Source: an optimization exercise on an open RTL-to-GDS flow (aim: small area, a short achievable clock period and few clock cycles per item). Production flows keep margins and buffers that such runs may drop. The RTL was checked by simulation tests, not by an equivalence proof against the original design. The series may have gaps, and a smaller design here may also do less where the tests do not look. Power figures rest on the tool's default switching activity, not on a simulated workload.

**Run 1: met3 routing**

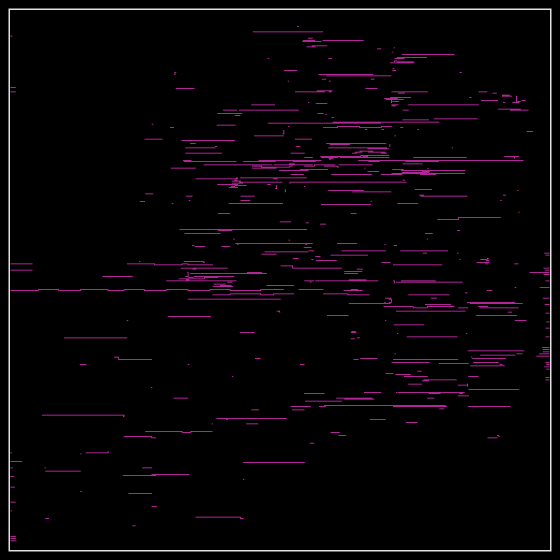
**Run 1: hierarchy map of the flops**

Scale bar: 100 um.
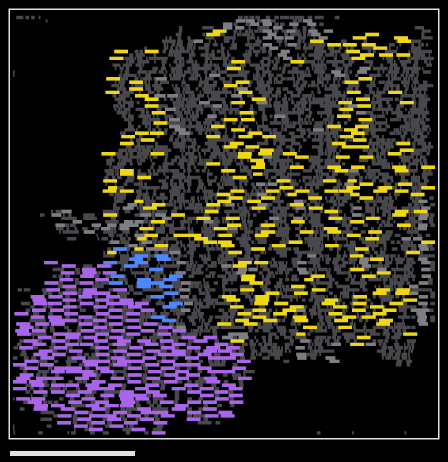
**Run 1: placed cells, one color a class**

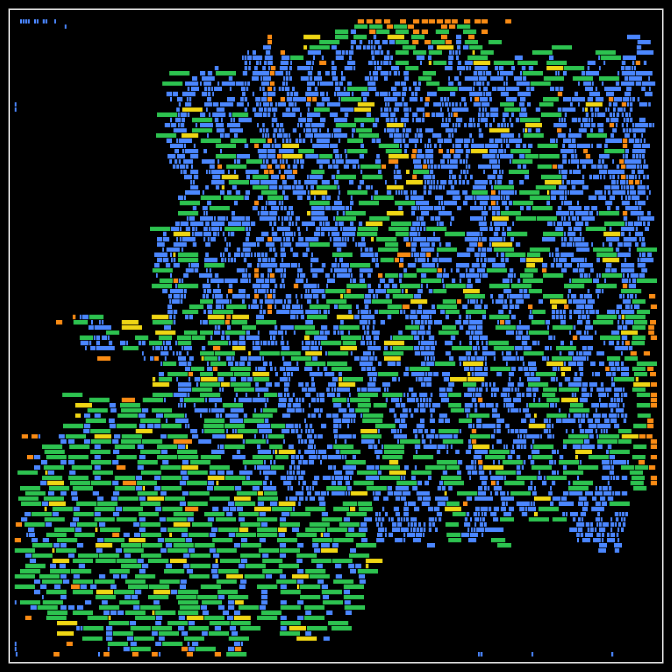
**Run 1: track usage over the die**

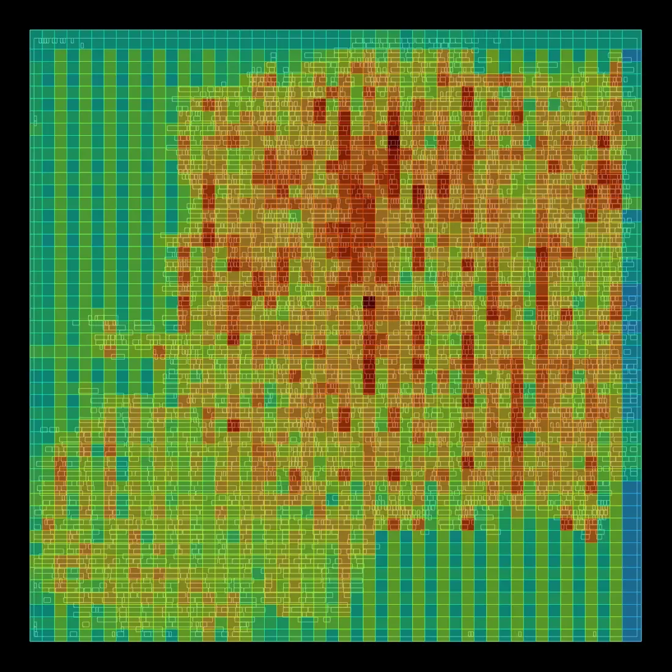
==> flow/design.v <==
module tab0_0(input [3:0] a, output [13:0] c);
  localparam [15:0] Tc0 = 16'h0116;
  assign c[0] = Tc0[a];
  localparam [15:0] Tc1 = 16'h0116;
  assign c[1] = Tc1[a];
  localparam [15:0] Tc2 = 16'h6880;
  assign c[2] = Tc2[a];
  localparam [15:0] Tc3 = 16'h7ee8;
  assign c[3] = Tc3[a];
  localparam [15:0] Tc4 = 16'he996;
  assign c[4] = Tc4[a];
  localparam [15:0] Tc5 = 16'h7ee8;
  assign c[5] = Tc5[a];
  localparam [15:0] Tc6 = 16'he996;
  assign c[6] = Tc6[a];
  localparam [15:0] Tc7 = 16'h177e;
  assign c[7] = Tc7[a];
  localparam [15:0] Tc8 = 16'h9668;
  assign c[8] = Tc8[a];
  localparam [15:0] Tc9 = 16'h8116;
  assign c[9] = Tc9[a];
  localparam [15:0] Tc10 = 16'h1668;
  assign c[10] = Tc10[a];
  localparam [15:0] Tc11 = 16'he880;
  assign c[11] = Tc11[a];
  localparam [15:0] Tc12 = 16'h0000;
  assign c[12] = Tc12[a];
  localparam [15:0] Tc13 = 16'h0000;
  assign c[13] = Tc13[a];
endmodule
module tab0_1(input [3:0] a, output [13:0] c);
  localparam [15:0] Tc0 = 16'h381c;
  assign c[0] = Tc0[a];
  localparam [15:0] Tc1 = 16'h65ba;
  assign c[1] = Tc1[a];
  localparam [15:0] Tc2 = 16'h20ba;
  assign c[2] = Tc2[a];
  localparam [15:0] Tc3 = 16'h1c86;
  assign c[3] = Tc3[a];
  localparam [15:0] Tc4 = 16'h5924;
  assign c[4] = Tc4[a];
  localparam [15:0] Tc5 = 16'h5d04;
  assign c[5] = Tc5[a];
  localparam [15:0] Tc6 = 16'h08ae;
  assign c[6] = Tc6[a];
  localparam [15:0] Tc7 = 16'h6138;
  assign c[7] = Tc7[a];
  localparam [15:0] Tc8 = 16'h7130;
  assign c[8] = Tc8[a];
  localparam [15:0] Tc9 = 16'h4d0c;
  assign c[9] = Tc9[a];
  localparam [15:0] Tc10 = 16'h18a6;
  assign c[10] = Tc10[a];
  localparam [15:0] Tc11 = 16'h08ae;
  assign c[11] = Tc11[a];
  localparam [15:0] Tc12 = 16'h08ae;
  assign c[12] = Tc12[a];
  localparam [15:0] Tc13 = 16'h08ae;
  assign c[13] = Tc13[a];
endmodule
module tab0_2(input [3:0] a, output [13:0] c);
  localparam [15:0] Tc0 = 16'h6996;
  assign c[0] = Tc0[a];
  localparam [15:0] Tc1 = 16'h2902;
  assign c[1] = Tc1[a];
  localparam [15:0] Tc2 = 16'h4094;
  assign c[2] = Tc2[a];
  localparam [15:0] Tc3 = 16'h42d4;
  assign c[3] = Tc3[a];
  localparam [15:0] Tc4 = 16'h2942;
  assign c[4] = Tc4[a];
  localparam [15:0] Tc5 = 16'h4294;
  assign c[5] = Tc5[a];
  localparam [15:0] Tc6 = 16'h2942;
  assign c[6] = Tc6[a];
  localparam [15:0] Tc7 = 16'h2b02;
  assign c[7] = Tc7[a];
  localparam [15:0] Tc8 = 16'h4294;
  assign c[8] = Tc8[a];
  localparam [15:0] Tc9 = 16'h2942;
  assign c[9] = Tc9[a];
  localparam [15:0] Tc10 = 16'h4294;
  assign c[10] = Tc10[a];
  localparam [15:0] Tc11 = 16'h40d4;
  assign c[11] = Tc11[a];
  localparam [15:0] Tc12 = 16'h40d4;
  assign c[12] = Tc12[a];
  localparam [15:0] Tc13 = 16'h40d4;
  assign c[13] = Tc13[a];
endmodule
module tab0_3(input [3:0] a, output [13:0] c);
  localparam [15:0] Tc0 = 16'h45a2;
  assign c[0] = Tc0[a];
  localparam [15:0] Tc1 = 16'h793c;
  assign c[1] = Tc1[a];
  localparam [15:0] Tc2 = 16'h7130;
  assign c[2] = Tc2[a];
  localparam [15:0] Tc3 = 16'h249a;
  assign c[3] = Tc3[a];
  localparam [15:0] Tc4 = 16'h1c86;
  assign c[4] = Tc4[a];
  localparam [15:0] Tc5 = 16'h0c8e;
  assign c[5] = Tc5[a];
  localparam [15:0] Tc6 = 16'h30b2;
  assign c[6] = Tc6[a];
  localparam [15:0] Tc7 = 16'h5924;
  assign c[7] = Tc7[a];
  localparam [15:0] Tc8 = 16'h5d04;
  assign c[8] = Tc8[a];
  localparam [15:0] Tc9 = 16'h08ae;
  assign c[9] = Tc9[a];
  localparam [15:0] Tc10 = 16'h3492;
  assign c[10] = Tc10[a];
  localparam [15:0] Tc11 = 16'h30b2;
  assign c[11] = Tc11[a];
  localparam [15:0] Tc12 = 16'h30b2;
  assign c[12] = Tc12[a];
  localparam [15:0] Tc13 = 16'h30b2;
  assign c[13] = Tc13[a];
endmodule
module tab2_0(input [3:0] a, output [13:0] c);
  localparam [15:0] Tc0 = 16'h3432;
  assign c[0] = Tc0[a];
  localparam [15:0] Tc1 = 16'h3032;
  assign c[1] = Tc1[a];
  localparam [15:0] Tc2 = 16'h3fc2;
  assign c[2] = Tc2[a];
  localparam [15:0] Tc3 = 16'h5964;
  assign c[3] = Tc3[a];
  localparam [15:0] Tc4 = 16'h52b4;
  assign c[4] = Tc4[a];
  localparam [15:0] Tc5 = 16'h5f04;
  assign c[5] = Tc5[a];
  localparam [15:0] Tc6 = 16'hc992;
  assign c[6] = Tc6[a];
  localparam [15:0] Tc7 = 16'h0b42;
  assign c[7] = Tc7[a];
  localparam [15:0] Tc8 = 16'h5158;
  assign c[8] = Tc8[a];
  localparam [15:0] Tc9 = 16'h9d9c;
  assign c[9] = Tc9[a];
  localparam [15:0] Tc10 = 16'h1ee0;
  assign c[10] = Tc10[a];
  localparam [15:0] Tc11 = 16'he000;
  assign c[11] = Tc11[a];
  localparam [15:0] Tc12 = 16'h0000;
  assign c[12] = Tc12[a];
  localparam [15:0] Tc13 = 16'h0000;
  assign c[13] = Tc13[a];
endmodule
module tab2_1(input [3:0] a, output [13:0] c);
  localparam [15:0] Tc0 = 16'h0ff0;
  assign c[0] = Tc0[a];
  localparam [15:0] Tc1 = 16'h0f00;
  assign c[1] = Tc1[a];
  localparam [15:0] Tc2 = 16'h3ccc;
  assign c[2] = Tc2[a];
  localparam [15:0] Tc3 = 16'h9a5a;
  assign c[3] = Tc3[a];
  localparam [15:0] Tc4 = 16'h239c;
  assign c[4] = Tc4[a];
  localparam [15:0] Tc5 = 16'hcc10;
  assign c[5] = Tc5[a];
  localparam [15:0] Tc6 = 16'ha54a;
  assign c[6] = Tc6[a];
  localparam [15:0] Tc7 = 16'h500a;
  assign c[7] = Tc7[a];
  localparam [15:0] Tc8 = 16'h0ffa;
  assign c[8] = Tc8[a];
  localparam [15:0] Tc9 = 16'h5550;
  assign c[9] = Tc9[a];
  localparam [15:0] Tc10 = 16'hcc36;
  assign c[10] = Tc10[a];
  localparam [15:0] Tc11 = 16'hccfe;
  assign c[11] = Tc11[a];
  localparam [15:0] Tc12 = 16'hccfe;
  assign c[12] = Tc12[a];
  localparam [15:0] Tc13 = 16'hccfe;
  assign c[13] = Tc13[a];
endmodule
module tab2_2(input [3:0] a, output [13:0] c);
  localparam [15:0] Tc0 = 16'h6666;
  assign c[0] = Tc0[a];
  localparam [15:0] Tc1 = 16'heeee;
  assign c[1] = Tc1[a];
  localparam [15:0] Tc2 = 16'hb4b4;
  assign c[2] = Tc2[a];
  localparam [15:0] Tc3 = 16'h37c8;
  assign c[3] = Tc3[a];
  localparam [15:0] Tc4 = 16'h6d5a;
  assign c[4] = Tc4[a];
  localparam [15:0] Tc5 = 16'h85a0;
  assign c[5] = Tc5[a];
  localparam [15:0] Tc6 = 16'h9c66;
  assign c[6] = Tc6[a];
  localparam [15:0] Tc7 = 16'h2644;
  assign c[7] = Tc7[a];
  localparam [15:0] Tc8 = 16'h6222;
  assign c[8] = Tc8[a];
  localparam [15:0] Tc9 = 16'hdd22;
  assign c[9] = Tc9[a];
  localparam [15:0] Tc10 = 16'h5a78;
  assign c[10] = Tc10[a];
  localparam [15:0] Tc11 = 16'h5070;
  assign c[11] = Tc11[a];
  localparam [15:0] Tc12 = 16'h5070;
  assign c[12] = Tc12[a];
  localparam [15:0] Tc13 = 16'h5070;
  assign c[13] = Tc13[a];
endmodule
module tab2_3(input [3:0] a, output [13:0] c);
  localparam [15:0] Tc0 = 16'h33cc;
  assign c[0] = Tc0[a];
  localparam [15:0] Tc1 = 16'hffcc;
  assign c[1] = Tc1[a];
  localparam [15:0] Tc2 = 16'h99aa;
  assign c[2] = Tc2[a];
  localparam [15:0] Tc3 = 16'h1ef0;
  assign c[3] = Tc3[a];
  localparam [15:0] Tc4 = 16'h8666;
  assign c[4] = Tc4[a];
  localparam [15:0] Tc5 = 16'he888;
  assign c[5] = Tc5[a];
  localparam [15:0] Tc6 = 16'hc33c;
  assign c[6] = Tc6[a];
  localparam [15:0] Tc7 = 16'hf330;
  assign c[7] = Tc7[a];
  localparam [15:0] Tc8 = 16'hc0fc;
  assign c[8] = Tc8[a];
  localparam [15:0] Tc9 = 16'h300c;
  assign c[9] = Tc9[a];
  localparam [15:0] Tc10 = 16'h969a;
  assign c[10] = Tc10[a];
  localparam [15:0] Tc11 = 16'hb2ba;
  assign c[11] = Tc11[a];
  localparam [15:0] Tc12 = 16'hb2ba;
  assign c[12] = Tc12[a];
  localparam [15:0] Tc13 = 16'hb2ba;
  assign c[13] = Tc13[a];
endmodule
module tab1_0(input [7:0] a, output [13:0] h, output [13:0] l);
  localparam [15:0] Th0 = 16'h6996;
  assign h[0] = Th0[a[7:4]];
  localparam [15:0] Th1 = 16'h177e;
  assign h[1] = Th1[a[7:4]];
  localparam [15:0] Th2 = 16'hf00e;
  assign h[2] = Th2[a[7:4]];
  localparam [15:0] Th3 = 16'h9968;
  assign h[3] = Th3[a[7:4]];
  localparam [15:0] Th4 = 16'h4bda;
  assign h[4] = Th4[a[7:4]];
  localparam [15:0] Th5 = 16'ha1a0;
  assign h[5] = Th5[a[7:4]];
  localparam [15:0] Th6 = 16'hf1f0;
  assign h[6] = Th6[a[7:4]];
  localparam [15:0] Th7 = 16'h3d3c;
  assign h[7] = Th7[a[7:4]];
  localparam [15:0] Th8 = 16'h5756;
  assign h[8] = Th8[a[7:4]];
  localparam [15:0] Th9 = 16'hfffe;
  assign h[9] = Th9[a[7:4]];
  localparam [15:0] Th10 = 16'h9668;
  assign h[10] = Th10[a[7:4]];
  localparam [15:0] Th11 = 16'he880;
  assign h[11] = Th11[a[7:4]];
  localparam [15:0] Th12 = 16'h0000;
  assign h[12] = Th12[a[7:4]];
  localparam [15:0] Th13 = 16'h0000;
  assign h[13] = Th13[a[7:4]];
  localparam [15:0] Tl0 = 16'h33cc;
  assign l[0] = Tl0[a[3:0]];
  localparam [15:0] Tl1 = 16'h3cf0;
  assign l[1] = Tl1[a[3:0]];
  localparam [15:0] Tl2 = 16'h6aaa;
  assign l[2] = Tl2[a[3:0]];
  localparam [15:0] Tl3 = 16'hb3cc;
  assign l[3] = Tl3[a[3:0]];
  localparam [15:0] Tl4 = 16'hcc00;
  assign l[4] = Tl4[a[3:0]];
  localparam [15:0] Tl5 = 16'h9696;
  assign l[5] = Tl5[a[3:0]];
  localparam [15:0] Tl6 = 16'hb2b2;
  assign l[6] = Tl6[a[3:0]];
  localparam [15:0] Tl7 = 16'he718;
  assign l[7] = Tl7[a[3:0]];
  localparam [15:0] Tl8 = 16'hc4dc;
  assign l[8] = Tl8[a[3:0]];
  localparam [15:0] Tl9 = 16'h07e0;
  assign l[9] = Tl9[a[3:0]];
  localparam [15:0] Tl10 = 16'hf800;
  assign l[10] = Tl10[a[3:0]];
  localparam [15:0] Tl11 = 16'h0000;
  assign l[11] = Tl11[a[3:0]];
  localparam [15:0] Tl12 = 16'h0000;
  assign l[12] = Tl12[a[3:0]];
  localparam [15:0] Tl13 = 16'h0000;
  assign l[13] = Tl13[a[3:0]];
endmodule
module tab1_1(input [7:0] a, output [13:0] h, output [13:0] l);
  localparam [15:0] Th0 = 16'h9966;
  assign h[0] = Th0[a[7:4]];
  localparam [15:0] Th1 = 16'h1188;
  assign h[1] = Th1[a[7:4]];
  localparam [15:0] Th2 = 16'h4b5a;
  assign h[2] = Th2[a[7:4]];
  localparam [15:0] Th3 = 16'h38c6;
  assign h[3] = Th3[a[7:4]];
  localparam [15:0] Th4 = 16'h6ea8;
  assign h[4] = Th4[a[7:4]];
  localparam [15:0] Th5 = 16'h1696;
  assign h[5] = Th5[a[7:4]];
  localparam [15:0] Th6 = 16'h54d4;
  assign h[6] = Th6[a[7:4]];
  localparam [15:0] Th7 = 16'h5b24;
  assign h[7] = Th7[a[7:4]];
  localparam [15:0] Th8 = 16'h93c8;
  assign h[8] = Th8[a[7:4]];
  localparam [15:0] Th9 = 16'h1300;
  assign h[9] = Th9[a[7:4]];
  localparam [15:0] Th10 = 16'h8a66;
  assign h[10] = Th10[a[7:4]];
  localparam [15:0] Th11 = 16'h8aee;
  assign h[11] = Th11[a[7:4]];
  localparam [15:0] Th12 = 16'h8aee;
  assign h[12] = Th12[a[7:4]];
  localparam [15:0] Th13 = 16'h8aee;
  assign h[13] = Th13[a[7:4]];
  localparam [15:0] Tl0 = 16'hc33c;
  assign l[0] = Tl0[a[3:0]];
  localparam [15:0] Tl1 = 16'h65a6;
  assign l[1] = Tl1[a[3:0]];
  localparam [15:0] Tl2 = 16'h89c8;
  assign l[2] = Tl2[a[3:0]];
  localparam [15:0] Tl3 = 16'hc23c;
  assign l[3] = Tl3[a[3:0]];
  localparam [15:0] Tl4 = 16'hcf0c;
  assign l[4] = Tl4[a[3:0]];
  localparam [15:0] Tl5 = 16'h9aa6;
  assign l[5] = Tl5[a[3:0]];
  localparam [15:0] Tl6 = 16'h75ae;
  assign l[6] = Tl6[a[3:0]];
  localparam [15:0] Tl7 = 16'h0f5e;
  assign l[7] = Tl7[a[3:0]];
  localparam [15:0] Tl8 = 16'hf00e;
  assign l[8] = Tl8[a[3:0]];
  localparam [15:0] Tl9 = 16'ha554;
  assign l[9] = Tl9[a[3:0]];
  localparam [15:0] Tl10 = 16'hc968;
  assign l[10] = Tl10[a[3:0]];
  localparam [15:0] Tl11 = 16'h0180;
  assign l[11] = Tl11[a[3:0]];
  localparam [15:0] Tl12 = 16'h0100;
  assign l[12] = Tl12[a[3:0]];
  localparam [15:0] Tl13 = 16'h0100;
  assign l[13] = Tl13[a[3:0]];
endmodule
module tab1_2(input [7:0] a, output [13:0] h, output [13:0] l);
  localparam [15:0] Th0 = 16'h6996;
  assign h[0] = Th0[a[7:4]];
  localparam [15:0] Th1 = 16'h188e;
  assign h[1] = Th1[a[7:4]];
  localparam [15:0] Th2 = 16'ha224;
  assign h[2] = Th2[a[7:4]];
  localparam [15:0] Th3 = 16'h6992;
  assign h[3] = Th3[a[7:4]];
  localparam [15:0] Th4 = 16'he87e;
  assign h[4] = Th4[a[7:4]];
  localparam [15:0] Th5 = 16'h2432;
  assign h[5] = Th5[a[7:4]];
  localparam [15:0] Th6 = 16'hecfe;
  assign h[6] = Th6[a[7:4]];
  localparam [15:0] Th7 = 16'he30e;
  assign h[7] = Th7[a[7:4]];
  localparam [15:0] Th8 = 16'hdcc2;
  assign h[8] = Th8[a[7:4]];
  localparam [15:0] Th9 = 16'h33ce;
  assign h[9] = Th9[a[7:4]];
  localparam [15:0] Th10 = 16'h5a94;
  assign h[10] = Th10[a[7:4]];
  localparam [15:0] Th11 = 16'h50d4;
  assign h[11] = Th11[a[7:4]];
  localparam [15:0] Th12 = 16'h50d4;
  assign h[12] = Th12[a[7:4]];
  localparam [15:0] Th13 = 16'h50d4;
  assign h[13] = Th13[a[7:4]];
  localparam [15:0] Tl0 = 16'h5a5a;
  assign l[0] = Tl0[a[3:0]];
  localparam [15:0] Tl1 = 16'hc6c6;
  assign l[1] = Tl1[a[3:0]];
  localparam [15:0] Tl2 = 16'h0df2;
  assign l[2] = Tl2[a[3:0]];
  localparam [15:0] Tl3 = 16'h5558;
  assign l[3] = Tl3[a[3:0]];
  localparam [15:0] Tl4 = 16'h0f0a;
  assign l[4] = Tl4[a[3:0]];
  localparam [15:0] Tl5 = 16'h669c;
  assign l[5] = Tl5[a[3:0]];
  localparam [15:0] Tl6 = 16'hb42c;
  assign l[6] = Tl6[a[3:0]];
  localparam [15:0] Tl7 = 16'hfb0c;
  assign l[7] = Tl7[a[3:0]];
  localparam [15:0] Tl8 = 16'h55a6;
  assign l[8] = Tl8[a[3:0]];
  localparam [15:0] Tl9 = 16'h3362;
  assign l[9] = Tl9[a[3:0]];
  localparam [15:0] Tl10 = 16'h6978;
  assign l[10] = Tl10[a[3:0]];
  localparam [15:0] Tl11 = 16'h7170;
  assign l[11] = Tl11[a[3:0]];
  localparam [15:0] Tl12 = 16'h7170;
  assign l[12] = Tl12[a[3:0]];
  localparam [15:0] Tl13 = 16'h7170;
  assign l[13] = Tl13[a[3:0]];
endmodule
module tab1_3(input [7:0] a, output [13:0] h, output [13:0] l);
  localparam [15:0] Th0 = 16'h6996;
  assign h[0] = Th0[a[7:4]];
  localparam [15:0] Th1 = 16'hb224;
  assign h[1] = Th1[a[7:4]];
  localparam [15:0] Th2 = 16'hccc8;
  assign h[2] = Th2[a[7:4]];
  localparam [15:0] Th3 = 16'h6996;
  assign h[3] = Th3[a[7:4]];
  localparam [15:0] Th4 = 16'h188e;
  assign h[4] = Th4[a[7:4]];
  localparam [15:0] Th5 = 16'h077e;
  assign h[5] = Th5[a[7:4]];
  localparam [15:0] Th6 = 16'h00fe;
  assign h[6] = Th6[a[7:4]];
  localparam [15:0] Th7 = 16'haa54;
  assign h[7] = Th7[a[7:4]];
  localparam [15:0] Th8 = 16'h0fa4;
  assign h[8] = Th8[a[7:4]];
  localparam [15:0] Th9 = 16'hf004;
  assign h[9] = Th9[a[7:4]];
  localparam [15:0] Th10 = 16'h9692;
  assign h[10] = Th10[a[7:4]];
  localparam [15:0] Th11 = 16'hb2b2;
  assign h[11] = Th11[a[7:4]];
  localparam [15:0] Th12 = 16'hb2b2;
  assign h[12] = Th12[a[7:4]];
  localparam [15:0] Th13 = 16'hb2b2;
  assign h[13] = Th13[a[7:4]];
  localparam [15:0] Tl0 = 16'h6666;
  assign l[0] = Tl0[a[3:0]];
  localparam [15:0] Tl1 = 16'h11ee;
  assign l[1] = Tl1[a[3:0]];
  localparam [15:0] Tl2 = 16'h5ab4;
  assign l[2] = Tl2[a[3:0]];
  localparam [15:0] Tl3 = 16'h6cc8;
  assign l[3] = Tl3[a[3:0]];
  localparam [15:0] Tl4 = 16'he666;
  assign l[4] = Tl4[a[3:0]];
  localparam [15:0] Tl5 = 16'h4bb4;
  assign l[5] = Tl5[a[3:0]];
  localparam [15:0] Tl6 = 16'h155e;
  assign l[6] = Tl6[a[3:0]];
  localparam [15:0] Tl7 = 16'hc3c2;
  assign l[7] = Tl7[a[3:0]];
  localparam [15:0] Tl8 = 16'hcfce;
  assign l[8] = Tl8[a[3:0]];
  localparam [15:0] Tl9 = 16'hfc02;
  assign l[9] = Tl9[a[3:0]];
  localparam [15:0] Tl10 = 16'h6664;
  assign l[10] = Tl10[a[3:0]];
  localparam [15:0] Tl11 = 16'h4444;
  assign l[11] = Tl11[a[3:0]];
  localparam [15:0] Tl12 = 16'h4444;
  assign l[12] = Tl12[a[3:0]];
  localparam [15:0] Tl13 = 16'h4444;
  assign l[13] = Tl13[a[3:0]];
endmodule
module kfix1(input [3:0] sel, output [12:0] v);
  assign v = ({13{sel[0]}} & 13'd2971) | ({13{sel[1]}} & 13'd7105) | ({13{sel[2]}} & 13'd7529) | ({13{sel[3]}} & 13'd7657);
endmodule
module tab3_0(input [7:0] a, output [13:0] h, output [13:0] l);
  localparam [15:0] Th0 = 16'h0ff0;
  assign h[0] = Th0[a[7:4]];
  localparam [15:0] Th1 = 16'ha5aa;
  assign h[1] = Th1[a[7:4]];
  localparam [15:0] Th2 = 16'h9c66;
  assign h[2] = Th2[a[7:4]];
  localparam [15:0] Th3 = 16'hb0d2;
  assign h[3] = Th3[a[7:4]];
  localparam [15:0] Th4 = 16'hbf02;
  assign h[4] = Th4[a[7:4]];
  localparam [15:0] Th5 = 16'h2664;
  assign h[5] = Th5[a[7:4]];
  localparam [15:0] Th6 = 16'hfb44;
  assign h[6] = Th6[a[7:4]];
  localparam [15:0] Th7 = 16'hc378;
  assign h[7] = Th7[a[7:4]];
  localparam [15:0] Th8 = 16'h0380;
  assign h[8] = Th8[a[7:4]];
  localparam [15:0] Th9 = 16'h595a;
  assign h[9] = Th9[a[7:4]];
  localparam [15:0] Th10 = 16'hf40a;
  assign h[10] = Th10[a[7:4]];
  localparam [15:0] Th11 = 16'h000a;
  assign h[11] = Th11[a[7:4]];
  localparam [15:0] Th12 = 16'h000a;
  assign h[12] = Th12[a[7:4]];
  localparam [15:0] Th13 = 16'h000a;
  assign h[13] = Th13[a[7:4]];
  localparam [15:0] Tl0 = 16'h6996;
  assign l[0] = Tl0[a[3:0]];
  localparam [15:0] Tl1 = 16'hd442;
  assign l[1] = Tl1[a[3:0]];
  localparam [15:0] Tl2 = 16'hf0f2;
  assign l[2] = Tl2[a[3:0]];
  localparam [15:0] Tl3 = 16'h9964;
  assign l[3] = Tl3[a[3:0]];
  localparam [15:0] Tl4 = 16'hbb22;
  assign l[4] = Tl4[a[3:0]];
  localparam [15:0] Tl5 = 16'hdd44;
  assign l[5] = Tl5[a[3:0]];
  localparam [15:0] Tl6 = 16'h77ee;
  assign l[6] = Tl6[a[3:0]];
  localparam [15:0] Tl7 = 16'h00ee;
  assign l[7] = Tl7[a[3:0]];
  localparam [15:0] Tl8 = 16'h6688;
  assign l[8] = Tl8[a[3:0]];
  localparam [15:0] Tl9 = 16'h22aa;
  assign l[9] = Tl9[a[3:0]];
  localparam [15:0] Tl10 = 16'he196;
  assign l[10] = Tl10[a[3:0]];
  localparam [15:0] Tl11 = 16'h1f7e;
  assign l[11] = Tl11[a[3:0]];
  localparam [15:0] Tl12 = 16'hfffe;
  assign l[12] = Tl12[a[3:0]];
  localparam [15:0] Tl13 = 16'hfffe;
  assign l[13] = Tl13[a[3:0]];
endmodule
module tab3_1(input [7:0] a, output [13:0] h, output [13:0] l);
  localparam [15:0] Th0 = 16'h33cc;
  assign h[0] = Th0[a[7:4]];
  localparam [15:0] Th1 = 16'hc3f0;
  assign h[1] = Th1[a[7:4]];
  localparam [15:0] Th2 = 16'h9596;
  assign h[2] = Th2[a[7:4]];
  localparam [15:0] Th3 = 16'h2ad4;
  assign h[3] = Th3[a[7:4]];
  localparam [15:0] Th4 = 16'h3318;
  assign h[4] = Th4[a[7:4]];
  localparam [15:0] Th5 = 16'h5a86;
  assign h[5] = Th5[a[7:4]];
  localparam [15:0] Th6 = 16'hc642;
  assign h[6] = Th6[a[7:4]];
  localparam [15:0] Th7 = 16'ha8a8;
  assign h[7] = Th7[a[7:4]];
  localparam [15:0] Th8 = 16'hff00;
  assign h[8] = Th8[a[7:4]];
  localparam [15:0] Th9 = 16'h0ff0;
  assign h[9] = Th9[a[7:4]];
  localparam [15:0] Th10 = 16'hcc3c;
  assign h[10] = Th10[a[7:4]];
  localparam [15:0] Th11 = 16'hccfc;
  assign h[11] = Th11[a[7:4]];
  localparam [15:0] Th12 = 16'hccfc;
  assign h[12] = Th12[a[7:4]];
  localparam [15:0] Th13 = 16'hccfc;
  assign h[13] = Th13[a[7:4]];
  localparam [15:0] Tl0 = 16'h6996;
  assign l[0] = Tl0[a[3:0]];
  localparam [15:0] Tl1 = 16'h2b42;
  assign l[1] = Tl1[a[3:0]];
  localparam [15:0] Tl2 = 16'hd402;
  assign l[2] = Tl2[a[3:0]];
  localparam [15:0] Tl3 = 16'h6994;
  assign l[3] = Tl3[a[3:0]];
  localparam [15:0] Tl4 = 16'he78e;
  assign l[4] = Tl4[a[3:0]];
  localparam [15:0] Tl5 = 16'h1f7e;
  assign l[5] = Tl5[a[3:0]];
  localparam [15:0] Tl6 = 16'h0f0e;
  assign l[6] = Tl6[a[3:0]];
  localparam [15:0] Tl7 = 16'h6968;
  assign l[7] = Tl7[a[3:0]];
  localparam [15:0] Tl8 = 16'hdbda;
  assign l[8] = Tl8[a[3:0]];
  localparam [15:0] Tl9 = 16'ha1a0;
  assign l[9] = Tl9[a[3:0]];
  localparam [15:0] Tl10 = 16'h9866;
  assign l[10] = Tl10[a[3:0]];
  localparam [15:0] Tl11 = 16'h88ee;
  assign l[11] = Tl11[a[3:0]];
  localparam [15:0] Tl12 = 16'h88ee;
  assign l[12] = Tl12[a[3:0]];
  localparam [15:0] Tl13 = 16'h88ee;
  assign l[13] = Tl13[a[3:0]];
endmodule
module tab3_2(input [7:0] a, output [13:0] h, output [13:0] l);
  localparam [15:0] Th0 = 16'h9696;
  assign h[0] = Th0[a[7:4]];
  localparam [15:0] Th1 = 16'h17e8;
  assign h[1] = Th1[a[7:4]];
  localparam [15:0] Th2 = 16'h18f0;
  assign h[2] = Th2[a[7:4]];
  localparam [15:0] Th3 = 16'h8666;
  assign h[3] = Th3[a[7:4]];
  localparam [15:0] Th4 = 16'he888;
  assign h[4] = Th4[a[7:4]];
  localparam [15:0] Th5 = 16'h55aa;
  assign h[5] = Th5[a[7:4]];
  localparam [15:0] Th6 = 16'h5500;
  assign h[6] = Th6[a[7:4]];
  localparam [15:0] Th7 = 16'h99cc;
  assign h[7] = Th7[a[7:4]];
  localparam [15:0] Th8 = 16'hbbaa;
  assign h[8] = Th8[a[7:4]];
  localparam [15:0] Th9 = 16'h22cc;
  assign h[9] = Th9[a[7:4]];
  localparam [15:0] Th10 = 16'h3cf0;
  assign h[10] = Th10[a[7:4]];
  localparam [15:0] Th11 = 16'h30f0;
  assign h[11] = Th11[a[7:4]];
  localparam [15:0] Th12 = 16'h30f0;
  assign h[12] = Th12[a[7:4]];
  localparam [15:0] Th13 = 16'h30f0;
  assign h[13] = Th13[a[7:4]];
  localparam [15:0] Tl0 = 16'ha55a;
  assign l[0] = Tl0[a[3:0]];
  localparam [15:0] Tl1 = 16'h0a50;
  assign l[1] = Tl1[a[3:0]];
  localparam [15:0] Tl2 = 16'h339c;
  assign l[2] = Tl2[a[3:0]];
  localparam [15:0] Tl3 = 16'h694a;
  assign l[3] = Tl3[a[3:0]];
  localparam [15:0] Tl4 = 16'h24fa;
  assign l[4] = Tl4[a[3:0]];
  localparam [15:0] Tl5 = 16'he3c6;
  assign l[5] = Tl5[a[3:0]];
  localparam [15:0] Tl6 = 16'h10ce;
  assign l[6] = Tl6[a[3:0]];
  localparam [15:0] Tl7 = 16'h66a8;
  assign l[7] = Tl7[a[3:0]];
  localparam [15:0] Tl8 = 16'h78f0;
  assign l[8] = Tl8[a[3:0]];
  localparam [15:0] Tl9 = 16'h70f0;
  assign l[9] = Tl9[a[3:0]];
  localparam [15:0] Tl10 = 16'hd5aa;
  assign l[10] = Tl10[a[3:0]];
  localparam [15:0] Tl11 = 16'hffaa;
  assign l[11] = Tl11[a[3:0]];
  localparam [15:0] Tl12 = 16'hffaa;
  assign l[12] = Tl12[a[3:0]];
  localparam [15:0] Tl13 = 16'hffaa;
  assign l[13] = Tl13[a[3:0]];
endmodule
module tab3_3(input [7:0] a, output [13:0] h, output [13:0] l);
  localparam [15:0] Th0 = 16'h5a5a;
  assign h[0] = Th0[a[7:4]];
  localparam [15:0] Th1 = 16'h3636;
  assign h[1] = Th1[a[7:4]];
  localparam [15:0] Th2 = 16'hcd32;
  assign h[2] = Th2[a[7:4]];
  localparam [15:0] Th3 = 16'h5a68;
  assign h[3] = Th3[a[7:4]];
  localparam [15:0] Th4 = 16'hfada;
  assign h[4] = Th4[a[7:4]];
  localparam [15:0] Th5 = 16'h39c6;
  assign h[5] = Th5[a[7:4]];
  localparam [15:0] Th6 = 16'h073e;
  assign h[6] = Th6[a[7:4]];
  localparam [15:0] Th7 = 16'haa54;
  assign h[7] = Th7[a[7:4]];
  localparam [15:0] Th8 = 16'h5a0e;
  assign h[8] = Th8[a[7:4]];
  localparam [15:0] Th9 = 16'h9c98;
  assign h[9] = Th9[a[7:4]];
  localparam [15:0] Th10 = 16'hbaba;
  assign h[10] = Th10[a[7:4]];
  localparam [15:0] Th11 = 16'hbaba;
  assign h[11] = Th11[a[7:4]];
  localparam [15:0] Th12 = 16'hbaba;
  assign h[12] = Th12[a[7:4]];
  localparam [15:0] Th13 = 16'hbaba;
  assign h[13] = Th13[a[7:4]];
  localparam [15:0] Tl0 = 16'h6996;
  assign l[0] = Tl0[a[3:0]];
  localparam [15:0] Tl1 = 16'h4d24;
  assign l[1] = Tl1[a[3:0]];
  localparam [15:0] Tl2 = 16'h2b62;
  assign l[2] = Tl2[a[3:0]];
  localparam [15:0] Tl3 = 16'h8e78;
  assign l[3] = Tl3[a[3:0]];
  localparam [15:0] Tl4 = 16'h33bc;
  assign l[4] = Tl4[a[3:0]];
  localparam [15:0] Tl5 = 16'hcc30;
  assign l[5] = Tl5[a[3:0]];
  localparam [15:0] Tl6 = 16'hccfc;
  assign l[6] = Tl6[a[3:0]];
  localparam [15:0] Tl7 = 16'h3c0c;
  assign l[7] = Tl7[a[3:0]];
  localparam [15:0] Tl8 = 16'hf30c;
  assign l[8] = Tl8[a[3:0]];
  localparam [15:0] Tl9 = 16'hff0c;
  assign l[9] = Tl9[a[3:0]];
  localparam [15:0] Tl10 = 16'h969a;
  assign l[10] = Tl10[a[3:0]];
  localparam [15:0] Tl11 = 16'hb2ba;
  assign l[11] = Tl11[a[3:0]];
  localparam [15:0] Tl12 = 16'hb2ba;
  assign l[12] = Tl12[a[3:0]];
  localparam [15:0] Tl13 = 16'hb2ba;
  assign l[13] = Tl13[a[3:0]];
endmodule
module kfix3(input [3:0] sel, output [12:0] v);
  assign v = ({13{sel[0]}} & 13'd1763) | ({13{sel[1]}} & 13'd805) | ({13{sel[2]}} & 13'd581) | ({13{sel[3]}} & 13'd515);
endmodule
`timescale 1ns / 1ps
module add_up(
    input [14:0] in,
    output [17:0] out1,output [17:0] out2,
    output [17:0] out4,output [17:0] out3,
    input clk,
    input rst,
    input in_valid,
    output in_ready,
    output out_valid
    );
assign in_ready = 1'b1;
reg  [3:0]  cnt;         
reg         dir;         
reg         pact;        
reg  [3:0]  pj;          
wire        take  = in_valid & ~rst;
wire        shift = take | (pact & (cnt == 4'd0));    
wire        pv    = shift & pact;                     
always @(posedge clk) begin
    if (rst) begin
        cnt <= 4'd0; pj <= 4'd0; dir <= 1'b0; pact <= 1'b0;
    end else begin
        if (pv) begin
            pj <= pj + 4'd1;
            if (pj == 4'd15) pact <= 1'b0;
        end
        if (take) begin
            cnt <= cnt + 4'd1;
            if (cnt == 4'd15) begin
                dir <= ~dir; pact <= 1'b1; pj <= 4'd0;
            end
        end
    end
end
wire [15:0] p;           
dct_array ua(.clk(clk), .shift(shift), .dir(dir), .smp(in), .p(p));
wire [3:0] x0b, x2b;     
wire [7:0] db;           
dct_serial us(.clk(clk), .pv(pv), .first(pj == 4'd0), .p(p), .x0b(x0b), .x2b(x2b), .db(db));
wire [3:0] a0 = {x0b[0], x0b[1], x0b[2], x0b[3]};      
wire [3:0] a2 = {x2b[0], x2b[1], x2b[2], x2b[3]};
wire [7:0] a1 = {db[0], db[1], db[2], db[3], db[4], db[5], db[6], db[7]};
reg  [7:0] XO [0:3];     
reg  [7:0] XE [0:3];     
reg  [3:0] V;            
reg  [3:0] J [0:3];      
integer i;
always @(posedge clk) begin
    XO[0] <= (pj == 4'd15) ? ~a1 : a1; XE[0] <= {a0, a2}; J[0] <= pj;
    for (i = 1; i < 4; i = i + 1) begin XO[i] <= XO[i - 1]; XE[i] <= XE[i - 1]; J[i] <= J[i - 1]; end
    if (rst) V <= 4'd0;
    else     V <= {V[2:0], pv};
end
wire [12:0] res [0:15];  
reg  [3:0]  fin;         
genvar k;
generate
    for (k = 0; k < 4; k = k + 1) begin : grp
        wire [13:0] c0w, c2w, h1, l1, h3, l3;
        reg         first, ns, last;
        wire [14:0] mask;
        wire [3:0]  jp = (k == 0) ? pj : J[(k == 0) ? 0 : k - 1];
        if (k == 0) begin : t0
            tab0_0 u0(XE[0][7:4], c0w); tab1_0 u1(XO[0], h1, l1);
            tab2_0 u2(XE[0][3:0], c2w); tab3_0 u3(XO[0], h3, l3);
        end else if (k == 1) begin : t1
            tab0_1 u0(XE[1][7:4], c0w); tab1_1 u1(XO[1], h1, l1);
            tab2_1 u2(XE[1][3:0], c2w); tab3_1 u3(XO[1], h3, l3);
        end else if (k == 2) begin : t2
            tab0_2 u0(XE[2][7:4], c0w); tab1_2 u1(XO[2], h1, l1);
            tab2_2 u2(XE[2][3:0], c2w); tab3_2 u3(XO[2], h3, l3);
        end else begin : t3
            tab0_3 u0(XE[3][7:4], c0w); tab1_3 u1(XO[3], h1, l1);
            tab2_3 u2(XE[3][3:0], c2w); tab3_3 u3(XO[3], h3, l3);
        end
        genvar b;
        for (b = 0; b < 13; b = b + 1) begin : mk
            assign mask[b] = (J[k] >= 15 - b);
        end
        assign mask[13] = 1'b1;
        assign mask[14] = (J[k] != 4'd0);
        always @(posedge clk) begin
            first <= (jp == 4'd0);
            ns    <= (jp == 4'd1) | (jp == 4'd2);
            last  <= (jp == 4'd15);
            if (rst) fin[k] <= 1'b0;
            else     fin[k] <= V[k] & last;
        end
        dct_acc_e r0(.clk(clk), .v(V[k]), .first(first), .ns(ns), .last(last), .mask(mask), .c(c0w), .res(res[4 * k + 0]));
        dct_acc_o r1(.clk(clk), .v(V[k]), .first(first), .ns(ns), .mask(mask), .h(h1), .l(l1), .res(res[4 * k + 1]));
        dct_acc_e r2(.clk(clk), .v(V[k]), .first(first), .ns(ns), .last(last), .mask(mask), .c(c2w), .res(res[4 * k + 2]));
        dct_acc_o r3(.clk(clk), .v(V[k]), .first(first), .ns(ns), .mask(mask), .h(h3), .l(l3), .res(res[4 * k + 3]));
    end
endgenerate
wire [12:0] kf1, kf3;
kfix1 uk1(fin, kf1);
kfix3 uk3(fin, kf3);
wire [12:0] r0 = ({13{fin[0]}} & res[0])  | ({13{fin[1]}} & res[4])  | ({13{fin[2]}} & res[8])  | ({13{fin[3]}} & res[12]);
wire [12:0] r1 = ({13{fin[0]}} & res[1])  | ({13{fin[1]}} & res[5])  | ({13{fin[2]}} & res[9])  | ({13{fin[3]}} & res[13]);
wire [12:0] r2 = ({13{fin[0]}} & res[2])  | ({13{fin[1]}} & res[6])  | ({13{fin[2]}} & res[10]) | ({13{fin[3]}} & res[14]);
wire [12:0] r3 = ({13{fin[0]}} & res[3])  | ({13{fin[1]}} & res[7])  | ({13{fin[2]}} & res[11]) | ({13{fin[3]}} & res[15]);
reg [12:0] o1, o2, o3, o4;
reg        ov;
always @(posedge clk) begin
    if (rst) ov <= 1'b0;
    else     ov <= |fin;
    o1 <= r0;
    o2 <= r1 + kf1;
    o3 <= r2;
    o4 <= r3 + kf3;
end
assign out_valid = ov;
assign out1 = {o1, 5'd0};
assign out2 = {o2, 5'd0};
assign out3 = {o3, 5'd0};
assign out4 = {o4, 5'd0};
endmodule
module dct_array(
    input clk, input shift, input dir, input [14:0] smp,
    output [15:0] p
    );
reg  [15:0] M [0:15];
wire [15:0] inb;
genvar r, c;
generate
    for (c = 0; c < 16; c = c + 1) begin : ib
        if (c == 0) begin : z
            assign inb[c] = 1'b0;
        end else begin : b
            assign inb[c] = smp[15 - c];
        end
    end
    for (r = 0; r < 16; r = r + 1) begin : row
        for (c = 0; c < 16; c = c + 1) begin : col
            localparam P = (r + c) % 2;
            wire dn = (r == 0) ? inb[c] ^ P : ~M[(r == 0) ? 0 : r - 1][c];
            wire rt = (c == 0) ? inb[r] ^ P : ~M[r][(c == 0) ? 0 : c - 1];
            always @(posedge clk)
                if (shift) M[r][c] <= dir ? rt : dn;
        end
    end
    for (c = 0; c < 16; c = c + 1) begin : pl
        localparam P = c % 2;            
        assign p[c] = (dir ? M[15 - c][15] : M[15][15 - c]) ^ P;
    end
endgenerate
endmodule
module dct_serial(
    input clk, input pv, input first, input [15:0] p,
    output [3:0] x0b, output [3:0] x2b, output [7:0] db
    );
reg  [7:0] cs, cd;
reg  [3:0] c0, c2;
wire [7:0] sb;
wire [7:0] cs_in = first ? 8'h00 : cs;
wire [7:0] cd_in = first ? 8'hff : cd;
wire [3:0] c0_in = first ? 4'h0 : c0;
wire [3:0] c2_in = first ? 4'hf : c2;
wire [7:0] ncs, ncd;
wire [3:0] nc0, nc2;
genvar m;
generate
    for (m = 0; m < 8; m = m + 1) begin : sa
        wire a = p[m], b = p[15 - m];
        assign sb[m]  = a ^ b ^ cs_in[m];
        assign ncs[m] = (a & b) | (a & cs_in[m]) | (b & cs_in[m]);
        assign db[m]  = a ^ ~b ^ cd_in[m];
        assign ncd[m] = (a & ~b) | (a & cd_in[m]) | (~b & cd_in[m]);
    end
    for (m = 0; m < 4; m = m + 1) begin : sb2
        wire a = sb[m], b = sb[7 - m];
        assign x0b[m] = a ^ b ^ c0_in[m];
        assign nc0[m] = (a & b) | (a & c0_in[m]) | (b & c0_in[m]);
        assign x2b[m] = a ^ ~b ^ c2_in[m];
        assign nc2[m] = (a & ~b) | (a & c2_in[m]) | (~b & c2_in[m]);
    end
endgenerate
always @(posedge clk)
    if (pv) begin
        cs <= ncs; cd <= ncd; c0 <= nc0; c2 <= nc2;
    end
endmodule
module dct_base(input [14:0] R, input ns, output [14:0] base);
assign base = {ns & R[14], ns ? R[13] : R[14], ~ns & R[13], R[12:1]};
endmodule
module dct_acc_e(
    input clk, input v, input first, input ns, input last, input [14:0] mask,
    input [13:0] c, output [12:0] res
    );
reg  [14:0] R;
wire [14:0] base, sum;
dct_base bs(R, ns, base);
wire [14:0] op = {1'b0, ~c[13], c[12:0] ^ {13{last}}};
dct_add15 ad(.a(base), .b(op), .s(sum));
always @(posedge clk)
    if (v) R <= {sum[14] & mask[14], first ? ~c[13] : sum[13], sum[12:0] & mask[12:0]};
assign res = R[12:0];
endmodule
module dct_acc_o(
    input clk, input v, input first, input ns, input [14:0] mask,
    input [13:0] h, input [13:0] l, output [12:0] res
    );
reg  [14:0] R;
wire [14:0] bs0, sum;
dct_base bs(R, ns, bs0);
wire [14:0] base = first ? 15'd0 : bs0;
wire [14:0] hx   = {1'b0, ~h[13], h[12:0]};
wire [14:0] lx   = {l[13], l};
wire [14:0] s1   = base ^ hx ^ lx;
wire [14:0] c1   = (base & hx) | (base & lx) | (hx & lx);
dct_add15 ad(.a(s1), .b({c1[13:0], 1'b0}), .s(sum));
always @(posedge clk)
    if (v) R <= sum & mask;
assign res = R[12:0];
endmodule
module dct_add15(input [14:0] a, input [14:0] b, output [14:0] s);
reg [14:0] g, pp;
wire [14:0] p = a ^ b;
integer i, d;
always @(*) begin
    g  = a & b;
    pp = p;
    for (d = 1; d < 15; d = d * 2)
        for (i = 2 * d - 1; i < 15; i = i + 2 * d) begin
            g[i]  = g[i] | (pp[i] & g[i - d]);
            pp[i] = pp[i] & pp[i - d];
        end
    for (d = 4; d >= 1; d = d / 2)
        for (i = 3 * d - 1; i < 15; i = i + 2 * d) begin
            g[i]  = g[i] | (pp[i] & g[i - d]);
            pp[i] = pp[i] & pp[i - d];
        end
end
assign s = p ^ {g[13:0], 1'b0};
endmodule
==> flow/run.sh <==
#!/bin/bash
# synth_recipe.tcl (not shown) runs the flow's synth.tcl, then flattens the netlist and writes it again
# the make line also repeats each setting of config.mk as NAME=value (left out here)
make -C /OpenROAD-flow-scripts/flow DESIGN_CONFIG=/design/flow/config.mk WORK_HOME=/design/flow/orfs CLKGATE_MAP_FILE= SYNTH_SCRIPT=/design/flow/synth_recipe.tcl finish
==> flow/config.mk <==
export PLATFORM = sky130hd
export DESIGN_NAME = add_up
export DESIGN_NICKNAME = add_up
export VERILOG_FILES = /design/flow/design.v
export SDC_FILE = /design/flow/constraint.sdc
export NUM_CORES = 8
export LEC_CHECK = 0
export ABC_CLOCK_PERIOD_IN_PS = 3500
export CAP_MARGIN = 50
export CORE_MARGIN = 2
export CORE_UTILIZATION = 40
export SETUP_SLACK_MARGIN = 5
export SLEW_MARGIN = 50
==> flow/constraint.sdc <==
create_clock -name core_clock -period 9.0 [get_ports {clk}]
set_input_delay 1.8000 -clock core_clock [delete_from_list [all_inputs] [get_ports {clk}]]
set_output_delay 1.8000 -clock core_clock [all_outputs]
set_load 0.01 [all_outputs]
==> impl_metrics.yaml, run 1 <==
clock_network:
  postCtsHoldBufs: 0
  clkTransAtPathRegs_ns: 0.07
  ctsLongestPathBuffers: 3
  insertion_delay_ns: 0.67
  cts.root.buffer_cell: "clkbuf_16"
  cts_buffers: 80
timing:
  layout_min_cycle_time_ns: 3.98
  rsz0062_at_grt: "yes"
  max_freq_mhz: 251
  max_slew_margin_pct: 51.9
  fin_skew_ns: 0.0442
  timing_hold_violations_final: 0
  worst_pin_slew_ns: 0.701
  finalSetupViolCount: 0
logic_synthesis:
  syn_area_um2: 45700
  ys_types: 72
  synth-seq-cells: 682
  synth-seq-area-share_pct: 41.3
  synth-edff-count: 519
  synthAdderAreaFrac_pct: 20.6
  syn_inst: 4175
  synth-async-reset-ratio_pct: 0
  ys_warn_count: 13
  muxShareOfSynthArea_pct: 7.47
  synthXorXnorAreaFrac_pct: 5.45
placed_design:
  io_buffers: 70
  dp_hpwl_um: 84600
  gp_congestion: 0.904
floorplan:
  die_x_um: 342
  ios: 92
  start_util_pct: 40.5
  die_y_um: 342
global_routing:
  grt_max_degree: 96
  grt_overflow: 0
worst_setup_path:
  cp_data_arrival_time_ns: 4.48
  crit_type: "reg -> reg"
  critPathLaunchType: "register"
  cp_data_required_time_ns: 9.49
layout:
  drive_above_1_share_pct: 11.4
  fillers: 10356
  area_growth_syn_to_layout_pct: 14.0
min_path:
  holdCritPathClass: "reg -> reg"
power:
  vdd_drop_max_mv: 0.158
run_status:
  status: "no timing/DRC/antenna violations"
detailed_routing:
  drt_iter0_markers: 2176
Testbench counts for the RTL of run 1, summed over its fixed seeds: cycles 5,296, blocks 320.
-- 'met3 routing' (at the start) --
main direction: horizontal
wire length on this layer: 5390 um
share of all routed wire: 4.8%
nets with wire on the layer: 277
longest straight run: 104 um
total wire length: 113000 um
Vias: 30642

-- 'hierarchy map of the flops' (at the start) --
| color | scope | sequential cells |
|---|---|---|
| yellow | grp | 252 |
| purple | ua | 255 |
| blue | us | 24 |
final cell count without fillers: 5829
die area: 117000 um2
fin util: 46.2%

-- 'placed cells, one color a class' (at the start) --
| color | class | cells | share of their area |
|---|---|---|---|
| orange | other buffers and delay cells | 174 | 3.2% |
| green | flip-flops | 682 | 38% |
| yellow | clock drivers and dummy loads | 148 | 5.5% |
| blue | all other logic | 3324 | 53% |
Core ar.: 113000 um2
Core Rows: 123
Seq area share: 36.5%
Finished Cell Area: 52100 um2

-- 'track usage over the die' (at the start) --
busiest grt layer: met2
GRT Overall Usage: 19.0%
DR WL/cell: 19.4 um
met2 Usage GRT: 31.3%

-- run 1: where the power goes --
part	switching (mW)	total, mW	internal, mW
logic	1.47	2.65	1.18
registers	0.130	3.59	3.46
clock network	1.40	3.40	2.00
-- run 1: stage by stage --
| step | hold WS [ns] | std cells | instance area (um2) | setup slack, ns | power (mW) |
|---|---|---|---|---|---|
| final | 0.352 | 5829 | 52100 | 5.02 | 9.63 |
| after global routing | 0.359 | 5828 | 52100 | 4.86 | 10.2 |
| after CTS | 0.360 | 5768 | 51100 | 4.92 | 9.59 |
| after detailed placement | 0.345 | 5614 | 48000 | 4.28 | 6.10 |
| after global placement | 0.347 | 5611 | 47800 | 3.98 | 6.06 |
| after floorplan | 0.329 | 4194 | 45800 | 1.42 | 5.57 |
-- run 1: state kept, by name (all words and copies together), names as in the netlist, 16 cells and up --
signal    cells
ua.M        255
grp.r0.R     60
grp.r1.R     60
grp.r2.R     60
grp.r3.R     60
XE           32
XO           32
J            16
-- run 1: worst paths after layout --
path | start | end | cells after the start | slack [ns]
max | XO[1][4] | grp[1].r3.R[12] | 15 | 5.02
min | XE[2][4] | XE[3][4] | 0 | 0.35
min reg2reg | XE[2][4] | XE[3][4] | 0 | 0.35
max reg2reg | XO[1][4] | grp[1].r3.R[12] | 15 | 5.02
-- run 1: synthesized netlist by cell type, types with 6 or more instances --
master,n,area (um2)
fa_1,238,4760
nor2b_1,96,601
o21a_1,21,158
o21ai_0,172,861
dfxtp_1,163,3260
and3_1,30,188
o211a_1,6,60.1
nand2_1,256,961
o21ai_1,7,35.0
buf_2,36,180
a31oi_1,20,125
nand4_1,7,43.8
a22o_1,6,52.6
a211o_1,13,114
mux2_2,28,315
a21oi_1,192,961
a22oi_1,99,743
inv_1,352,1320
and2_1,61,382
nand3b_1,9,67.6
a211oi_1,53,398
edfxtp_1,519,15600
xnor2_1,158,1380
nor2_1,331,1240
o31ai_1,12,90.1
and4_1,8,70.1
nand3_1,27,135
or3_1,7,43.8
nand2b_1,92,576
nor3_1,27,135
buf_4,21,158
buf_1,20,75.1
a21boi_0,7,52.6
xor2_1,126,1100
o211ai_1,36,270
clkbuf_1,111,417
ha_1,370,4630
or2_2,22,138
mux2i_1,307,3070
a21o_1,41,308
-- run 1: final cells by class --
type	count	area share [%]
antenna	1	0.00481
clock inverter	46	1.11
timing repair buffer	174	3.06
clock buffer	102	4.24
inverter	358	2.68
multi-input combinational	2966	48.9
tap	1500	3.60
sequential	682	36.5
-- run 1: cell usage in the layout, fill, tap and decap left out, types with 61 or more instances in the layout --
master	instances
xor2_1	123
fa_1	236
edfxtp_1	519
a22oi_1	99
ha_1	350
dfxtp_1	108
o21ai_0	142
nor2b_1	96
mux2i_1	302
xnor2_1	154
inv_1	333
nand2b_1	90
a21oi_1	177
buf_4	91
clkbuf_16	83
nand2_1	253
clkdlybuf4s50_1	69
nor2_1	323
and2_1	61
-- run 1: critical path, cell delays in order, from the launching register on --
cell and delay, ns:
dfxtp_4 0.38, clkinvlp_4 0.15, ha_4 0.31, or2_2 0.32, a21oi_1 0.14, a21oi_1 0.08
fa_1 0.61, ha_4 0.22, a211oi_2 0.21, o21ai_2 0.10, o31ai_2 0.21, buf_4 0.17
nor2_2 0.05, a311oi_2 0.28, fa_1 0.46, nor2_1 0.12
-- run 1: per-layer routing --
layer,up-vias,GRT usage (%),part of all wire [%]
met5,-,0,0
met2,715,31.3,47
met1,15086,25.9,45
met4,0,6.22,3.1
met3,165,2.33,4.8
li1,14676,-,-
-- run 1: repair_timing --
action,CTS,global route
pin swaps,4,44
gates resized for setup,95,113
endpoints found under the setup margin,73,56
buffers inserted,6,59
-- run 1: cell families (layout without fill, tap and decap cells) --
logic type | after synthesis | count (layout)
mux | 336 | 336
flops | 682 | 682
fa+ha+maj | 608 | 608
buf+inv | 546 | 680
simple gates | 981 | 981
other cells | 2 | 22
compound gates | 736 | 736
xor+xnor | 284 | 284
**Run 1: finished layout with every layer on**

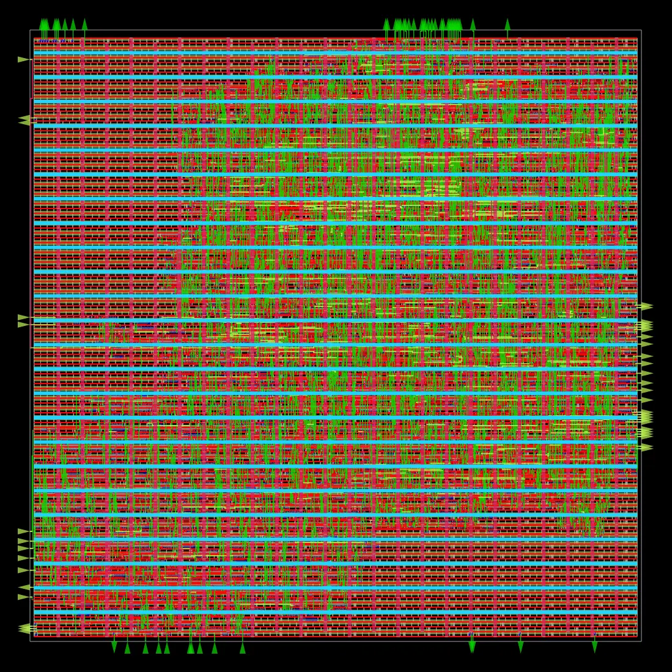

==> run 2, diff against run 1 <==
==> flow/flow/run.sh (new file) <==
#!/bin/bash
# Standard layout, with repair aiming at a 3 ns period and plain buffers on the ports.
set -o pipefail
bash standard.sh SETUP_SLACK_MARGIN=6 "BUFFER_PORTS_ARGS=-buffer_cell sky130_fd_sc_hd__buf_2" finish > standard.log 2>&1
==> flow/standard.sh (new file) <==
#!/bin/bash
# synth_recipe.tcl (not shown) runs the flow's synth.tcl, then flattens the netlist and writes it again
# the make line also repeats each setting of config.mk as NAME=value (left out here)
make -C /OpenROAD-flow-scripts/flow DESIGN_CONFIG=/design/flow/config.mk WORK_HOME=/design/flow/orfs CLKGATE_MAP_FILE= SYNTH_SCRIPT=/design/flow/synth_recipe.tcl "${@:-finish}"
removed: flow/run.sh
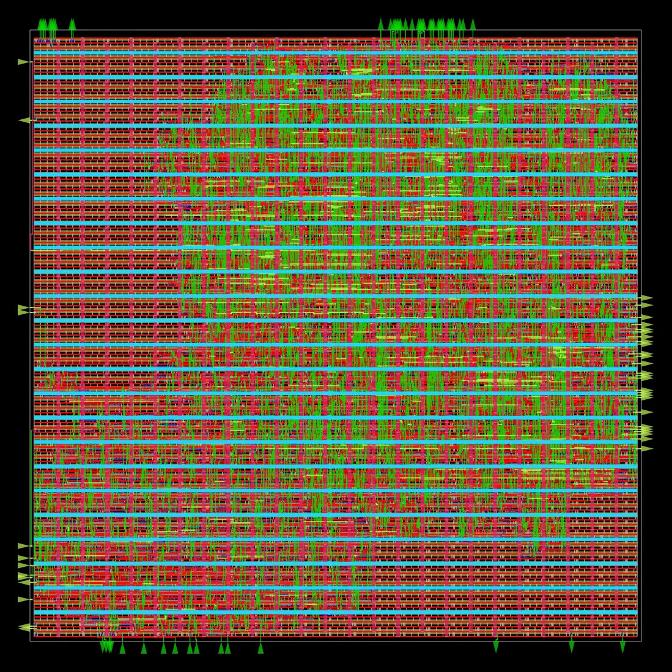
**Above:** run 2 (finished layout with every layer on).
Die X-Extent: 342 um
total wire length: 122000 um
I/O pin count: 92
Die Span Y: 342 um
fin util: 50.6%

==> impl_metrics.yaml, run 2 <==
clock_network:
  postCtsHoldBufs: 0
  insertion_delay_ns: 0.68
  cts_buffers: 80
  clkTransAtPathRegs_ns: 0.06
  ctsLongestPathBuffers: 3
layout:
  drive_above_1_share_pct: 28.0
  fillers: 9854
  max_flop_register: "ua.M"
  final_cell_count_no_fill: 6080
  area_growth_syn_to_layout_pct: 24.9
  layout_common_cells: "519 x edfxtp_1, 294 x mux2i_1, 291 x nor2_1, 278 x inv_1, 264 x buf_4"
logic_synthesis:
  synth-seq-area-share_pct: 41.3
  syn_area_um2: 45700
  ys_types: 72
  synth-async-reset-ratio_pct: 0
  synth_common_cells: "519 x edfxtp_1, 370 x ha_1, 352 x inv_1"
  yosysTopAreaCell: "edfxtp_1"
  synth-seq-cells: 682
  synth_area_leaders: "edfxtp_1 34%, fa_1 10%, ha_1 10%"
  ys_warn_count: 13
  syn_inst: 4175
  netlist.area_leader.share_pct: 34.1
  yosysMostFrequentCell: "edfxtp_1"
placed_design:
  dp_hpwl_um: 85600
  io_buffers: 70
  place_inst: 5614
  gp_congestion: 0.883
worst_setup_path:
  slowest_delay_ns: 0.61
  crit_type: "reg -> reg"
  cp_data_arrival_time_ns: 4.24
  r2r-end: "grp[1].r3.R[12]"
  rrSetupSlack_ns: 5.26
  reg2reg_depth: 14
  crit_path_top_delay_cell: "fa_1"
  critPathLaunchType: "register"
  worst-path-stages: 14
  cp_top_family: "adder cells"
  cp_data_required_time_ns: 9.50
global_routing:
  grt_overflow: 0
  grt_max_degree: 84
  grt_usage_pct: 20.6
power:
  p_total_mw: 10.5
min_path:
  min_from: "J[1][0]"
  min_path_cells: 0
  holdCritPathClass: "reg -> reg"
floorplan:
  dieArea_um2: 117000
  start_util_pct: 40.5
  core_um2: 113000
detailed_routing:
  vias_per_cell: 5.26
  num_vias: 31989
  drt_iter0_markers: 2349
  drcViolationCount: 0
  wire_per_inst_um: 20.1
timing:
  rsz0062_at_grt: "yes"
  max_slew_margin_pct: 49.0
  fin_skew_ns: 0.0541
  timing_hold_violations_final: 0
  hold_ws_ns: 0.365
  layout_min_cycle_time_ns: 3.74
  worst_pin_slew_ns: 0.766
run_status:
  status: "no timing/DRC/antenna violations"
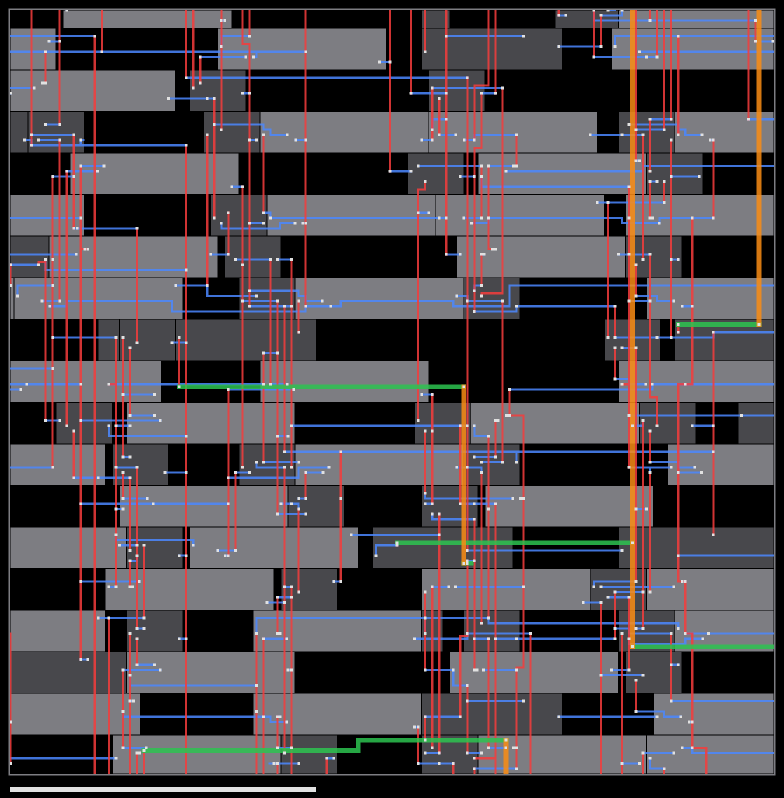
**Above:** run 2 (close-up of the layout).
Scale bar: 20 um. Region (60, 60) to (110, 110) um. Cells in gray, sequential cells in the stronger gray; small squares are vias.
| color | layer |
|---|---|
| red | met2 |
| green | met3 |
| orange | met4 |
| blue | met1 |
most frequent: edfxtp_1 (42), mux2i_1 (32), clkbuf_16 (6)
netlist names of flops here include: ua.M (42)
cells with their middle in the window: 83
sequential cells in the window: 42

-- run 2: how the worst max path moves through the flow --
stage                        start               to  slack, ns
after global routing      XO[1][5]  grp[1].r3.R[11]       5.17
final                     XO[1][5]  grp[1].r3.R[12]       5.26
after CTS                 XO[1][1]  grp[1].r1.R[12]       5.34
after global placement    XO[1][6]  grp[1].r3.R[12]       4.50
after floorplan             cnt[1]            pj[3]       1.42
after detailed placement  XO[3][6]  grp[3].r3.R[10]       4.74
-- run 2: final cells by class --
| type | instances | share of cell area, % |
|---|---|---|
| clock inverters | 38 | 0.783 |
| well taps | 1500 | 3.29 |
| inverters | 358 | 2.70 |
| flip-flops and latches | 682 | 33.5 |
| diodes | 1 | 0.00439 |
| multi-input cells | 2966 | 49.4 |
| clock buffers | 111 | 3.91 |
| repair buffers | 424 | 6.47 |
-- run 2: logic make-up (layout without fill, tap and decap cells) --
logic type | count (synthesis) | in the layout | share of synthesized area (%)
multiplexers | 336 | 336 | 7.47
buffers and inverters | 546 | 931 | 4.76
AO/OA/AOI/OAI | 736 | 736 | 10.3
XOR/XNOR | 284 | 284 | 5.45
adder cells (fa/ha/maj) | 608 | 608 | 20.6
flip-flops | 682 | 682 | 41.3
AND/OR/NAND/NOR | 981 | 981 | 10.2
other | 2 | 22 | 0.0164
-- run 2: power by group --
group / switching (mW) / internal [mW]
clock: 1.40 / 1.90
combinational: 1.86 / 1.77
sequential: 0.117 / 3.46
-- run 2: per-stage QoR --
step | area, um2 | setup WS, ns
floorplan | 47300 | 1.42
global placement | 48800 | 4.50
detailed placement | 49000 | 4.74
CTS | 55300 | 5.34
global route | 57000 | 5.17
finish | 57000 | 5.26
-- run 2: repair_timing --
item	CTS	global route
resized for setup	427	256
endpoints found under the setup margin	243	251
pin swaps	248	217
gates cloned	5	1
buffers inserted	223	87
-- run 2: metal layers --
metal  vias to the layer above  global-route usage, %  wire length [um]
li1                      15155                      -                 -
met1                     15879                   27.9             53900
met2                       754                   34.2             59100
met3                       201                   2.37              5160
met4                         0                   6.70              4190
met5                         -                      0                 0
**Run 2: hierarchy map of the flops**

Scale bar: 100 um.
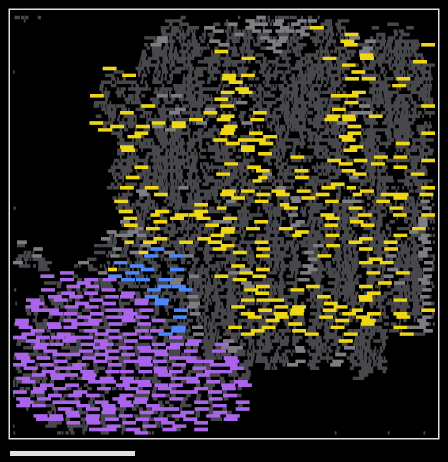

==> run 3, diff against run 2 <==
==> flow/flow/run.sh (replaced) <==
#!/bin/bash
# Standard layout, without full-adder cell extraction in synthesis and with
# plain buffers on the ports.
set -o pipefail
bash standard.sh ADDER_MAP_FILE= "BUFFER_PORTS_ARGS=-buffer_cell sky130_fd_sc_hd__buf_2" finish > standard.log 2>&1
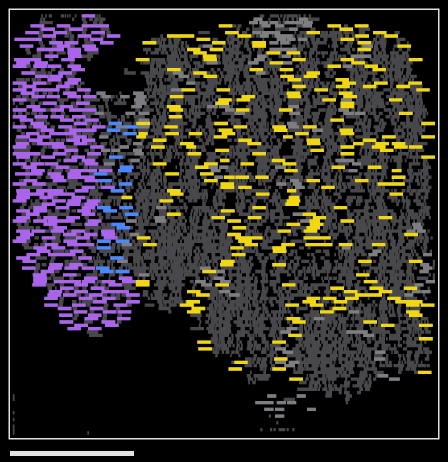
**Above:** run 3 (hierarchy map of the flops).
Scale bar: 100 um.
| color | scope | sequential cells |
|---|---|---|
| purple | ua | 255 |
| blue | us | 24 |
| yellow | grp | 252 |
fin util: 50.9%
final cell count without fillers: 7011
die area: 120000 um2

==> impl_metrics.yaml, run 3 <==
detailed_routing:
  drcViolationCount: 0
  drt_iter0_markers: 3650
  num_vias: 39607
  vias_per_cell: 5.65
logic_synthesis:
  syn_area_um2: 46800
  synth-async-reset-ratio_pct: 0
  synth-edff-count: 519
  yosys.area_share.simple_pct: 15.9
  synth_top_family_by_area: "simple AND/OR/NAND/NOR gates"
  synth_common_cells: "585 x xnor2_1, 541 x nor2_1, 519 x edfxtp_1"
  synth_compound_area_share_pct: 15.6
  synth-seq-cells: 682
  ys_warn_count: 13
  synth_area_leaders: "edfxtp_1 33%, xnor2_1 11%, dfxtp_1 7.0%"
  synth-seq-area-share_pct: 40.3
  syn_inst: 5018
  netlist.area_leader.share_pct: 33.3
  synthXorXnorAreaFrac_pct: 14.7
worst_setup_path:
  crit_buf_inv: 1
  crit_path_top_delay_cell: "maj3_4"
  crit_type: "reg -> reg"
  cp_data_required_time_ns: 9.38
  cp_data_arrival_time_ns: 4.86
  slowest_delay_ns: 0.38
  cp_cell_sequence: "buf_12, xor2_4, o22ai_2, a21oi_2, maj3_2, maj3_2, maj3_2, maj3_2, maj3_2, maj3_2, a22o_4, maj3_4, maj3_2, a21oi_2, o21ai_1, o31ai_2, a22oi_2"
  cp_top_family: "adder cells"
  critPathLaunchType: "register"
placed_design:
  io_buffers: 70
  gp_congestion: 0.894
timing:
  timing_hold_violations_final: 0
  max_slew_margin_pct: 41.8
  finalSetupViolCount: 0
  layout_min_cycle_time_ns: 4.48
  worst_pin_slew_ns: 0.867
  max_freq_mhz: 223
  rsz0062_at_grt: "yes"
run_status:
  status: "no timing/DRC/antenna violations"
power:
  vdd_drop_max_mv: 0.159
clock_network:
  ctsLongestPathBuffers: 3
  cts_buffers: 79
  cts.root.buffer_cell: "clkbuf_16"
  insertion_delay_ns: 0.67
min_path:
  holdCritPathClass: "reg -> reg"
layout:
  max_flop_register: "ua.M"
  area_growth_syn_to_layout_pct: 26.3
floorplan:
  num_rows: 125
  start_util_pct: 40.3
  ios: 92
  die_y_um: 346
global_routing:
  grt_max_degree: 91
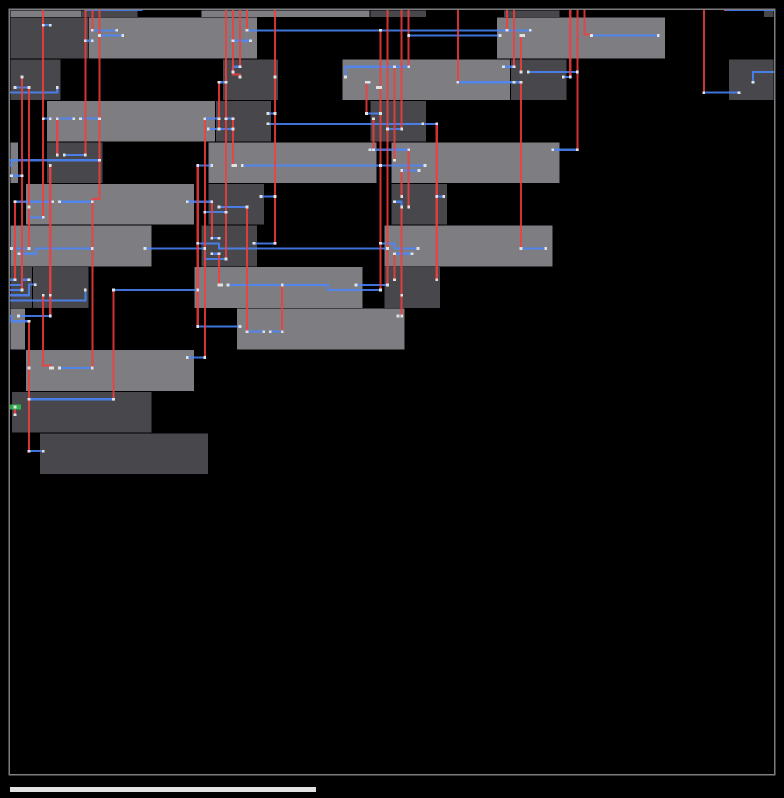
**Above:** run 3 (close-up of the layout).
Scale bar: 20 um. Region (62, 62) to (112, 112) um. Cells in gray, sequential cells in the stronger gray; small squares are vias.
| color | layer |
|---|---|
| blue | met1 |
| red | met2 |
| green | met3 |
cells with their middle in the window: 26
netlist names of flops here include: ua.M (12)
sequential cells in the window: 12
most frequent: edfxtp_1 (12), mux2i_1 (11), clkbuf_16 (2)

## run 3: cell types whose count changed in the layout (fill, tap and decap cells not counted), moves of 141 or more
cell	before	now
buf_4	264	405
fa_1	157	0
ha_1	261	0
inv_1	278	130
nor2_1	291	520
xnor2_1	128	524
## run 3: worst paths after layout
check / start / to / slack [ns] / depth (start not counted)
max: grp[3].last / grp[3].r2.R[14] / 4.52 / 17
min: pj[3] / J[0][3] / 0.41 / 0
max reg2reg: grp[3].last / grp[3].r2.R[14] / 4.52 / 17
min reg2reg: pj[3] / J[0][3] / 0.41 / 0
## run 3: repair_timing
action                     in CTS  in global routing
hold endpoints to repair        0                  0
setup endpoints to repair      98                 73
hold buffers                    0                  0
gates cloned                   11                  4
gates resized for setup       420                307
pin swaps                     185                221
buffers inserted              262                179
## run 3: report_power, final
part / internal, mW / switching (mW) / leakage [nW] / total [mW]
Combinational: 1.37 / 1.45 / 13.4 / 2.82
Clock: 2.00 / 1.40 / 1.35 / 3.40
Sequential: 3.44 / 0.113 / 5.80 / 3.56
Total: 6.82 / 2.96 / 20.5 / 9.78
## run 3: metal layers
layer / up-vias / GRT usage [%] / wire (um)
li1: 18765 / - / -
met1: 19139 / 28.4 / 58300
met2: 1358 / 36.0 / 66200
met3: 343 / 2.55 / 8190
met4: 2 / 10.9 / 7030
met5: - / 0 / 16
## run 3: through the flow
| stage | total power, mW | std cells | cell area, um2 | worst slack, ns | utilization [%] |
|---|---|---|---|---|---|
| floorplan | 5.42 | 5037 | 47700 | 1.97 | - |
| global placement | 5.70 | 6399 | 49000 | 3.90 | 42.2 |
| detailed placement | 5.74 | 6406 | 49400 | 3.88 | 42.5 |
| CTS | 9.49 | 6827 | 56200 | 4.51 | 48.4 |
| global route | 10.2 | 7010 | 59100 | 4.33 | 50.9 |
| finish | 9.78 | 7011 | 59100 | 4.52 | 50.9 |
## run 3: kinds of logic (layout without fill, tap and decap cells)
kind of cell / count (synthesis) / count (layout)
adder cells (fa/ha/maj): 148 / 148
AND/OR/NAND/NOR: 1584 / 1584
AO/OA/AOI/OAI: 1117 / 1117
buffers and inverters: 417 / 866
multiplexers: 310 / 310
flip-flops: 682 / 682
XOR/XNOR: 758 / 758
other: 2 / 22
## run 3: area by class of cell
cell class / instances / area (um2)
clock buffer: 106 / 2280
tap: 1524 / 1910
multi-input combinational: 3938 / 29700
antenna: 1 / 2.50
fill: 10178 / 56900
clock inverter: 42 / 478
timing repair buffer: 573 / 5080
inverter: 145 / 591
sequential: 682 / 19100
## run 3: worst register-to-register path, stage by stage, from the launching register on
cell and delay, ns:
dfxtp_4 0.35, buf_12 0.14, xor2_4 0.16, o22ai_2 0.11, a21oi_2 0.06, maj3_2 0.34
maj3_2 0.33, maj3_2 0.33, maj3_2 0.32, maj3_2 0.33, maj3_2 0.33, a22o_4 0.23
maj3_4 0.38, maj3_2 0.38, a21oi_2 0.15, o21ai_1 0.10, o31ai_2 0.07, a22oi_2 0.11
**Run 3: track usage over the die**

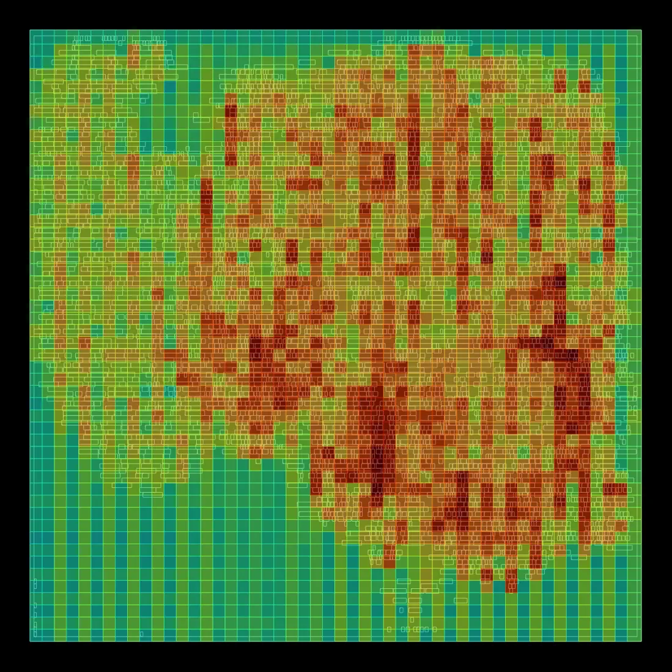

==> run 4, diff against run 3 <==
==> flow/flow/run.sh (replaced) <==
#!/bin/bash
# Standard layout, repair aiming at a 3.5 ns period, plain buffers on the ports.
set -o pipefail
bash standard.sh SETUP_SLACK_MARGIN=5.5 "BUFFER_PORTS_ARGS=-buffer_cell sky130_fd_sc_hd__buf_2" finish > standard.log 2>&1
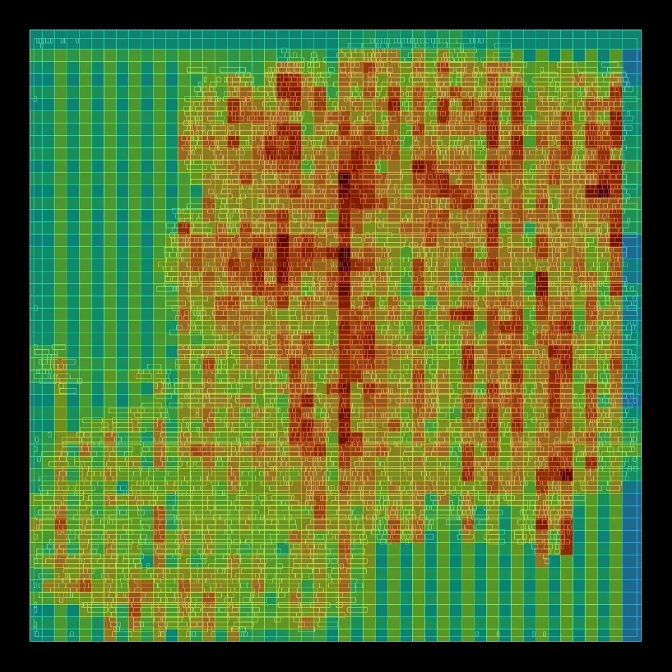
**Above:** run 4 (track usage over the die).
GRT Overall Usage: 20.0%
DR WL/cell: 19.9 um

==> impl_metrics.yaml, run 4 <==
layout:
  ff_latch_area_um2: 19100
  drive_above_1_share_pct: 21.2
  max_flop_register: "ua.M"
  layout_common_cells: "519 x edfxtp_1, 306 x nor2_1, 302 x mux2i_1, 300 x inv_1, 291 x ha_1"
  final_common_cell: "edfxtp_1"
  area_growth_syn_to_layout_pct: 19.8
logic_synthesis:
  synthXorXnorAreaFrac_pct: 5.45
  synthAdderAreaFrac_pct: 20.6
  yosysTopAreaCell: "edfxtp_1"
  synth_common_cells: "519 x edfxtp_1, 370 x ha_1, 352 x inv_1"
  synth_area_leaders: "edfxtp_1 34%, fa_1 10%, ha_1 10%"
  synth-edff-count: 519
  ys_warn_count: 13
  syn_inst: 4175
  ys_types: 72
worst_setup_path:
  cp_cell_sequence: "inv_6, ha_4, or2_4, a21oi_2, a21oi_2, fa_1, ha_4, a211oi_2, o21ai_2, o31ai_4, nor2_2, a311oi_2, fa_1, nor2_1"
  critPathLaunchType: "register"
  crit_type: "reg -> reg"
  cp_top_family: "adder cells"
  crit_buf_inv: 1
clock_network:
  clkTransAtPathRegs_ns: 0.07
  postCtsHoldBufs: 0
  insertion_delay_ns: 0.67
min_path:
  holdCritPathClass: "reg -> reg"
timing:
  max_freq_mhz: 266
  rsz0062_at_grt: "yes"
  finalSetupViolCount: 0
  layout_min_cycle_time_ns: 3.76
floorplan:
  start_util_pct: 40.5
  die_x_um: 342
  die_y_um: 342
  ios: 92
global_routing:
  grt_overflow: 0
detailed_routing:
  drcViolationCount: 0
  dr.max_layer_used: "met5"
  wl_met2_um: 57600
  drt_iter0_markers: 2349
power:
  vdd_drop_max_mv: 0.143
  comb_power_share_pct: 31.3
  clkPwrFrac_pct: 33.6
  p_int_mw: 6.95
  sequentialPowerShare_pct: 35.1
  p_total_mw: 10.2
run_status:
  status: "no timing/DRC/antenna violations"
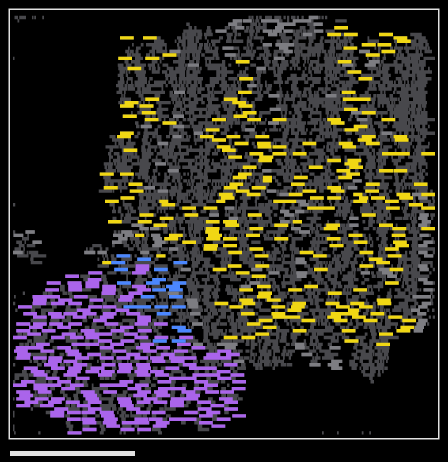
**Above:** run 4 (hierarchy map of the flops).
Scale bar: 100 um.
| color | scope | sequential cells |
|---|---|---|
| blue | us | 24 |
| purple | ua | 255 |
| yellow | grp | 252 |
not colored: 151
fin util: 48.5%
final cell count without fillers: 5965

[run 4: area by class of cell]
cell class                      count  area share (%)
Inverter                          358            2.72
Multi-Input combinational cell   2966            49.3
Timing Repair Buffer              308            4.55
Sequential cell                   682            34.9
Tap cell                         1500            3.43
Clock inverter                     45            1.04
Clock buffer                      106            4.14
[run 4: path summary, 6_finish.rpt]
check	cells past startpoint	start	endpoint
hold reg to reg	0	J[1][0]	J[2][0]
setup reg to reg	14	XO[1][5]	grp[1].r3.R[12]
setup / recovery	14	XO[1][5]	grp[1].r3.R[12]
hold / removal	0	J[1][0]	J[2][0]
[run 4: layer usage]
layer / track usage, % / vias to the layer above
li1: - / 14971
met5: 0 / -
met4: 6.15 / 2
met2: 33.5 / 790
met3: 2.40 / 188
met1: 27.0 / 15602
[run 4: cells by family after synthesis]
logic type	Yosys count
compound gates	736
xor+xnor	284
fa+ha+maj	608
buf+inv	546
flops	682
mux	336
other cells	2
simple gates	981
[run 4: repair_timing]
item | CTS | global route
gates cloned | 1 | 0
resized for setup | 302 | 290
pin swaps | 112 | 168
setup endpoints to repair | 129 | 183
setup buffers | 110 | 86
endpoints found under the hold margin | 0 | 0
[run 4: worst register-to-register path: stages (launching register included)]
cell and delay (ns):
dfxtp_4 0.42, inv_6 0.06, ha_4 0.24, or2_4 0.26, a21oi_2 0.14, a21oi_2 0.06, fa_1 0.60, ha_4 0.22
a211oi_2 0.21, o21ai_2 0.12, o31ai_4 0.37, nor2_2 0.11, a311oi_2 0.28, fa_1 0.45, nor2_1 0.09
[run 4: through the flow]
| step | hold slack (ns) | instances | instance area [um2] | worst slack [ns] |
|---|---|---|---|---|
| finish | 0.356 | 5965 | 54700 | 5.24 |
| global route | 0.371 | 5965 | 54700 | 5.15 |
| CTS | 0.357 | 5879 | 52900 | 5.29 |
| detailed placement | 0.347 | 5617 | 48000 | 4.63 |
| global placement | 0.342 | 5610 | 47700 | 4.57 |
| floorplan | 0.329 | 4194 | 46100 | 1.42 |
[run 4: power by group through the flow]
stage / combinational [mW] / sequential, mW / clock [mW]
floorplan: 2.03 / 3.58 / 0
global placement: 2.48 / 3.66 / 0
detailed placement: 2.51 / 3.66 / 0
CTS: 2.86 / 3.57 / 3.50
global route: 3.57 / 3.59 / 3.62
finish: 3.19 / 3.58 / 3.42
**Run 4: finished layout with every layer on**

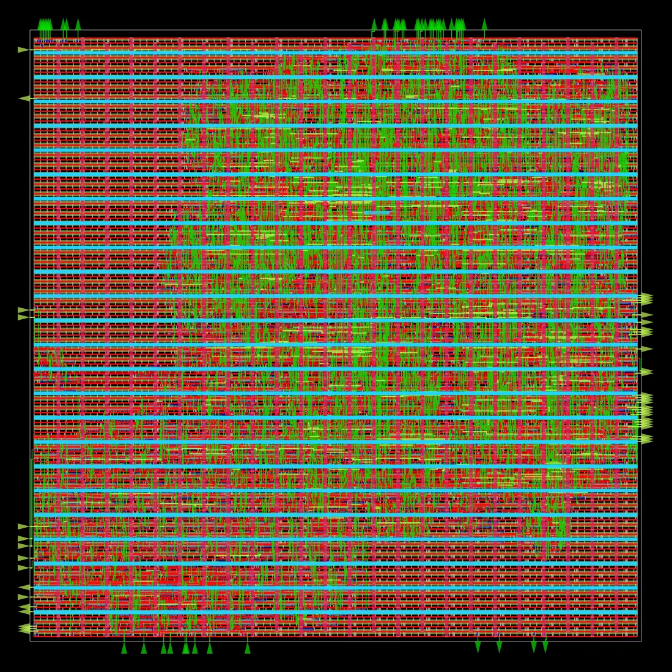

==> run 5, diff against run 4 <==
==> flow/flow/run.sh (replaced) <==
#!/bin/bash
# Standard layout, repair of the worst paths aiming at a 3 ns period, plain buffers on the ports.
set -o pipefail
bash standard.sh SETUP_SLACK_MARGIN=6 TNS_END_PERCENT=5 "BUFFER_PORTS_ARGS=-buffer_cell sky130_fd_sc_hd__buf_2" finish > standard.log 2>&1
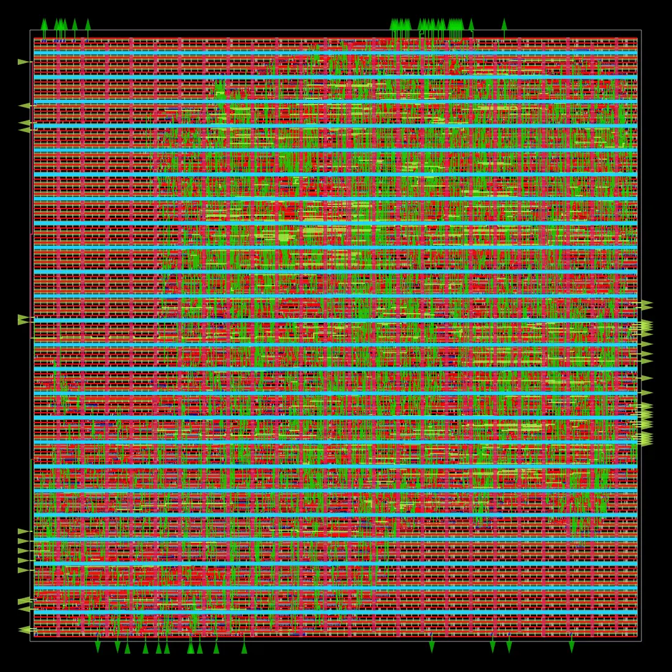
**Above:** run 5 (finished layout with every layer on).
die area: 117000 um2
Finished Cell Area: 53500 um2

==> impl_metrics.yaml, run 5 <==
run_status:
  status: "no timing/DRC/antenna violations"
worst_setup_path:
  crit_buf_inv: 3
  reg2reg_depth: 15
  worstPathMaxFanout: 5
  timing.rr.start: "XO[0][4]"
  worst-path-stages: 15
  cp_top_family: "adder cells"
  cp_data_required_time_ns: 9.38
  r2r-end: "grp[0].r3.R[11]"
  critPathLaunchType: "register"
  cp_data_arrival_time_ns: 4.19
  worstSetupEndpoint: "grp[0].r3.R[11]"
  slowest_delay_ns: 0.47
  cp_cell_sequence: "buf_4, buf_4, ha_1, mux2i_1, fa_1, inv_1, ha_1, a211oi_2, o211a_1, or2_2, nor2_2, a211oi_2, fa_1, xor2_1, nor2_1"
  crit_path_top_delay_cell: "fa_1"
  rrSetupSlack_ns: 5.18
  crit_type: "reg -> reg"
  startpoint: "XO[0][4]"
global_routing:
  grt_usage_pct: 19.7
  grt_overflow: 0
  grt_max_degree: 89
  grt_pass1_wl_um: 179000
power:
  p_per_area_nw_per_um2: 185
  leakagePower_nw: 20.6
  p_int_mw: 6.69
  switching_share_pct: 32.4
  vdd_drop_max_mv: 0.132
  sequentialPowerShare_pct: 36.2
  clkPwrFrac_pct: 33.3
  power.switching_mw: 3.20
  comb_power_share_pct: 30.5
logic_synthesis:
  netlist.area_leader.share_pct: 34.1
  yosysTopAreaCell: "edfxtp_1"
  synth-async-reset-ratio_pct: 0
  synth-seq-area-share_pct: 41.3
  syn_inst: 4175
  synth_common_cells: "519 x edfxtp_1, 370 x ha_1, 352 x inv_1"
  yosysMostFrequentCell: "edfxtp_1"
  ys_warn_count: 13
  dominantRegCellSynth: "edfxtp_1"
  ys_types: 72
  syn_area_um2: 45700
  synth_area_per_cell_um2: 10.9
  synth-seq-cells: 682
  synth_area_leaders: "edfxtp_1 34%, fa_1 10%, ha_1 10%"
  synth-edff-count: 519
floorplan:
  num_rows: 123
  core_um2: 113000
  die_y_um: 342
  ios: 92
  start_util_pct: 40.5
  die_x_um: 342
placed_design:
  gp_congestion: 0.889
  place_inst: 5615
  dp_hpwl_um: 85500
  io_buffers: 70
timing:
  fin_skew_ns: 0.0555
  rsz0062_at_grt: "yes"
  finalSetupViolCount: 0
  layout_min_cycle_time_ns: 3.82
  max_freq_mhz: 262
  timing_hold_violations_final: 0
  worst_pin_slew_ns: 0.703
  max_slew_margin_pct: 53.1
  hold_ws_ns: 0.345
  period_share_pct: 42.4
layout:
  fillers: 10158
  area_growth_syn_to_layout_pct: 17.1
  nets: 4985
  final_cell_count_no_fill: 5930
  final_common_cell: "edfxtp_1"
  max_flop_register: "ua.M"
  largest_register_ffs: 255
  layout_common_cells: "519 x edfxtp_1, 314 x nor2_1, 312 x ha_1, 305 x inv_1, 302 x mux2i_1"
  drive_above_1_share_pct: 18.7
detailed_routing:
  wire_per_inst_um: 19.7
  dr.pass1.iters: 5
  wl_um: 117000
  vias_per_cell: 5.27
  final_antenna_net_count: 0
  drt_iter0_markers: 2203
  num_vias: 31276
  drcViolationCount: 0
clock_network:
  clkTransAtPathRegs_ns: 0.07
  cts_buffers: 81
  clock-sinks: 682
  postCtsHoldBufs: 0
  insertion_delay_ns: 0.69
  cts_tree: "done"
  cts.root.buffer_cell: "clkbuf_16"
  ctsLongestPathBuffers: 3
  htree_levels: 3
min_path:
  holdCritPathClass: "reg -> reg"
flow_run:
  cap_violations: 0
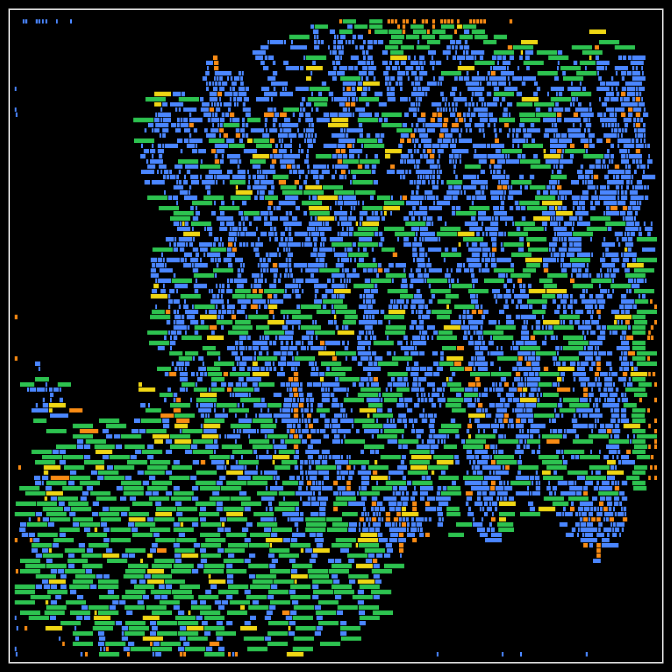
**Above:** run 5 (placed cells, one color a class).
| color | class | cells | share of their area |
|---|---|---|---|
| green | flip-flops | 682 | 37% |
| blue | all other logic | 3324 | 54% |
| yellow | clock drivers and dummy loads | 152 | 5.3% |
| orange | other buffers and delay cells | 270 | 3.9% |
Seq area share: 35.6%
fin util: 47.4%

run 5: changes by cell type in the layout (fill, tap and decap cells not counted), sizes merged:
| cell | change |
|---|---|
| inv | +5 |
| bufinv | -5 |
| buf | -35 |
| clkbuf | -10 |
| clkinv | +1 |
| diode | +2 |
| bufbuf | -1 |
| clkinvlp | +8 |
run 5: worst min-delay path by stage:
stage                        start        to  slack (ns)  cells past startpoint
after CTS                  J[1][0]   J[2][0]        0.35                      0
after global placement     J[1][0]   J[2][0]        0.36                      0
after floorplan           XE[0][3]  XE[1][3]        0.33                      0
after global routing       J[1][0]   J[2][0]        0.36                      0
final                      J[1][0]   J[2][0]        0.34                      0
after detailed placement   J[1][0]   J[2][0]        0.36                      0
run 5: area by class of cell:
cell class	instances	area (um2)	area share [%]
Clock inverter	54	532	0.994
Antenna cell	2	5.00	0.00936
Multi-Input combinational cell	2966	26400	49.3
Clock buffer	98	2180	4.08
Inverter	358	1450	2.70
Tap cell	1500	1880	3.51
Timing Repair Buffer	270	2040	3.81
Sequential cell	682	19100	35.6
run 5: power by group through the flow:
stage / Sequential, mW / Clock, mW / Combinational [mW]
floorplan: 3.58 / 0 / 1.99
global placement: 3.65 / 0 / 2.42
detailed placement: 3.65 / 0 / 2.46
CTS: 3.58 / 3.38 / 2.69
global route: 3.60 / 3.50 / 3.39
finish: 3.58 / 3.30 / 3.01
run 5: cells by family after synthesis:
kind of cell | Yosys count | synth area share, %
AO/OA/AOI/OAI | 736 | 10.3
XOR/XNOR | 284 | 5.45
adder cells (fa/ha/maj) | 608 | 20.6
buffers and inverters | 546 | 4.76
flip-flops | 682 | 41.3
multiplexers | 336 | 7.47
other | 2 | 0.0164
AND/OR/NAND/NOR | 981 | 10.2
run 5: layer usage:
| metal | global-route usage, % | wire length, um | up-vias |
|---|---|---|---|
| met2 | 32.3 | 55600 | 741 |
| met3 | 2.68 | 6350 | 158 |
| met1 | 27.3 | 51700 | 15481 |
| met5 | 0 | 0 | - |
| met4 | 5.84 | 3390 | 0 |
| li1 | - | - | 14896 |
run 5: repair_timing:
item | in CTS | in global routing
setup buffers | 67 | 93
endpoints found under the setup margin | 303 | 308
pin swaps | 77 | 128
gates cloned | 0 | 0
resized for setup | 236 | 242
run 5: metrics by stage:
step	instance area (um2)	util, %	total power [mW]	setup WS [ns]
final	53500	47.4	9.89	5.18
after global routing	53500	47.4	10.5	5.05
after CTS	51800	45.9	9.65	5.20
after detailed placement	47700	42.3	6.11	4.17
after global placement	47500	42.1	6.07	4.19
after floorplan	45800	-	5.57	1.42
**Run 5: hierarchy map of the flops**

Scale bar: 100 um.
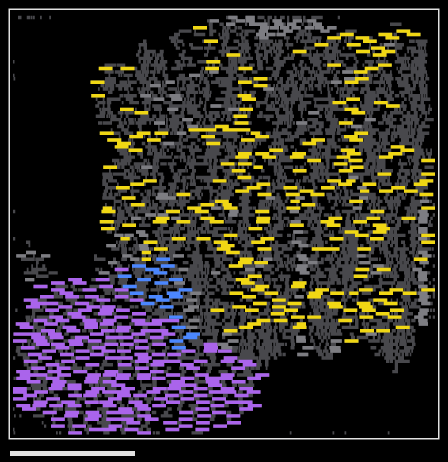

==> run 6, diff against run 5 <==
--- a/flow/design.v
+++ b/flow/design.v
@@ -753,14 +753,15 @@
 wire [7:0] a1 = {db[0], db[1], db[2], db[3], db[4], db[5], db[6], db[7]};
 reg  [7:0] XO [0:3];     
 reg  [7:0] XE [0:3];     
-reg  [3:0] V;            
-reg  [3:0] J [0:3];      
+reg  [4:0] V;            
+reg  [3:0] J [0:4];      
 integer i;
 always @(posedge clk) begin
     XO[0] <= (pj == 4'd15) ? ~a1 : a1; XE[0] <= {a0, a2}; J[0] <= pj;
-    for (i = 1; i < 4; i = i + 1) begin XO[i] <= XO[i - 1]; XE[i] <= XE[i - 1]; J[i] <= J[i - 1]; end
-    if (rst) V <= 4'd0;
-    else     V <= {V[2:0], pv};
+    for (i = 1; i < 4; i = i + 1) begin XO[i] <= XO[i - 1]; XE[i] <= XE[i - 1]; end
+    for (i = 1; i < 5; i = i + 1) J[i] <= J[i - 1];
+    if (rst) V <= 5'd0;
+    else     V <= {V[3:0], pv};
 end
 wire [12:0] res [0:15];  
 reg  [3:0]  fin;         
@@ -768,9 +769,9 @@
 generate
     for (k = 0; k < 4; k = k + 1) begin : grp
         wire [13:0] c0w, c2w, h1, l1, h3, l3;
+        reg  [13:0] c0, c1, c2, c3;
         reg         first, ns, last;
         wire [14:0] mask;
-        wire [3:0]  jp = (k == 0) ? pj : J[(k == 0) ? 0 : k - 1];
         if (k == 0) begin : t0
             tab0_0 u0(XE[0][7:4], c0w); tab1_0 u1(XO[0], h1, l1);
             tab2_0 u2(XE[0][3:0], c2w); tab3_0 u3(XO[0], h3, l3);
@@ -786,21 +787,25 @@
         end
         genvar b;
         for (b = 0; b < 13; b = b + 1) begin : mk
-            assign mask[b] = (J[k] >= 15 - b);
+            assign mask[b] = (J[k + 1] >= 15 - b);
         end
         assign mask[13] = 1'b1;
-        assign mask[14] = (J[k] != 4'd0);
+        assign mask[14] = (J[k + 1] != 4'd0);
         always @(posedge clk) begin
-            first <= (jp == 4'd0);
-            ns    <= (jp == 4'd1) | (jp == 4'd2);
-            last  <= (jp == 4'd15);
+            c0    <= c0w;
+            c1    <= h1 + l1;
+            c2    <= c2w;
+            c3    <= h3 + l3;
+            first <= (J[k] == 4'd0);
+            ns    <= (J[k] == 4'd1) | (J[k] == 4'd2);
+            last  <= (J[k] == 4'd15);
             if (rst) fin[k] <= 1'b0;
-            else     fin[k] <= V[k] & last;
+            else     fin[k] <= V[k + 1] & last;
         end
-        dct_acc_e r0(.clk(clk), .v(V[k]), .first(first), .ns(ns), .last(last), .mask(mask), .c(c0w), .res(res[4 * k + 0]));
-        dct_acc_o r1(.clk(clk), .v(V[k]), .first(first), .ns(ns), .mask(mask), .h(h1), .l(l1), .res(res[4 * k + 1]));
-        dct_acc_e r2(.clk(clk), .v(V[k]), .first(first), .ns(ns), .last(last), .mask(mask), .c(c2w), .res(res[4 * k + 2]));
-        dct_acc_o r3(.clk(clk), .v(V[k]), .first(first), .ns(ns), .mask(mask), .h(h3), .l(l3), .res(res[4 * k + 3]));
+        dct_acc r0(.clk(clk), .v(V[k + 1]), .first(first), .ns(ns), .neg(last), .mask(mask), .c(c0),  .res(res[4 * k + 0]));
+        dct_acc r1(.clk(clk), .v(V[k + 1]), .first(first), .ns(ns), .neg(1'b0), .mask(mask), .c(c1),  .res(res[4 * k + 1]));
+        dct_acc r2(.clk(clk), .v(V[k + 1]), .first(first), .ns(ns), .neg(last), .mask(mask), .c(c2),  .res(res[4 * k + 2]));
+        dct_acc r3(.clk(clk), .v(V[k + 1]), .first(first), .ns(ns), .neg(1'b0), .mask(mask), .c(c3),  .res(res[4 * k + 3]));
     end
 endgenerate
 wire [12:0] kf1, kf3;
@@ -894,53 +899,19 @@
 module dct_base(input [14:0] R, input ns, output [14:0] base);
 assign base = {ns & R[14], ns ? R[13] : R[14], ~ns & R[13], R[12:1]};
 endmodule
-module dct_acc_e(
-    input clk, input v, input first, input ns, input last, input [14:0] mask,
+module dct_acc(
+    input clk, input v, input first, input ns, input neg, input [14:0] mask,
     input [13:0] c, output [12:0] res
     );
 reg  [14:0] R;
 wire [14:0] base, sum;
 dct_base bs(R, ns, base);
-wire [14:0] op = {1'b0, ~c[13], c[12:0] ^ {13{last}}};
+wire [14:0] op = {1'b0, ~c[13], c[12:0] ^ {13{neg}}};
 dct_add15 ad(.a(base), .b(op), .s(sum));
 always @(posedge clk)
     if (v) R <= {sum[14] & mask[14], first ? ~c[13] : sum[13], sum[12:0] & mask[12:0]};
 assign res = R[12:0];
 endmodule
-module dct_acc_o(
-    input clk, input v, input first, input ns, input [14:0] mask,
-    input [13:0] h, input [13:0] l, output [12:0] res
-    );
-reg  [14:0] R;
-wire [14:0] bs0, sum;
-dct_base bs(R, ns, bs0);
-wire [14:0] base = first ? 15'd0 : bs0;
-wire [14:0] hx   = {1'b0, ~h[13], h[12:0]};
-wire [14:0] lx   = {l[13], l};
-wire [14:0] s1   = base ^ hx ^ lx;
-wire [14:0] c1   = (base & hx) | (base & lx) | (hx & lx);
-dct_add15 ad(.a(s1), .b({c1[13:0], 1'b0}), .s(sum));
-always @(posedge clk)
-    if (v) R <= sum & mask;
-assign res = R[12:0];
-endmodule
 module dct_add15(input [14:0] a, input [14:0] b, output [14:0] s);
-reg [14:0] g, pp;
-wire [14:0] p = a ^ b;
-integer i, d;
-always @(*) begin
-    g  = a & b;
-    pp = p;
-    for (d = 1; d < 15; d = d * 2)
-        for (i = 2 * d - 1; i < 15; i = i + 2 * d) begin
-            g[i]  = g[i] | (pp[i] & g[i - d]);
-            pp[i] = pp[i] & pp[i - d];
-        end
-    for (d = 4; d >= 1; d = d / 2)
-        for (i = 3 * d - 1; i < 15; i = i + 2 * d) begin
-            g[i]  = g[i] | (pp[i] & g[i - d]);
-            pp[i] = pp[i] & pp[i - d];
-        end
-end
-assign s = p ^ {g[13:0], 1'b0};
+assign s = a + b;
 endmodule
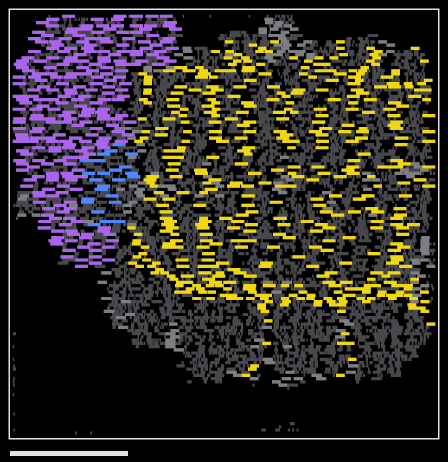
**Above:** run 6 (hierarchy map of the flops).
Scale bar: 100 um.
| color | scope | sequential cells |
|---|---|---|
| yellow | grp | 445 |
| blue | us | 24 |
| purple | ua | 255 |
die area: 132000 um2
fin util: 45.9%
final cell count without fillers: 6794

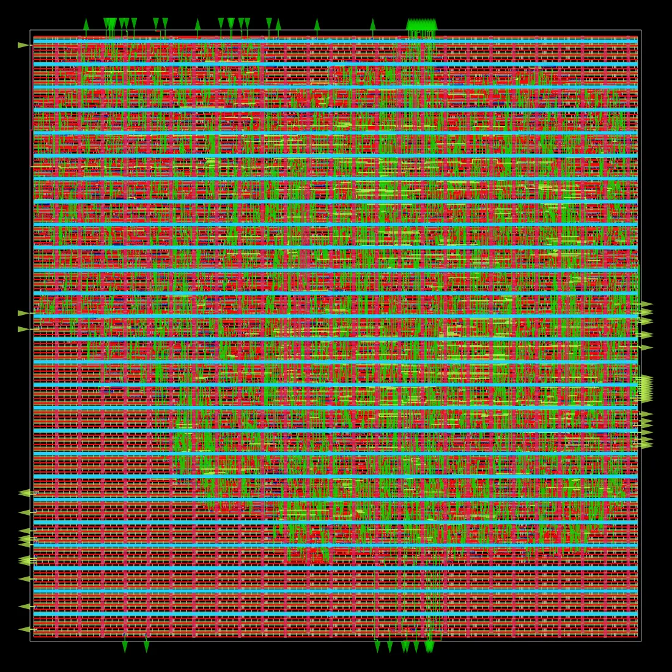
**Above:** run 6 (finished layout with every layer on).
Core Rows: 131
Die X-Extent: 363 um
Die Span Y: 363 um
total wire length: 129000 um

==> impl_metrics.yaml, run 6 <==
run_status:
  status: "no timing/DRC/antenna violations"
logic_synthesis:
  yosysTopAreaCell: "edfxtp_1"
  syn_area_um2: 51500
  netlist.area_leader.share_pct: 30.2
  synth-seq-cells: 880
  synth-seq-area-share_pct: 44.3
  dominantRegCellSynth: "edfxtp_1"
  ys_types: 78
  ys_warn_count: 11
  synth_area_leaders: "edfxtp_1 30%, dfxtp_1 14%, ha_1 12%"
  synth_common_cells: "519 x edfxtp_1, 477 x ha_1, 410 x nor2_1"
  synth-edff-count: 519
  synth-async-reset-ratio_pct: 0
  yosysMostFrequentCell: "edfxtp_1"
  syn_inst: 4945
  synth_area_per_cell_um2: 10.4
power:
  p_total_mw: 13.5
  p_per_area_nw_per_um2: 230
  vdd_drop_max_mv: 0.175
  leakagePower_nw: 23.0
clock_network:
  cts_tree: "done"
  clkTransAtPathRegs_ns: 0.07
  ctsLongestPathBuffers: 3
  postCtsHoldBufs: 0
  clock-sinks: 880
  cts_buffers: 95
  cts.root.buffer_cell: "clkbuf_16"
  insertion_delay_ns: 0.72
  htree_levels: 3
global_routing:
  grt_pass1_vias: 34725
  antenna_found_initial: 2
  grt_max_degree: 65
  grt_overflow: 0
  grt_usage_pct: 19.0
  grt_pass1_wl_um: 197000
layout:
  fillers: 11782
  antennaDiodeCount: 0
  layout_common_cells: "519 x edfxtp_1, 461 x ha_1, 405 x nor2_1, 314 x mux2i_1, 308 x dfxtp_1"
  ff_latch_area_um2: 23000
  finalInstanceArea_um2: 58600
  nets: 5596
  drive_above_1_share_pct: 11.5
  largest_register_ffs: 255
  multiInputGateArea_um2: 27800
  area_growth_syn_to_layout_pct: 13.8
  final_common_cell: "edfxtp_1"
  max_flop_register: "ua.M"
timing:
  max_slew_margin_pct: 48.0
  finalSetupViolCount: 0
  layout_min_cycle_time_ns: 3.06
  worst_pin_slew_ns: 0.775
  fin_skew_ns: 0.0238
  setup_ws_ns: 5.94
  max_freq_mhz: 327
  timing_hold_violations_final: 0
  period_share_pct: 34.0
  fin_setup_tns_ns: 0
  rsz0062_at_grt: "yes"
detailed_routing:
  num_vias: 36951
  drcViolationCount: 0
  drt_iter0_markers: 2903
  wire_per_inst_um: 19.0
  dr.pass1.iters: 6
  final_antenna_net_count: 0
  vias_per_cell: 5.44
worst_setup_path:
  crit_type: "reg -> reg"
  reg2reg_depth: 12
  critPathLaunchType: "register"
  cp_data_arrival_time_ns: 3.71
  worstPathMaxFanout: 4
  rrSetupSlack_ns: 5.94
  endpoint_kind: "register"
  cp_data_required_time_ns: 9.66
placed_design:
  place_inst: 6540
  dp_hpwl_um: 93800
  dpl_cell_area_um2: 53700
  gp_congestion: 0.906
  dp_slack_ns: 4.62
  io_buffers: 70
flow_run:
  cap_violations: 0
floorplan:
  core_um2: 128000
  start_util_pct: 40.4
  ios: 92
min_path:
  holdCritPathClass: "reg -> reg"
  min_path_cells: 0
Testbench counts for the RTL of run 6, summed over its fixed seeds: cycles 5,304, blocks 320.
## run 6: cell type report
| type | count | area share [%] |
|---|---|---|
| multi-input cells | 3655 | 47.4 |
| flip-flops and latches | 880 | 39.2 |
| clock buffers | 127 | 4.67 |
| well taps | 1662 | 3.55 |
| repair buffers | 176 | 2.72 |
| inverters | 243 | 1.64 |
| clock inverters | 51 | 0.892 |
## run 6: worst paths after layout
check | startpoint | to
max | XO[2][0] | grp[2].c3[12]
min reg2reg | J[0][3] | J[1][3]
max reg2reg | XO[2][0] | grp[2].c3[12]
min | J[0][3] | J[1][3]
## run 6: through the flow
step	hold WS (ns)	util (%)
floorplan	0.329	-
global placement	0.374	41.9
detailed placement	0.380	42.1
CTS	0.397	45.5
global route	0.402	45.9
finish	0.382	45.9
## run 6: critical path, stage by stage (launching register included)
cell and delay (ns):
dfxtp_4 0.38, clkinvlp_4 0.14, ha_1 0.37, xor2_1 0.18, ha_1 0.22, fa_1 0.42, a21o_1 0.21, a21oi_2 0.21
o21ai_0 0.11, o211a_1 0.15, o211a_1 0.26, o21ai_1 0.18, a31o_2 0.17
## run 6: timing repair
action	4_1_cts	5_1_grt
gates cloned	4	2
buffers inserted	42	28
endpoints found under the setup margin	442	219
resized for setup	179	71
pin swaps	12	20
## run 6: where the power goes
group          leakage, nW  switching, mW  internal (mW)
combinational         13.9           2.42           1.96
clock                 1.60           1.71           2.33
sequential            7.51          0.382           4.67
total                 23.0           4.51           8.96
## run 6: kinds of logic after synthesis
group | after synthesis | synth area share [%]
xor gates and xnor gates | 359 | 6.10
muxes | 361 | 7.21
buffers and inverters | 429 | 3.28
other | 2 | 0.0146
DFF | 880 | 44.3
and+or+nand+nor | 1198 | 10.8
AOI/OAI and AO/OA | 1189 | 14.8
adders and majority gates | 527 | 13.5
## run 6: metal layers
metal	up-vias	track usage (%)	part of all wire [%]
li1	18166	-	-
met1	17755	25.6	45
met2	838	31.8	48
met3	192	2.16	4.4
met4	0	6.17	3.2
met5	-	0	0
**Run 6: close-up of the layout**

Scale bar: 20 um. Region (66, 66) to (116, 116) um. Cells in gray, sequential cells in the stronger gray; small squares are vias.
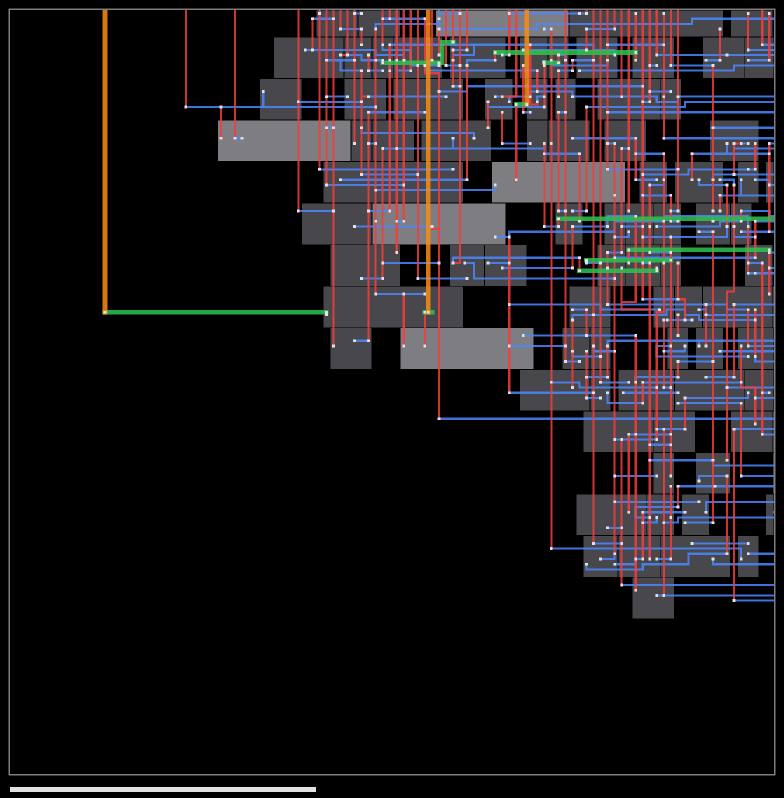

==> run 7, diff against run 6 <==
--- a/flow/config.mk
+++ b/flow/config.mk
@@ -8,6 +8,6 @@
 export ABC_CLOCK_PERIOD_IN_PS = 3500
 export CAP_MARGIN = 50
 export CORE_MARGIN = 2
-export CORE_UTILIZATION = 40
+export CORE_UTILIZATION = 30
 export SETUP_SLACK_MARGIN = 5
 export SLEW_MARGIN = 50
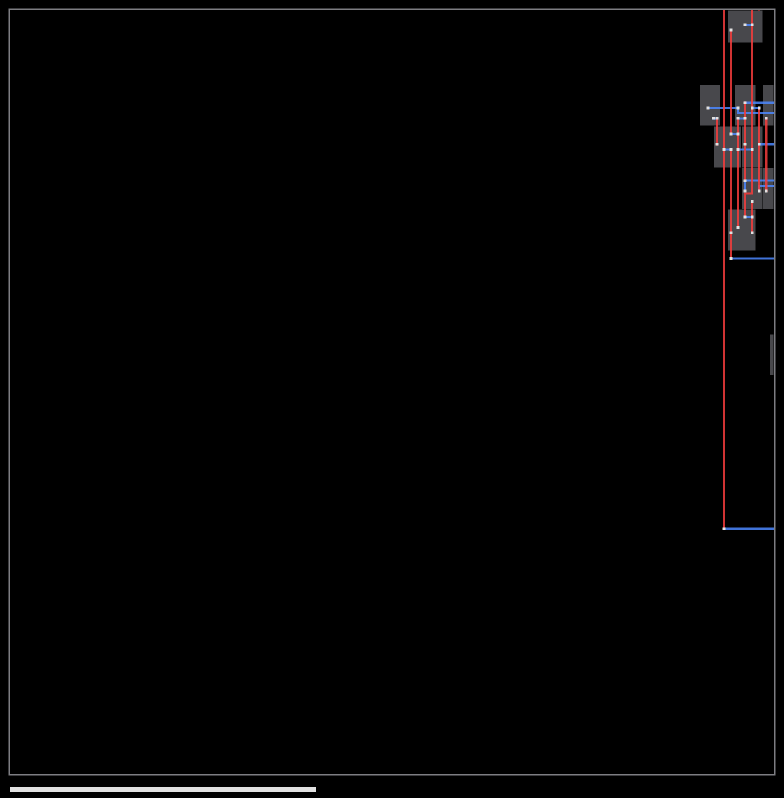
**Above:** run 7 (close-up of the layout).
Scale bar: 20 um. Region (80, 80) to (130, 130) um. Cells in gray, sequential cells in the stronger gray; small squares are vias.
| color | layer |
|---|---|
| blue | met1 |
| red | met2 |
most frequent: nand2_1 (2), o21ai_0 (2)
cells with their middle in the window: 7
sequential cells in the window: 0

==> impl_metrics.yaml, run 7 <==
run_status:
  status: "no timing/DRC/antenna violations"
worst_setup_path:
  reg2reg_depth: 15
  crit_buf_inv: 1
  cp_data_arrival_time_ns: 1.27
  worstPathMaxFanout: 1
  worst-path-stages: 1
  cp_cell_sequence: "buf_2"
  crit_path_top_delay_cell: "dfxtp_4"
  crit_type: "reg -> out"
  slowest_delay_ns: 0.38
  critPathLaunchType: "register"
  cp_data_required_time_ns: 7.20
  cp_top_family: "flip-flops"
  endpoint_kind: "output port"
logic_synthesis:
  netlist.area_leader.share_pct: 30.2
  synth_area_leaders: "edfxtp_1 30%, dfxtp_1 14%, ha_1 12%"
  yosysTopAreaCell: "edfxtp_1"
  yosysMostFrequentCell: "edfxtp_1"
  syn_inst: 4945
  synth-seq-cells: 880
  synth-async-reset-ratio_pct: 0
  synth-edff-count: 519
  synth_area_per_cell_um2: 10.4
  synth_common_cells: "519 x edfxtp_1, 477 x ha_1, 410 x nor2_1"
  dominantRegCellSynth: "edfxtp_1"
  syn_area_um2: 51500
  ys_types: 78
  ys_warn_count: 11
  synth-seq-area-share_pct: 44.3
timing:
  layout_min_cycle_time_ns: 3.07
  worst_pin_slew_ns: 0.733
  fin_skew_ns: 0.0549
  slew_viol_final: 0
  fin_setup_tns_ns: 0
  finalSetupViolCount: 0
  max_slew_margin_pct: 50.9
  rsz0062_at_grt: "yes"
  period_share_pct: 34.1
  max_freq_mhz: 326
  timing_hold_violations_final: 0
layout:
  final_common_cell: "edfxtp_1"
  largest_register_ffs: 255
  drive_above_1_share_pct: 12.4
  layout_common_cells: "519 x edfxtp_1, 458 x ha_1, 406 x nor2_1, 313 x mux2i_1, 309 x dfxtp_1"
  max_flop_register: "ua.M"
  final_cell_count_no_fill: 7415
  fillers: 17032
  area_growth_syn_to_layout_pct: 16.3
  finalInstanceArea_um2: 59900
  nets: 5637
detailed_routing:
  drcViolationCount: 0
  vias_per_cell: 5.02
  dr.max_layer_used: "met5"
  wl_um: 135000
  drt_iter0_markers: 2532
  wl_met1_um: 57400
  dr_wl_met3_um: 5990
  wl_met2_um: 64600
  wire_per_inst_um: 18.2
  dr.pass1.iters: 5
  final_antenna_net_count: 0
global_routing:
  antenna_found_initial: 5
  grt_max_degree: 63
  grt_pass1_wl_um: 203000
  grt_pass1_vias: 35751
  grt_overflow: 0
  grt_usage_pct: 14.8
placed_design:
  gp_congestion: 0.912
  dp_hpwl_um: 97900
  place_inst: 7112
  dpl_cell_area_um2: 54400
  io_buffers: 70
min_path:
  holdCritPathClass: "reg -> reg"
  min_path_cells: 0
power:
  leakagePower_nw: 23.2
  p_per_area_nw_per_um2: 227
  vdd_drop_max_mv: 0.171
clock_network:
  htree_levels: 3
  clock-sinks: 880
  ctsLongestPathBuffers: 3
  cts.root.buffer_cell: "clkbuf_16"
  cts_buffers: 99
  cts_tree: "done"
  insertion_delay_ns: 0.75
  clkTransAtPathRegs_ns: 0.07
floorplan:
  die_y_um: 419
  core_um2: 171000
  die_x_um: 419
  num_rows: 152
  ios: 92
  dieArea_um2: 175000
  start_util_pct: 30.1
flow_run:
  cap_violations: 0
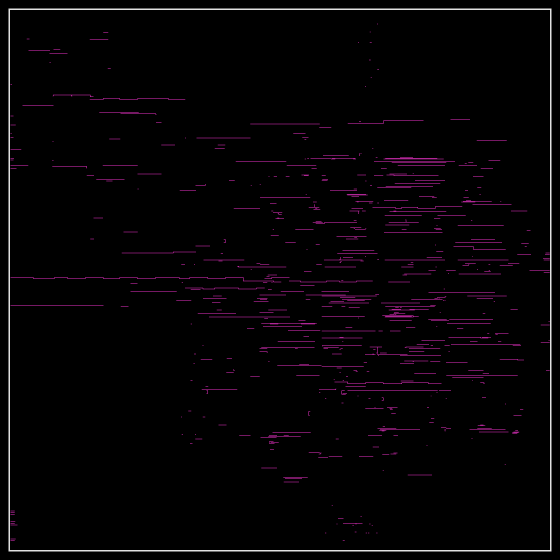
**Above:** run 7 (met3 routing).
main direction: horizontal
share of all routed wire: 4.5%
nets with wire on the layer: 339
met3 usage: 1.81%
Vias: 37248

-- run 7: cell counts after synthesis --
Identical to the previous run, type by type.
-- run 7: path summary, 6_finish.rpt --
kind,startpoint,end,slack [ns]
setup / recovery,o4[12],out4[17],5.93
hold reg to reg,pj[1],J[0][1],0.38
hold / removal,pj[1],J[0][1],0.38
setup reg to reg,XO[0][4],grp[0].c1[4],5.98
-- run 7: metal layers --
layer	vias to the layer above	global-route usage (%)
met5	-	0
met4	4	6.82
met3	254	1.81
met2	881	25.1
met1	17873	18.6
li1	18236	-
-- run 7: timing repair --
item,CTS,global route
resized for setup,161,114
hold buffers,0,0
endpoints found under the setup margin,355,264
cloned,5,7
pin swaps,18,32
buffers inserted,45,55
hold endpoints to repair,0,0
-- run 7: final cells by class --
class	count	area (um2)	area share, %
Timing Repair Buffer	213	2000	3.33
Clock buffer	130	2660	4.43
Multi-Input combinational cell	3655	27900	46.5
Tap cell	2233	2790	4.66
Antenna cell	4	10.0	0.0167
Inverter	243	967	1.61
Clock inverter	57	688	1.15
Sequential cell	880	23000	38.3
-- run 7: cells by family after synthesis --
logic type	count (synthesis)	synth area share, %
and+or+nand+nor	1198	10.8
AOI/OAI and AO/OA	1189	14.8
DFF	880	44.3
adders and majority gates	527	13.5
buffers and inverters	429	3.28
muxes	361	7.21
xor gates and xnor gates	359	6.10
other	2	0.0146
-- run 7: power by group --
group	internal (mW)	switching (mW)	total [mW]
sequential	4.67	0.360	5.03
combinational	1.99	2.46	4.45
clock	2.37	1.78	4.15
total	9.02	4.60	13.6
-- run 7: per-stage QoR --
stage	utilization (%)	setup slack, ns	power [mW]	hold WS, ns
after floorplan	-	1.40	8.36	0.329
after global placement	31.7	4.75	9.25	0.371
after detailed placement	31.8	4.53	9.32	0.378
after CTS	34.4	5.87	13.6	0.392
after global routing	35.0	5.85	14.5	0.407
final	35.0	5.93	13.6	0.381
**Run 7: finished layout with every layer on**

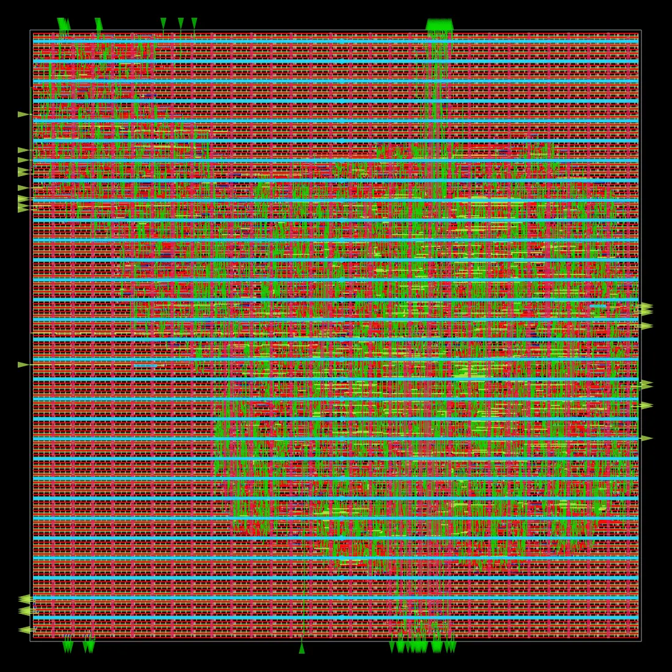

==> run 8, diff against run 7 <==
--- a/flow/config.mk
+++ b/flow/config.mk
@@ -6,8 +6,8 @@
 export NUM_CORES = 8
 export LEC_CHECK = 0
 export ABC_CLOCK_PERIOD_IN_PS = 3500
-export CAP_MARGIN = 50
+export CAP_MARGIN = 0
 export CORE_MARGIN = 2
-export CORE_UTILIZATION = 30
+export CORE_UTILIZATION = 40
 export SETUP_SLACK_MARGIN = 5
-export SLEW_MARGIN = 50
+export SLEW_MARGIN = 0
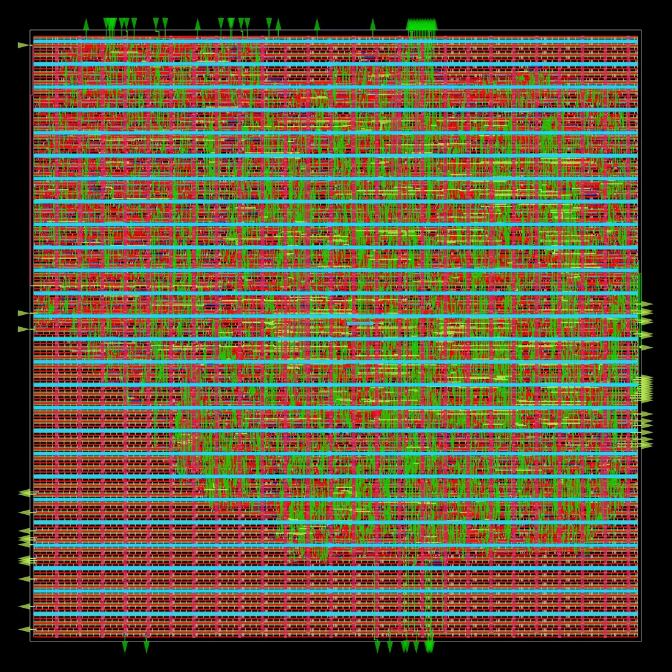
**Above:** run 8 (finished layout with every layer on).
total wire length: 129000 um
fin util: 45.8%
final cell count without fillers: 6789
Finished Cell Area: 58500 um2

==> impl_metrics.yaml, run 8 <==
worst_setup_path:
  cp_cell_sequence: "buf_2"
  crit_buf_inv: 1
  rrSetupSlack_ns: 6.00
  worstSetupEndpoint: "out2[17]"
  cp_data_arrival_time_ns: 1.30
  cp_top_family: "flip-flops"
  slowest_delay_ns: 0.42
  cp_data_required_time_ns: 7.20
  crit_path_top_delay_cell: "dfxtp_1"
logic_synthesis:
  netlist.area_leader.share_pct: 30.2
  ys_types: 78
  synth_compound_area_share_pct: 14.8
  synth-edff-count: 519
  synthAdderAreaFrac_pct: 13.5
  ys_warn_count: 11
  synth_top_family_by_area: "compound AO/OA/AOI/OAI gates"
  synth-async-reset-ratio_pct: 0
  synth-seq-area-share_pct: 44.3
  muxShareOfSynthArea_pct: 7.21
  synth_common_cells: "519 x edfxtp_1, 477 x ha_1, 410 x nor2_1"
  yosysTopAreaCell: "edfxtp_1"
  synth_area_per_cell_um2: 10.4
  yosysMostFrequentCell: "edfxtp_1"
  dominantRegCellSynth: "edfxtp_1"
run_status:
  status: "no timing/DRC/antenna violations"
clock_network:
  clock-sinks: 880
  cts.root.buffer_cell: "clkbuf_16"
  clkTransAtPathRegs_ns: 0.06
timing:
  timing_hold_violations_final: 0
  finalSetupViolCount: 0
  rsz0062_at_grt: "yes"
  slew_viol_final: 0
  period_share_pct: 34.5
min_path:
  holdCritPathClass: "reg -> reg"
  min_from: "J[0][3]"
power:
  leakagePower_nw: 22.9
  vdd_drop_max_mv: 0.177
detailed_routing:
  drt_iter0_markers: 2954
  num_vias: 36993
  final_antenna_net_count: 0
placed_design:
  gp_congestion: 0.906
  dp_hpwl_um: 93400
layout:
  drive_above_1_share_pct: 11.6
  largest_register_ffs: 255
  final_common_cell: "edfxtp_1"
global_routing:
  grt_use_met3_pct: 2.11
  use_met1_pct: 25.6
  grt_pass1_vias: 34911
floorplan:
  num_rows: 131
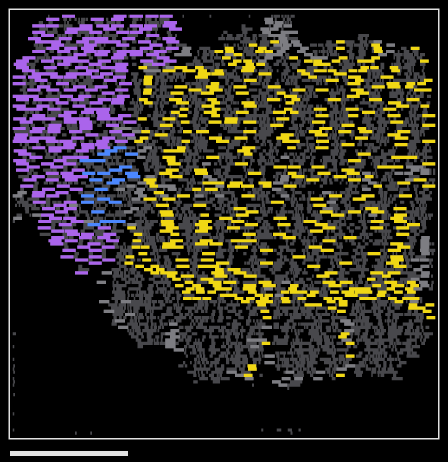
**Above:** run 8 (hierarchy map of the flops).
Scale bar: 100 um.
| color | scope | sequential cells |
|---|---|---|
| purple | ua | 255 |
| blue | us | 24 |
| yellow | grp | 445 |

## run 8: cell types whose count changed in the layout (fill, tap and decap cells not counted), sizes merged
cell and change:
clkinvlp -3, bufinv -1, inv +2, clkbuf -9, diode -3, bufbuf -3, clkinv -5, buf -33
## run 8: kinds of logic after synthesis
kind of cell	Yosys count
and+or+nand+nor	1198
AOI/OAI and AO/OA	1189
DFF	880
adders and majority gates	527
buffers and inverters	429
muxes	361
xor gates and xnor gates	359
other	2
## run 8: per-stage QoR
stage                     total power [mW]  setup WS (ns)  hold WS, ns  util (%)  std cells
final                                 13.5           5.90        0.395      45.8       6789
after global routing                  14.3           5.86        0.401      45.8       6788
after CTS                             13.5           5.72        0.400      45.1       6747
after detailed placement              9.31           4.83        0.385      41.9       6536
after global placement                9.25           4.86        0.374      41.9       6536
after floorplan                       8.36           1.40        0.329         -       4964
## run 8: cell type report
type | instances | area (um2) | share of cell area (%)
sequential | 880 | 22900 | 39.2
clock buffer | 125 | 2660 | 4.54
tap | 1662 | 2080 | 3.56
multi-input combinational | 3655 | 27800 | 47.6
timing repair buffer | 173 | 1400 | 2.39
inverter | 243 | 968 | 1.66
clock inverter | 50 | 584 | 1.00
antenna | 1 | 2.50 | 0.00428
## run 8: worst min path at each step
| stage | endpoint | slack [ns] | cells past startpoint |
|---|---|---|---|
| floorplan | J[2][1] | 0.33 | 0 |
| global placement | J[1][3] | 0.37 | 0 |
| detailed placement | J[0][1] | 0.38 | 0 |
| CTS | J[0][3] | 0.40 | 0 |
| global route | J[1][2] | 0.40 | 0 |
| finish | J[1][3] | 0.39 | 0 |
## run 8: metal layers
metal,vias up,wire [um]
met3,201,5900
met1,17796,57500
met5,-,13
li1,18138,-
met2,856,61700
met4,2,4290
## run 8: report_power, final
part / internal [mW] / switching (mW)
clock network: 2.33 / 1.72
logic: 1.96 / 2.43
registers: 4.67 / 0.384
total: 8.96 / 4.54
## run 8: timing repair
action / in CTS / in global routing
pin swaps: 15 / 30
endpoints found under the setup margin: 526 / 530
cloned: 2 / 3
buffers inserted: 34 / 38
hold buffers: 0 / 0
gates resized for setup: 146 / 136
**Run 8: met3 routing**

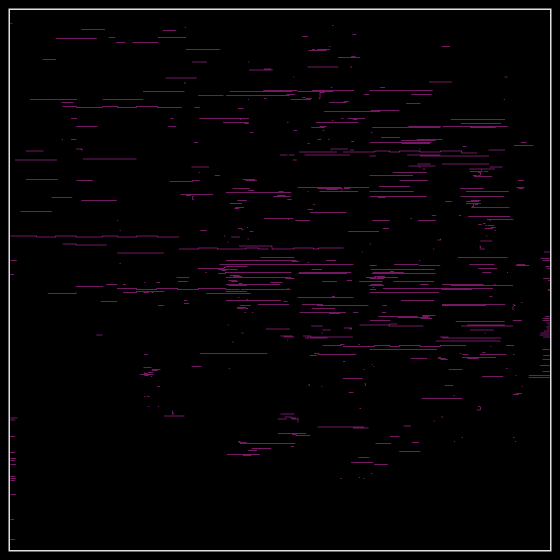

==> run 9, diff against run 8 <==
--- a/flow/config.mk
+++ b/flow/config.mk
@@ -6,8 +6,8 @@
 export NUM_CORES = 8
 export LEC_CHECK = 0
 export ABC_CLOCK_PERIOD_IN_PS = 3500
-export CAP_MARGIN = 0
+export CAP_MARGIN = 20
 export CORE_MARGIN = 2
 export CORE_UTILIZATION = 40
 export SETUP_SLACK_MARGIN = 5
-export SLEW_MARGIN = 0
+export SLEW_MARGIN = 20
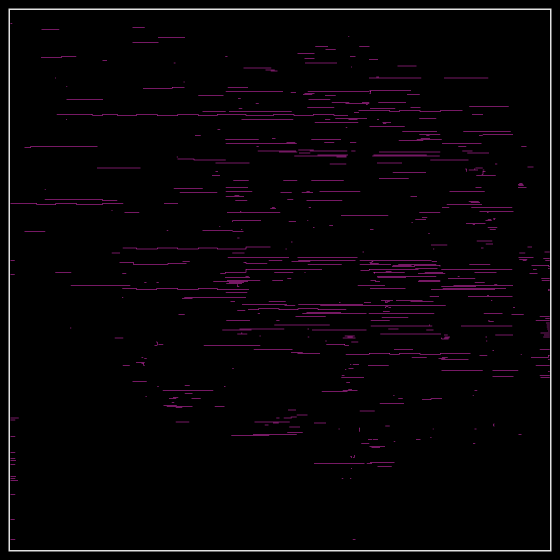
**Above:** run 9 (met3 routing).
nets with wire on the layer: 318
longest straight run: 84.2 um
main direction: horizontal
met3 usage: 2.47%
total wire length: 129000 um
Vias: 36830

==> impl_metrics.yaml, run 9 <==
run_status:
  status: "no timing/DRC/antenna violations"
worst_setup_path:
  critPathLaunchType: "register"
  cp_data_required_time_ns: 7.20
  cp_cell_sequence: "buf_2"
  slowest_delay_ns: 0.41
  worstPathMaxFanout: 1
  r2r-end: "grp[0].c3[10]"
timing:
  slew_viol_final: 0
  rsz0062_at_grt: "yes"
  finalSetupViolCount: 0
  max_freq_mhz: 325
  hold_ws_ns: 0.361
  period_share_pct: 34.2
logic_synthesis:
  synth_area_leaders: "edfxtp_1 30%, dfxtp_1 14%, ha_1 12%"
  dominantRegCellSynth: "edfxtp_1"
  syn_inst: 4945
  synth-seq-area-share_pct: 44.3
  syn_area_um2: 51500
  ys_types: 78
  synth_area_per_cell_um2: 10.4
layout:
  antennaDiodeCount: 0
  layout_common_cells: "519 x edfxtp_1, 454 x ha_1, 405 x nor2_1, 317 x dfxtp_1, 314 x mux2i_1"
  max_flop_register: "ua.M"
  final_common_cell: "edfxtp_1"
clock_network:
  clkTransAtPathRegs_ns: 0.06
  insertion_delay_ns: 0.72
  cts.root.buffer_cell: "clkbuf_16"
  cts_tree: "done"
  postCtsHoldBufs: 0
  htree_levels: 3
  cts_buffers: 94
floorplan:
  start_util_pct: 40.4
  die_y_um: 363
flow_run:
  cap_violations: 0
detailed_routing:
  dr.pass1.iters: 6
  drt_iter0_markers: 2834
power:
  leakagePower_nw: 22.9
global_routing:
  antenna_found_initial: 3
  grt_usage_pct: 19.0
min_path:
  min_path_cells: 0
  min_from: "J[0][3]"
  holdPathEnd: "J[1][3]"
placed_design:
  gp_congestion: 0.906
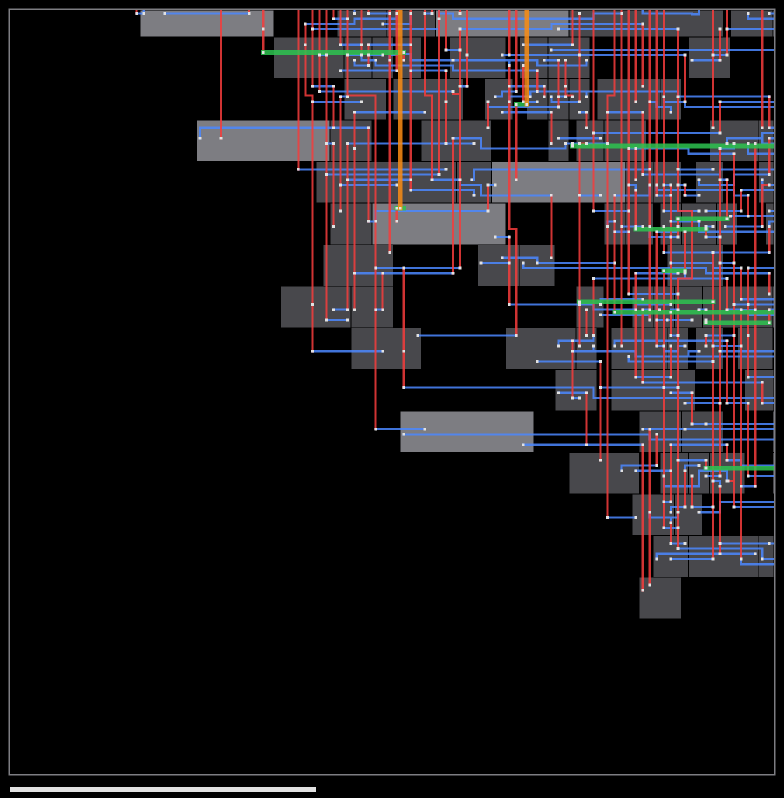
**Above:** run 9 (close-up of the layout).
Scale bar: 20 um. Region (66, 66) to (116, 116) um. Cells in gray, sequential cells in the stronger gray; small squares are vias.
| color | layer |
|---|---|
| blue | met1 |
| red | met2 |
| orange | met4 |
| green | met3 |
netlist names of flops here include: XO (6)
most frequent: ha_1 (10), buf_4 (9), nand2_1 (8)
sequential cells in the window: 6
cells with their middle in the window: 76

[run 9: changes by cell type in the layout (fill, tap and decap cells not counted), moves of 4 or more]
cell	before	now
o21ai_0	241	235
o21ai_1	21	26
bufinv_16	8	4
clkbuf_16	103	98
clkbuf_8	6	10
buf_4	79	95
[run 9: stage by stage]
| step | util [%] | power (mW) | cells | worst slack, ns | instance area (um2) |
|---|---|---|---|---|---|
| after floorplan | - | 8.36 | 4964 | 1.40 | 51700 |
| after global placement | 41.9 | 9.25 | 6536 | 4.86 | 53500 |
| after detailed placement | 41.9 | 9.31 | 6537 | 4.82 | 53500 |
| after CTS | 45.1 | 13.3 | 6763 | 5.73 | 57600 |
| after global routing | 45.8 | 14.2 | 6802 | 5.85 | 58400 |
| final | 45.8 | 13.4 | 6802 | 5.92 | 58400 |
[run 9: cell families after synthesis]
logic type               after synthesis  synth area share, %
AO/OA/AOI/OAI                       1189                 14.8
XOR/XNOR                             359                 6.10
adder cells (fa/ha/maj)              527                 13.5
buffers and inverters                429                 3.28
flip-flops                           880                 44.3
multiplexers                         361                 7.21
other                                  2               0.0146
AND/OR/NAND/NOR                     1198                 10.8
[run 9: routing by layer]
layer | global-route usage, % | wire, um | vias up
li1 | - | - | 18160
met2 | 31.7 | 61400 | 820
met3 | 2.47 | 5890 | 183
met4 | 5.99 | 3950 | 0
met5 | 0 | 0 | -
met1 | 25.7 | 57900 | 17667
[run 9: cell type report]
cell class / instances / area [um2]
fill: 11820 / 69200
multi-input combinational: 3655 / 27800
sequential: 880 / 22900
clock buffer: 126 / 2620
tap: 1662 / 2080
timing repair buffer: 187 / 1490
inverter: 243 / 968
clock inverter: 49 / 508
[run 9: repair_timing]
item / 4_1_cts / 5_1_grt
gates resized for setup: 154 / 136
cloned: 2 / 2
buffers inserted: 49 / 37
pin swaps: 13 / 35
setup endpoints to repair: 526 / 535
[run 9: how the worst max path moves through the flow]
| stage | cells past startpoint | end | from | slack, ns |
|---|---|---|---|---|
| floorplan | 9 | pj[3] | cnt[1] | 1.40 |
| global placement | 4 | ua.M[0][2] | rst | 4.86 |
| detailed placement | 4 | ua.M[0][3] | rst | 4.82 |
| CTS | 12 | grp[3].r2.R[12] | grp[3].last | 5.73 |
| global route | 12 | grp[3].c3[12] | XO[3][0] | 5.85 |
| finish | 1 | out2[17] | o2[12] | 5.92 |
[run 9: power by group]
| group | switching, mW | total, mW | internal, mW |
|---|---|---|---|
| Combinational | 2.42 | 4.40 | 1.98 |
| Sequential | 0.386 | 5.06 | 4.67 |
| Clock | 1.71 | 3.89 | 2.19 |
| Total | 4.52 | 13.4 | 8.83 |
**Run 9: finished layout with every layer on**

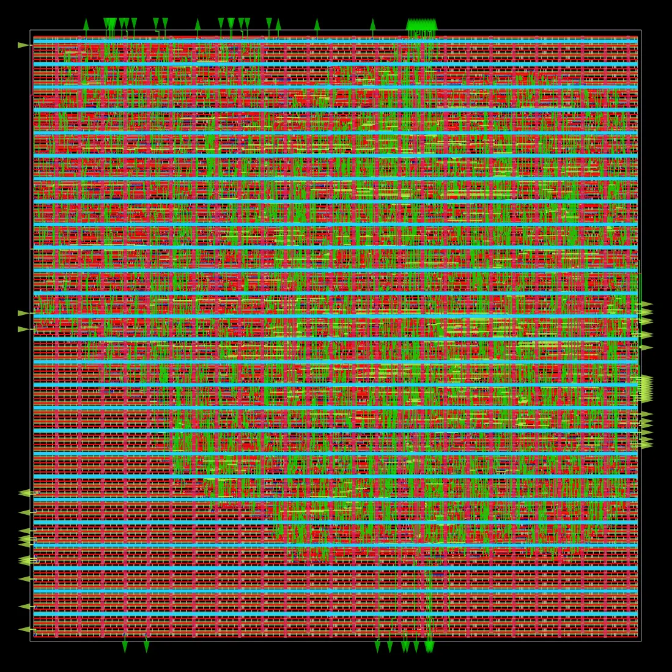

==> run 10, diff against run 9 <==
--- a/flow/config.mk
+++ b/flow/config.mk
@@ -9,5 +9,6 @@
 export CAP_MARGIN = 20
 export CORE_MARGIN = 2
 export CORE_UTILIZATION = 40
+export PLACE_DENSITY = 0.75
 export SETUP_SLACK_MARGIN = 5
 export SLEW_MARGIN = 20
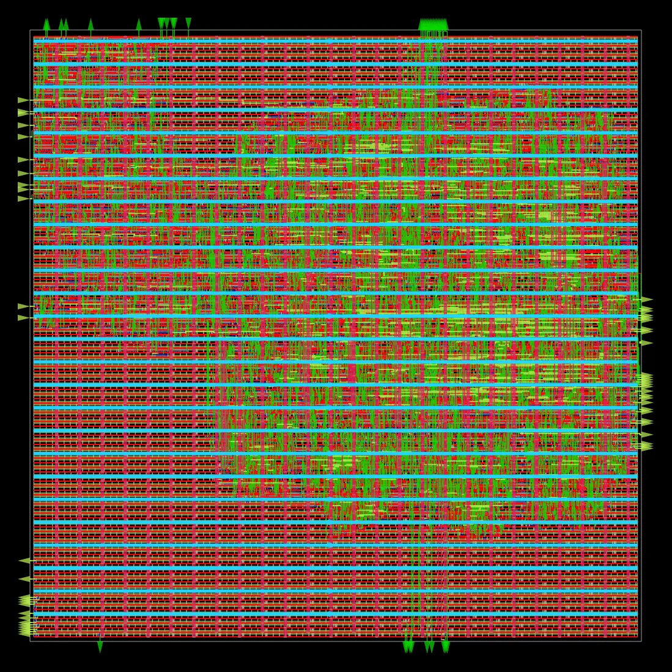
**Above:** run 10 (finished layout with every layer on).
total wire length: 126000 um
final cell count without fillers: 6778
fin util: 45.5%
Finished Cell Area: 58100 um2

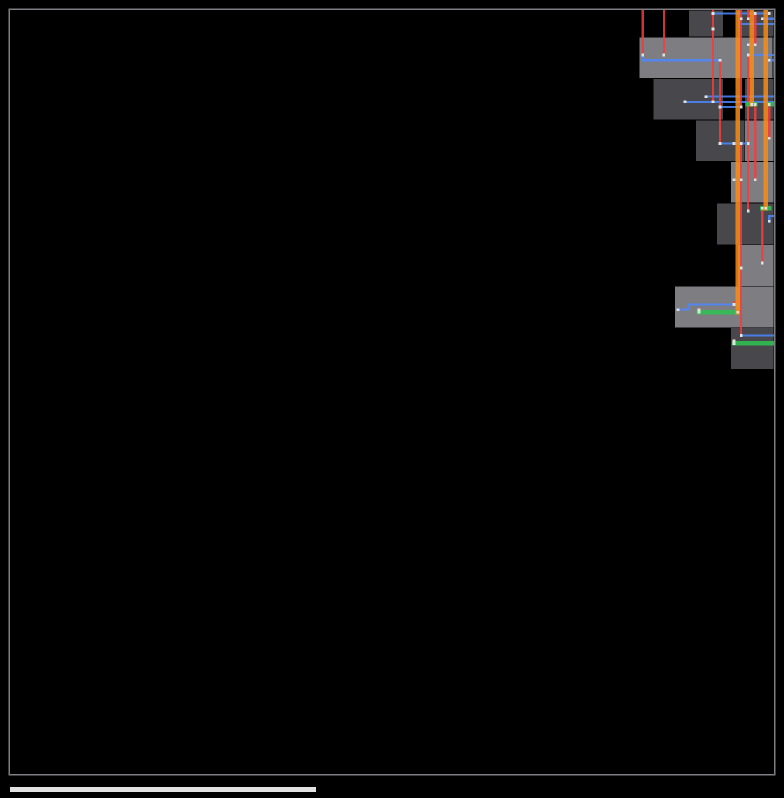
**Above:** run 10 (close-up of the layout).
Scale bar: 20 um. Region (66, 66) to (116, 116) um. Cells in gray, sequential cells in the stronger gray; small squares are vias.
| color | layer |
|---|---|
| green | met3 |
| blue | met1 |
| orange | met4 |
| red | met2 |
sequential cells in the window: 2
netlist names of flops here include: XO (2)
most frequent: dfxtp_4 (2), ha_1 (2)
cells with their middle in the window: 7

==> impl_metrics.yaml, run 10 <==
power:
  vdd_drop_max_mv: 0.196
  p_total_mw: 13.3
  leakagePower_nw: 22.8
  p_per_area_nw_per_um2: 229
worst_setup_path:
  cp_data_arrival_time_ns: 1.30
  endpoint_kind: "output port"
  r2r-end: "o2[11]"
  crit_buf_inv: 1
  worstPathMaxFanout: 1
  reg2reg_depth: 10
  cp_cell_sequence: "buf_2"
  slowest_delay_ns: 0.43
  rrSetupSlack_ns: 5.90
  startpoint: "o2[10]"
  crit_type: "reg -> out"
  cp_top_family: "flip-flops"
  crit_path_top_delay_cell: "dfxtp_1"
  critPathLaunchType: "register"
  worstSetupEndpoint: "out2[15]"
  cp_data_required_time_ns: 7.20
  worst-path-stages: 1
  timing.rr.start: "fin[1]"
logic_synthesis:
  dominantRegCellSynth: "edfxtp_1"
  synth_common_cells: "519 x edfxtp_1, 477 x ha_1, 410 x nor2_1"
  synth_area_per_cell_um2: 10.4
  synth_compound_area_share_pct: 14.8
  ys_types: 78
  ys_warn_count: 11
  synthAdderAreaFrac_pct: 13.5
  yosysMostFrequentCell: "edfxtp_1"
  muxShareOfSynthArea_pct: 7.21
  synth-seq-area-share_pct: 44.3
  netlist.area_leader.share_pct: 30.2
  syn_area_um2: 51500
  yosysTopAreaCell: "edfxtp_1"
  synthXorXnorAreaFrac_pct: 6.10
  synth_area_leaders: "edfxtp_1 30%, dfxtp_1 14%, ha_1 12%"
  syn_inst: 4945
  synth_top_family_by_area: "compound AO/OA/AOI/OAI gates"
  synth-edff-count: 519
  synth-async-reset-ratio_pct: 0
  yosys.area_share.simple_pct: 10.8
  synth-seq-cells: 880
detailed_routing:
  vias_per_cell: 5.56
  wire_per_inst_um: 18.6
  dr.pass1.iters: 6
  num_vias: 37699
  final_antenna_net_count: 0
  drt_iter0_markers: 3396
  drcViolationCount: 0
clock_network:
  cts.root.buffer_cell: "clkbuf_16"
  clkTransAtPathRegs_ns: 0.06
  insertion_delay_ns: 0.73
  clock-sinks: 880
  cts_tree: "done"
  ctsLongestPathBuffers: 3
  htree_levels: 3
  cts_buffers: 89
global_routing:
  antenna_found_initial: 0
  grt_max_degree: 91
  grt_overflow: 0
  grt_usage_pct: 18.4
  grt_pass1_wl_um: 193000
  grt_pass1_vias: 35781
min_path:
  holdCritPathClass: "reg -> reg"
layout:
  final_common_cell: "edfxtp_1"
  nets: 5585
  drive_above_1_share_pct: 10.9
  max_flop_register: "ua.M"
  largest_register_ffs: 255
  area_growth_syn_to_layout_pct: 12.7
  layout_common_cells: "519 x edfxtp_1, 463 x ha_1, 404 x nor2_1, 317 x dfxtp_1, 314 x mux2i_1"
  antennaDiodeCount: 0
placed_design:
  dpl_cell_area_um2: 53500
  dp_hpwl_um: 90700
  io_buffers: 70
  place_inst: 6532
  gp_congestion: 0.944
timing:
  timing_hold_violations_final: 0
  layout_min_cycle_time_ns: 3.10
  max_freq_mhz: 322
  max_slew_margin_pct: 19.8
  fin_skew_ns: 0.0590
  slew_viol_final: 0
  worst_pin_slew_ns: 1.19
  finalSetupViolCount: 0
  rsz0062_at_grt: "yes"
  fin_setup_tns_ns: 0
  period_share_pct: 34.5
floorplan:
  start_util_pct: 40.4
  ios: 92
  die_y_um: 363
  die_x_um: 363
  core_um2: 128000
  dieArea_um2: 132000
  num_rows: 131
run_status:
  status: "no timing/DRC/antenna violations"
flow_run:
  cap_violations: 0
-- run 10: kinds of logic after synthesis --
kind of cell / after synthesis
and+or+nand+nor: 1198
AOI/OAI and AO/OA: 1189
DFF: 880
adders and majority gates: 527
buffers and inverters: 429
muxes: 361
xor gates and xnor gates: 359
other: 2
-- run 10: how the worst min path moves through the flow --
stage / from / to / slack (ns) / cells past startpoint
after global placement: J[0][3] / J[1][3] / 0.37 / 0
after floorplan: J[1][1] / J[2][1] / 0.33 / 0
after CTS: J[0][2] / J[1][2] / 0.36 / 0
after detailed placement: J[0][2] / J[1][2] / 0.38 / 0
after global routing: J[0][2] / J[1][2] / 0.37 / 0
final: J[0][3] / J[1][3] / 0.35 / 0
-- run 10: stage by stage --
stage | worst slack (ns) | hold WS, ns
6_report | 5.90 | 0.354
4_1_cts | 5.83 | 0.357
3_5_place_dp | 4.65 | 0.376
5_1_grt | 5.76 | 0.372
3_3_place_gp | 4.68 | 0.371
2_1_floorplan | 1.40 | 0.329
-- run 10: layer usage --
layer  track usage (%)  wire [um]
met4              7.24       5320
met1              23.7      52300
met2              30.8      60000
met3              2.72       8370
met5                 0          0
-- run 10: area by class of cell --
| cell class | instances | area (um2) |
|---|---|---|
| Clock buffer | 110 | 2450 |
| Inverter | 243 | 961 |
| Clock inverter | 57 | 644 |
| Multi-Input combinational cell | 3655 | 27700 |
| Tap cell | 1662 | 2080 |
| Fill cell | 11505 | 69600 |
| Sequential cell | 880 | 22900 |
| Timing Repair Buffer | 171 | 1320 |
-- run 10: what timing repair did --
item	4_1_cts	5_1_grt
pin swaps	11	8
hold buffers	0	0
gates cloned	1	4
resized for setup	151	91
buffers inserted	39	35
setup endpoints to repair	318	243
-- run 10: power breakdown --
part | leakage [nW] | switching [mW] | total (mW) | internal, mW
combinational | 13.8 | 2.45 | 4.41 | 1.95
sequential | 7.50 | 0.372 | 5.04 | 4.67
clock | 1.51 | 1.70 | 3.85 | 2.15
total | 22.8 | 4.53 | 13.3 | 8.77
-- run 10: worst register-to-register path, cell delays in order, from the launching register on --
cell	delay, ns
dfxtp_4	0.43
buf_6	0.26
a22oi_1	0.32
nand2_1	0.12
ha_1	0.37
nand2_1	0.06
a211oi_1	0.22
o21ai_0	0.22
a21oi_1	0.30
a221oi_1	0.14
xnor2_1	0.49
**Run 10: track usage over the die**

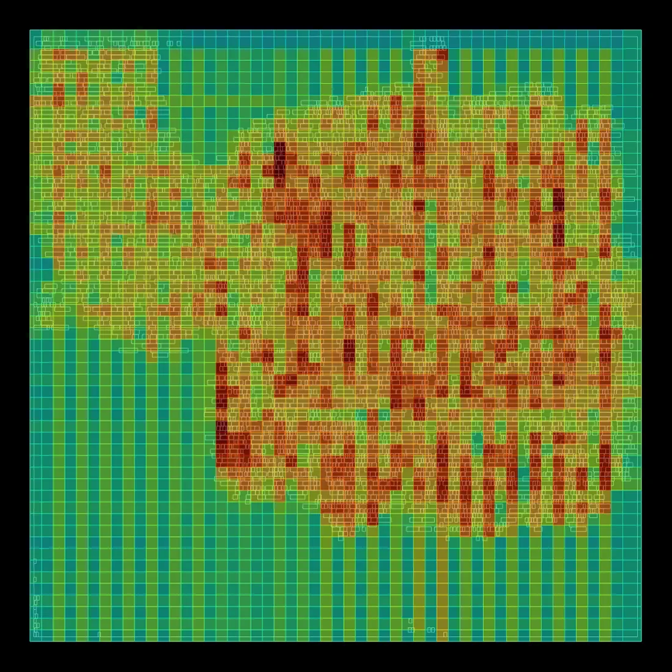

==> run 11, diff against run 10 <==
--- a/flow/config.mk
+++ b/flow/config.mk
@@ -9,6 +9,6 @@
 export CAP_MARGIN = 20
 export CORE_MARGIN = 2
 export CORE_UTILIZATION = 40
-export PLACE_DENSITY = 0.75
+export GPL_TIMING_DRIVEN = 1
 export SETUP_SLACK_MARGIN = 5
 export SLEW_MARGIN = 20
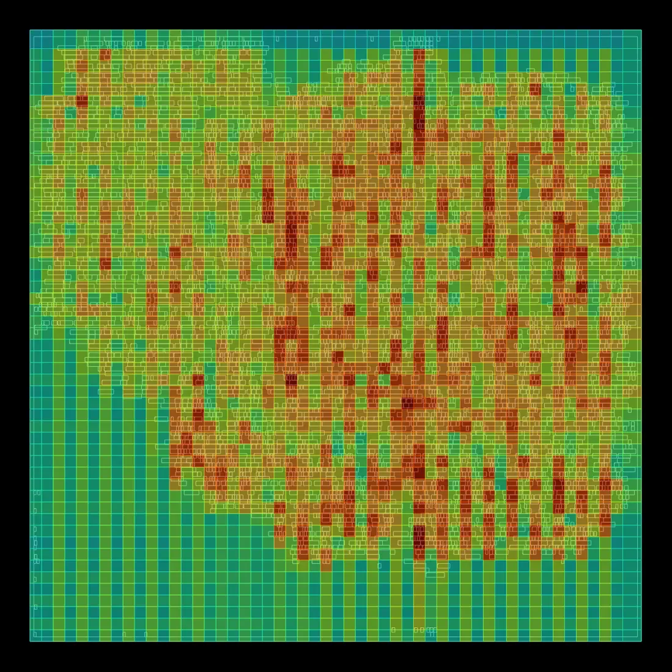
**Above:** run 11 (track usage over the die).
fin util: 45.8%
DR WL/cell: 19.0 um
met2 Usage GRT: 31.7%
Global Route met1 Usage: 25.7%

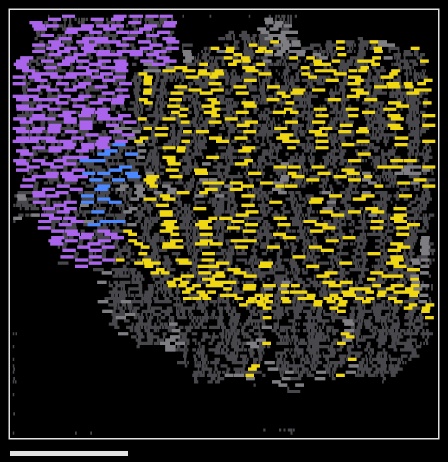
**Above:** run 11 (hierarchy map of the flops).
Scale bar: 100 um.
| color | scope | sequential cells |
|---|---|---|
| blue | us | 24 |
| purple | ua | 255 |
| yellow | grp | 445 |
final cell count without fillers: 6802

==> impl_metrics.yaml, run 11 <==
clock_network:
  cts_tree: "done"
  cts.root.buffer_cell: "clkbuf_16"
  clock-sinks: 880
  insertion_delay_ns: 0.72
  ctsLongestPathBuffers: 3
  cts_buffers: 94
  clkTransAtPathRegs_ns: 0.06
  postCtsHoldBufs: 0
  htree_levels: 3
worst_setup_path:
  startpoint: "o2[12]"
  worstPathMaxFanout: 1
  timing.rr.start: "XO[0][1]"
  reg2reg_depth: 13
  rrSetupSlack_ns: 6.01
  cp_top_family: "flip-flops"
  crit_type: "reg -> out"
  r2r-end: "grp[0].c3[10]"
  crit_buf_inv: 1
  crit_path_top_delay_cell: "dfxtp_1"
  cp_data_required_time_ns: 7.20
  cp_cell_sequence: "buf_2"
  critPathLaunchType: "register"
  cp_data_arrival_time_ns: 1.28
  slowest_delay_ns: 0.41
power:
  power.switching_mw: 4.52
  sequentialPowerShare_pct: 37.9
  vdd_drop_max_mv: 0.176
  clkPwrFrac_pct: 29.1
  p_int_mw: 8.83
  p_per_area_nw_per_um2: 228
  leakagePower_nw: 22.9
  comb_power_share_pct: 33.0
placed_design:
  dp_slack_ns: 4.82
  io_buffers: 70
  gp_congestion: 0.906
  place_inst: 6537
  dp_hpwl_um: 93400
logic_synthesis:
  syn_inst: 4945
  yosysMostFrequentCell: "edfxtp_1"
  synth-edff-count: 519
  synth_area_per_cell_um2: 10.4
  yosysTopAreaCell: "edfxtp_1"
  ys_warn_count: 11
  synth-async-reset-ratio_pct: 0
  dominantRegCellSynth: "edfxtp_1"
  syn_area_um2: 51500
  synth_common_cells: "519 x edfxtp_1, 477 x ha_1, 410 x nor2_1"
  synth-seq-area-share_pct: 44.3
  netlist.area_leader.share_pct: 30.2
  synth-seq-cells: 880
  ys_types: 78
global_routing:
  grt_pass1_vias: 34944
  grt_overflow: 0
  grt_usage_pct: 19.0
  grt_max_degree: 106
  grt_busiest_layer: "met2"
  antenna_found_initial: 3
  grt_pass1_wl_um: 197000
  grt_use_met3_pct: 2.47
layout:
  max_flop_register: "ua.M"
  fillers: 11820
  nets: 5606
  area_growth_syn_to_layout_pct: 13.4
  layout_common_cells: "519 x edfxtp_1, 454 x ha_1, 405 x nor2_1, 317 x dfxtp_1, 314 x mux2i_1"
  final_common_cell: "edfxtp_1"
  largest_register_ffs: 255
  drive_above_1_share_pct: 11.8
detailed_routing:
  vias_per_cell: 5.41
  final_antenna_net_count: 0
  dr.pass1.iters: 6
  wl_um: 129000
  drcViolationCount: 0
  num_vias: 36830
  drt_iter0_markers: 2834
min_path:
  min_path_cells: 0
  holdPathEnd: "J[1][3]"
  holdCritPathClass: "reg -> reg"
timing:
  max_freq_mhz: 325
  timing_hold_violations_final: 0
  worst_pin_slew_ns: 1.13
  setup_ws_ns: 5.92
  layout_min_cycle_time_ns: 3.08
  max_slew_margin_pct: 23.6
  slew_viol_final: 0
  fin_setup_tns_ns: 0
  fin_skew_ns: 0.0364
  rsz0062_at_grt: "yes"
  finalSetupViolCount: 0
floorplan:
  ios: 92
  die_y_um: 363
  start_util_pct: 40.4
  die_x_um: 363
  core_um2: 128000
  dieArea_um2: 132000
  num_rows: 131
flow_run:
  cap_violations: 0
run_status:
  status: "no timing/DRC/antenna violations"
run 11: metrics by stage:
| step | hold WS [ns] | cell area [um2] | power, mW |
|---|---|---|---|
| after floorplan | 0.329 | 51700 | 8.36 |
| after global placement | 0.374 | 53500 | 9.25 |
| after detailed placement | 0.378 | 53500 | 9.31 |
| after CTS | 0.373 | 57600 | 13.3 |
| after global routing | 0.369 | 58400 | 14.2 |
| final | 0.361 | 58400 | 13.4 |
run 11: worst max-delay path by stage:
stage | end | depth (start not counted)
6_report | out2[17] | 1
5_1_grt | grp[3].c3[12] | 12
4_1_cts | grp[3].r2.R[12] | 12
3_5_place_dp | ua.M[0][3] | 4
3_3_place_gp | ua.M[0][2] | 4
2_1_floorplan | pj[3] | 9
run 11: repair_timing:
| action | in CTS | in global routing |
|---|---|---|
| endpoints found under the setup margin | 526 | 535 |
| resized for setup | 154 | 136 |
| setup buffers | 49 | 37 |
| gates cloned | 2 | 2 |
| pin swaps | 13 | 35 |
run 11: area by class of cell:
| type | instances | area (um2) | area share (%) |
|---|---|---|---|
| flip-flops and latches | 880 | 22900 | 39.3 |
| clock buffers | 126 | 2620 | 4.47 |
| inverters | 243 | 968 | 1.66 |
| clock inverters | 49 | 508 | 0.869 |
| repair buffers | 187 | 1490 | 2.54 |
| well taps | 1662 | 2080 | 3.56 |
| multi-input cells | 3655 | 27800 | 47.6 |
run 11: logic make-up after synthesis:
logic type,synth area share [%]
adders and majority gates,13.5
other,0.0146
and+or+nand+nor,10.8
muxes,7.21
DFF,44.3
xor gates and xnor gates,6.10
AOI/OAI and AO/OA,14.8
buffers and inverters,3.28
run 11: metal layers:
metal,wire length (um),vias up
met5,0,-
met4,3950,0
met3,5890,183
met2,61400,820
met1,57900,17667
li1,-,18160
run 11: power by group through the flow:
stage / clock (mW) / sequential (mW) / combinational (mW)
4_1_cts: 3.99 / 5.07 / 4.27
6_report: 3.89 / 5.06 / 4.40
3_3_place_gp: 0 / 5.17 / 4.09
5_1_grt: 4.15 / 5.10 / 4.94
2_1_floorplan: 0 / 4.92 / 3.44
3_5_place_dp: 0 / 5.17 / 4.14
==> run 12, diff against run 11 <==
--- a/flow/config.mk
+++ b/flow/config.mk
@@ -9,6 +9,6 @@
 export CAP_MARGIN = 20
 export CORE_MARGIN = 2
 export CORE_UTILIZATION = 40
-export GPL_TIMING_DRIVEN = 1
+export CTS_CLUSTER_SIZE = 40
 export SETUP_SLACK_MARGIN = 5
 export SLEW_MARGIN = 20
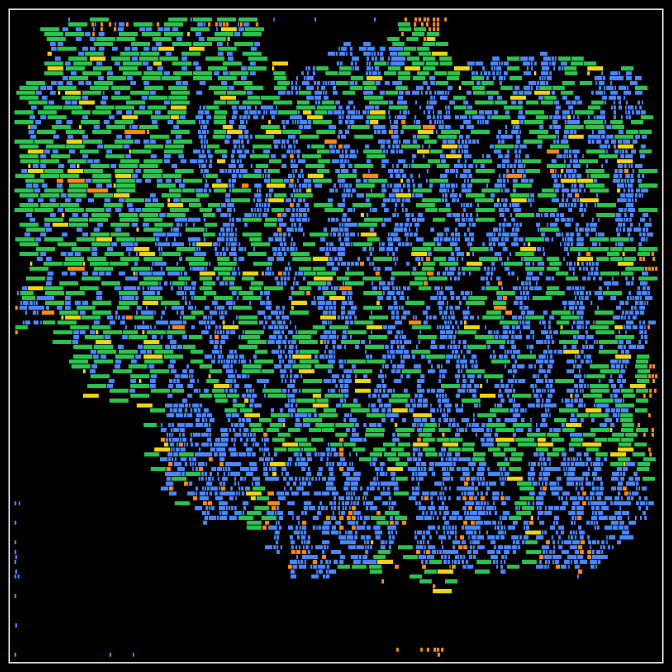
**Above:** run 12 (placed cells, one color a class).
| color | class | cells | share of their area |
|---|---|---|---|
| yellow | clock drivers and dummy loads | 175 | 5.5% |
| green | flip-flops | 880 | 41% |
| orange | other buffers and delay cells | 187 | 2.6% |
| blue | all other logic | 3898 | 51% |
Seq area share: 39.3%
Finished Cell Area: 58400 um2
Core ar.: 128000 um2

==> impl_metrics.yaml, run 12 <==
clock_network:
  cts.root.buffer_cell: "clkbuf_16"
  cts_buffers: 94
  insertion_delay_ns: 0.72
  htree_levels: 3
  ctsLongestPathBuffers: 3
  clkTransAtPathRegs_ns: 0.06
  cts_tree: "done"
  clock-sinks: 880
logic_synthesis:
  ys_warn_count: 11
  yosysTopAreaCell: "edfxtp_1"
  synth_area_per_cell_um2: 10.4
  synth_area_leaders: "edfxtp_1 30%, dfxtp_1 14%, ha_1 12%"
  netlist.area_leader.share_pct: 30.2
  syn_area_um2: 51500
  synth-edff-count: 519
  synth-seq-area-share_pct: 44.3
  syn_inst: 4945
  yosysMostFrequentCell: "edfxtp_1"
  synth_common_cells: "519 x edfxtp_1, 477 x ha_1, 410 x nor2_1"
  ys_types: 78
  dominantRegCellSynth: "edfxtp_1"
  synth-seq-cells: 880
  synth-async-reset-ratio_pct: 0
timing:
  finalSetupViolCount: 0
  slew_viol_final: 0
  fin_skew_ns: 0.0364
  layout_min_cycle_time_ns: 3.08
  max_freq_mhz: 325
  period_share_pct: 34.2
  rsz0062_at_grt: "yes"
  max_slew_margin_pct: 23.6
  worst_pin_slew_ns: 1.13
  timing_hold_violations_final: 0
  fin_setup_tns_ns: 0
global_routing:
  grt_use_met3_pct: 2.47
  grt_pass1_wl_um: 197000
  use_met1_pct: 25.7
  use_met2_pct: 31.7
  grt_overflow: 0
  grt_max_degree: 106
  grt_busiest_layer: "met2"
  grt_usage_pct: 19.0
  antenna_found_initial: 3
  grt_pass1_vias: 34944
detailed_routing:
  num_vias: 36830
  vias_per_cell: 5.41
  dr.pass1.iters: 6
  final_antenna_net_count: 0
  wl_um: 129000
  drcViolationCount: 0
  drt_iter0_markers: 2834
  wire_per_inst_um: 19.0
floorplan:
  die_y_um: 363
  dieArea_um2: 132000
  start_util_pct: 40.4
  die_x_um: 363
  ios: 92
  num_rows: 131
worst_setup_path:
  cp_top_family: "flip-flops"
  cp_data_arrival_time_ns: 1.28
  crit_type: "reg -> out"
  crit_buf_inv: 1
  endpoint_kind: "output port"
  cp_data_required_time_ns: 7.20
  cp_cell_sequence: "buf_2"
  critPathLaunchType: "register"
  crit_path_top_delay_cell: "dfxtp_1"
  slowest_delay_ns: 0.41
  worstPathMaxFanout: 1
layout:
  fillers: 11820
  ff_latch_area_um2: 22900
  max_flop_register: "ua.M"
  multiInputGateArea_um2: 27800
  area_growth_syn_to_layout_pct: 13.4
  largest_register_ffs: 255
  final_common_cell: "edfxtp_1"
  layout_common_cells: "519 x edfxtp_1, 454 x ha_1, 405 x nor2_1, 317 x dfxtp_1, 314 x mux2i_1"
  drive_above_1_share_pct: 11.8
  nets: 5606
  antennaDiodeCount: 0
power:
  vdd_drop_max_mv: 0.176
  leakagePower_nw: 22.9
  p_total_mw: 13.4
  p_per_area_nw_per_um2: 228
flow_run:
  cap_violations: 0
min_path:
  holdCritPathClass: "reg -> reg"
placed_design:
  io_buffers: 70
  dp_hpwl_um: 93400
  gp_congestion: 0.906
run_status:
  status: "no timing/DRC/antenna violations"
## run 12: cell counts in the layout (fill, tap and decap cells not counted)
Identical to the previous run, type by type.
## run 12: worst paths after layout
| check | from | to | slack, ns | depth (start not counted) |
|---|---|---|---|---|
| worst min register to register | J[0][3] | J[1][3] | 0.36 | 0 |
| worst max register to register | XO[0][1] | grp[0].c3[10] | 6.01 | 13 |
| worst min-delay path | J[0][3] | J[1][3] | 0.36 | 0 |
| worst max-delay path | o2[12] | out2[17] | 5.92 | 1 |
## run 12: area by class of cell
class	instances	share of cell area, %
flip-flops and latches	880	39.3
clock inverters	49	0.869
inverters	243	1.66
clock buffers	126	4.47
well taps	1662	3.56
multi-input cells	3655	47.6
repair buffers	187	2.54
## run 12: kinds of logic (layout without fill, tap and decap cells)
kind of cell / Yosys count / after routing / synth area share [%]
AND/OR/NAND/NOR: 1198 / 1198 / 10.8
multiplexers: 361 / 361 / 7.21
XOR/XNOR: 359 / 359 / 6.10
other: 2 / 21 / 0.0146
buffers and inverters: 429 / 605 / 3.28
adder cells (fa/ha/maj): 527 / 527 / 13.5
flip-flops: 880 / 880 / 44.3
AO/OA/AOI/OAI: 1189 / 1189 / 14.8
## run 12: what timing repair did
action / in CTS / in global routing
pin swaps: 13 / 35
resized for setup: 154 / 136
hold buffers: 0 / 0
gates cloned: 2 / 2
setup endpoints to repair: 526 / 535
buffers inserted: 49 / 37
## run 12: report_power, final
| part | total, mW | switching, mW | internal, mW |
|---|---|---|---|
| Combinational | 4.40 | 2.42 | 1.98 |
| Clock | 3.89 | 1.71 | 2.19 |
| Sequential | 5.06 | 0.386 | 4.67 |
| Total | 13.4 | 4.52 | 8.83 |
## run 12: routing by layer
| metal | wire length (um) | vias to the layer above |
|---|---|---|
| li1 | - | 18160 |
| met1 | 57900 | 17667 |
| met2 | 61400 | 820 |
| met3 | 5890 | 183 |
| met4 | 3950 | 0 |
| met5 | 0 | - |
## run 12: per-stage QoR
stage	cell area [um2]	worst slack [ns]	std cells	hold slack, ns	util (%)
2_1_floorplan	51700	1.40	4964	0.329	-
4_1_cts	57600	5.73	6763	0.373	45.1
3_3_place_gp	53500	4.86	6536	0.374	41.9
5_1_grt	58400	5.85	6802	0.369	45.8
6_report	58400	5.92	6802	0.361	45.8
3_5_place_dp	53500	4.82	6537	0.378	41.9
==> run 13, diff against run 12 <==
--- a/flow/config.mk
+++ b/flow/config.mk
@@ -9,6 +9,6 @@
 export CAP_MARGIN = 20
 export CORE_MARGIN = 2
 export CORE_UTILIZATION = 40
-export CTS_CLUSTER_SIZE = 40
+export CTS_BUF_LIST = sky130_fd_sc_hd__clkbuf_8
 export SETUP_SLACK_MARGIN = 5
 export SLEW_MARGIN = 20
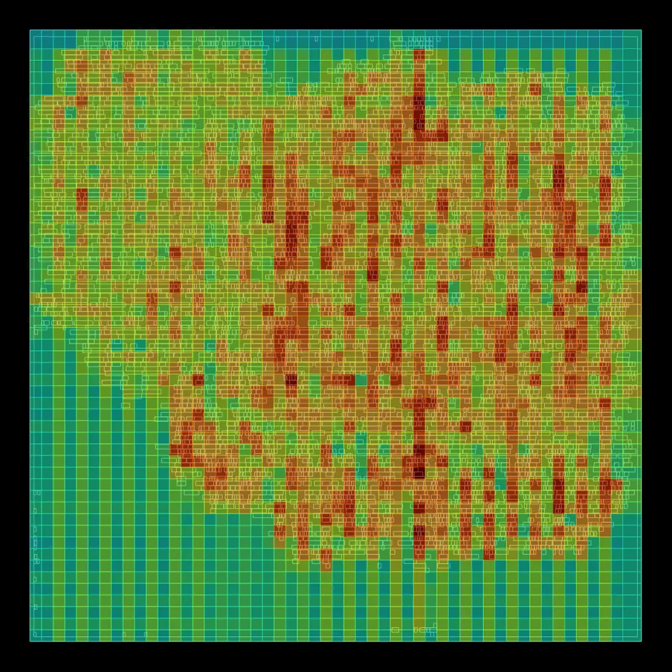
**Above:** run 13 (track usage over the die).
Global Route met1 Usage: 25.6%
met2 Usage GRT: 31.5%
DR WL/cell: 18.8 um

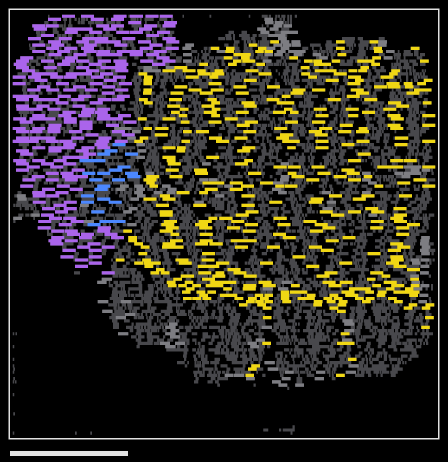
**Above:** run 13 (hierarchy map of the flops).
Scale bar: 100 um.
| color | scope | sequential cells |
|---|---|---|
| yellow | grp | 445 |
| blue | us | 24 |
| purple | ua | 255 |
not colored: 156
fin util: 45.5%
final cell count without fillers: 6898

==> impl_metrics.yaml, run 13 <==
worst_setup_path:
  crit_path_top_delay_cell: "dfxtp_1"
  crit_type: "reg -> out"
  cp_top_family: "flip-flops"
  cp_data_required_time_ns: 7.20
  critPathLaunchType: "register"
  endpoint_kind: "output port"
  cp_data_arrival_time_ns: 1.37
  cp_cell_sequence: "buf_2"
  crit_buf_inv: 1
power:
  p_int_mw: 8.58
  clkPwrFrac_pct: 28.2
  p_per_area_nw_per_um2: 226
  switching_share_pct: 34.5
  comb_power_share_pct: 33.2
  sequentialPowerShare_pct: 38.6
  leakagePower_nw: 23.1
  vdd_drop_max_mv: 0.177
  power.switching_mw: 4.53
placed_design:
  io_buffers: 70
  dp_hpwl_um: 93400
  gp_congestion: 0.906
timing:
  layout_min_cycle_time_ns: 3.17
  fin_skew_ns: 0.0452
  max_slew_margin_pct: 25.2
  finalSetupViolCount: 0
  slew_viol_final: 0
  rsz0062_at_grt: "yes"
  timing_hold_violations_final: 0
  hold_ws_ns: 0.382
  max_freq_mhz: 315
  worst_pin_slew_ns: 1.11
  fin_setup_tns_ns: 0
clock_network:
  cts_tree: "done"
  insertion_delay_ns: 0.89
  htree_levels: 4
  postCtsHoldBufs: 0
  clock-sinks: 880
  cts_buffers: 152
  cts.root.buffer_cell: "clkbuf_8"
  clkTransAtPathRegs_ns: 0.07
  ctsLongestPathBuffers: 3
logic_synthesis:
  ys_types: 78
  synth-edff-count: 519
  netlist.area_leader.share_pct: 30.2
  synth-async-reset-ratio_pct: 0
  synth_common_cells: "519 x edfxtp_1, 477 x ha_1, 410 x nor2_1"
  synth_area_per_cell_um2: 10.4
  yosysMostFrequentCell: "edfxtp_1"
  dominantRegCellSynth: "edfxtp_1"
  synth-seq-cells: 880
  ys_warn_count: 11
  syn_inst: 4945
  synth-seq-area-share_pct: 44.3
  yosysTopAreaCell: "edfxtp_1"
  synth_area_leaders: "edfxtp_1 30%, dfxtp_1 14%, ha_1 12%"
detailed_routing:
  drcViolationCount: 0
  vias_per_cell: 5.41
  num_vias: 37308
  final_antenna_net_count: 0
  drt_iter0_markers: 2874
  wl_um: 130000
  dr.pass1.iters: 6
floorplan:
  ios: 92
  dieArea_um2: 132000
  core_um2: 128000
  num_rows: 131
  start_util_pct: 40.4
  die_y_um: 363
  die_x_um: 363
global_routing:
  grt_max_degree: 211
  grt_pass1_vias: 35416
  grt_overflow: 0
  antenna_found_initial: 4
  grt_usage_pct: 19.2
  grt_pass1_wl_um: 198000
run_status:
  status: "no timing/DRC/antenna violations"
layout:
  largest_register_ffs: 255
  drive_above_1_share_pct: 12.0
  fillers: 11908
  max_flop_register: "ua.M"
  area_growth_syn_to_layout_pct: 12.7
  final_common_cell: "edfxtp_1"
flow_run:
  cap_violations: 0
min_path:
  holdCritPathClass: "reg -> reg"
-- run 13: final cells by class --
type / count / area (um2) / area share, %
Multi-Input combinational cell: 3655 / 27600 / 47.5
Sequential cell: 880 / 22900 / 39.5
Clock buffer: 181 / 2490 / 4.29
Tap cell: 1662 / 2080 / 3.58
Timing Repair Buffer: 176 / 1370 / 2.36
Inverter: 243 / 961 / 1.65
Clock inverter: 96 / 608 / 1.05
Antenna cell: 5 / 12.5 / 0.0215
-- run 13: timing repair --
item	4_1_cts	5_1_grt
gates cloned	1	2
endpoints found under the setup margin	545	534
hold endpoints to repair	0	0
pin swaps	15	14
buffers inserted	43	33
gates resized for setup	159	66
-- run 13: routing by layer --
metal	track usage [%]	wire [um]	vias to the layer above
li1	-	-	18283
met1	25.6	58200	17882
met2	31.5	61000	920
met3	2.76	6190	223
met4	7.22	4280	0
met5	0	0	-
-- run 13: path summary, 6_finish.rpt --
path            from        to  slack [ns]  cells after the start
max reg2reg      dir  XE[0][4]        5.89                      6
min          J[0][3]   J[1][3]        0.38                      0
min reg2reg  J[0][3]   J[1][3]        0.38                      0
max           o4[12]  out4[17]        5.83                      1
-- run 13: through the flow --
stage          utilization [%]  power [mW]  instances  cell area [um2]  setup WS (ns)
2_1_floorplan                -        8.36       4964            51700           1.40
3_3_place_gp              41.9        9.25       6536            53500           4.86
3_5_place_dp              41.9        9.31       6537            53500           4.82
4_1_cts                   45.0        13.1       6858            57500           5.74
5_1_grt                   45.5        13.9       6896            58100           5.72
6_report                  45.5        13.1       6898            58100           5.83
-- run 13: power groups by stage --
stage                     registers [mW]  clock network [mW]  logic [mW]
after CTS                           5.08                3.80        4.26
after global placement              5.17                   0        4.09
after detailed placement            5.17                   0        4.14
final                               5.06                3.70        4.35
after floorplan                     4.92                   0        3.44
after global routing                5.10                3.96        4.88
-- run 13: cell families after synthesis --
logic type | count (synthesis) | synth area share [%]
buffers and inverters | 429 | 3.28
XOR/XNOR | 359 | 6.10
AND/OR/NAND/NOR | 1198 | 10.8
other | 2 | 0.0146
AO/OA/AOI/OAI | 1189 | 14.8
adder cells (fa/ha/maj) | 527 | 13.5
multiplexers | 361 | 7.21
flip-flops | 880 | 44.3
**Run 13: finished layout with every layer on**

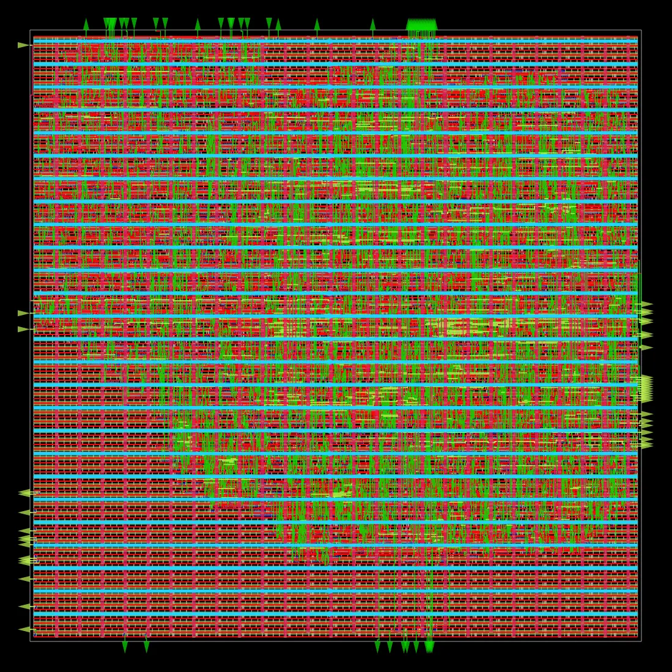

==> run 14, diff against run 13 <==
--- a/flow/config.mk
+++ b/flow/config.mk
@@ -8,7 +8,6 @@
 export ABC_CLOCK_PERIOD_IN_PS = 3500
 export CAP_MARGIN = 20
 export CORE_MARGIN = 2
-export CORE_UTILIZATION = 40
-export CTS_BUF_LIST = sky130_fd_sc_hd__clkbuf_8
+export CORE_UTILIZATION = 55
 export SETUP_SLACK_MARGIN = 5
 export SLEW_MARGIN = 20
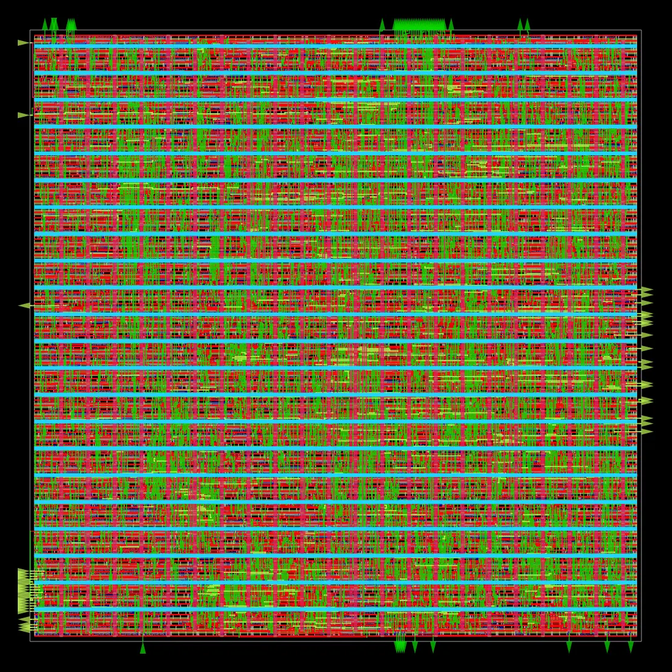
**Above:** run 14 (finished layout with every layer on).
Finished Cell Area: 58600 um2
total wire length: 133000 um
final cell count without fillers: 6439

==> impl_metrics.yaml, run 14 <==
layout:
  largest_register_ffs: 255
  max_flop_register: "ua.M"
  area_growth_syn_to_layout_pct: 13.7
  layout_common_cells: "519 x edfxtp_1, 454 x ha_1, 403 x nor2_1, 315 x dfxtp_1, 315 x mux2i_1"
logic_synthesis:
  netlist.area_leader.share_pct: 30.2
  synth-seq-cells: 880
  ys_warn_count: 11
  synth_common_cells: "519 x edfxtp_1, 477 x ha_1, 410 x nor2_1"
  synth_area_leaders: "edfxtp_1 30%, dfxtp_1 14%, ha_1 12%"
  ys_types: 78
  syn_inst: 4945
  dominantRegCellSynth: "edfxtp_1"
  synth-seq-area-share_pct: 44.3
timing:
  max_freq_mhz: 325
  setup_ws_ns: 5.92
  worst_pin_slew_ns: 1.22
  fin_skew_ns: 0.0312
  finalSetupViolCount: 0
  timing_hold_violations_final: 0
  slew_viol_final: 0
flow_run:
  cap_violations: 0
min_path:
  holdCritPathClass: "reg -> reg"
run_status:
  status: "no timing/DRC/antenna violations"
floorplan:
  die_y_um: 310
  die_x_um: 310
  start_util_pct: 55.4
  ios: 92
worst_setup_path:
  cp_data_arrival_time_ns: 3.40
  critPathLaunchType: "primary input"
  endpoint_kind: "register"
  rrSetupSlack_ns: 5.95
  slowest_delay_ns: 0.56
  worstPathMaxFanout: 161
  crit_buf_inv: 3
  cp_cell_sequence: "buf_2, o32ai_4, buf_4, buf_12"
clock_network:
  postCtsHoldBufs: 0
  ctsLongestPathBuffers: 3
  htree_levels: 3
  cts.root.buffer_cell: "clkbuf_16"
placed_design:
  dp_hpwl_um: 96800
  gp_congestion: 0.909
  dp_slack_ns: 4.98
detailed_routing:
  final_antenna_net_count: 0
  wl_met2_um: 65000
  wire_per_inst_um: 20.7
  dr_wl_met3_um: 5720
  wl_met1_um: 57400
  drt_iter0_markers: 2776
  num_vias: 37073
  vias_per_cell: 5.76
  dr.pass1.iters: 6
  dr.max_layer_used: "met4"
global_routing:
  grt_usage_pct: 27.0
  grt_pass1_wl_um: 200000
  antenna_found_initial: 2
  grt_overflow: 0
power:
  p_total_mw: 13.7
  p_per_area_nw_per_um2: 234
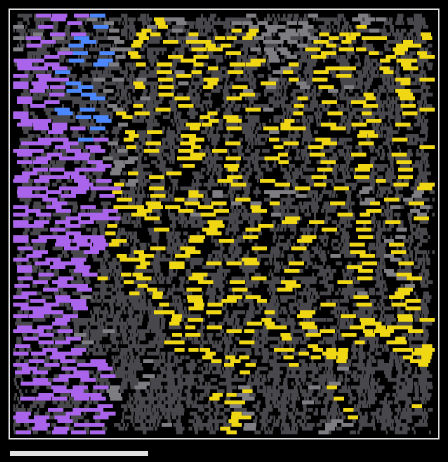
**Above:** run 14 (hierarchy map of the flops).
Scale bar: 100 um.
| color | scope | sequential cells |
|---|---|---|
| yellow | grp | 445 |
| blue | us | 24 |
| purple | ua | 255 |
not colored: 156
fin util: 63.0%
die area: 96200 um2

-- run 14: cells by family (layout without fill, tap and decap cells) --
group / Yosys count / after routing / synth area share [%]
flip-flops: 880 / 880 / 44.3
XOR/XNOR: 359 / 359 / 6.10
AO/OA/AOI/OAI: 1189 / 1189 / 14.8
other: 2 / 22 / 0.0146
multiplexers: 361 / 361 / 7.21
buffers and inverters: 429 / 649 / 3.28
adder cells (fa/ha/maj): 527 / 527 / 13.5
AND/OR/NAND/NOR: 1198 / 1198 / 10.8
-- run 14: final timing paths --
check	start	end	cells after the start
hold / removal	J[0][3]	J[1][3]	0
hold reg to reg	J[0][3]	J[1][3]	0
setup reg to reg	XO[0][5]	grp[0].c1[12]	13
setup / recovery	rst	ua.M[7][3]	4
-- run 14: worst reg2reg max path, stage by stage (launching register included) --
cell and delay [ns]:
dfxtp_4 0.43, clkinvlp_4 0.15, ha_4 0.31, and2_4 0.15, nor2_2 0.03, ha_2 0.18, fa_2 0.34, a21o_1 0.20
a21oi_2 0.16, nor2_2 0.06, o31a_1 0.25, o41a_1 0.36, a211oi_2 0.23, nor3_1 0.06
-- run 14: timing repair --
item | CTS | global route
gates resized for setup | 177 | 123
setup buffers | 43 | 73
pin swaps | 21 | 61
cloned | 1 | 4
endpoints found under the setup margin | 426 | 267
hold endpoints to repair | 0 | 0
-- run 14: area by class of cell --
type                       instances  area (um2)
fill                            7728       34500
timing repair buffer             221        1780
antenna                            1        2.50
inverter                         243         982
clock inverter                    57         574
multi-input combinational       3655       27900
clock buffer                     128        2820
sequential                       880       22900
tap                             1254        1570
-- run 14: per-layer routing --
metal / track usage, % / up-vias
li1: - / 18223
met1: 35.0 / 17720
met2: 46.7 / 892
met3: 3.13 / 238
met4: 9.37 / 0
met5: 0 / -
-- run 14: power breakdown --
part	internal, mW	total, mW	leakage [nW]	switching [mW]
combinational	2.01	4.49	14.0	2.47
sequential	4.67	5.06	7.50	0.391
clock	2.43	4.16	1.69	1.73
**Run 14: track usage over the die**

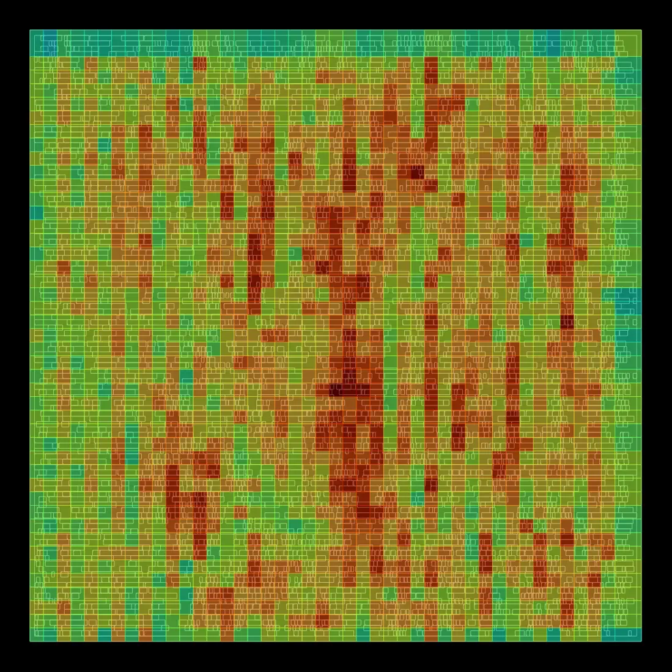

==> run 15, diff against run 14 <==
--- a/flow/config.mk
+++ b/flow/config.mk
@@ -8,6 +8,8 @@
 export ABC_CLOCK_PERIOD_IN_PS = 3500
 export CAP_MARGIN = 20
 export CORE_MARGIN = 2
-export CORE_UTILIZATION = 55
+export CORE_UTILIZATION = 40
+export CTS_CLUSTER_DIAMETER = 80
+export CTS_CLUSTER_SIZE = 30
 export SETUP_SLACK_MARGIN = 5
 export SLEW_MARGIN = 20
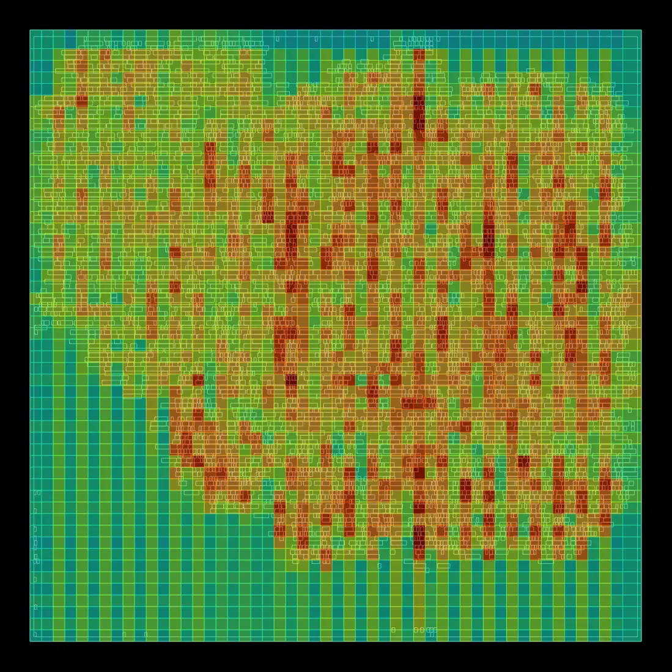
**Above:** run 15 (track usage over the die).
GRT Overall Usage: 18.7%
DR WL/cell: 19.0 um

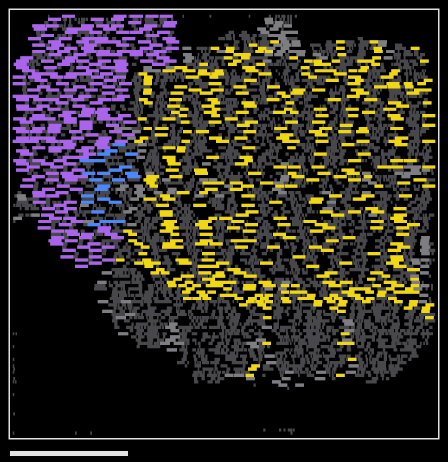
**Above:** run 15 (hierarchy map of the flops).
Scale bar: 100 um.
| color | scope | sequential cells |
|---|---|---|
| purple | ua | 255 |
| blue | us | 24 |
| yellow | grp | 445 |
not colored: 156
fin util: 44.7%
die area: 132000 um2
final cell count without fillers: 6724

==> impl_metrics.yaml, run 15 <==
run_status:
  status: "no timing/DRC/antenna violations"
detailed_routing:
  drt_iter0_markers: 2884
  drcViolationCount: 0
  vias_per_cell: 5.46
  wl_um: 128000
  num_vias: 36683
logic_synthesis:
  synth_area_leaders: "edfxtp_1 30%, dfxtp_1 14%, ha_1 12%"
  yosysMostFrequentCell: "edfxtp_1"
  synth_area_per_cell_um2: 10.4
  dominantRegCellSynth: "edfxtp_1"
  synth-edff-count: 519
  ys_warn_count: 11
  syn_area_um2: 51500
  ys_types: 78
  yosysTopAreaCell: "edfxtp_1"
  synth_common_cells: "519 x edfxtp_1, 477 x ha_1, 410 x nor2_1"
  netlist.area_leader.share_pct: 30.2
  syn_inst: 4945
worst_setup_path:
  r2r-end: "grp[0].c1[12]"
  worstPathMaxFanout: 1
  crit_path_top_delay_cell: "dfxtp_1"
  cp_cell_sequence: "buf_2"
  crit_type: "reg -> out"
  critPathLaunchType: "register"
  rrSetupSlack_ns: 5.98
  cp_top_family: "flip-flops"
  slowest_delay_ns: 0.44
  reg2reg_depth: 13
  cp_data_arrival_time_ns: 1.28
  cp_data_required_time_ns: 7.20
clock_network:
  postCtsHoldBufs: 0
  cts_buffers: 45
  htree_levels: 2
  cts_tree: "done"
  clock-sinks: 880
  insertion_delay_ns: 0.70
  cts.root.buffer_cell: "clkbuf_16"
  ctsLongestPathBuffers: 3
timing:
  finalSetupViolCount: 0
  worst_pin_slew_ns: 1.21
  max_freq_mhz: 325
  max_slew_margin_pct: 18.7
  slew_viol_final: 0
  rsz0062_at_grt: "yes"
  timing_hold_violations_final: 0
  period_share_pct: 34.2
floorplan:
  core_um2: 128000
  num_rows: 131
  die_x_um: 363
  start_util_pct: 40.4
  ios: 92
  die_y_um: 363
layout:
  fillers: 11916
  finalInstanceArea_um2: 57000
  final_common_cell: "edfxtp_1"
  largest_register_ffs: 255
  layout_common_cells: "519 x edfxtp_1, 451 x ha_1, 407 x nor2_1, 319 x dfxtp_1, 314 x mux2i_1"
  drive_above_1_share_pct: 10.7
  area_growth_syn_to_layout_pct: 10.6
  multiInputGateArea_um2: 27800
  antennaDiodeCount: 0
placed_design:
  gp_congestion: 0.906
  dp_hpwl_um: 93400
global_routing:
  grt_pass1_vias: 34480
  use_met2_pct: 31.5
  antenna_found_initial: 2
  use_met1_pct: 25.6
  grt_max_degree: 106
flow_run:
  cap_violations: 0
power:
  vdd_drop_max_mv: 0.173
  clkPwrFrac_pct: 21.4
  leakagePower_nw: 22.2
  comb_power_share_pct: 36.6
  p_per_area_nw_per_um2: 211
  switching_share_pct: 36.0
min_path:
  min_from: "J[0][3]"
  min_path_cells: 0
[run 15: cell counts after synthesis]
Identical to the previous run, type by type.
[run 15: how the worst max path moves through the flow]
| stage | start | to | slack [ns] | depth (start not counted) |
|---|---|---|---|---|
| floorplan | cnt[1] | pj[3] | 1.40 | 9 |
| global placement | rst | ua.M[0][2] | 4.86 | 4 |
| detailed placement | rst | ua.M[0][3] | 4.82 | 4 |
| CTS | rst | pj[3] | 5.77 | 8 |
| global route | XO[3][7] | grp[3].c1[12] | 5.83 | 12 |
| finish | o2[8] | out2[13] | 5.92 | 1 |
[run 15: cell families after synthesis]
logic type	after synthesis	share of synthesized area [%]
AOI/OAI and AO/OA	1189	14.8
muxes	361	7.21
xor gates and xnor gates	359	6.10
buffers and inverters	429	3.28
and+or+nand+nor	1198	10.8
DFF	880	44.3
adders and majority gates	527	13.5
other	2	0.0146
[run 15: what timing repair did]
item,4_1_cts,5_1_grt
resized for setup,158,129
pin swaps,11,42
gates cloned,2,1
endpoints found under the hold margin,0,0
setup endpoints to repair,528,513
setup buffers,48,52
[run 15: stage by stage]
step / hold slack [ns] / setup slack [ns] / instances / util [%] / power [mW]
final: 0.392 / 5.92 / 6724 / 44.7 / 12.0
after global routing: 0.403 / 5.83 / 6724 / 44.7 / 12.8
after CTS: 0.393 / 5.77 / 6671 / 43.9 / 12.0
after detailed placement: 0.378 / 4.82 / 6537 / 41.9 / 9.31
after global placement: 0.374 / 4.86 / 6536 / 41.9 / 9.25
after floorplan: 0.329 / 1.40 / 4964 / - / 8.36
[run 15: layout make-up]
class	instances	area share [%]
well taps	1662	3.65
repair buffers	200	2.75
clock inverters	30	0.770
inverters	243	1.69
multi-input cells	3655	48.8
clock buffers	54	2.07
flip-flops and latches	880	40.2
[run 15: routing by layer]
metal	up-vias	wire length, um
li1	18027	-
met5	-	0
met3	168	5280
met2	791	60700
met1	17697	57400
met4	0	4190
[run 15: power by group through the flow]
stage	logic, mW	registers, mW	clock network [mW]
2_1_floorplan	3.44	4.92	0
3_3_place_gp	4.09	5.17	0
3_5_place_dp	4.14	5.17	0
4_1_cts	4.27	5.06	2.65
5_1_grt	4.94	5.09	2.77
6_report	4.40	5.04	2.57
**Run 15: placed cells, one color a class**

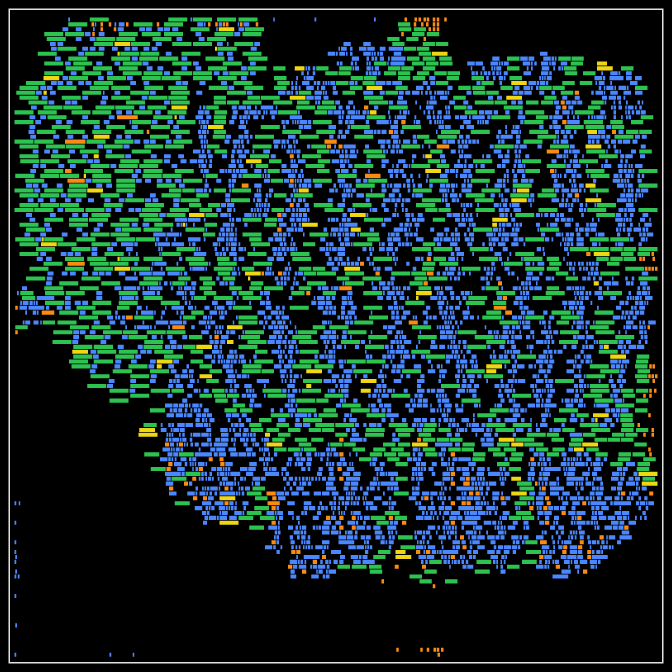

==> run 16, diff against run 15 <==
--- a/flow/config.mk
+++ b/flow/config.mk
@@ -9,7 +9,7 @@
 export CAP_MARGIN = 20
 export CORE_MARGIN = 2
 export CORE_UTILIZATION = 40
-export CTS_CLUSTER_DIAMETER = 80
+export CTS_CLUSTER_DIAMETER = 100
 export CTS_CLUSTER_SIZE = 30
 export SETUP_SLACK_MARGIN = 5
 export SLEW_MARGIN = 20
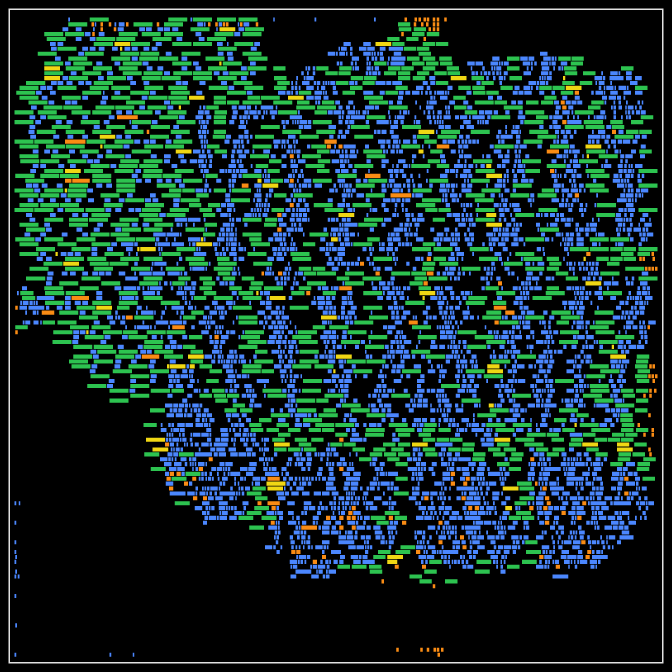
**Above:** run 16 (placed cells, one color a class).
| color | class | cells | share of their area |
|---|---|---|---|
| yellow | clock drivers and dummy loads | 71 | 2.3% |
| orange | other buffers and delay cells | 181 | 2.7% |
| blue | all other logic | 3898 | 53% |
| green | flip-flops | 880 | 42% |
Seq area share: 40.6%
fin util: 44.3%
Finished Cell Area: 56500 um2

==> impl_metrics.yaml, run 16 <==
run_status:
  status: "no timing/DRC/antenna violations"
global_routing:
  grt_usage_pct: 18.7
  grt_busiest_layer: "met2"
  grt_max_degree: 106
  use_met2_pct: 31.6
  antenna_found_initial: 2
  grt_pass1_vias: 34363
  grt_pass1_wl_um: 195000
  use_met1_pct: 25.6
  grt_overflow: 0
worst_setup_path:
  crit_path_top_delay_cell: "dfxtp_1"
  cp_data_arrival_time_ns: 1.26
  crit_type: "reg -> out"
  cp_top_family: "flip-flops"
  slowest_delay_ns: 0.44
  worstPathMaxFanout: 1
  endpoint_kind: "output port"
  critPathLaunchType: "register"
  cp_cell_sequence: "buf_2"
  cp_data_required_time_ns: 7.20
  crit_buf_inv: 1
  worst-path-stages: 1
  reg2reg_depth: 13
floorplan:
  dieArea_um2: 132000
  die_y_um: 363
  ios: 92
  core_um2: 128000
  num_rows: 131
  start_util_pct: 40.4
  die_x_um: 363
logic_synthesis:
  yosysTopAreaCell: "edfxtp_1"
  synth-seq-cells: 880
  synth_common_cells: "519 x edfxtp_1, 477 x ha_1, 410 x nor2_1"
  synth-async-reset-ratio_pct: 0
  synth-edff-count: 519
  netlist.area_leader.share_pct: 30.2
  synth-seq-area-share_pct: 44.3
  synth_area_leaders: "edfxtp_1 30%, dfxtp_1 14%, ha_1 12%"
  synth_area_per_cell_um2: 10.4
  yosysMostFrequentCell: "edfxtp_1"
  syn_area_um2: 51500
  dominantRegCellSynth: "edfxtp_1"
  ys_types: 78
  ys_warn_count: 11
  syn_inst: 4945
layout:
  drive_above_1_share_pct: 9.86
  max_flop_register: "ua.M"
  layout_common_cells: "519 x edfxtp_1, 458 x ha_1, 405 x nor2_1, 318 x dfxtp_1, 314 x mux2i_1"
  antennaDiodeCount: 0
  nets: 5545
  area_growth_syn_to_layout_pct: 9.70
  final_cell_count_no_fill: 6692
  largest_register_ffs: 255
  final_common_cell: "edfxtp_1"
  fillers: 11957
placed_design:
  place_inst: 6537
  io_buffers: 70
  dpl_cell_area_um2: 53500
  gp_congestion: 0.906
  dp_hpwl_um: 93400
timing:
  slew_viol_final: 0
  max_freq_mhz: 327
  layout_min_cycle_time_ns: 3.06
  worst_pin_slew_ns: 1.14
  finalSetupViolCount: 0
  period_share_pct: 34.0
  fin_skew_ns: 0.0480
  rsz0062_at_grt: "yes"
  fin_setup_tns_ns: 0
  timing_hold_violations_final: 0
  max_slew_margin_pct: 23.3
detailed_routing:
  final_antenna_net_count: 0
  dr.pass1.iters: 7
  wire_per_inst_um: 19.0
  vias_per_cell: 5.46
  drcViolationCount: 0
  drt_iter0_markers: 2743
clock_network:
  clkTransAtPathRegs_ns: 0.11
  cts.root.buffer_cell: "clkbuf_16"
  cts_tree: "done"
  insertion_delay_ns: 0.67
  ctsLongestPathBuffers: 3
  clock-sinks: 880
  htree_levels: 2
  cts_buffers: 39
min_path:
  holdCritPathClass: "reg -> reg"
  min_path_cells: 0
power:
  leakagePower_nw: 22.0
  p_per_area_nw_per_um2: 206
  vdd_drop_max_mv: 0.126
flow_run:
  cap_violations: 0
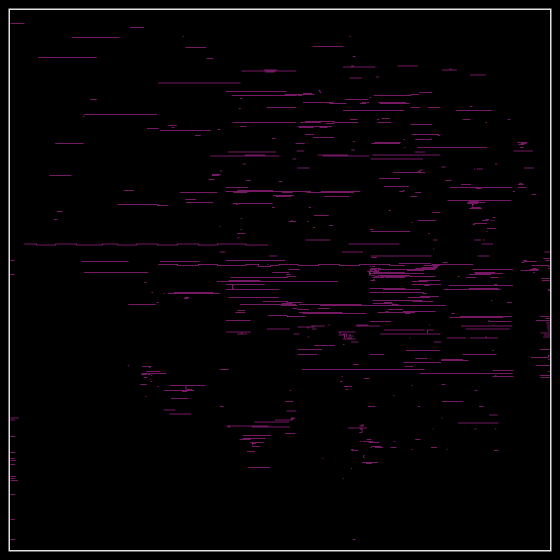
**Above:** run 16 (met3 routing).
nets with wire on the layer: 340
longest straight run: 84.2 um
wire length on this layer: 5660 um
share of all routed wire: 4.4%
Vias: 36557
total wire length: 127000 um
met3 usage: 1.43%

==> run 16: cell count changes in the layout (fill, tap and decap cells not counted), sizes merged <==
cell,delta
inv,-7
clkbuf,+5
clkinvlp,-1
clkinv,-9
bufbuf,+1
buf,-21
==> run 16: final cells by class <==
type                            instances  area [um2]  share of cell area [%]
Inverter                              243         957                    1.69
Clock buffer                           58        1070                    1.89
Timing Repair Buffer                  181        1490                    2.64
Sequential cell                       880       22900                    40.6
Clock inverter                         13         198                   0.350
Multi-Input combinational cell       3655       27800                    49.2
Tap cell                             1662        2080                    3.68
==> run 16: cells by family after synthesis <==
kind of cell	after synthesis	synth area share, %
simple gates	1198	10.8
xor+xnor	359	6.10
compound gates	1189	14.8
fa+ha+maj	527	13.5
mux	361	7.21
other cells	2	0.0146
buf+inv	429	3.28
flops	880	44.3
==> run 16: power breakdown <==
part / internal [mW] / total (mW) / switching [mW]
logic: 1.96 / 4.38 / 2.42
clock network: 0.885 / 2.25 / 1.36
registers: 4.66 / 5.04 / 0.380
==> run 16: layer usage <==
metal,share of wire [%],up-vias
li1,-,17973
met1,45,17562
met2,48,868
met3,4.4,154
met4,3.2,0
met5,0,-
==> run 16: worst paths after layout <==
kind	start	end	slack, ns
max reg2reg	XO[0][4]	grp[0].c1[12]	5.97
max	o2[8]	out2[13]	5.94
min reg2reg	J[0][3]	J[1][3]	0.39
min	J[0][3]	J[1][3]	0.39
==> run 16: worst register-to-register path: stages (launching register included) <==
cell and delay, ns:
dfxtp_4 0.37, clkinvlp_4 0.11, ha_4 0.31, and2_4 0.15
nor2_1 0.05, ha_1 0.22, fa_2 0.36, a21o_1 0.20
a21oi_2 0.16, nor2_1 0.08, o31a_1 0.27, o41a_1 0.36
a211oi_2 0.23, nor3_1 0.07
==> run 16: through the flow <==
| stage | hold WS [ns] | total power, mW | setup WS (ns) |
|---|---|---|---|
| 3_3_place_gp | 0.374 | 9.25 | 4.86 |
| 5_1_grt | 0.403 | 12.4 | 5.80 |
| 6_report | 0.393 | 11.7 | 5.94 |
| 2_1_floorplan | 0.329 | 8.36 | 1.40 |
| 4_1_cts | 0.395 | 11.6 | 5.75 |
| 3_5_place_dp | 0.378 | 9.31 | 4.82 |
==> run 16: repair_timing <==
| item | CTS | global route |
|---|---|---|
| buffers inserted | 43 | 36 |
| setup endpoints to repair | 530 | 508 |
| pin swaps | 9 | 29 |
| cloned | 3 | 2 |
| hold buffers | 0 | 0 |
| resized for setup | 148 | 133 |
| hold endpoints to repair | 0 | 0 |
**Run 16: track usage over the die**

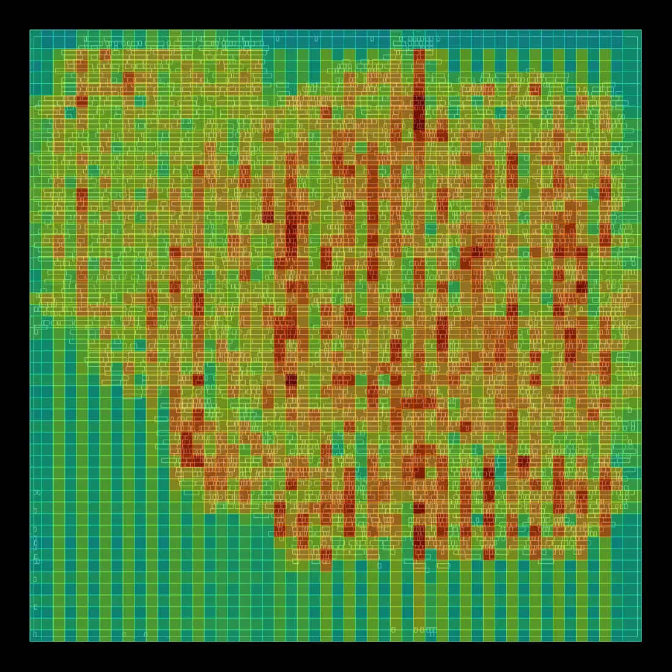

==> run 17, diff against run 16 <==
--- a/flow/config.mk
+++ b/flow/config.mk
@@ -10,6 +10,6 @@
 export CORE_MARGIN = 2
 export CORE_UTILIZATION = 40
 export CTS_CLUSTER_DIAMETER = 100
-export CTS_CLUSTER_SIZE = 30
+export CTS_CLUSTER_SIZE = 20
 export SETUP_SLACK_MARGIN = 5
 export SLEW_MARGIN = 20
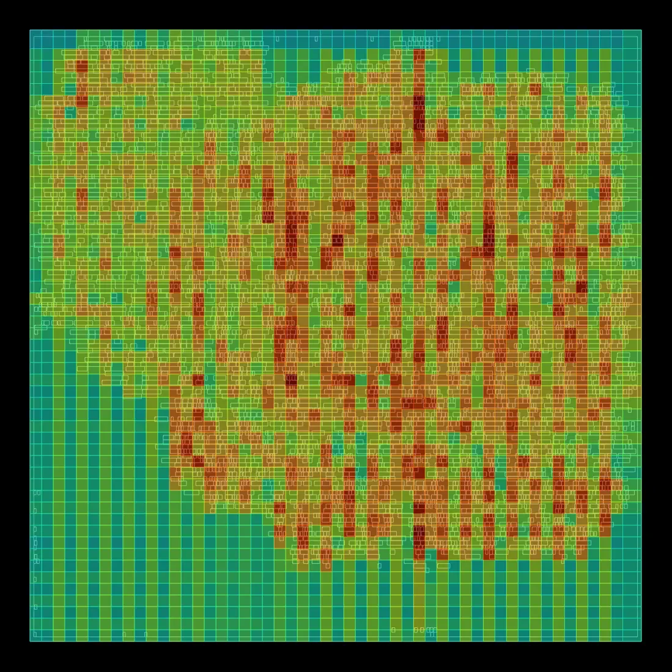
**Above:** run 17 (track usage over the die).
GRT Overall Usage: 18.8%
met3 usage: 1.59%

==> impl_metrics.yaml, run 17 <==
logic_synthesis:
  yosysTopAreaCell: "edfxtp_1"
  synth_area_leaders: "edfxtp_1 30%, dfxtp_1 14%, ha_1 12%"
  yosysMostFrequentCell: "edfxtp_1"
  synth-async-reset-ratio_pct: 0
  dominantRegCellSynth: "edfxtp_1"
  synth-seq-cells: 880
  synth_common_cells: "519 x edfxtp_1, 477 x ha_1, 410 x nor2_1"
worst_setup_path:
  worstPathMaxFanout: 1
  startpoint: "o2[8]"
  crit_buf_inv: 1
  crit_type: "reg -> out"
  cp_cell_sequence: "buf_2"
  slowest_delay_ns: 0.44
  cp_top_family: "flip-flops"
  timing.rr.start: "XO[0][1]"
clock_network:
  postCtsHoldBufs: 0
  ctsLongestPathBuffers: 3
  htree_levels: 2
  cts_tree: "done"
  insertion_delay_ns: 0.70
  cts.root.buffer_cell: "clkbuf_16"
floorplan:
  die_y_um: 363
  dieArea_um2: 132000
  ios: 92
  core_um2: 128000
  start_util_pct: 40.4
global_routing:
  grt_pass1_wl_um: 195000
  grt_busiest_layer: "met2"
  grt_pass1_vias: 34536
  use_met2_pct: 31.7
layout:
  multiInputGateArea_um2: 27800
  ff_latch_area_um2: 22900
  nets: 5571
  area_growth_syn_to_layout_pct: 10.4
  layout_common_cells: "519 x edfxtp_1, 455 x ha_1, 406 x nor2_1, 319 x dfxtp_1, 314 x mux2i_1"
  fillers: 11930
power:
  p_per_area_nw_per_um2: 210
detailed_routing:
  drt_iter0_markers: 2848
  final_antenna_net_count: 0
  vias_per_cell: 5.43
timing:
  worst_pin_slew_ns: 1.13
  period_share_pct: 34.3
  max_freq_mhz: 324
  fin_setup_tns_ns: 0
  layout_min_cycle_time_ns: 3.09
min_path:
  min_from: "J[0][2]"
run_status:
  status: "no timing/DRC/antenna violations"
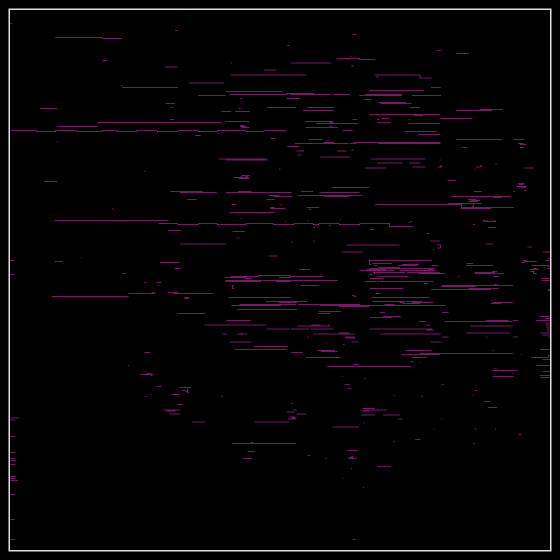
**Above:** run 17 (met3 routing).
longest straight run: 84.2 um
wire length on this layer: 5430 um
share of all routed wire: 4.3%
main direction: horizontal
Vias: 36567
total wire length: 128000 um

run 17: per-stage QoR:
| step | setup WS (ns) | utilization (%) | cell area, um2 | cells |
|---|---|---|---|---|
| after floorplan | 1.40 | - | 51700 | 4964 |
| after global routing | 5.86 | 44.6 | 56900 | 6730 |
| final | 5.91 | 44.6 | 56900 | 6730 |
| after global placement | 4.86 | 41.9 | 53500 | 6536 |
| after detailed placement | 4.82 | 41.9 | 53500 | 6537 |
| after CTS | 5.78 | 43.9 | 56000 | 6680 |
run 17: final cells by class:
type | count | share of cell area [%]
clock buffer | 87 | 2.50
clock inverter | 8 | 0.270
inverter | 243 | 1.71
multi-input combinational | 3655 | 48.9
sequential | 880 | 40.3
tap | 1662 | 3.65
timing repair buffer | 195 | 2.69
run 17: path summary, 6_finish.rpt:
path | end | slack [ns] | depth (start not counted)
hold reg to reg | J[1][2] | 0.39 | 0
setup / recovery | out2[13] | 5.91 | 1
setup reg to reg | grp[0].c1[12] | 5.99 | 12
hold / removal | J[1][2] | 0.39 | 0
run 17: kinds of logic after synthesis:
kind of cell	Yosys count	synth area share, %
AO/OA/AOI/OAI	1189	14.8
XOR/XNOR	359	6.10
adder cells (fa/ha/maj)	527	13.5
buffers and inverters	429	3.28
flip-flops	880	44.3
multiplexers	361	7.21
other	2	0.0146
AND/OR/NAND/NOR	1198	10.8
run 17: routing by layer:
layer	vias to the layer above	wire length, um
li1	18018	-
met1	17628	57500
met5	-	0
met4	0	3990
met2	761	60900
met3	160	5430
run 17: power breakdown:
group	switching, mW	internal (mW)
sequential	0.380	4.66
combinational	2.43	1.97
clock	1.39	1.13
run 17: timing repair:
action | 4_1_cts | 5_1_grt
resized for setup | 156 | 123
setup endpoints to repair | 527 | 510
cloned | 2 | 1
pin swaps | 12 | 32
setup buffers | 46 | 49
**Run 17: placed cells, one color a class**

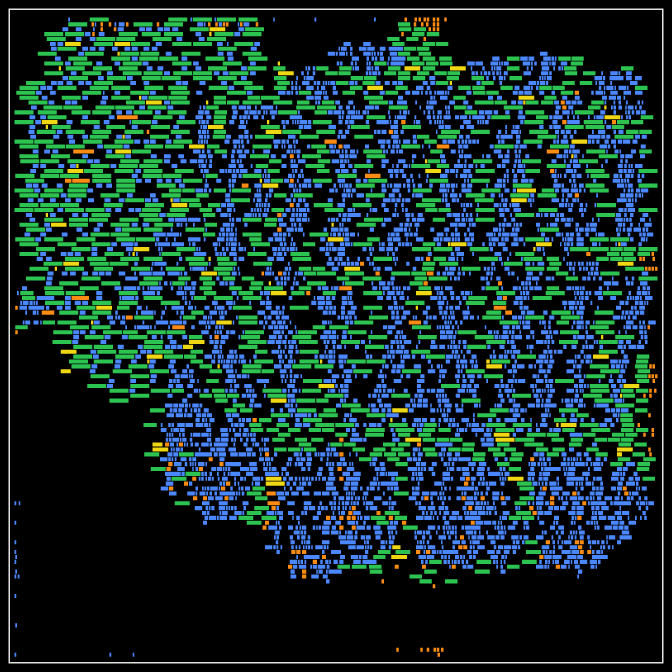

==> run 18, diff against run 17 <==
--- a/flow/config.mk
+++ b/flow/config.mk
@@ -9,7 +9,7 @@
 export CAP_MARGIN = 20
 export CORE_MARGIN = 2
 export CORE_UTILIZATION = 40
-export CTS_CLUSTER_DIAMETER = 100
+export CTS_CLUSTER_DIAMETER = 150
 export CTS_CLUSTER_SIZE = 20
 export SETUP_SLACK_MARGIN = 5
 export SLEW_MARGIN = 20
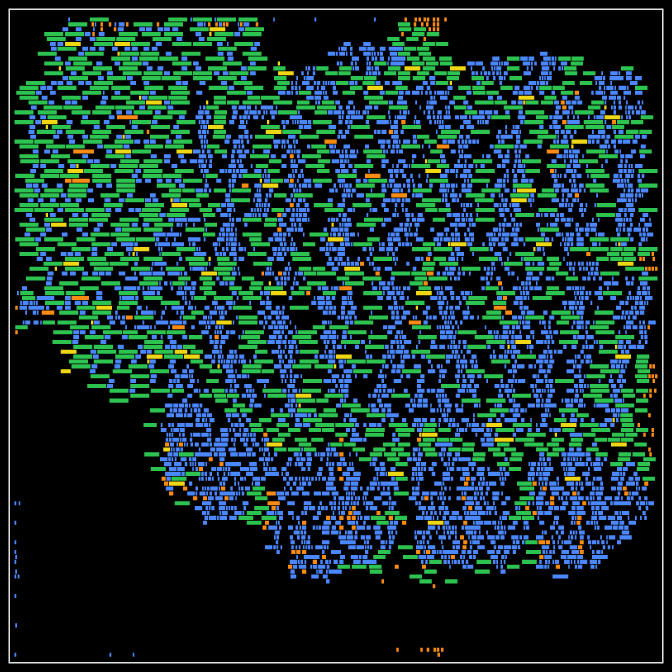
**Above:** run 18 (placed cells, one color a class).
| color | class | cells | share of their area |
|---|---|---|---|
| green | flip-flops | 880 | 42% |
| orange | other buffers and delay cells | 191 | 2.8% |
| yellow | clock drivers and dummy loads | 92 | 2.7% |
| blue | all other logic | 3898 | 53% |
Seq area share: 40.4%
fin util: 44.5%
Finished Cell Area: 56800 um2

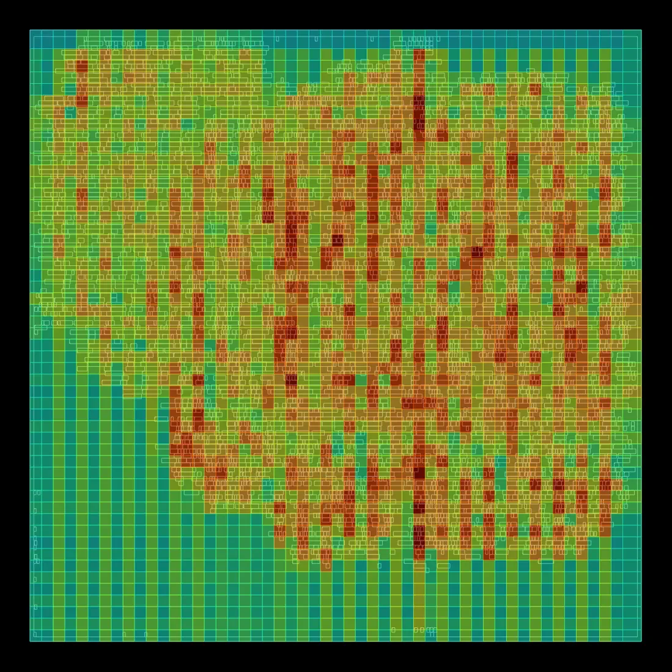
**Above:** run 18 (track usage over the die).
met3 usage: 1.54%
DR WL/cell: 19.0 um

==> impl_metrics.yaml, run 18 <==
global_routing:
  grt_pass1_wl_um: 195000
  grt_usage_pct: 18.7
  grt_overflow: 0
  antenna_found_initial: 2
logic_synthesis:
  synth-seq-area-share_pct: 44.3
  synth-seq-cells: 880
  syn_area_um2: 51500
  synth_area_leaders: "edfxtp_1 30%, dfxtp_1 14%, ha_1 12%"
  synth_common_cells: "519 x edfxtp_1, 477 x ha_1, 410 x nor2_1"
  ys_warn_count: 11
  synth_area_per_cell_um2: 10.4
  netlist.area_leader.share_pct: 30.2
  ys_types: 78
  synth-edff-count: 519
  synth-async-reset-ratio_pct: 0
  yosysTopAreaCell: "edfxtp_1"
  syn_inst: 4945
timing:
  rsz0062_at_grt: "yes"
  period_share_pct: 34.4
  worst_pin_slew_ns: 1.10
  fin_setup_tns_ns: 0
  max_freq_mhz: 323
  timing_hold_violations_final: 0
  layout_min_cycle_time_ns: 3.10
  fin_skew_ns: 0.0514
  max_slew_margin_pct: 25.9
  slew_viol_final: 0
layout:
  multiInputGateArea_um2: 27800
  final_common_cell: "edfxtp_1"
  area_growth_syn_to_layout_pct: 10.2
  ff_latch_area_um2: 22900
  max_flop_register: "ua.M"
  nets: 5566
  drive_above_1_share_pct: 9.98
  fillers: 11949
min_path:
  min_from: "J[0][2]"
  min_path_cells: 0
  holdCritPathClass: "reg -> reg"
  holdPathEnd: "J[1][2]"
worst_setup_path:
  crit_path_top_delay_cell: "dfxtp_1"
  cp_data_required_time_ns: 7.20
  cp_cell_sequence: "buf_2"
  endpoint_kind: "output port"
  reg2reg_depth: 13
  crit_type: "reg -> out"
  r2r-end: "grp[3].c3[12]"
  cp_data_arrival_time_ns: 1.30
  timing.rr.start: "XO[3][1]"
  slowest_delay_ns: 0.44
  rrSetupSlack_ns: 5.99
detailed_routing:
  drt_iter0_markers: 2846
  vias_per_cell: 5.44
  drcViolationCount: 0
  num_vias: 36547
  wl_um: 128000
clock_network:
  clock-sinks: 880
  ctsLongestPathBuffers: 3
  insertion_delay_ns: 0.70
  htree_levels: 2
  cts_buffers: 50
  clkTransAtPathRegs_ns: 0.09
  cts_tree: "done"
  cts.root.buffer_cell: "clkbuf_16"
power:
  switching_share_pct: 35.2
  clkPwrFrac_pct: 20.8
  comb_power_share_pct: 36.9
  power.switching_mw: 4.19
  leakagePower_nw: 22.1
flow_run:
  cap_violations: 0
placed_design:
  io_buffers: 70
  dpl_cell_area_um2: 53500
  gp_congestion: 0.906
floorplan:
  core_um2: 128000
  die_x_um: 363
  die_y_um: 363
  ios: 92
  dieArea_um2: 132000
run_status:
  status: "no timing/DRC/antenna violations"
==> run 18: power by group through the flow <==
stage / combinational, mW / sequential, mW / clock, mW
CTS: 4.26 / 5.07 / 2.55
global route: 4.92 / 5.09 / 2.67
global placement: 4.09 / 5.17 / 0
finish: 4.39 / 5.04 / 2.47
floorplan: 3.44 / 4.92 / 0
detailed placement: 4.14 / 5.17 / 0
==> run 18: area by class of cell <==
cell class              instances  area share [%]
flip-flops and latches        880            40.4
inverters                     243            1.70
repair buffers                191            2.68
clock inverters                 5           0.189
multi-input cells            3655            48.9
well taps                    1662            3.66
clock buffers                  87            2.45
==> run 18: cell families after synthesis <==
kind of cell	Yosys count	share of synthesized area, %
muxes	361	7.21
buffers and inverters	429	3.28
DFF	880	44.3
adders and majority gates	527	13.5
xor gates and xnor gates	359	6.10
and+or+nand+nor	1198	10.8
other	2	0.0146
AOI/OAI and AO/OA	1189	14.8
==> run 18: metrics by stage <==
stage | hold WS [ns] | worst slack (ns) | power, mW | cells
5_1_grt | 0.396 | 5.84 | 12.7 | 6723
3_3_place_gp | 0.374 | 4.86 | 9.25 | 6536
4_1_cts | 0.391 | 5.78 | 11.9 | 6673
6_report | 0.392 | 5.90 | 11.9 | 6723
2_1_floorplan | 0.329 | 1.40 | 8.36 | 4964
3_5_place_dp | 0.378 | 4.82 | 9.31 | 6537
==> run 18: timing repair <==
| item | 4_1_cts | 5_1_grt |
|---|---|---|
| resized for setup | 158 | 117 |
| hold buffers | 0 | 0 |
| gates cloned | 2 | 2 |
| endpoints found under the setup margin | 526 | 514 |
| pin swaps | 15 | 28 |
| setup buffers | 42 | 48 |
==> run 18: routing by layer <==
metal  track usage [%]  share of wire (%)  vias to the layer above  wire (um)
li1                  -                  -                    18016          -
met1              25.6                 45                    17588      57300
met2              31.6                 48                      787      60900
met3              1.54                4.5                      156       5760
met4              5.70                3.1                        0       3950
met5                 0                  0                        -          0
==> run 18: worst max path at each step <==
stage / startpoint / end / depth (start not counted) / slack (ns)
floorplan: cnt[1] / pj[3] / 9 / 1.40
global placement: rst / ua.M[0][2] / 4 / 4.86
detailed placement: rst / ua.M[0][3] / 4 / 4.82
CTS: rst / pj[3] / 8 / 5.78
global route: XO[3][1] / grp[3].c3[12] / 13 / 5.84
finish: o2[8] / out2[13] / 1 / 5.90
**Run 18: close-up of the layout**

Scale bar: 20 um. Region (66, 66) to (116, 116) um. Cells in gray, sequential cells in the stronger gray; small squares are vias.
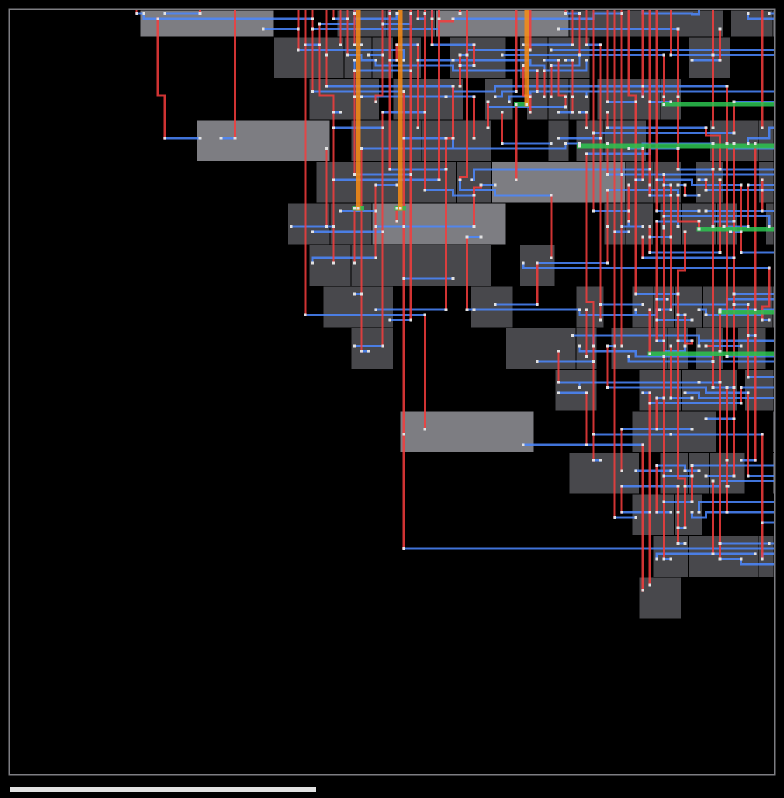

==> run 19, diff against run 18 <==
==> flow/flow/run.sh (replaced) <==
#!/bin/bash
# Standard layout, repair of the worst paths aiming at a 3 ns period, plain buffers on the ports.
set -o pipefail
bash standard.sh SETUP_SLACK_MARGIN=6 TNS_END_PERCENT=20 "BUFFER_PORTS_ARGS=-buffer_cell sky130_fd_sc_hd__buf_2" finish > standard.log 2>&1
--- a/flow/config.mk
+++ b/flow/config.mk
@@ -9,7 +9,5 @@
 export CAP_MARGIN = 20
 export CORE_MARGIN = 2
 export CORE_UTILIZATION = 40
-export CTS_CLUSTER_DIAMETER = 150
-export CTS_CLUSTER_SIZE = 20
 export SETUP_SLACK_MARGIN = 5
 export SLEW_MARGIN = 20
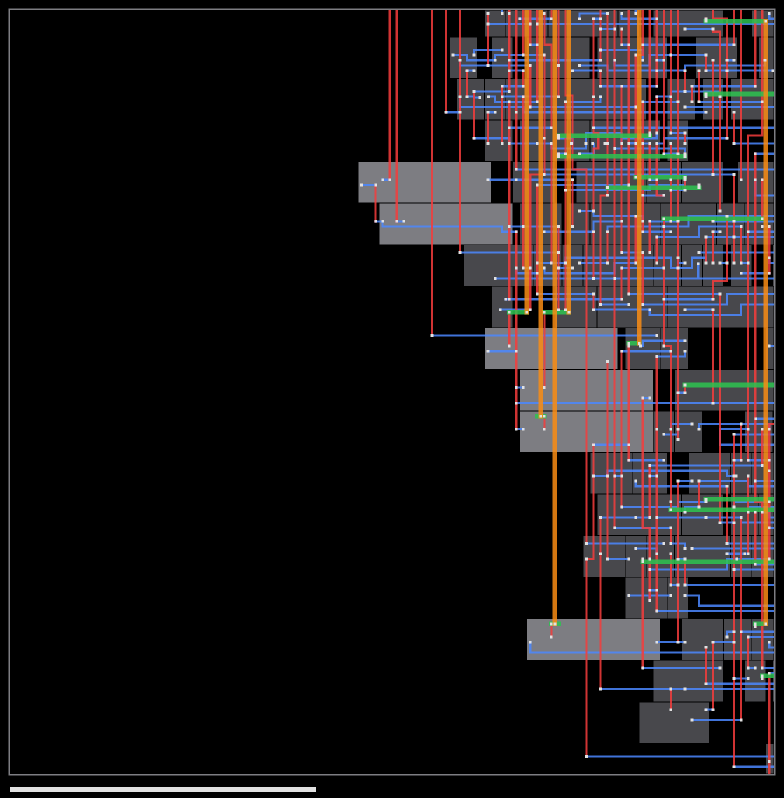
**Above:** run 19 (close-up of the layout).
Scale bar: 20 um. Region (66, 66) to (116, 116) um. Cells in gray, sequential cells in the stronger gray; small squares are vias.
| color | layer |
|---|---|
| blue | met1 |
| red | met2 |
| green | met3 |
| orange | met4 |
netlist names of flops here include: XO (6)
most frequent: nand2_1 (10), ha_1 (10)
sequential cells in the window: 6
cells with their middle in the window: 82

==> impl_metrics.yaml, run 19 <==
global_routing:
  grt_usage_pct: 19.0
  grt_max_degree: 99
  antenna_found_initial: 2
  grt_overflow: 0
  grt_pass1_wl_um: 196000
worst_setup_path:
  critPathLaunchType: "register"
  slowest_delay_ns: 0.39
  cp_top_family: "flip-flops"
  crit_type: "reg -> out"
  cp_data_required_time_ns: 7.20
  crit_path_top_delay_cell: "dfxtp_1"
  worstPathMaxFanout: 1
  cp_cell_sequence: "buf_2"
  endpoint_kind: "output port"
  worst-path-stages: 1
  cp_data_arrival_time_ns: 1.25
floorplan:
  die_x_um: 363
  num_rows: 131
  core_um2: 128000
  ios: 92
  start_util_pct: 40.4
  dieArea_um2: 132000
  die_y_um: 363
timing:
  layout_min_cycle_time_ns: 3.05
  fin_skew_ns: 0.0283
  worst_pin_slew_ns: 1.05
  finalSetupViolCount: 0
  setup_ws_ns: 5.95
  slew_viol_final: 0
  max_freq_mhz: 328
  max_slew_margin_pct: 29.1
  timing_hold_violations_final: 0
  period_share_pct: 33.9
  rsz0062_at_grt: "yes"
placed_design:
  dpl_cell_area_um2: 53500
  gp_congestion: 0.906
  dp_hpwl_um: 93400
  place_inst: 6537
  io_buffers: 70
  dp_slack_ns: 4.75
layout:
  antennaDiodeCount: 0
  drive_above_1_share_pct: 12.6
  max_flop_register: "ua.M"
  finalInstanceArea_um2: 58900
  utilization_pct: 46.1
  layout_common_cells: "519 x edfxtp_1, 448 x ha_1, 404 x nor2_1, 318 x dfxtp_1, 314 x mux2i_1"
  nets: 5627
  area_growth_syn_to_layout_pct: 14.2
  largest_register_ffs: 255
  final_common_cell: "edfxtp_1"
clock_network:
  cts.root.buffer_cell: "clkbuf_16"
  postCtsHoldBufs: 0
  clock-sinks: 880
  ctsLongestPathBuffers: 3
  insertion_delay_ns: 0.71
  htree_levels: 3
  clkTransAtPathRegs_ns: 0.06
  cts_buffers: 94
logic_synthesis:
  synth_common_cells: "519 x edfxtp_1, 477 x ha_1, 410 x nor2_1"
  dominantRegCellSynth: "edfxtp_1"
  syn_inst: 4945
  syn_area_um2: 51500
  netlist.area_leader.share_pct: 30.2
  synthAdderAreaFrac_pct: 13.5
  muxShareOfSynthArea_pct: 7.21
  synth-seq-cells: 880
  synth-seq-area-share_pct: 44.3
  synthXorXnorAreaFrac_pct: 6.10
  yosys.area_share.simple_pct: 10.8
  synth-edff-count: 519
  yosysMostFrequentCell: "edfxtp_1"
  synth-async-reset-ratio_pct: 0
  ys_warn_count: 11
  yosysTopAreaCell: "edfxtp_1"
  synth_top_family_by_area: "compound AO/OA/AOI/OAI gates"
  synth_area_leaders: "edfxtp_1 30%, dfxtp_1 14%, ha_1 12%"
  synth_area_per_cell_um2: 10.4
  ys_types: 78
power:
  leakagePower_nw: 23.1
  vdd_drop_max_mv: 0.148
  p_per_area_nw_per_um2: 229
detailed_routing:
  wire_per_inst_um: 19.1
  drcViolationCount: 0
  drt_iter0_markers: 2674
  vias_per_cell: 5.42
  dr.pass1.iters: 5
run_status:
  status: "no timing/DRC/antenna violations"
flow_run:
  cap_violations: 0
min_path:
  holdCritPathClass: "reg -> reg"
  min_path_cells: 0
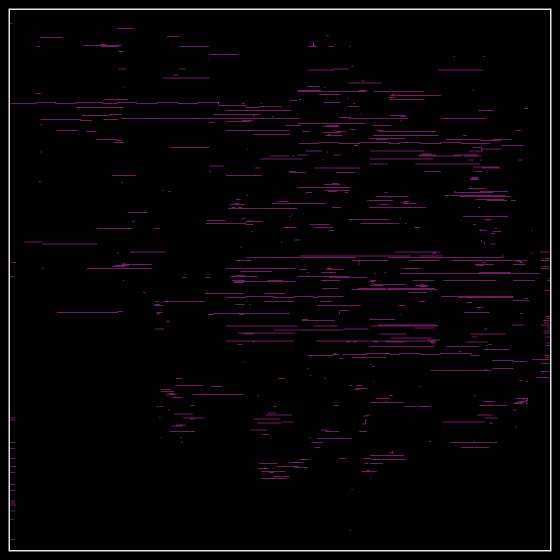
**Above:** run 19 (met3 routing).
longest straight run: 93.8 um
wire length on this layer: 6380 um
Vias: 36971
met3 usage: 2.25%
total wire length: 131000 um

run 19: report_power, final:
| group | internal [mW] | switching, mW |
|---|---|---|
| logic | 1.99 | 2.45 |
| clock network | 2.33 | 1.69 |
| registers | 4.67 | 0.376 |
| total | 8.99 | 4.52 |
run 19: repair_timing:
item,4_1_cts,5_1_grt
cloned,2,6
setup buffers,40,63
setup endpoints to repair,331,323
pin swaps,10,57
resized for setup,152,154
run 19: cells by family after synthesis:
kind of cell / Yosys count
simple gates: 1198
fa+ha+maj: 527
buf+inv: 429
xor+xnor: 359
compound gates: 1189
mux: 361
other cells: 2
flops: 880
run 19: layout make-up:
type | count | area, um2
clock buffers | 129 | 2670
multi-input cells | 3655 | 28000
inverters | 243 | 968
flip-flops and latches | 880 | 22900
fillers | 11718 | 68800
well taps | 1662 | 2080
repair buffers | 208 | 1680
clock inverters | 47 | 562
run 19: path summary, 6_finish.rpt:
kind	from	endpoint	slack, ns
setup reg to reg	XO[0][1]	grp[0].c3[10]	5.96
setup / recovery	o2[8]	out2[13]	5.95
hold reg to reg	J[0][3]	J[1][3]	0.36
hold / removal	J[0][3]	J[1][3]	0.36
run 19: per-layer routing:
layer  wire, um  global-route usage [%]
met5          0                       0
met4       4700                    6.79
met3       6380                    2.25
met2      62100                    31.7
met1      57400                    25.5
**Run 19: hierarchy map of the flops**

Scale bar: 100 um.
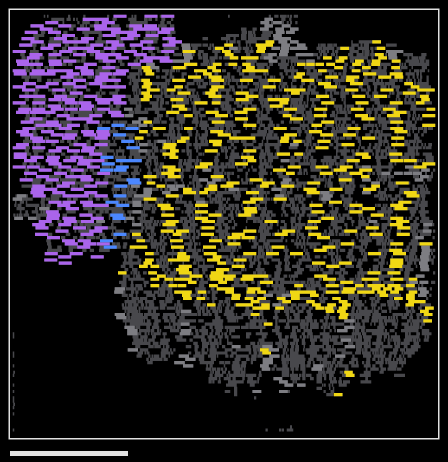

==> run 20, diff against run 19 <==
==> flow/flow/run.sh (replaced) <==
#!/bin/bash
# Standard layout, repair of the worst paths aiming at a 3 ns period, plain buffers on the ports.
set -o pipefail
bash standard.sh SETUP_SLACK_MARGIN=6 TNS_END_PERCENT=5 "BUFFER_PORTS_ARGS=-buffer_cell sky130_fd_sc_hd__buf_4" finish > standard.log 2>&1
--- a/flow/config.mk
+++ b/flow/config.mk
@@ -9,5 +9,7 @@
 export CAP_MARGIN = 20
 export CORE_MARGIN = 2
 export CORE_UTILIZATION = 40
+export CTS_CLUSTER_DIAMETER = 100
+export CTS_CLUSTER_SIZE = 20
 export SETUP_SLACK_MARGIN = 5
 export SLEW_MARGIN = 20
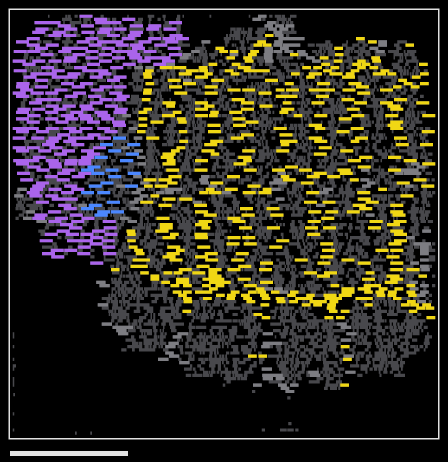
**Above:** run 20 (hierarchy map of the flops).
Scale bar: 100 um.
| color | scope | sequential cells |
|---|---|---|
| purple | ua | 255 |
| yellow | grp | 445 |
| blue | us | 24 |
fin util: 44.6%
final cell count without fillers: 6719

==> impl_metrics.yaml, run 20 <==
global_routing:
  grt_pass1_vias: 34525
  grt_pass1_wl_um: 194000
  grt_overflow: 0
  antenna_found_initial: 4
  grt_max_degree: 185
logic_synthesis:
  synth_area_leaders: "edfxtp_1 30%, dfxtp_1 14%, ha_1 12%"
  synth-seq-area-share_pct: 44.3
  synth-edff-count: 519
  synth_area_per_cell_um2: 10.4
  yosysTopAreaCell: "edfxtp_1"
  yosysMostFrequentCell: "edfxtp_1"
  dominantRegCellSynth: "edfxtp_1"
  synth-seq-cells: 880
power:
  vdd_drop_max_mv: 0.159
  clkPwrFrac_pct: 21.2
  p_total_mw: 12.0
  sequentialPowerShare_pct: 42.1
  p_per_area_nw_per_um2: 210
clock_network:
  cts_buffers: 51
  clkTransAtPathRegs_ns: 0.08
  htree_levels: 2
  cts.root.buffer_cell: "clkbuf_16"
layout:
  layout_common_cells: "519 x edfxtp_1, 459 x ha_1, 408 x nor2_1, 318 x dfxtp_1, 315 x mux2i_1"
  max_flop_register: "ua.M"
  drive_above_1_share_pct: 9.83
  largest_register_ffs: 255
  fillers: 11943
  area_growth_syn_to_layout_pct: 10.5
placed_design:
  gp_congestion: 0.906
  dp_hpwl_um: 94000
  io_buffers: 70
detailed_routing:
  drt_iter0_markers: 2762
  vias_per_cell: 5.45
  num_vias: 36634
  final_antenna_net_count: 0
  wire_per_inst_um: 19.2
timing:
  max_slew_margin_pct: 28.1
  rsz0062_at_grt: "yes"
  timing_hold_violations_final: 0
  slew_viol_final: 0
floorplan:
  die_y_um: 363
  core_um2: 128000
  dieArea_um2: 132000
  ios: 92
worst_setup_path:
  crit_path_top_delay_cell: "dfxtp_1"
  cp_data_required_time_ns: 7.20
  timing.rr.start: "XO[3][0]"
  cp_top_family: "flip-flops"
min_path:
  min_path_cells: 0
  holdCritPathClass: "reg -> reg"
  min_from: "J[0][3]"
run_status:
  status: "no timing/DRC/antenna violations"
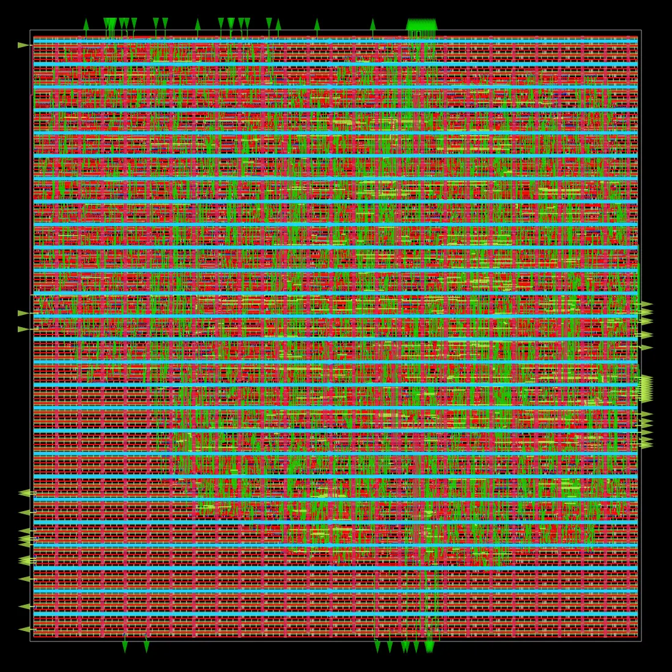
**Above:** run 20 (finished layout with every layer on).
total wire length: 129000 um
Finished Cell Area: 56900 um2

run 20: cell count changes in the layout (fill, tap and decap cells not counted), moves of 11 or more:
| cell | change |
|---|---|
| buf_2 | -69 |
| buf_4 | +50 |
| clkbuf_1 | +17 |
| clkbuf_16 | -48 |
| clkbuf_8 | -13 |
| clkinv_2 | -19 |
| ha_1 | +11 |
run 20: cells by family after synthesis:
family | count (synthesis) | synth area share [%]
simple gates | 1198 | 10.8
compound gates | 1189 | 14.8
flops | 880 | 44.3
fa+ha+maj | 527 | 13.5
buf+inv | 429 | 3.28
mux | 361 | 7.21
xor+xnor | 359 | 6.10
other cells | 2 | 0.0146
run 20: cell type report:
| class | count | area [um2] | area share [%] |
|---|---|---|---|
| diodes | 1 | 2.50 | 0.00439 |
| clock buffers | 88 | 1430 | 2.50 |
| clock inverters | 7 | 151 | 0.266 |
| inverters | 243 | 970 | 1.70 |
| multi-input cells | 3655 | 27800 | 48.7 |
| flip-flops and latches | 880 | 22900 | 40.3 |
| well taps | 1662 | 2080 | 3.65 |
| repair buffers | 183 | 1620 | 2.84 |
run 20: timing repair:
action | 4_1_cts | 5_1_grt
setup endpoints to repair | 423 | 336
pin swaps | 9 | 39
resized for setup | 137 | 126
gates cloned | 1 | 3
buffers inserted | 41 | 44
run 20: path summary, 6_finish.rpt:
check	end	slack, ns
setup / recovery	out2[13]	5.92
hold / removal	J[1][3]	0.39
setup reg to reg	grp[3].c1[9]	5.94
hold reg to reg	J[1][3]	0.39
run 20: routing by layer:
layer  routed length (um)  vias to the layer above  GRT usage (%)
met2                60600                      776           31.1
met1                57400                    17639           25.0
met3                 5670                      218           1.99
li1                     -                    18001              -
met4                 5160                        0           7.20
met5                    0                        -              0
run 20: power groups by stage:
stage | sequential, mW | combinational [mW] | clock (mW)
6_report | 5.04 | 4.39 | 2.53
5_1_grt | 5.08 | 4.93 | 2.75
4_1_cts | 5.06 | 4.26 | 2.62
3_5_place_dp | 5.16 | 4.14 | 0
3_3_place_gp | 5.17 | 4.09 | 0
2_1_floorplan | 4.92 | 3.44 | 0
run 20: metrics by stage:
step | cell area [um2] | utilization, % | setup WS (ns) | std cells
after global routing | 56900 | 44.6 | 5.80 | 6718
after global placement | 53700 | 42.1 | 4.81 | 6534
after CTS | 56100 | 43.9 | 5.74 | 6671
final | 56900 | 44.6 | 5.92 | 6719
after detailed placement | 53700 | 42.1 | 4.78 | 6534
after floorplan | 51700 | - | 1.40 | 4964
**Run 20: placed cells, one color a class**

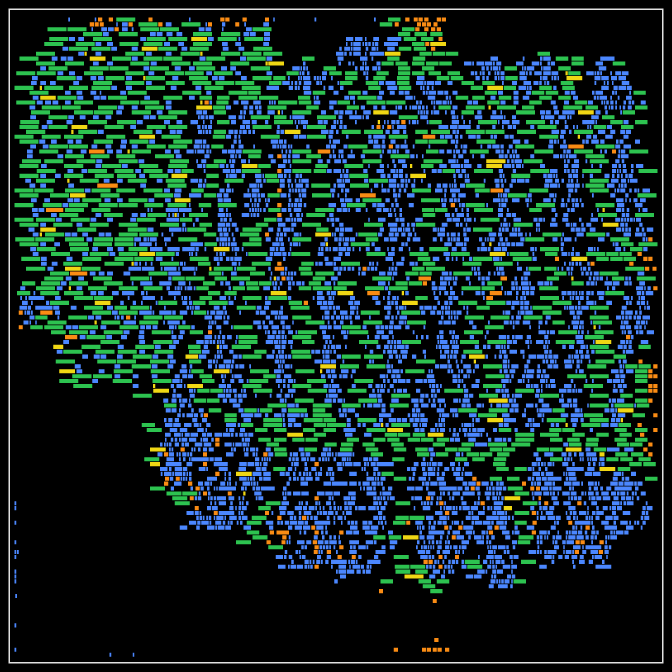

==> run 21, diff against run 20 <==
==> flow/flow/run.sh (replaced) <==
#!/bin/bash
# Standard layout, repair of the worst paths aiming at a 3 ns period, plain buffers on the ports.
set -o pipefail
bash standard.sh SETUP_SLACK_MARGIN=6.2 TNS_END_PERCENT=5 "BUFFER_PORTS_ARGS=-buffer_cell sky130_fd_sc_hd__buf_2" finish > standard.log 2>&1
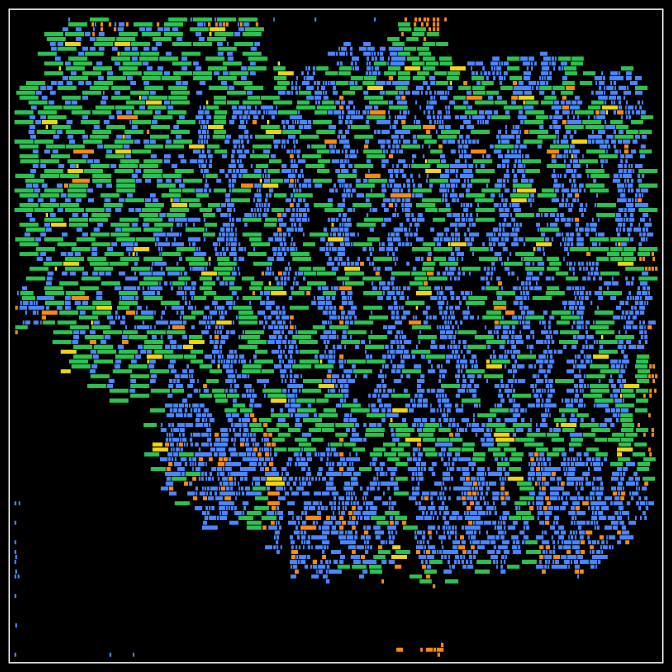
**Above:** run 21 (placed cells, one color a class).
| color | class | cells | share of their area |
|---|---|---|---|
| green | flip-flops | 880 | 41% |
| blue | all other logic | 3898 | 52% |
| yellow | clock drivers and dummy loads | 95 | 2.8% |
| orange | other buffers and delay cells | 264 | 4.0% |
Seq area share: 39.4%
Finished Cell Area: 58300 um2
fin util: 45.6%

==> impl_metrics.yaml, run 21 <==
placed_design:
  io_buffers: 70
  dp_hpwl_um: 93400
  place_inst: 6537
  dpl_cell_area_um2: 53500
  gp_congestion: 0.906
worst_setup_path:
  crit_path_top_delay_cell: "dfxtp_4"
  r2r-end: "grp[0].c3[10]"
  cp_cell_sequence: "buf_6"
  cp_data_arrival_time_ns: 1.17
  critPathLaunchType: "register"
  worstPathMaxFanout: 1
  crit_type: "reg -> out"
  rrSetupSlack_ns: 6.04
  cp_top_family: "flip-flops"
run_status:
  status: "no timing/DRC/antenna violations"
detailed_routing:
  num_vias: 37112
  final_antenna_net_count: 0
  vias_per_cell: 5.46
  dr.pass1.iters: 5
  wl_um: 130000
logic_synthesis:
  synth_top_family_by_area: "compound AO/OA/AOI/OAI gates"
  synth_area_per_cell_um2: 10.4
  yosys.area_share.simple_pct: 10.8
  dominantRegCellSynth: "edfxtp_1"
  synth-async-reset-ratio_pct: 0
  synth_compound_area_share_pct: 14.8
  yosysTopAreaCell: "edfxtp_1"
  synth-seq-cells: 880
  ys_types: 78
global_routing:
  antenna_found_initial: 2
  grt_max_degree: 106
  grt_overflow: 0
floorplan:
  die_x_um: 363
  ios: 92
  core_um2: 128000
  die_y_um: 363
  start_util_pct: 40.4
timing:
  period_share_pct: 32.9
  fin_setup_tns_ns: 0
  max_freq_mhz: 337
  worst_pin_slew_ns: 1.13
  hold_ws_ns: 0.390
  slew_viol_final: 0
clock_network:
  ctsLongestPathBuffers: 3
  insertion_delay_ns: 0.70
  htree_levels: 2
min_path:
  min_path_cells: 0
  holdPathEnd: "J[1][3]"
  min_from: "J[0][3]"
layout:
  final_common_cell: "edfxtp_1"
  nets: 5640
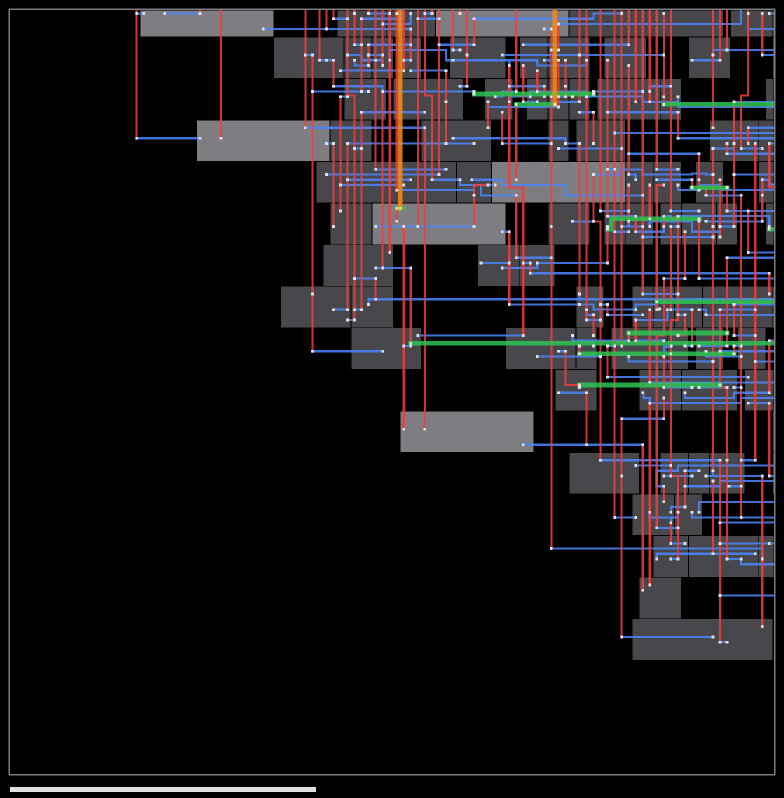
**Above:** run 21 (close-up of the layout).
Scale bar: 20 um. Region (66, 66) to (116, 116) um. Cells in gray, sequential cells in the stronger gray; small squares are vias.
| color | layer |
|---|---|
| orange | met4 |
| blue | met1 |
| green | met3 |
| red | met2 |
cells with their middle in the window: 76
sequential cells in the window: 6
most frequent: ha_1 (10), buf_4 (9), nand2_1 (8)
netlist names of flops here include: XO (6)

==> run 21: cell counts after synthesis <==
No cell type changed its count.
==> run 21: logic make-up (layout without fill, tap and decap cells) <==
logic type / after synthesis / after routing
XOR/XNOR: 359 / 359
multiplexers: 361 / 361
AO/OA/AOI/OAI: 1189 / 1189
adder cells (fa/ha/maj): 527 / 527
AND/OR/NAND/NOR: 1198 / 1198
other: 2 / 22
flip-flops: 880 / 880
buffers and inverters: 429 / 602
==> run 21: cell type report <==
type,count,area (um2)
fill,11800,69400
timing repair buffer,264,2260
clock inverter,8,154
tap,1662,2080
clock buffer,87,1420
multi-input combinational,3655,28400
antenna,1,2.50
inverter,243,977
sequential,880,23000
==> run 21: report_power, final <==
group | internal [mW] | total, mW | switching (mW)
sequential | 4.66 | 5.05 | 0.388
clock | 1.13 | 2.52 | 1.39
combinational | 2.11 | 4.62 | 2.51
total | 7.90 | 12.2 | 4.29
==> run 21: worst max path at each step <==
stage | start | to | slack, ns | cells after the start
after detailed placement | rst | ua.M[0][3] | 4.82 | 4
after CTS | o2[10] | out2[15] | 5.98 | 1
after global routing | XO[0][6] | grp[0].c3[10] | 5.90 | 12
final | o2[8] | out2[13] | 6.03 | 1
after floorplan | cnt[1] | pj[3] | 1.40 | 9
after global placement | rst | ua.M[0][2] | 4.86 | 4
==> run 21: routing by layer <==
metal  GRT usage, %  routed length [um]  vias up
met2           32.0               62300      812
met3           1.65                5330      171
met5              0                   0        -
met1           25.8               58300    17963
met4           5.85                4260        0
li1               -                   -    18166
==> run 21: what timing repair did <==
item | in CTS | in global routing
gates cloned | 3 | 8
setup endpoints to repair | 622 | 587
hold buffers | 0 | 0
pin swaps | 61 | 88
buffers inserted | 91 | 65
resized for setup | 261 | 187
==> run 21: stage by stage <==
stage                     power, mW  utilization (%)
after CTS                      12.0             44.5
after global routing           13.0             45.6
final                          12.2             45.6
after detailed placement       9.31             41.9
after global placement         9.25             41.9
after floorplan                8.36                -
**Run 21: hierarchy map of the flops**

Scale bar: 100 um.
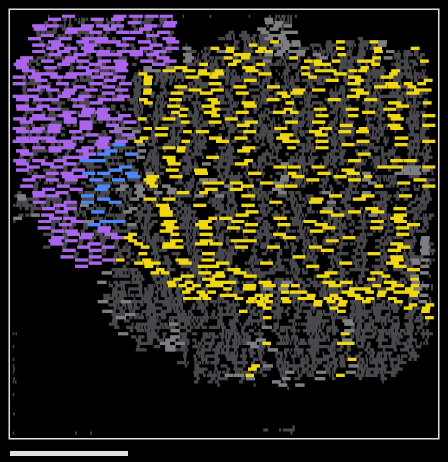

==> run 22, diff against run 21 <==
==> flow/run.sh (new file) <==
#!/bin/bash
# synth_recipe.tcl (not shown) runs the flow's synth.tcl, then flattens the netlist and writes it again
# the make line also repeats each setting of config.mk as NAME=value (left out here)
make -C /OpenROAD-flow-scripts/flow DESIGN_CONFIG=/design/flow/config.mk WORK_HOME=/design/flow/orfs CLKGATE_MAP_FILE= SYNTH_SCRIPT=/design/flow/synth_recipe.tcl finish
==> flow/config.mk (replaced) <==
export PLATFORM = sky130hd
export DESIGN_NAME = add_up
export DESIGN_NICKNAME = add_up
export VERILOG_FILES = /design/flow/design.v
export SDC_FILE = /design/flow/constraint.sdc
export NUM_CORES = 8
export LEC_CHECK = 0
export ABC_CLOCK_PERIOD_IN_PS = 3500
export CAP_MARGIN = 50
export CORE_MARGIN = 2
export CORE_UTILIZATION = 40
export SETUP_SLACK_MARGIN = 5
export SLEW_MARGIN = 50
removed: flow/flow/run.sh
removed: flow/standard.sh
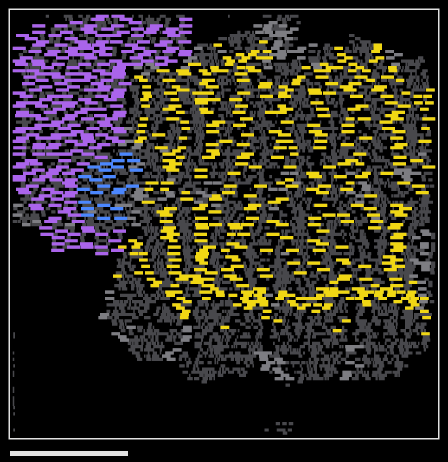
**Above:** run 22 (hierarchy map of the flops).
Scale bar: 100 um.
| color | scope | sequential cells |
|---|---|---|
| blue | us | 24 |
| purple | ua | 255 |
| yellow | grp | 445 |
not colored: 156
final cell count without fillers: 6715
fin util: 44.9%

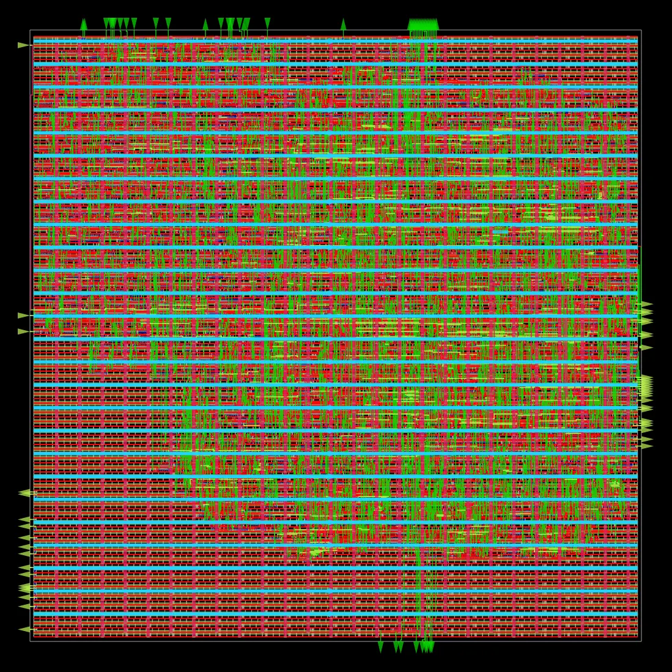
**Above:** run 22 (finished layout with every layer on).
total wire length: 126000 um
Finished Cell Area: 57400 um2

==> impl_metrics.yaml, run 22 <==
clock_network:
  clkTransAtPathRegs_ns: 0.06
  cts.root.buffer_cell: "clkbuf_16"
  cts_tree: "done"
  htree_levels: 3
  cts_buffers: 93
logic_synthesis:
  synth-async-reset-ratio_pct: 0
  synth_area_per_cell_um2: 10.4
  synth_common_cells: "519 x edfxtp_1, 477 x ha_1, 410 x nor2_1"
  ys_warn_count: 11
  dominantRegCellSynth: "edfxtp_1"
  netlist.area_leader.share_pct: 30.2
power:
  leakagePower_nw: 22.4
  clkPwrFrac_pct: 30.3
  vdd_drop_max_mv: 0.167
  p_per_area_nw_per_um2: 232
  power.switching_mw: 4.42
  p_int_mw: 8.87
  p_total_mw: 13.3
  switching_share_pct: 33.2
timing:
  slew_viol_final: 0
  hold_ws_ns: 0.373
  setup_ws_ns: 5.17
  period_share_pct: 42.6
  finalSetupViolCount: 0
  fin_skew_ns: 0.0354
flow_run:
  cap_violations: 0
worst_setup_path:
  crit_type: "reg -> reg"
  endpoint_kind: "register"
floorplan:
  die_x_um: 363
  die_y_um: 363
  ios: 92
layout:
  area_growth_syn_to_layout_pct: 11.3
  drive_above_1_share_pct: 6.25
  fillers: 11864
  final_common_cell: "edfxtp_1"
  largest_register_ffs: 255
  layout_common_cells: "519 x edfxtp_1, 476 x ha_1, 410 x nor2_1, 328 x dfxtp_1, 315 x mux2i_1"
  max_flop_register: "ua.M"
  antennaDiodeCount: 0
global_routing:
  grt_max_degree: 92
  grt_use_met3_pct: 2.79
  grt_pass1_wl_um: 193000
detailed_routing:
  final_antenna_net_count: 0
  drt_iter0_markers: 2583
  vias_per_cell: 5.40
  num_vias: 36260
placed_design:
  dp_hpwl_um: 93800
  io_buffers: 70
  place_inst: 6539
run_status:
  status: "no timing/DRC/antenna violations"
## run 22: cell counts after synthesis
Identical to the previous run, type by type.
## run 22: repair_timing
action	in CTS	in global routing
setup endpoints to repair	0	83
hold buffers	0	0
resized for setup	0	11
## run 22: per-layer routing
metal / share of wire [%] / vias to the layer above
met1: 44 / 17352
met2: 48 / 744
met4: 3.1 / 2
met3: 4.5 / 185
li1: - / 17977
met5: 0.0056 / -
## run 22: logic make-up after synthesis
logic type,after synthesis,synth area share (%)
AO/OA/AOI/OAI,1189,14.8
other,2,0.0146
adder cells (fa/ha/maj),527,13.5
multiplexers,361,7.21
AND/OR/NAND/NOR,1198,10.8
flip-flops,880,44.3
buffers and inverters,429,3.28
XOR/XNOR,359,6.10
## run 22: path summary, 6_finish.rpt
path,endpoint,cells after the start,startpoint,slack (ns)
hold reg to reg,J[1][2],0,J[0][2],0.37
setup reg to reg,o2[12],13,fin[1],5.17
setup / recovery,o2[12],13,fin[1],5.17
hold / removal,J[1][2],0,J[0][2],0.37
## run 22: cell type report
| type | count | share of cell area (%) |
|---|---|---|
| Multi-Input combinational cell | 3655 | 47.4 |
| Timing Repair Buffer | 100 | 1.87 |
| Sequential cell | 880 | 39.8 |
| Tap cell | 1662 | 3.62 |
| Inverter | 243 | 1.59 |
| Clock buffer | 135 | 4.86 |
| Clock inverter | 40 | 0.820 |
## run 22: critical path, stage by stage (launching register included)
cell and delay (ns):
dfxtp_2 0.74, buf_4 0.51, nor2_1 0.15, nand2_1 0.37, ha_1 0.24, inv_1 0.05, fa_1 0.39, nand2b_1 0.16
a21oi_1 0.20, o211ai_1 0.14, a31oi_1 0.30, a221oi_1 0.15, o21bai_1 0.17, xor2_1 0.16
## run 22: power by group through the flow
stage	registers (mW)	logic, mW	clock network (mW)
after floorplan	4.92	3.44	0
after global placement	5.16	4.09	0
after detailed placement	5.15	4.15	0
after CTS	5.07	4.19	4.12
after global routing	5.10	4.74	4.27
final	5.05	4.21	4.02
**Run 22: placed cells, one color a class**

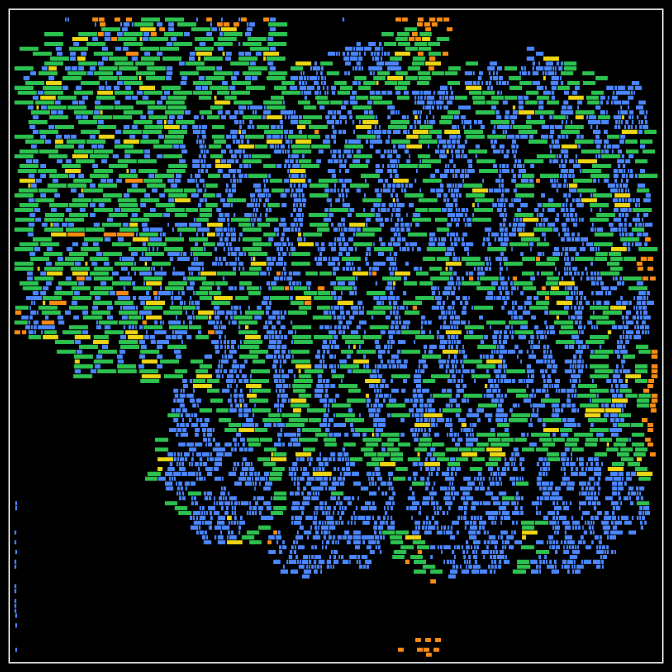

==> run 23, diff against run 22 <==
==> flow/flow/run.sh (new file) <==
#!/bin/bash
# Standard layout, with plain buffers on the ports.
set -o pipefail
bash standard.sh "BUFFER_PORTS_ARGS=-buffer_cell sky130_fd_sc_hd__buf_2" finish > standard.log 2>&1
==> flow/standard.sh (new file) <==
#!/bin/bash
# synth_recipe.tcl (not shown) runs the flow's synth.tcl, then flattens the netlist and writes it again
# the make line also repeats each setting of config.mk as NAME=value (left out here)
make -C /OpenROAD-flow-scripts/flow DESIGN_CONFIG=/design/flow/config.mk WORK_HOME=/design/flow/orfs CLKGATE_MAP_FILE= SYNTH_SCRIPT=/design/flow/synth_recipe.tcl "${@:-finish}"
removed: flow/run.sh
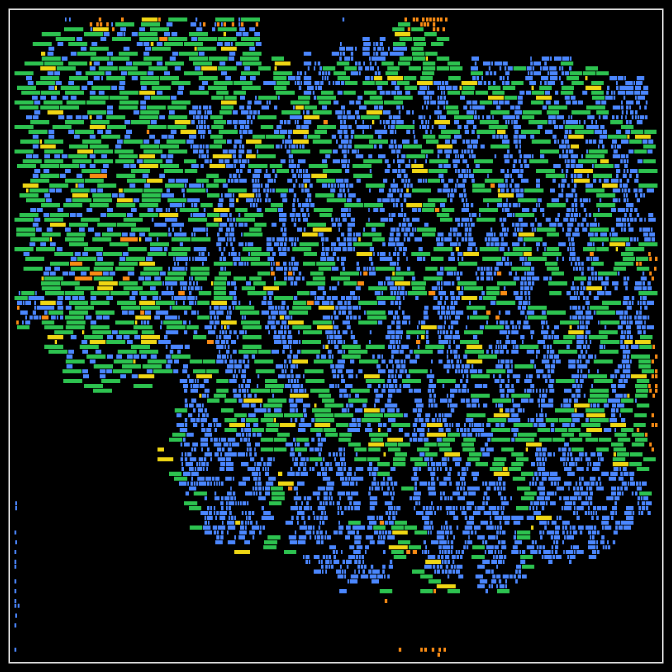
**Above:** run 23 (placed cells, one color a class).
| color | class | cells | share of their area |
|---|---|---|---|
| yellow | clock drivers and dummy loads | 176 | 5.9% |
| green | flip-flops | 880 | 42% |
| blue | all other logic | 3898 | 51% |
| orange | other buffers and delay cells | 101 | 1.3% |
Seq area share: 40.1%
fin util: 44.7%
Finished Cell Area: 57000 um2

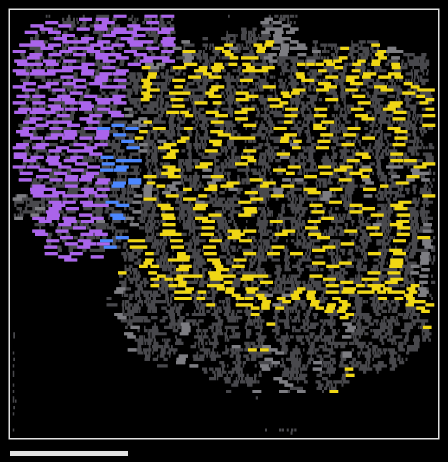
**Above:** run 23 (hierarchy map of the flops).
Scale bar: 100 um.
| color | scope | sequential cells |
|---|---|---|
| purple | ua | 255 |
| yellow | grp | 445 |
| blue | us | 24 |
final cell count without fillers: 6718

==> impl_metrics.yaml, run 23 <==
run_status:
  status: "no timing/DRC/antenna violations"
power:
  p_per_area_nw_per_um2: 233
  leakagePower_nw: 22.5
  vdd_drop_max_mv: 0.166
global_routing:
  grt_usage_pct: 18.7
  antenna_found_initial: 4
  grt_pass1_wl_um: 194000
  grt_max_degree: 95
  grt_overflow: 0
  grt_pass1_vias: 34436
clock_network:
  postCtsHoldBufs: 0
  clock-sinks: 880
  cts_resized: 0
  cts_tree: "done"
  insertion_delay_ns: 0.72
  cts.root.buffer_cell: "clkbuf_16"
  ctsLongestPathBuffers: 3
  clkTransAtPathRegs_ns: 0.07
  htree_levels: 3
  postCtsSetupRepairBufs: 0
  cts_buffers: 93
layout:
  drive_above_1_share_pct: 7.52
  final_common_cell: "edfxtp_1"
  area_growth_syn_to_layout_pct: 10.6
  nets: 5519
  max_flop_register: "ua.M"
  largest_register_ffs: 255
  layout_common_cells: "519 x edfxtp_1, 476 x ha_1, 410 x nor2_1, 329 x dfxtp_1, 315 x mux2i_1"
detailed_routing:
  drt_iter0_markers: 2585
  num_vias: 36133
  vias_per_cell: 5.38
  dr.pass1.iters: 8
  wire_per_inst_um: 18.7
  drcViolationCount: 0
  wl_um: 126000
  final_antenna_net_count: 0
logic_synthesis:
  yosysTopAreaCell: "edfxtp_1"
  synth-async-reset-ratio_pct: 0
  synth_area_per_cell_um2: 10.4
  syn_area_um2: 51500
  dominantRegCellSynth: "edfxtp_1"
  ys_warn_count: 11
  synth-edff-count: 519
  synth_area_leaders: "edfxtp_1 30%, dfxtp_1 14%, ha_1 12%"
  synth_common_cells: "519 x edfxtp_1, 477 x ha_1, 410 x nor2_1"
  netlist.area_leader.share_pct: 30.2
  syn_inst: 4945
  yosysMostFrequentCell: "edfxtp_1"
  synth-seq-cells: 880
  ys_types: 78
  synth-seq-area-share_pct: 44.3
placed_design:
  dp_hpwl_um: 93900
  gp_congestion: 0.906
  io_buffers: 70
timing:
  worst_pin_slew_ns: 0.708
  fin_skew_ns: 0.0476
  period_share_pct: 41.5
  hold_ws_ns: 0.356
  slew_viol_final: 0
  max_slew_margin_pct: 52.3
  rsz0062_at_grt: "no"
  layout_min_cycle_time_ns: 3.74
  timing_hold_violations_final: 0
  fin_setup_tns_ns: 0
  max_freq_mhz: 268
  finalSetupViolCount: 0
floorplan:
  die_y_um: 363
  core_um2: 128000
  start_util_pct: 40.4
  ios: 92
  dieArea_um2: 132000
  die_x_um: 363
  num_rows: 131
worst_setup_path:
  critPathLaunchType: "register"
  endpoint_kind: "register"
  cp_data_arrival_time_ns: 4.38
  rrSetupSlack_ns: 5.26
  worstPathMaxFanout: 19
  cp_data_required_time_ns: 9.65
  reg2reg_depth: 12
  crit_type: "reg -> reg"
min_path:
  min_path_cells: 0
  holdCritPathClass: "reg -> reg"
flow_run:
  cap_violations: 0
==> run 23: cell types whose count changed in the layout (fill, tap and decap cells not counted), sizes merged <==
cell,change
buf,+71
clkdlybuf4s50,-70
clkbuf,-9
clkinv,+5
bufinv,+3
clkinvlp,+3
diode,+1
inv,-1
==> run 23: kinds of logic (layout without fill, tap and decap cells) <==
family / count (synthesis) / count (layout) / share of synthesized area (%)
XOR/XNOR: 359 / 359 / 6.10
AND/OR/NAND/NOR: 1198 / 1198 / 10.8
multiplexers: 361 / 361 / 7.21
buffers and inverters: 429 / 520 / 3.28
AO/OA/AOI/OAI: 1189 / 1189 / 14.8
flip-flops: 880 / 880 / 44.3
adder cells (fa/ha/maj): 527 / 527 / 13.5
other: 2 / 22 / 0.0146
==> run 23: metrics by stage <==
step	instance area (um2)	std cells	setup WS [ns]	utilization, %	power (mW)
after CTS	56900	6716	5.04	44.6	13.4
after global routing	57000	6717	5.02	44.7	14.1
after detailed placement	53700	6540	5.02	42.1	9.32
after global placement	53500	6537	4.78	41.9	9.26
final	57000	6718	5.26	44.7	13.3
after floorplan	51700	4964	1.40	-	8.36
==> run 23: final timing paths <==
path,to,start
max reg2reg,grp[2].c3[12],XO[2][2]
min,J[1][2],J[0][2]
max,grp[2].c3[12],XO[2][2]
min reg2reg,J[1][2],J[0][2]
==> run 23: layout make-up <==
| cell class | count | area (um2) |
|---|---|---|
| inverter | 243 | 912 |
| multi-input combinational | 3655 | 27200 |
| fill | 11929 | 70700 |
| clock inverter | 50 | 617 |
| timing repair buffer | 101 | 704 |
| tap | 1662 | 2080 |
| antenna | 1 | 2.50 |
| sequential | 880 | 22900 |
| clock buffer | 126 | 2640 |
==> run 23: metal layers <==
metal | global-route usage (%) | up-vias | wire [um]
met4 | 6.98 | 0 | 4690
met3 | 2.42 | 204 | 5560
met2 | 31.0 | 732 | 59100
met1 | 25.0 | 17226 | 56500
met5 | 0 | - | 0
li1 | - | 17971 | -
==> run 23: worst max-delay path: stages, from the launching register on <==
cell and delay, ns:
dfxtp_1 0.72, inv_1 0.38, ha_1 0.42, xor2_1 0.17, ha_1 0.23, fa_1 0.41
a21o_1 0.19, a21oi_1 0.25, o21ai_0 0.12, o211a_1 0.15, o211a_1 0.25, o21ai_0 0.21
a31o_2 0.18
==> run 23: power breakdown <==
| group | switching (mW) | internal, mW | leakage [nW] |
|---|---|---|---|
| combinational | 2.33 | 1.87 | 13.4 |
| clock | 1.71 | 2.32 | 1.57 |
| sequential | 0.391 | 4.67 | 7.49 |

## Gallery

Met3 routing.
picture 1
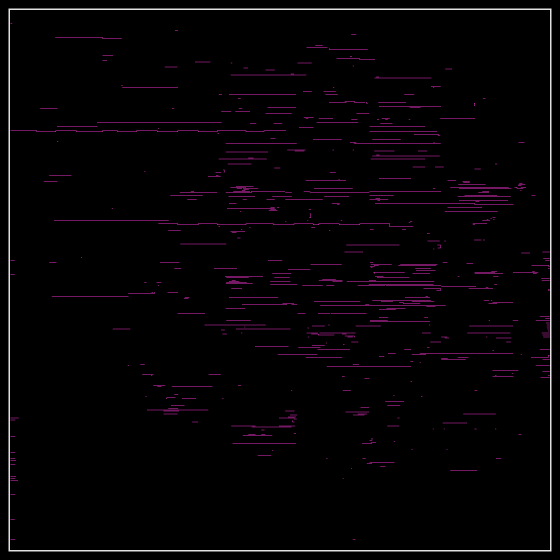
picture 2
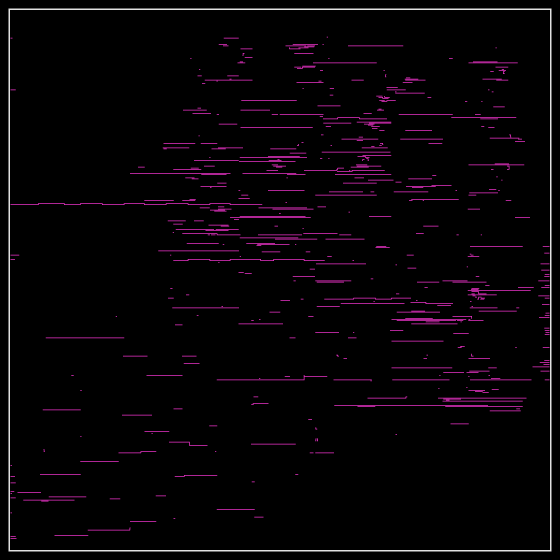
picture 3
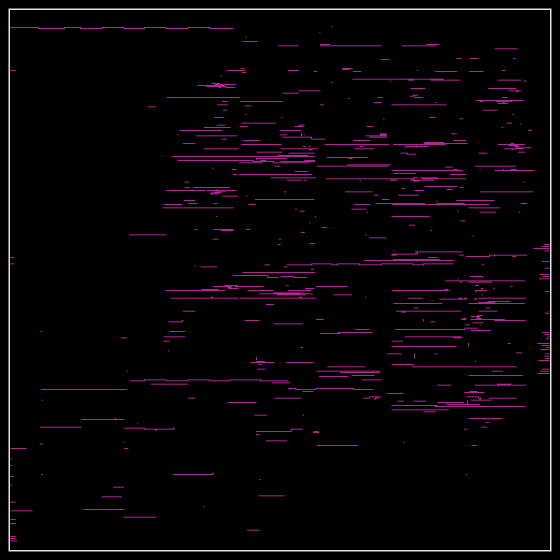
picture 4
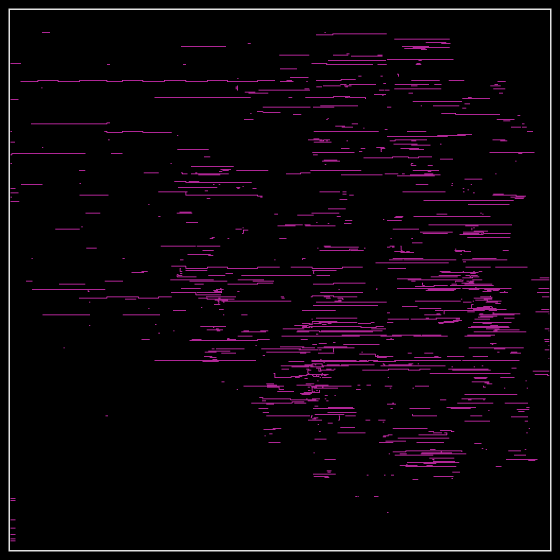
picture 5
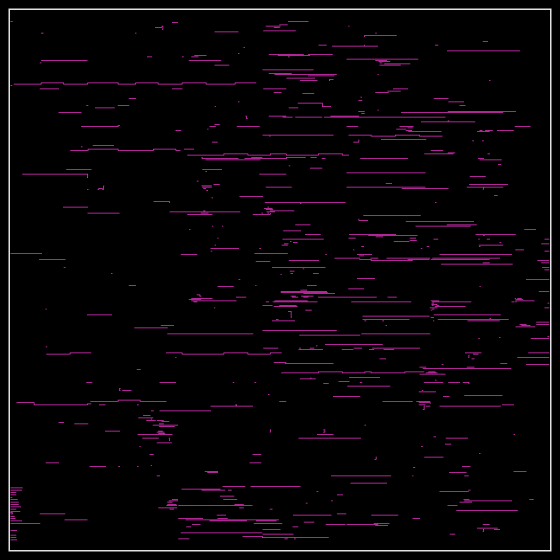
- run 2 = picture 2
- run 3 = picture 4
- run 4 = picture 3
- run 21 = picture 1
- run 14 = picture 5

Key to picture 3:
longest straight run: 90.6 um
share of all routed wire: 4.7%
nets with wire on the layer: 305
main direction: horizontal
wire length on this layer: 5520 um


## Gallery

Met3 routing.
Plate I
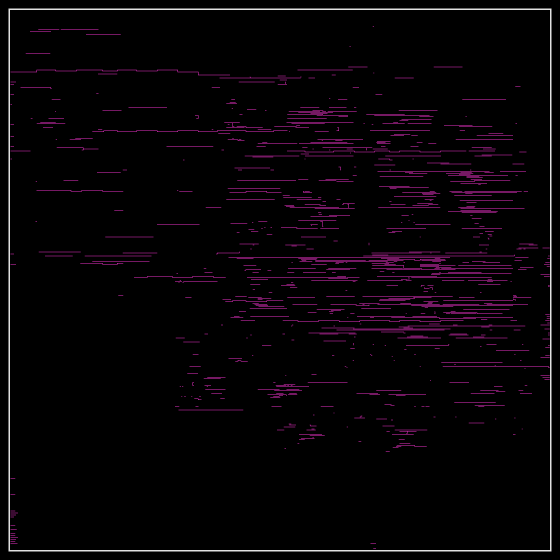
Plate II
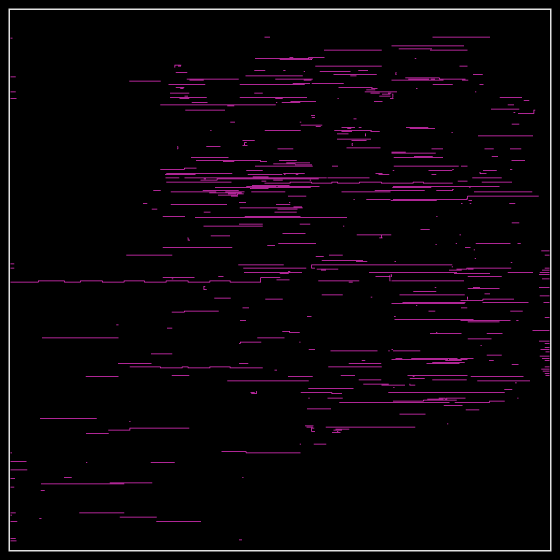
- Plate II = run 5
- Plate I = run 10

[port drivers added, routing unchanged]
The flow's constraints put no driver on any port. The routed layouts listed below were extracted and timed again, unchanged, in two steps.
Step 1, drivers: a clkbuf_16 drives clk and a buf_2 each remaining input, both assumed.
Step 2 times the ports against the registers' clock, not the clock port: input delays grow and output delays shrink by t, the midpoint of the rising clock arrivals with the driver on.
Slacks: ideal / step 1 / step 2; pairs: ideal / step 1.
run | shift t [ns] | slack for setup (ns) | worst slew at a driven data input, ns
run 1 | 0.714 | 5.020 / 5.020 / 4.788 | 0.08
run 2 | 0.714 | 5.264 / 5.264 / 5.264 | 0.06
run 3 | 0.720 | 4.516 / 4.516 / 4.516 | 0.07
run 4 | 0.726 | 5.237 / 5.237 / 5.035 | 0.06
run 5 | 0.725 | 5.182 / 5.182 / 5.078 | 0.07
run 6 | 0.782 | 5.944 / 5.895 / 5.222 | 0.06
run 7 | 0.800 | 5.929 / 5.855 / 5.208 | 0.07
run 8 | 0.774 | 5.896 / 5.828 / 5.380 | 0.06
run 9 | 0.771 | 5.920 / 5.851 / 5.370 | 0.06
run 10 | 0.760 | 5.899 / 5.834 / 5.276 | 0.05
run 11 | 0.771 | 5.920 / 5.851 / 5.370 | 0.06
run 12 | 0.771 | 5.920 / 5.851 / 5.370 | 0.06
run 13 | 0.932 | 5.826 / 5.761 / 5.021 | 0.07
run 14 | 0.754 | 5.922 / 5.853 / 5.219 | 0.05
run 15 | 0.742 | 5.921 / 5.845 / 5.421 | 0.07
run 16 | 0.716 | 5.943 / 5.869 / 5.377 | 0.07
run 17 | 0.746 | 5.913 / 5.841 / 5.377 | 0.06
run 18 | 0.750 | 5.903 / 5.831 / 5.389 | 0.07
run 19 | 0.775 | 5.947 / 5.872 / 5.348 | 0.07
run 20 | 0.749 | 5.916 / 5.848 / 5.322 | 0.03
run 21 | 0.744 | 6.035 / 5.963 / 5.514 | 0.06
run 22 | 0.768 | 5.166 / 5.166 / 4.521 | 0.03
run 23 | 0.776 | 5.264 / 5.264 / 5.166 | 0.07
After both steps every run listed still meets setup and hold. The setup slack of run 13, which loses most, moves by -0.065 ns with the drivers and by -0.805 ns with both steps.
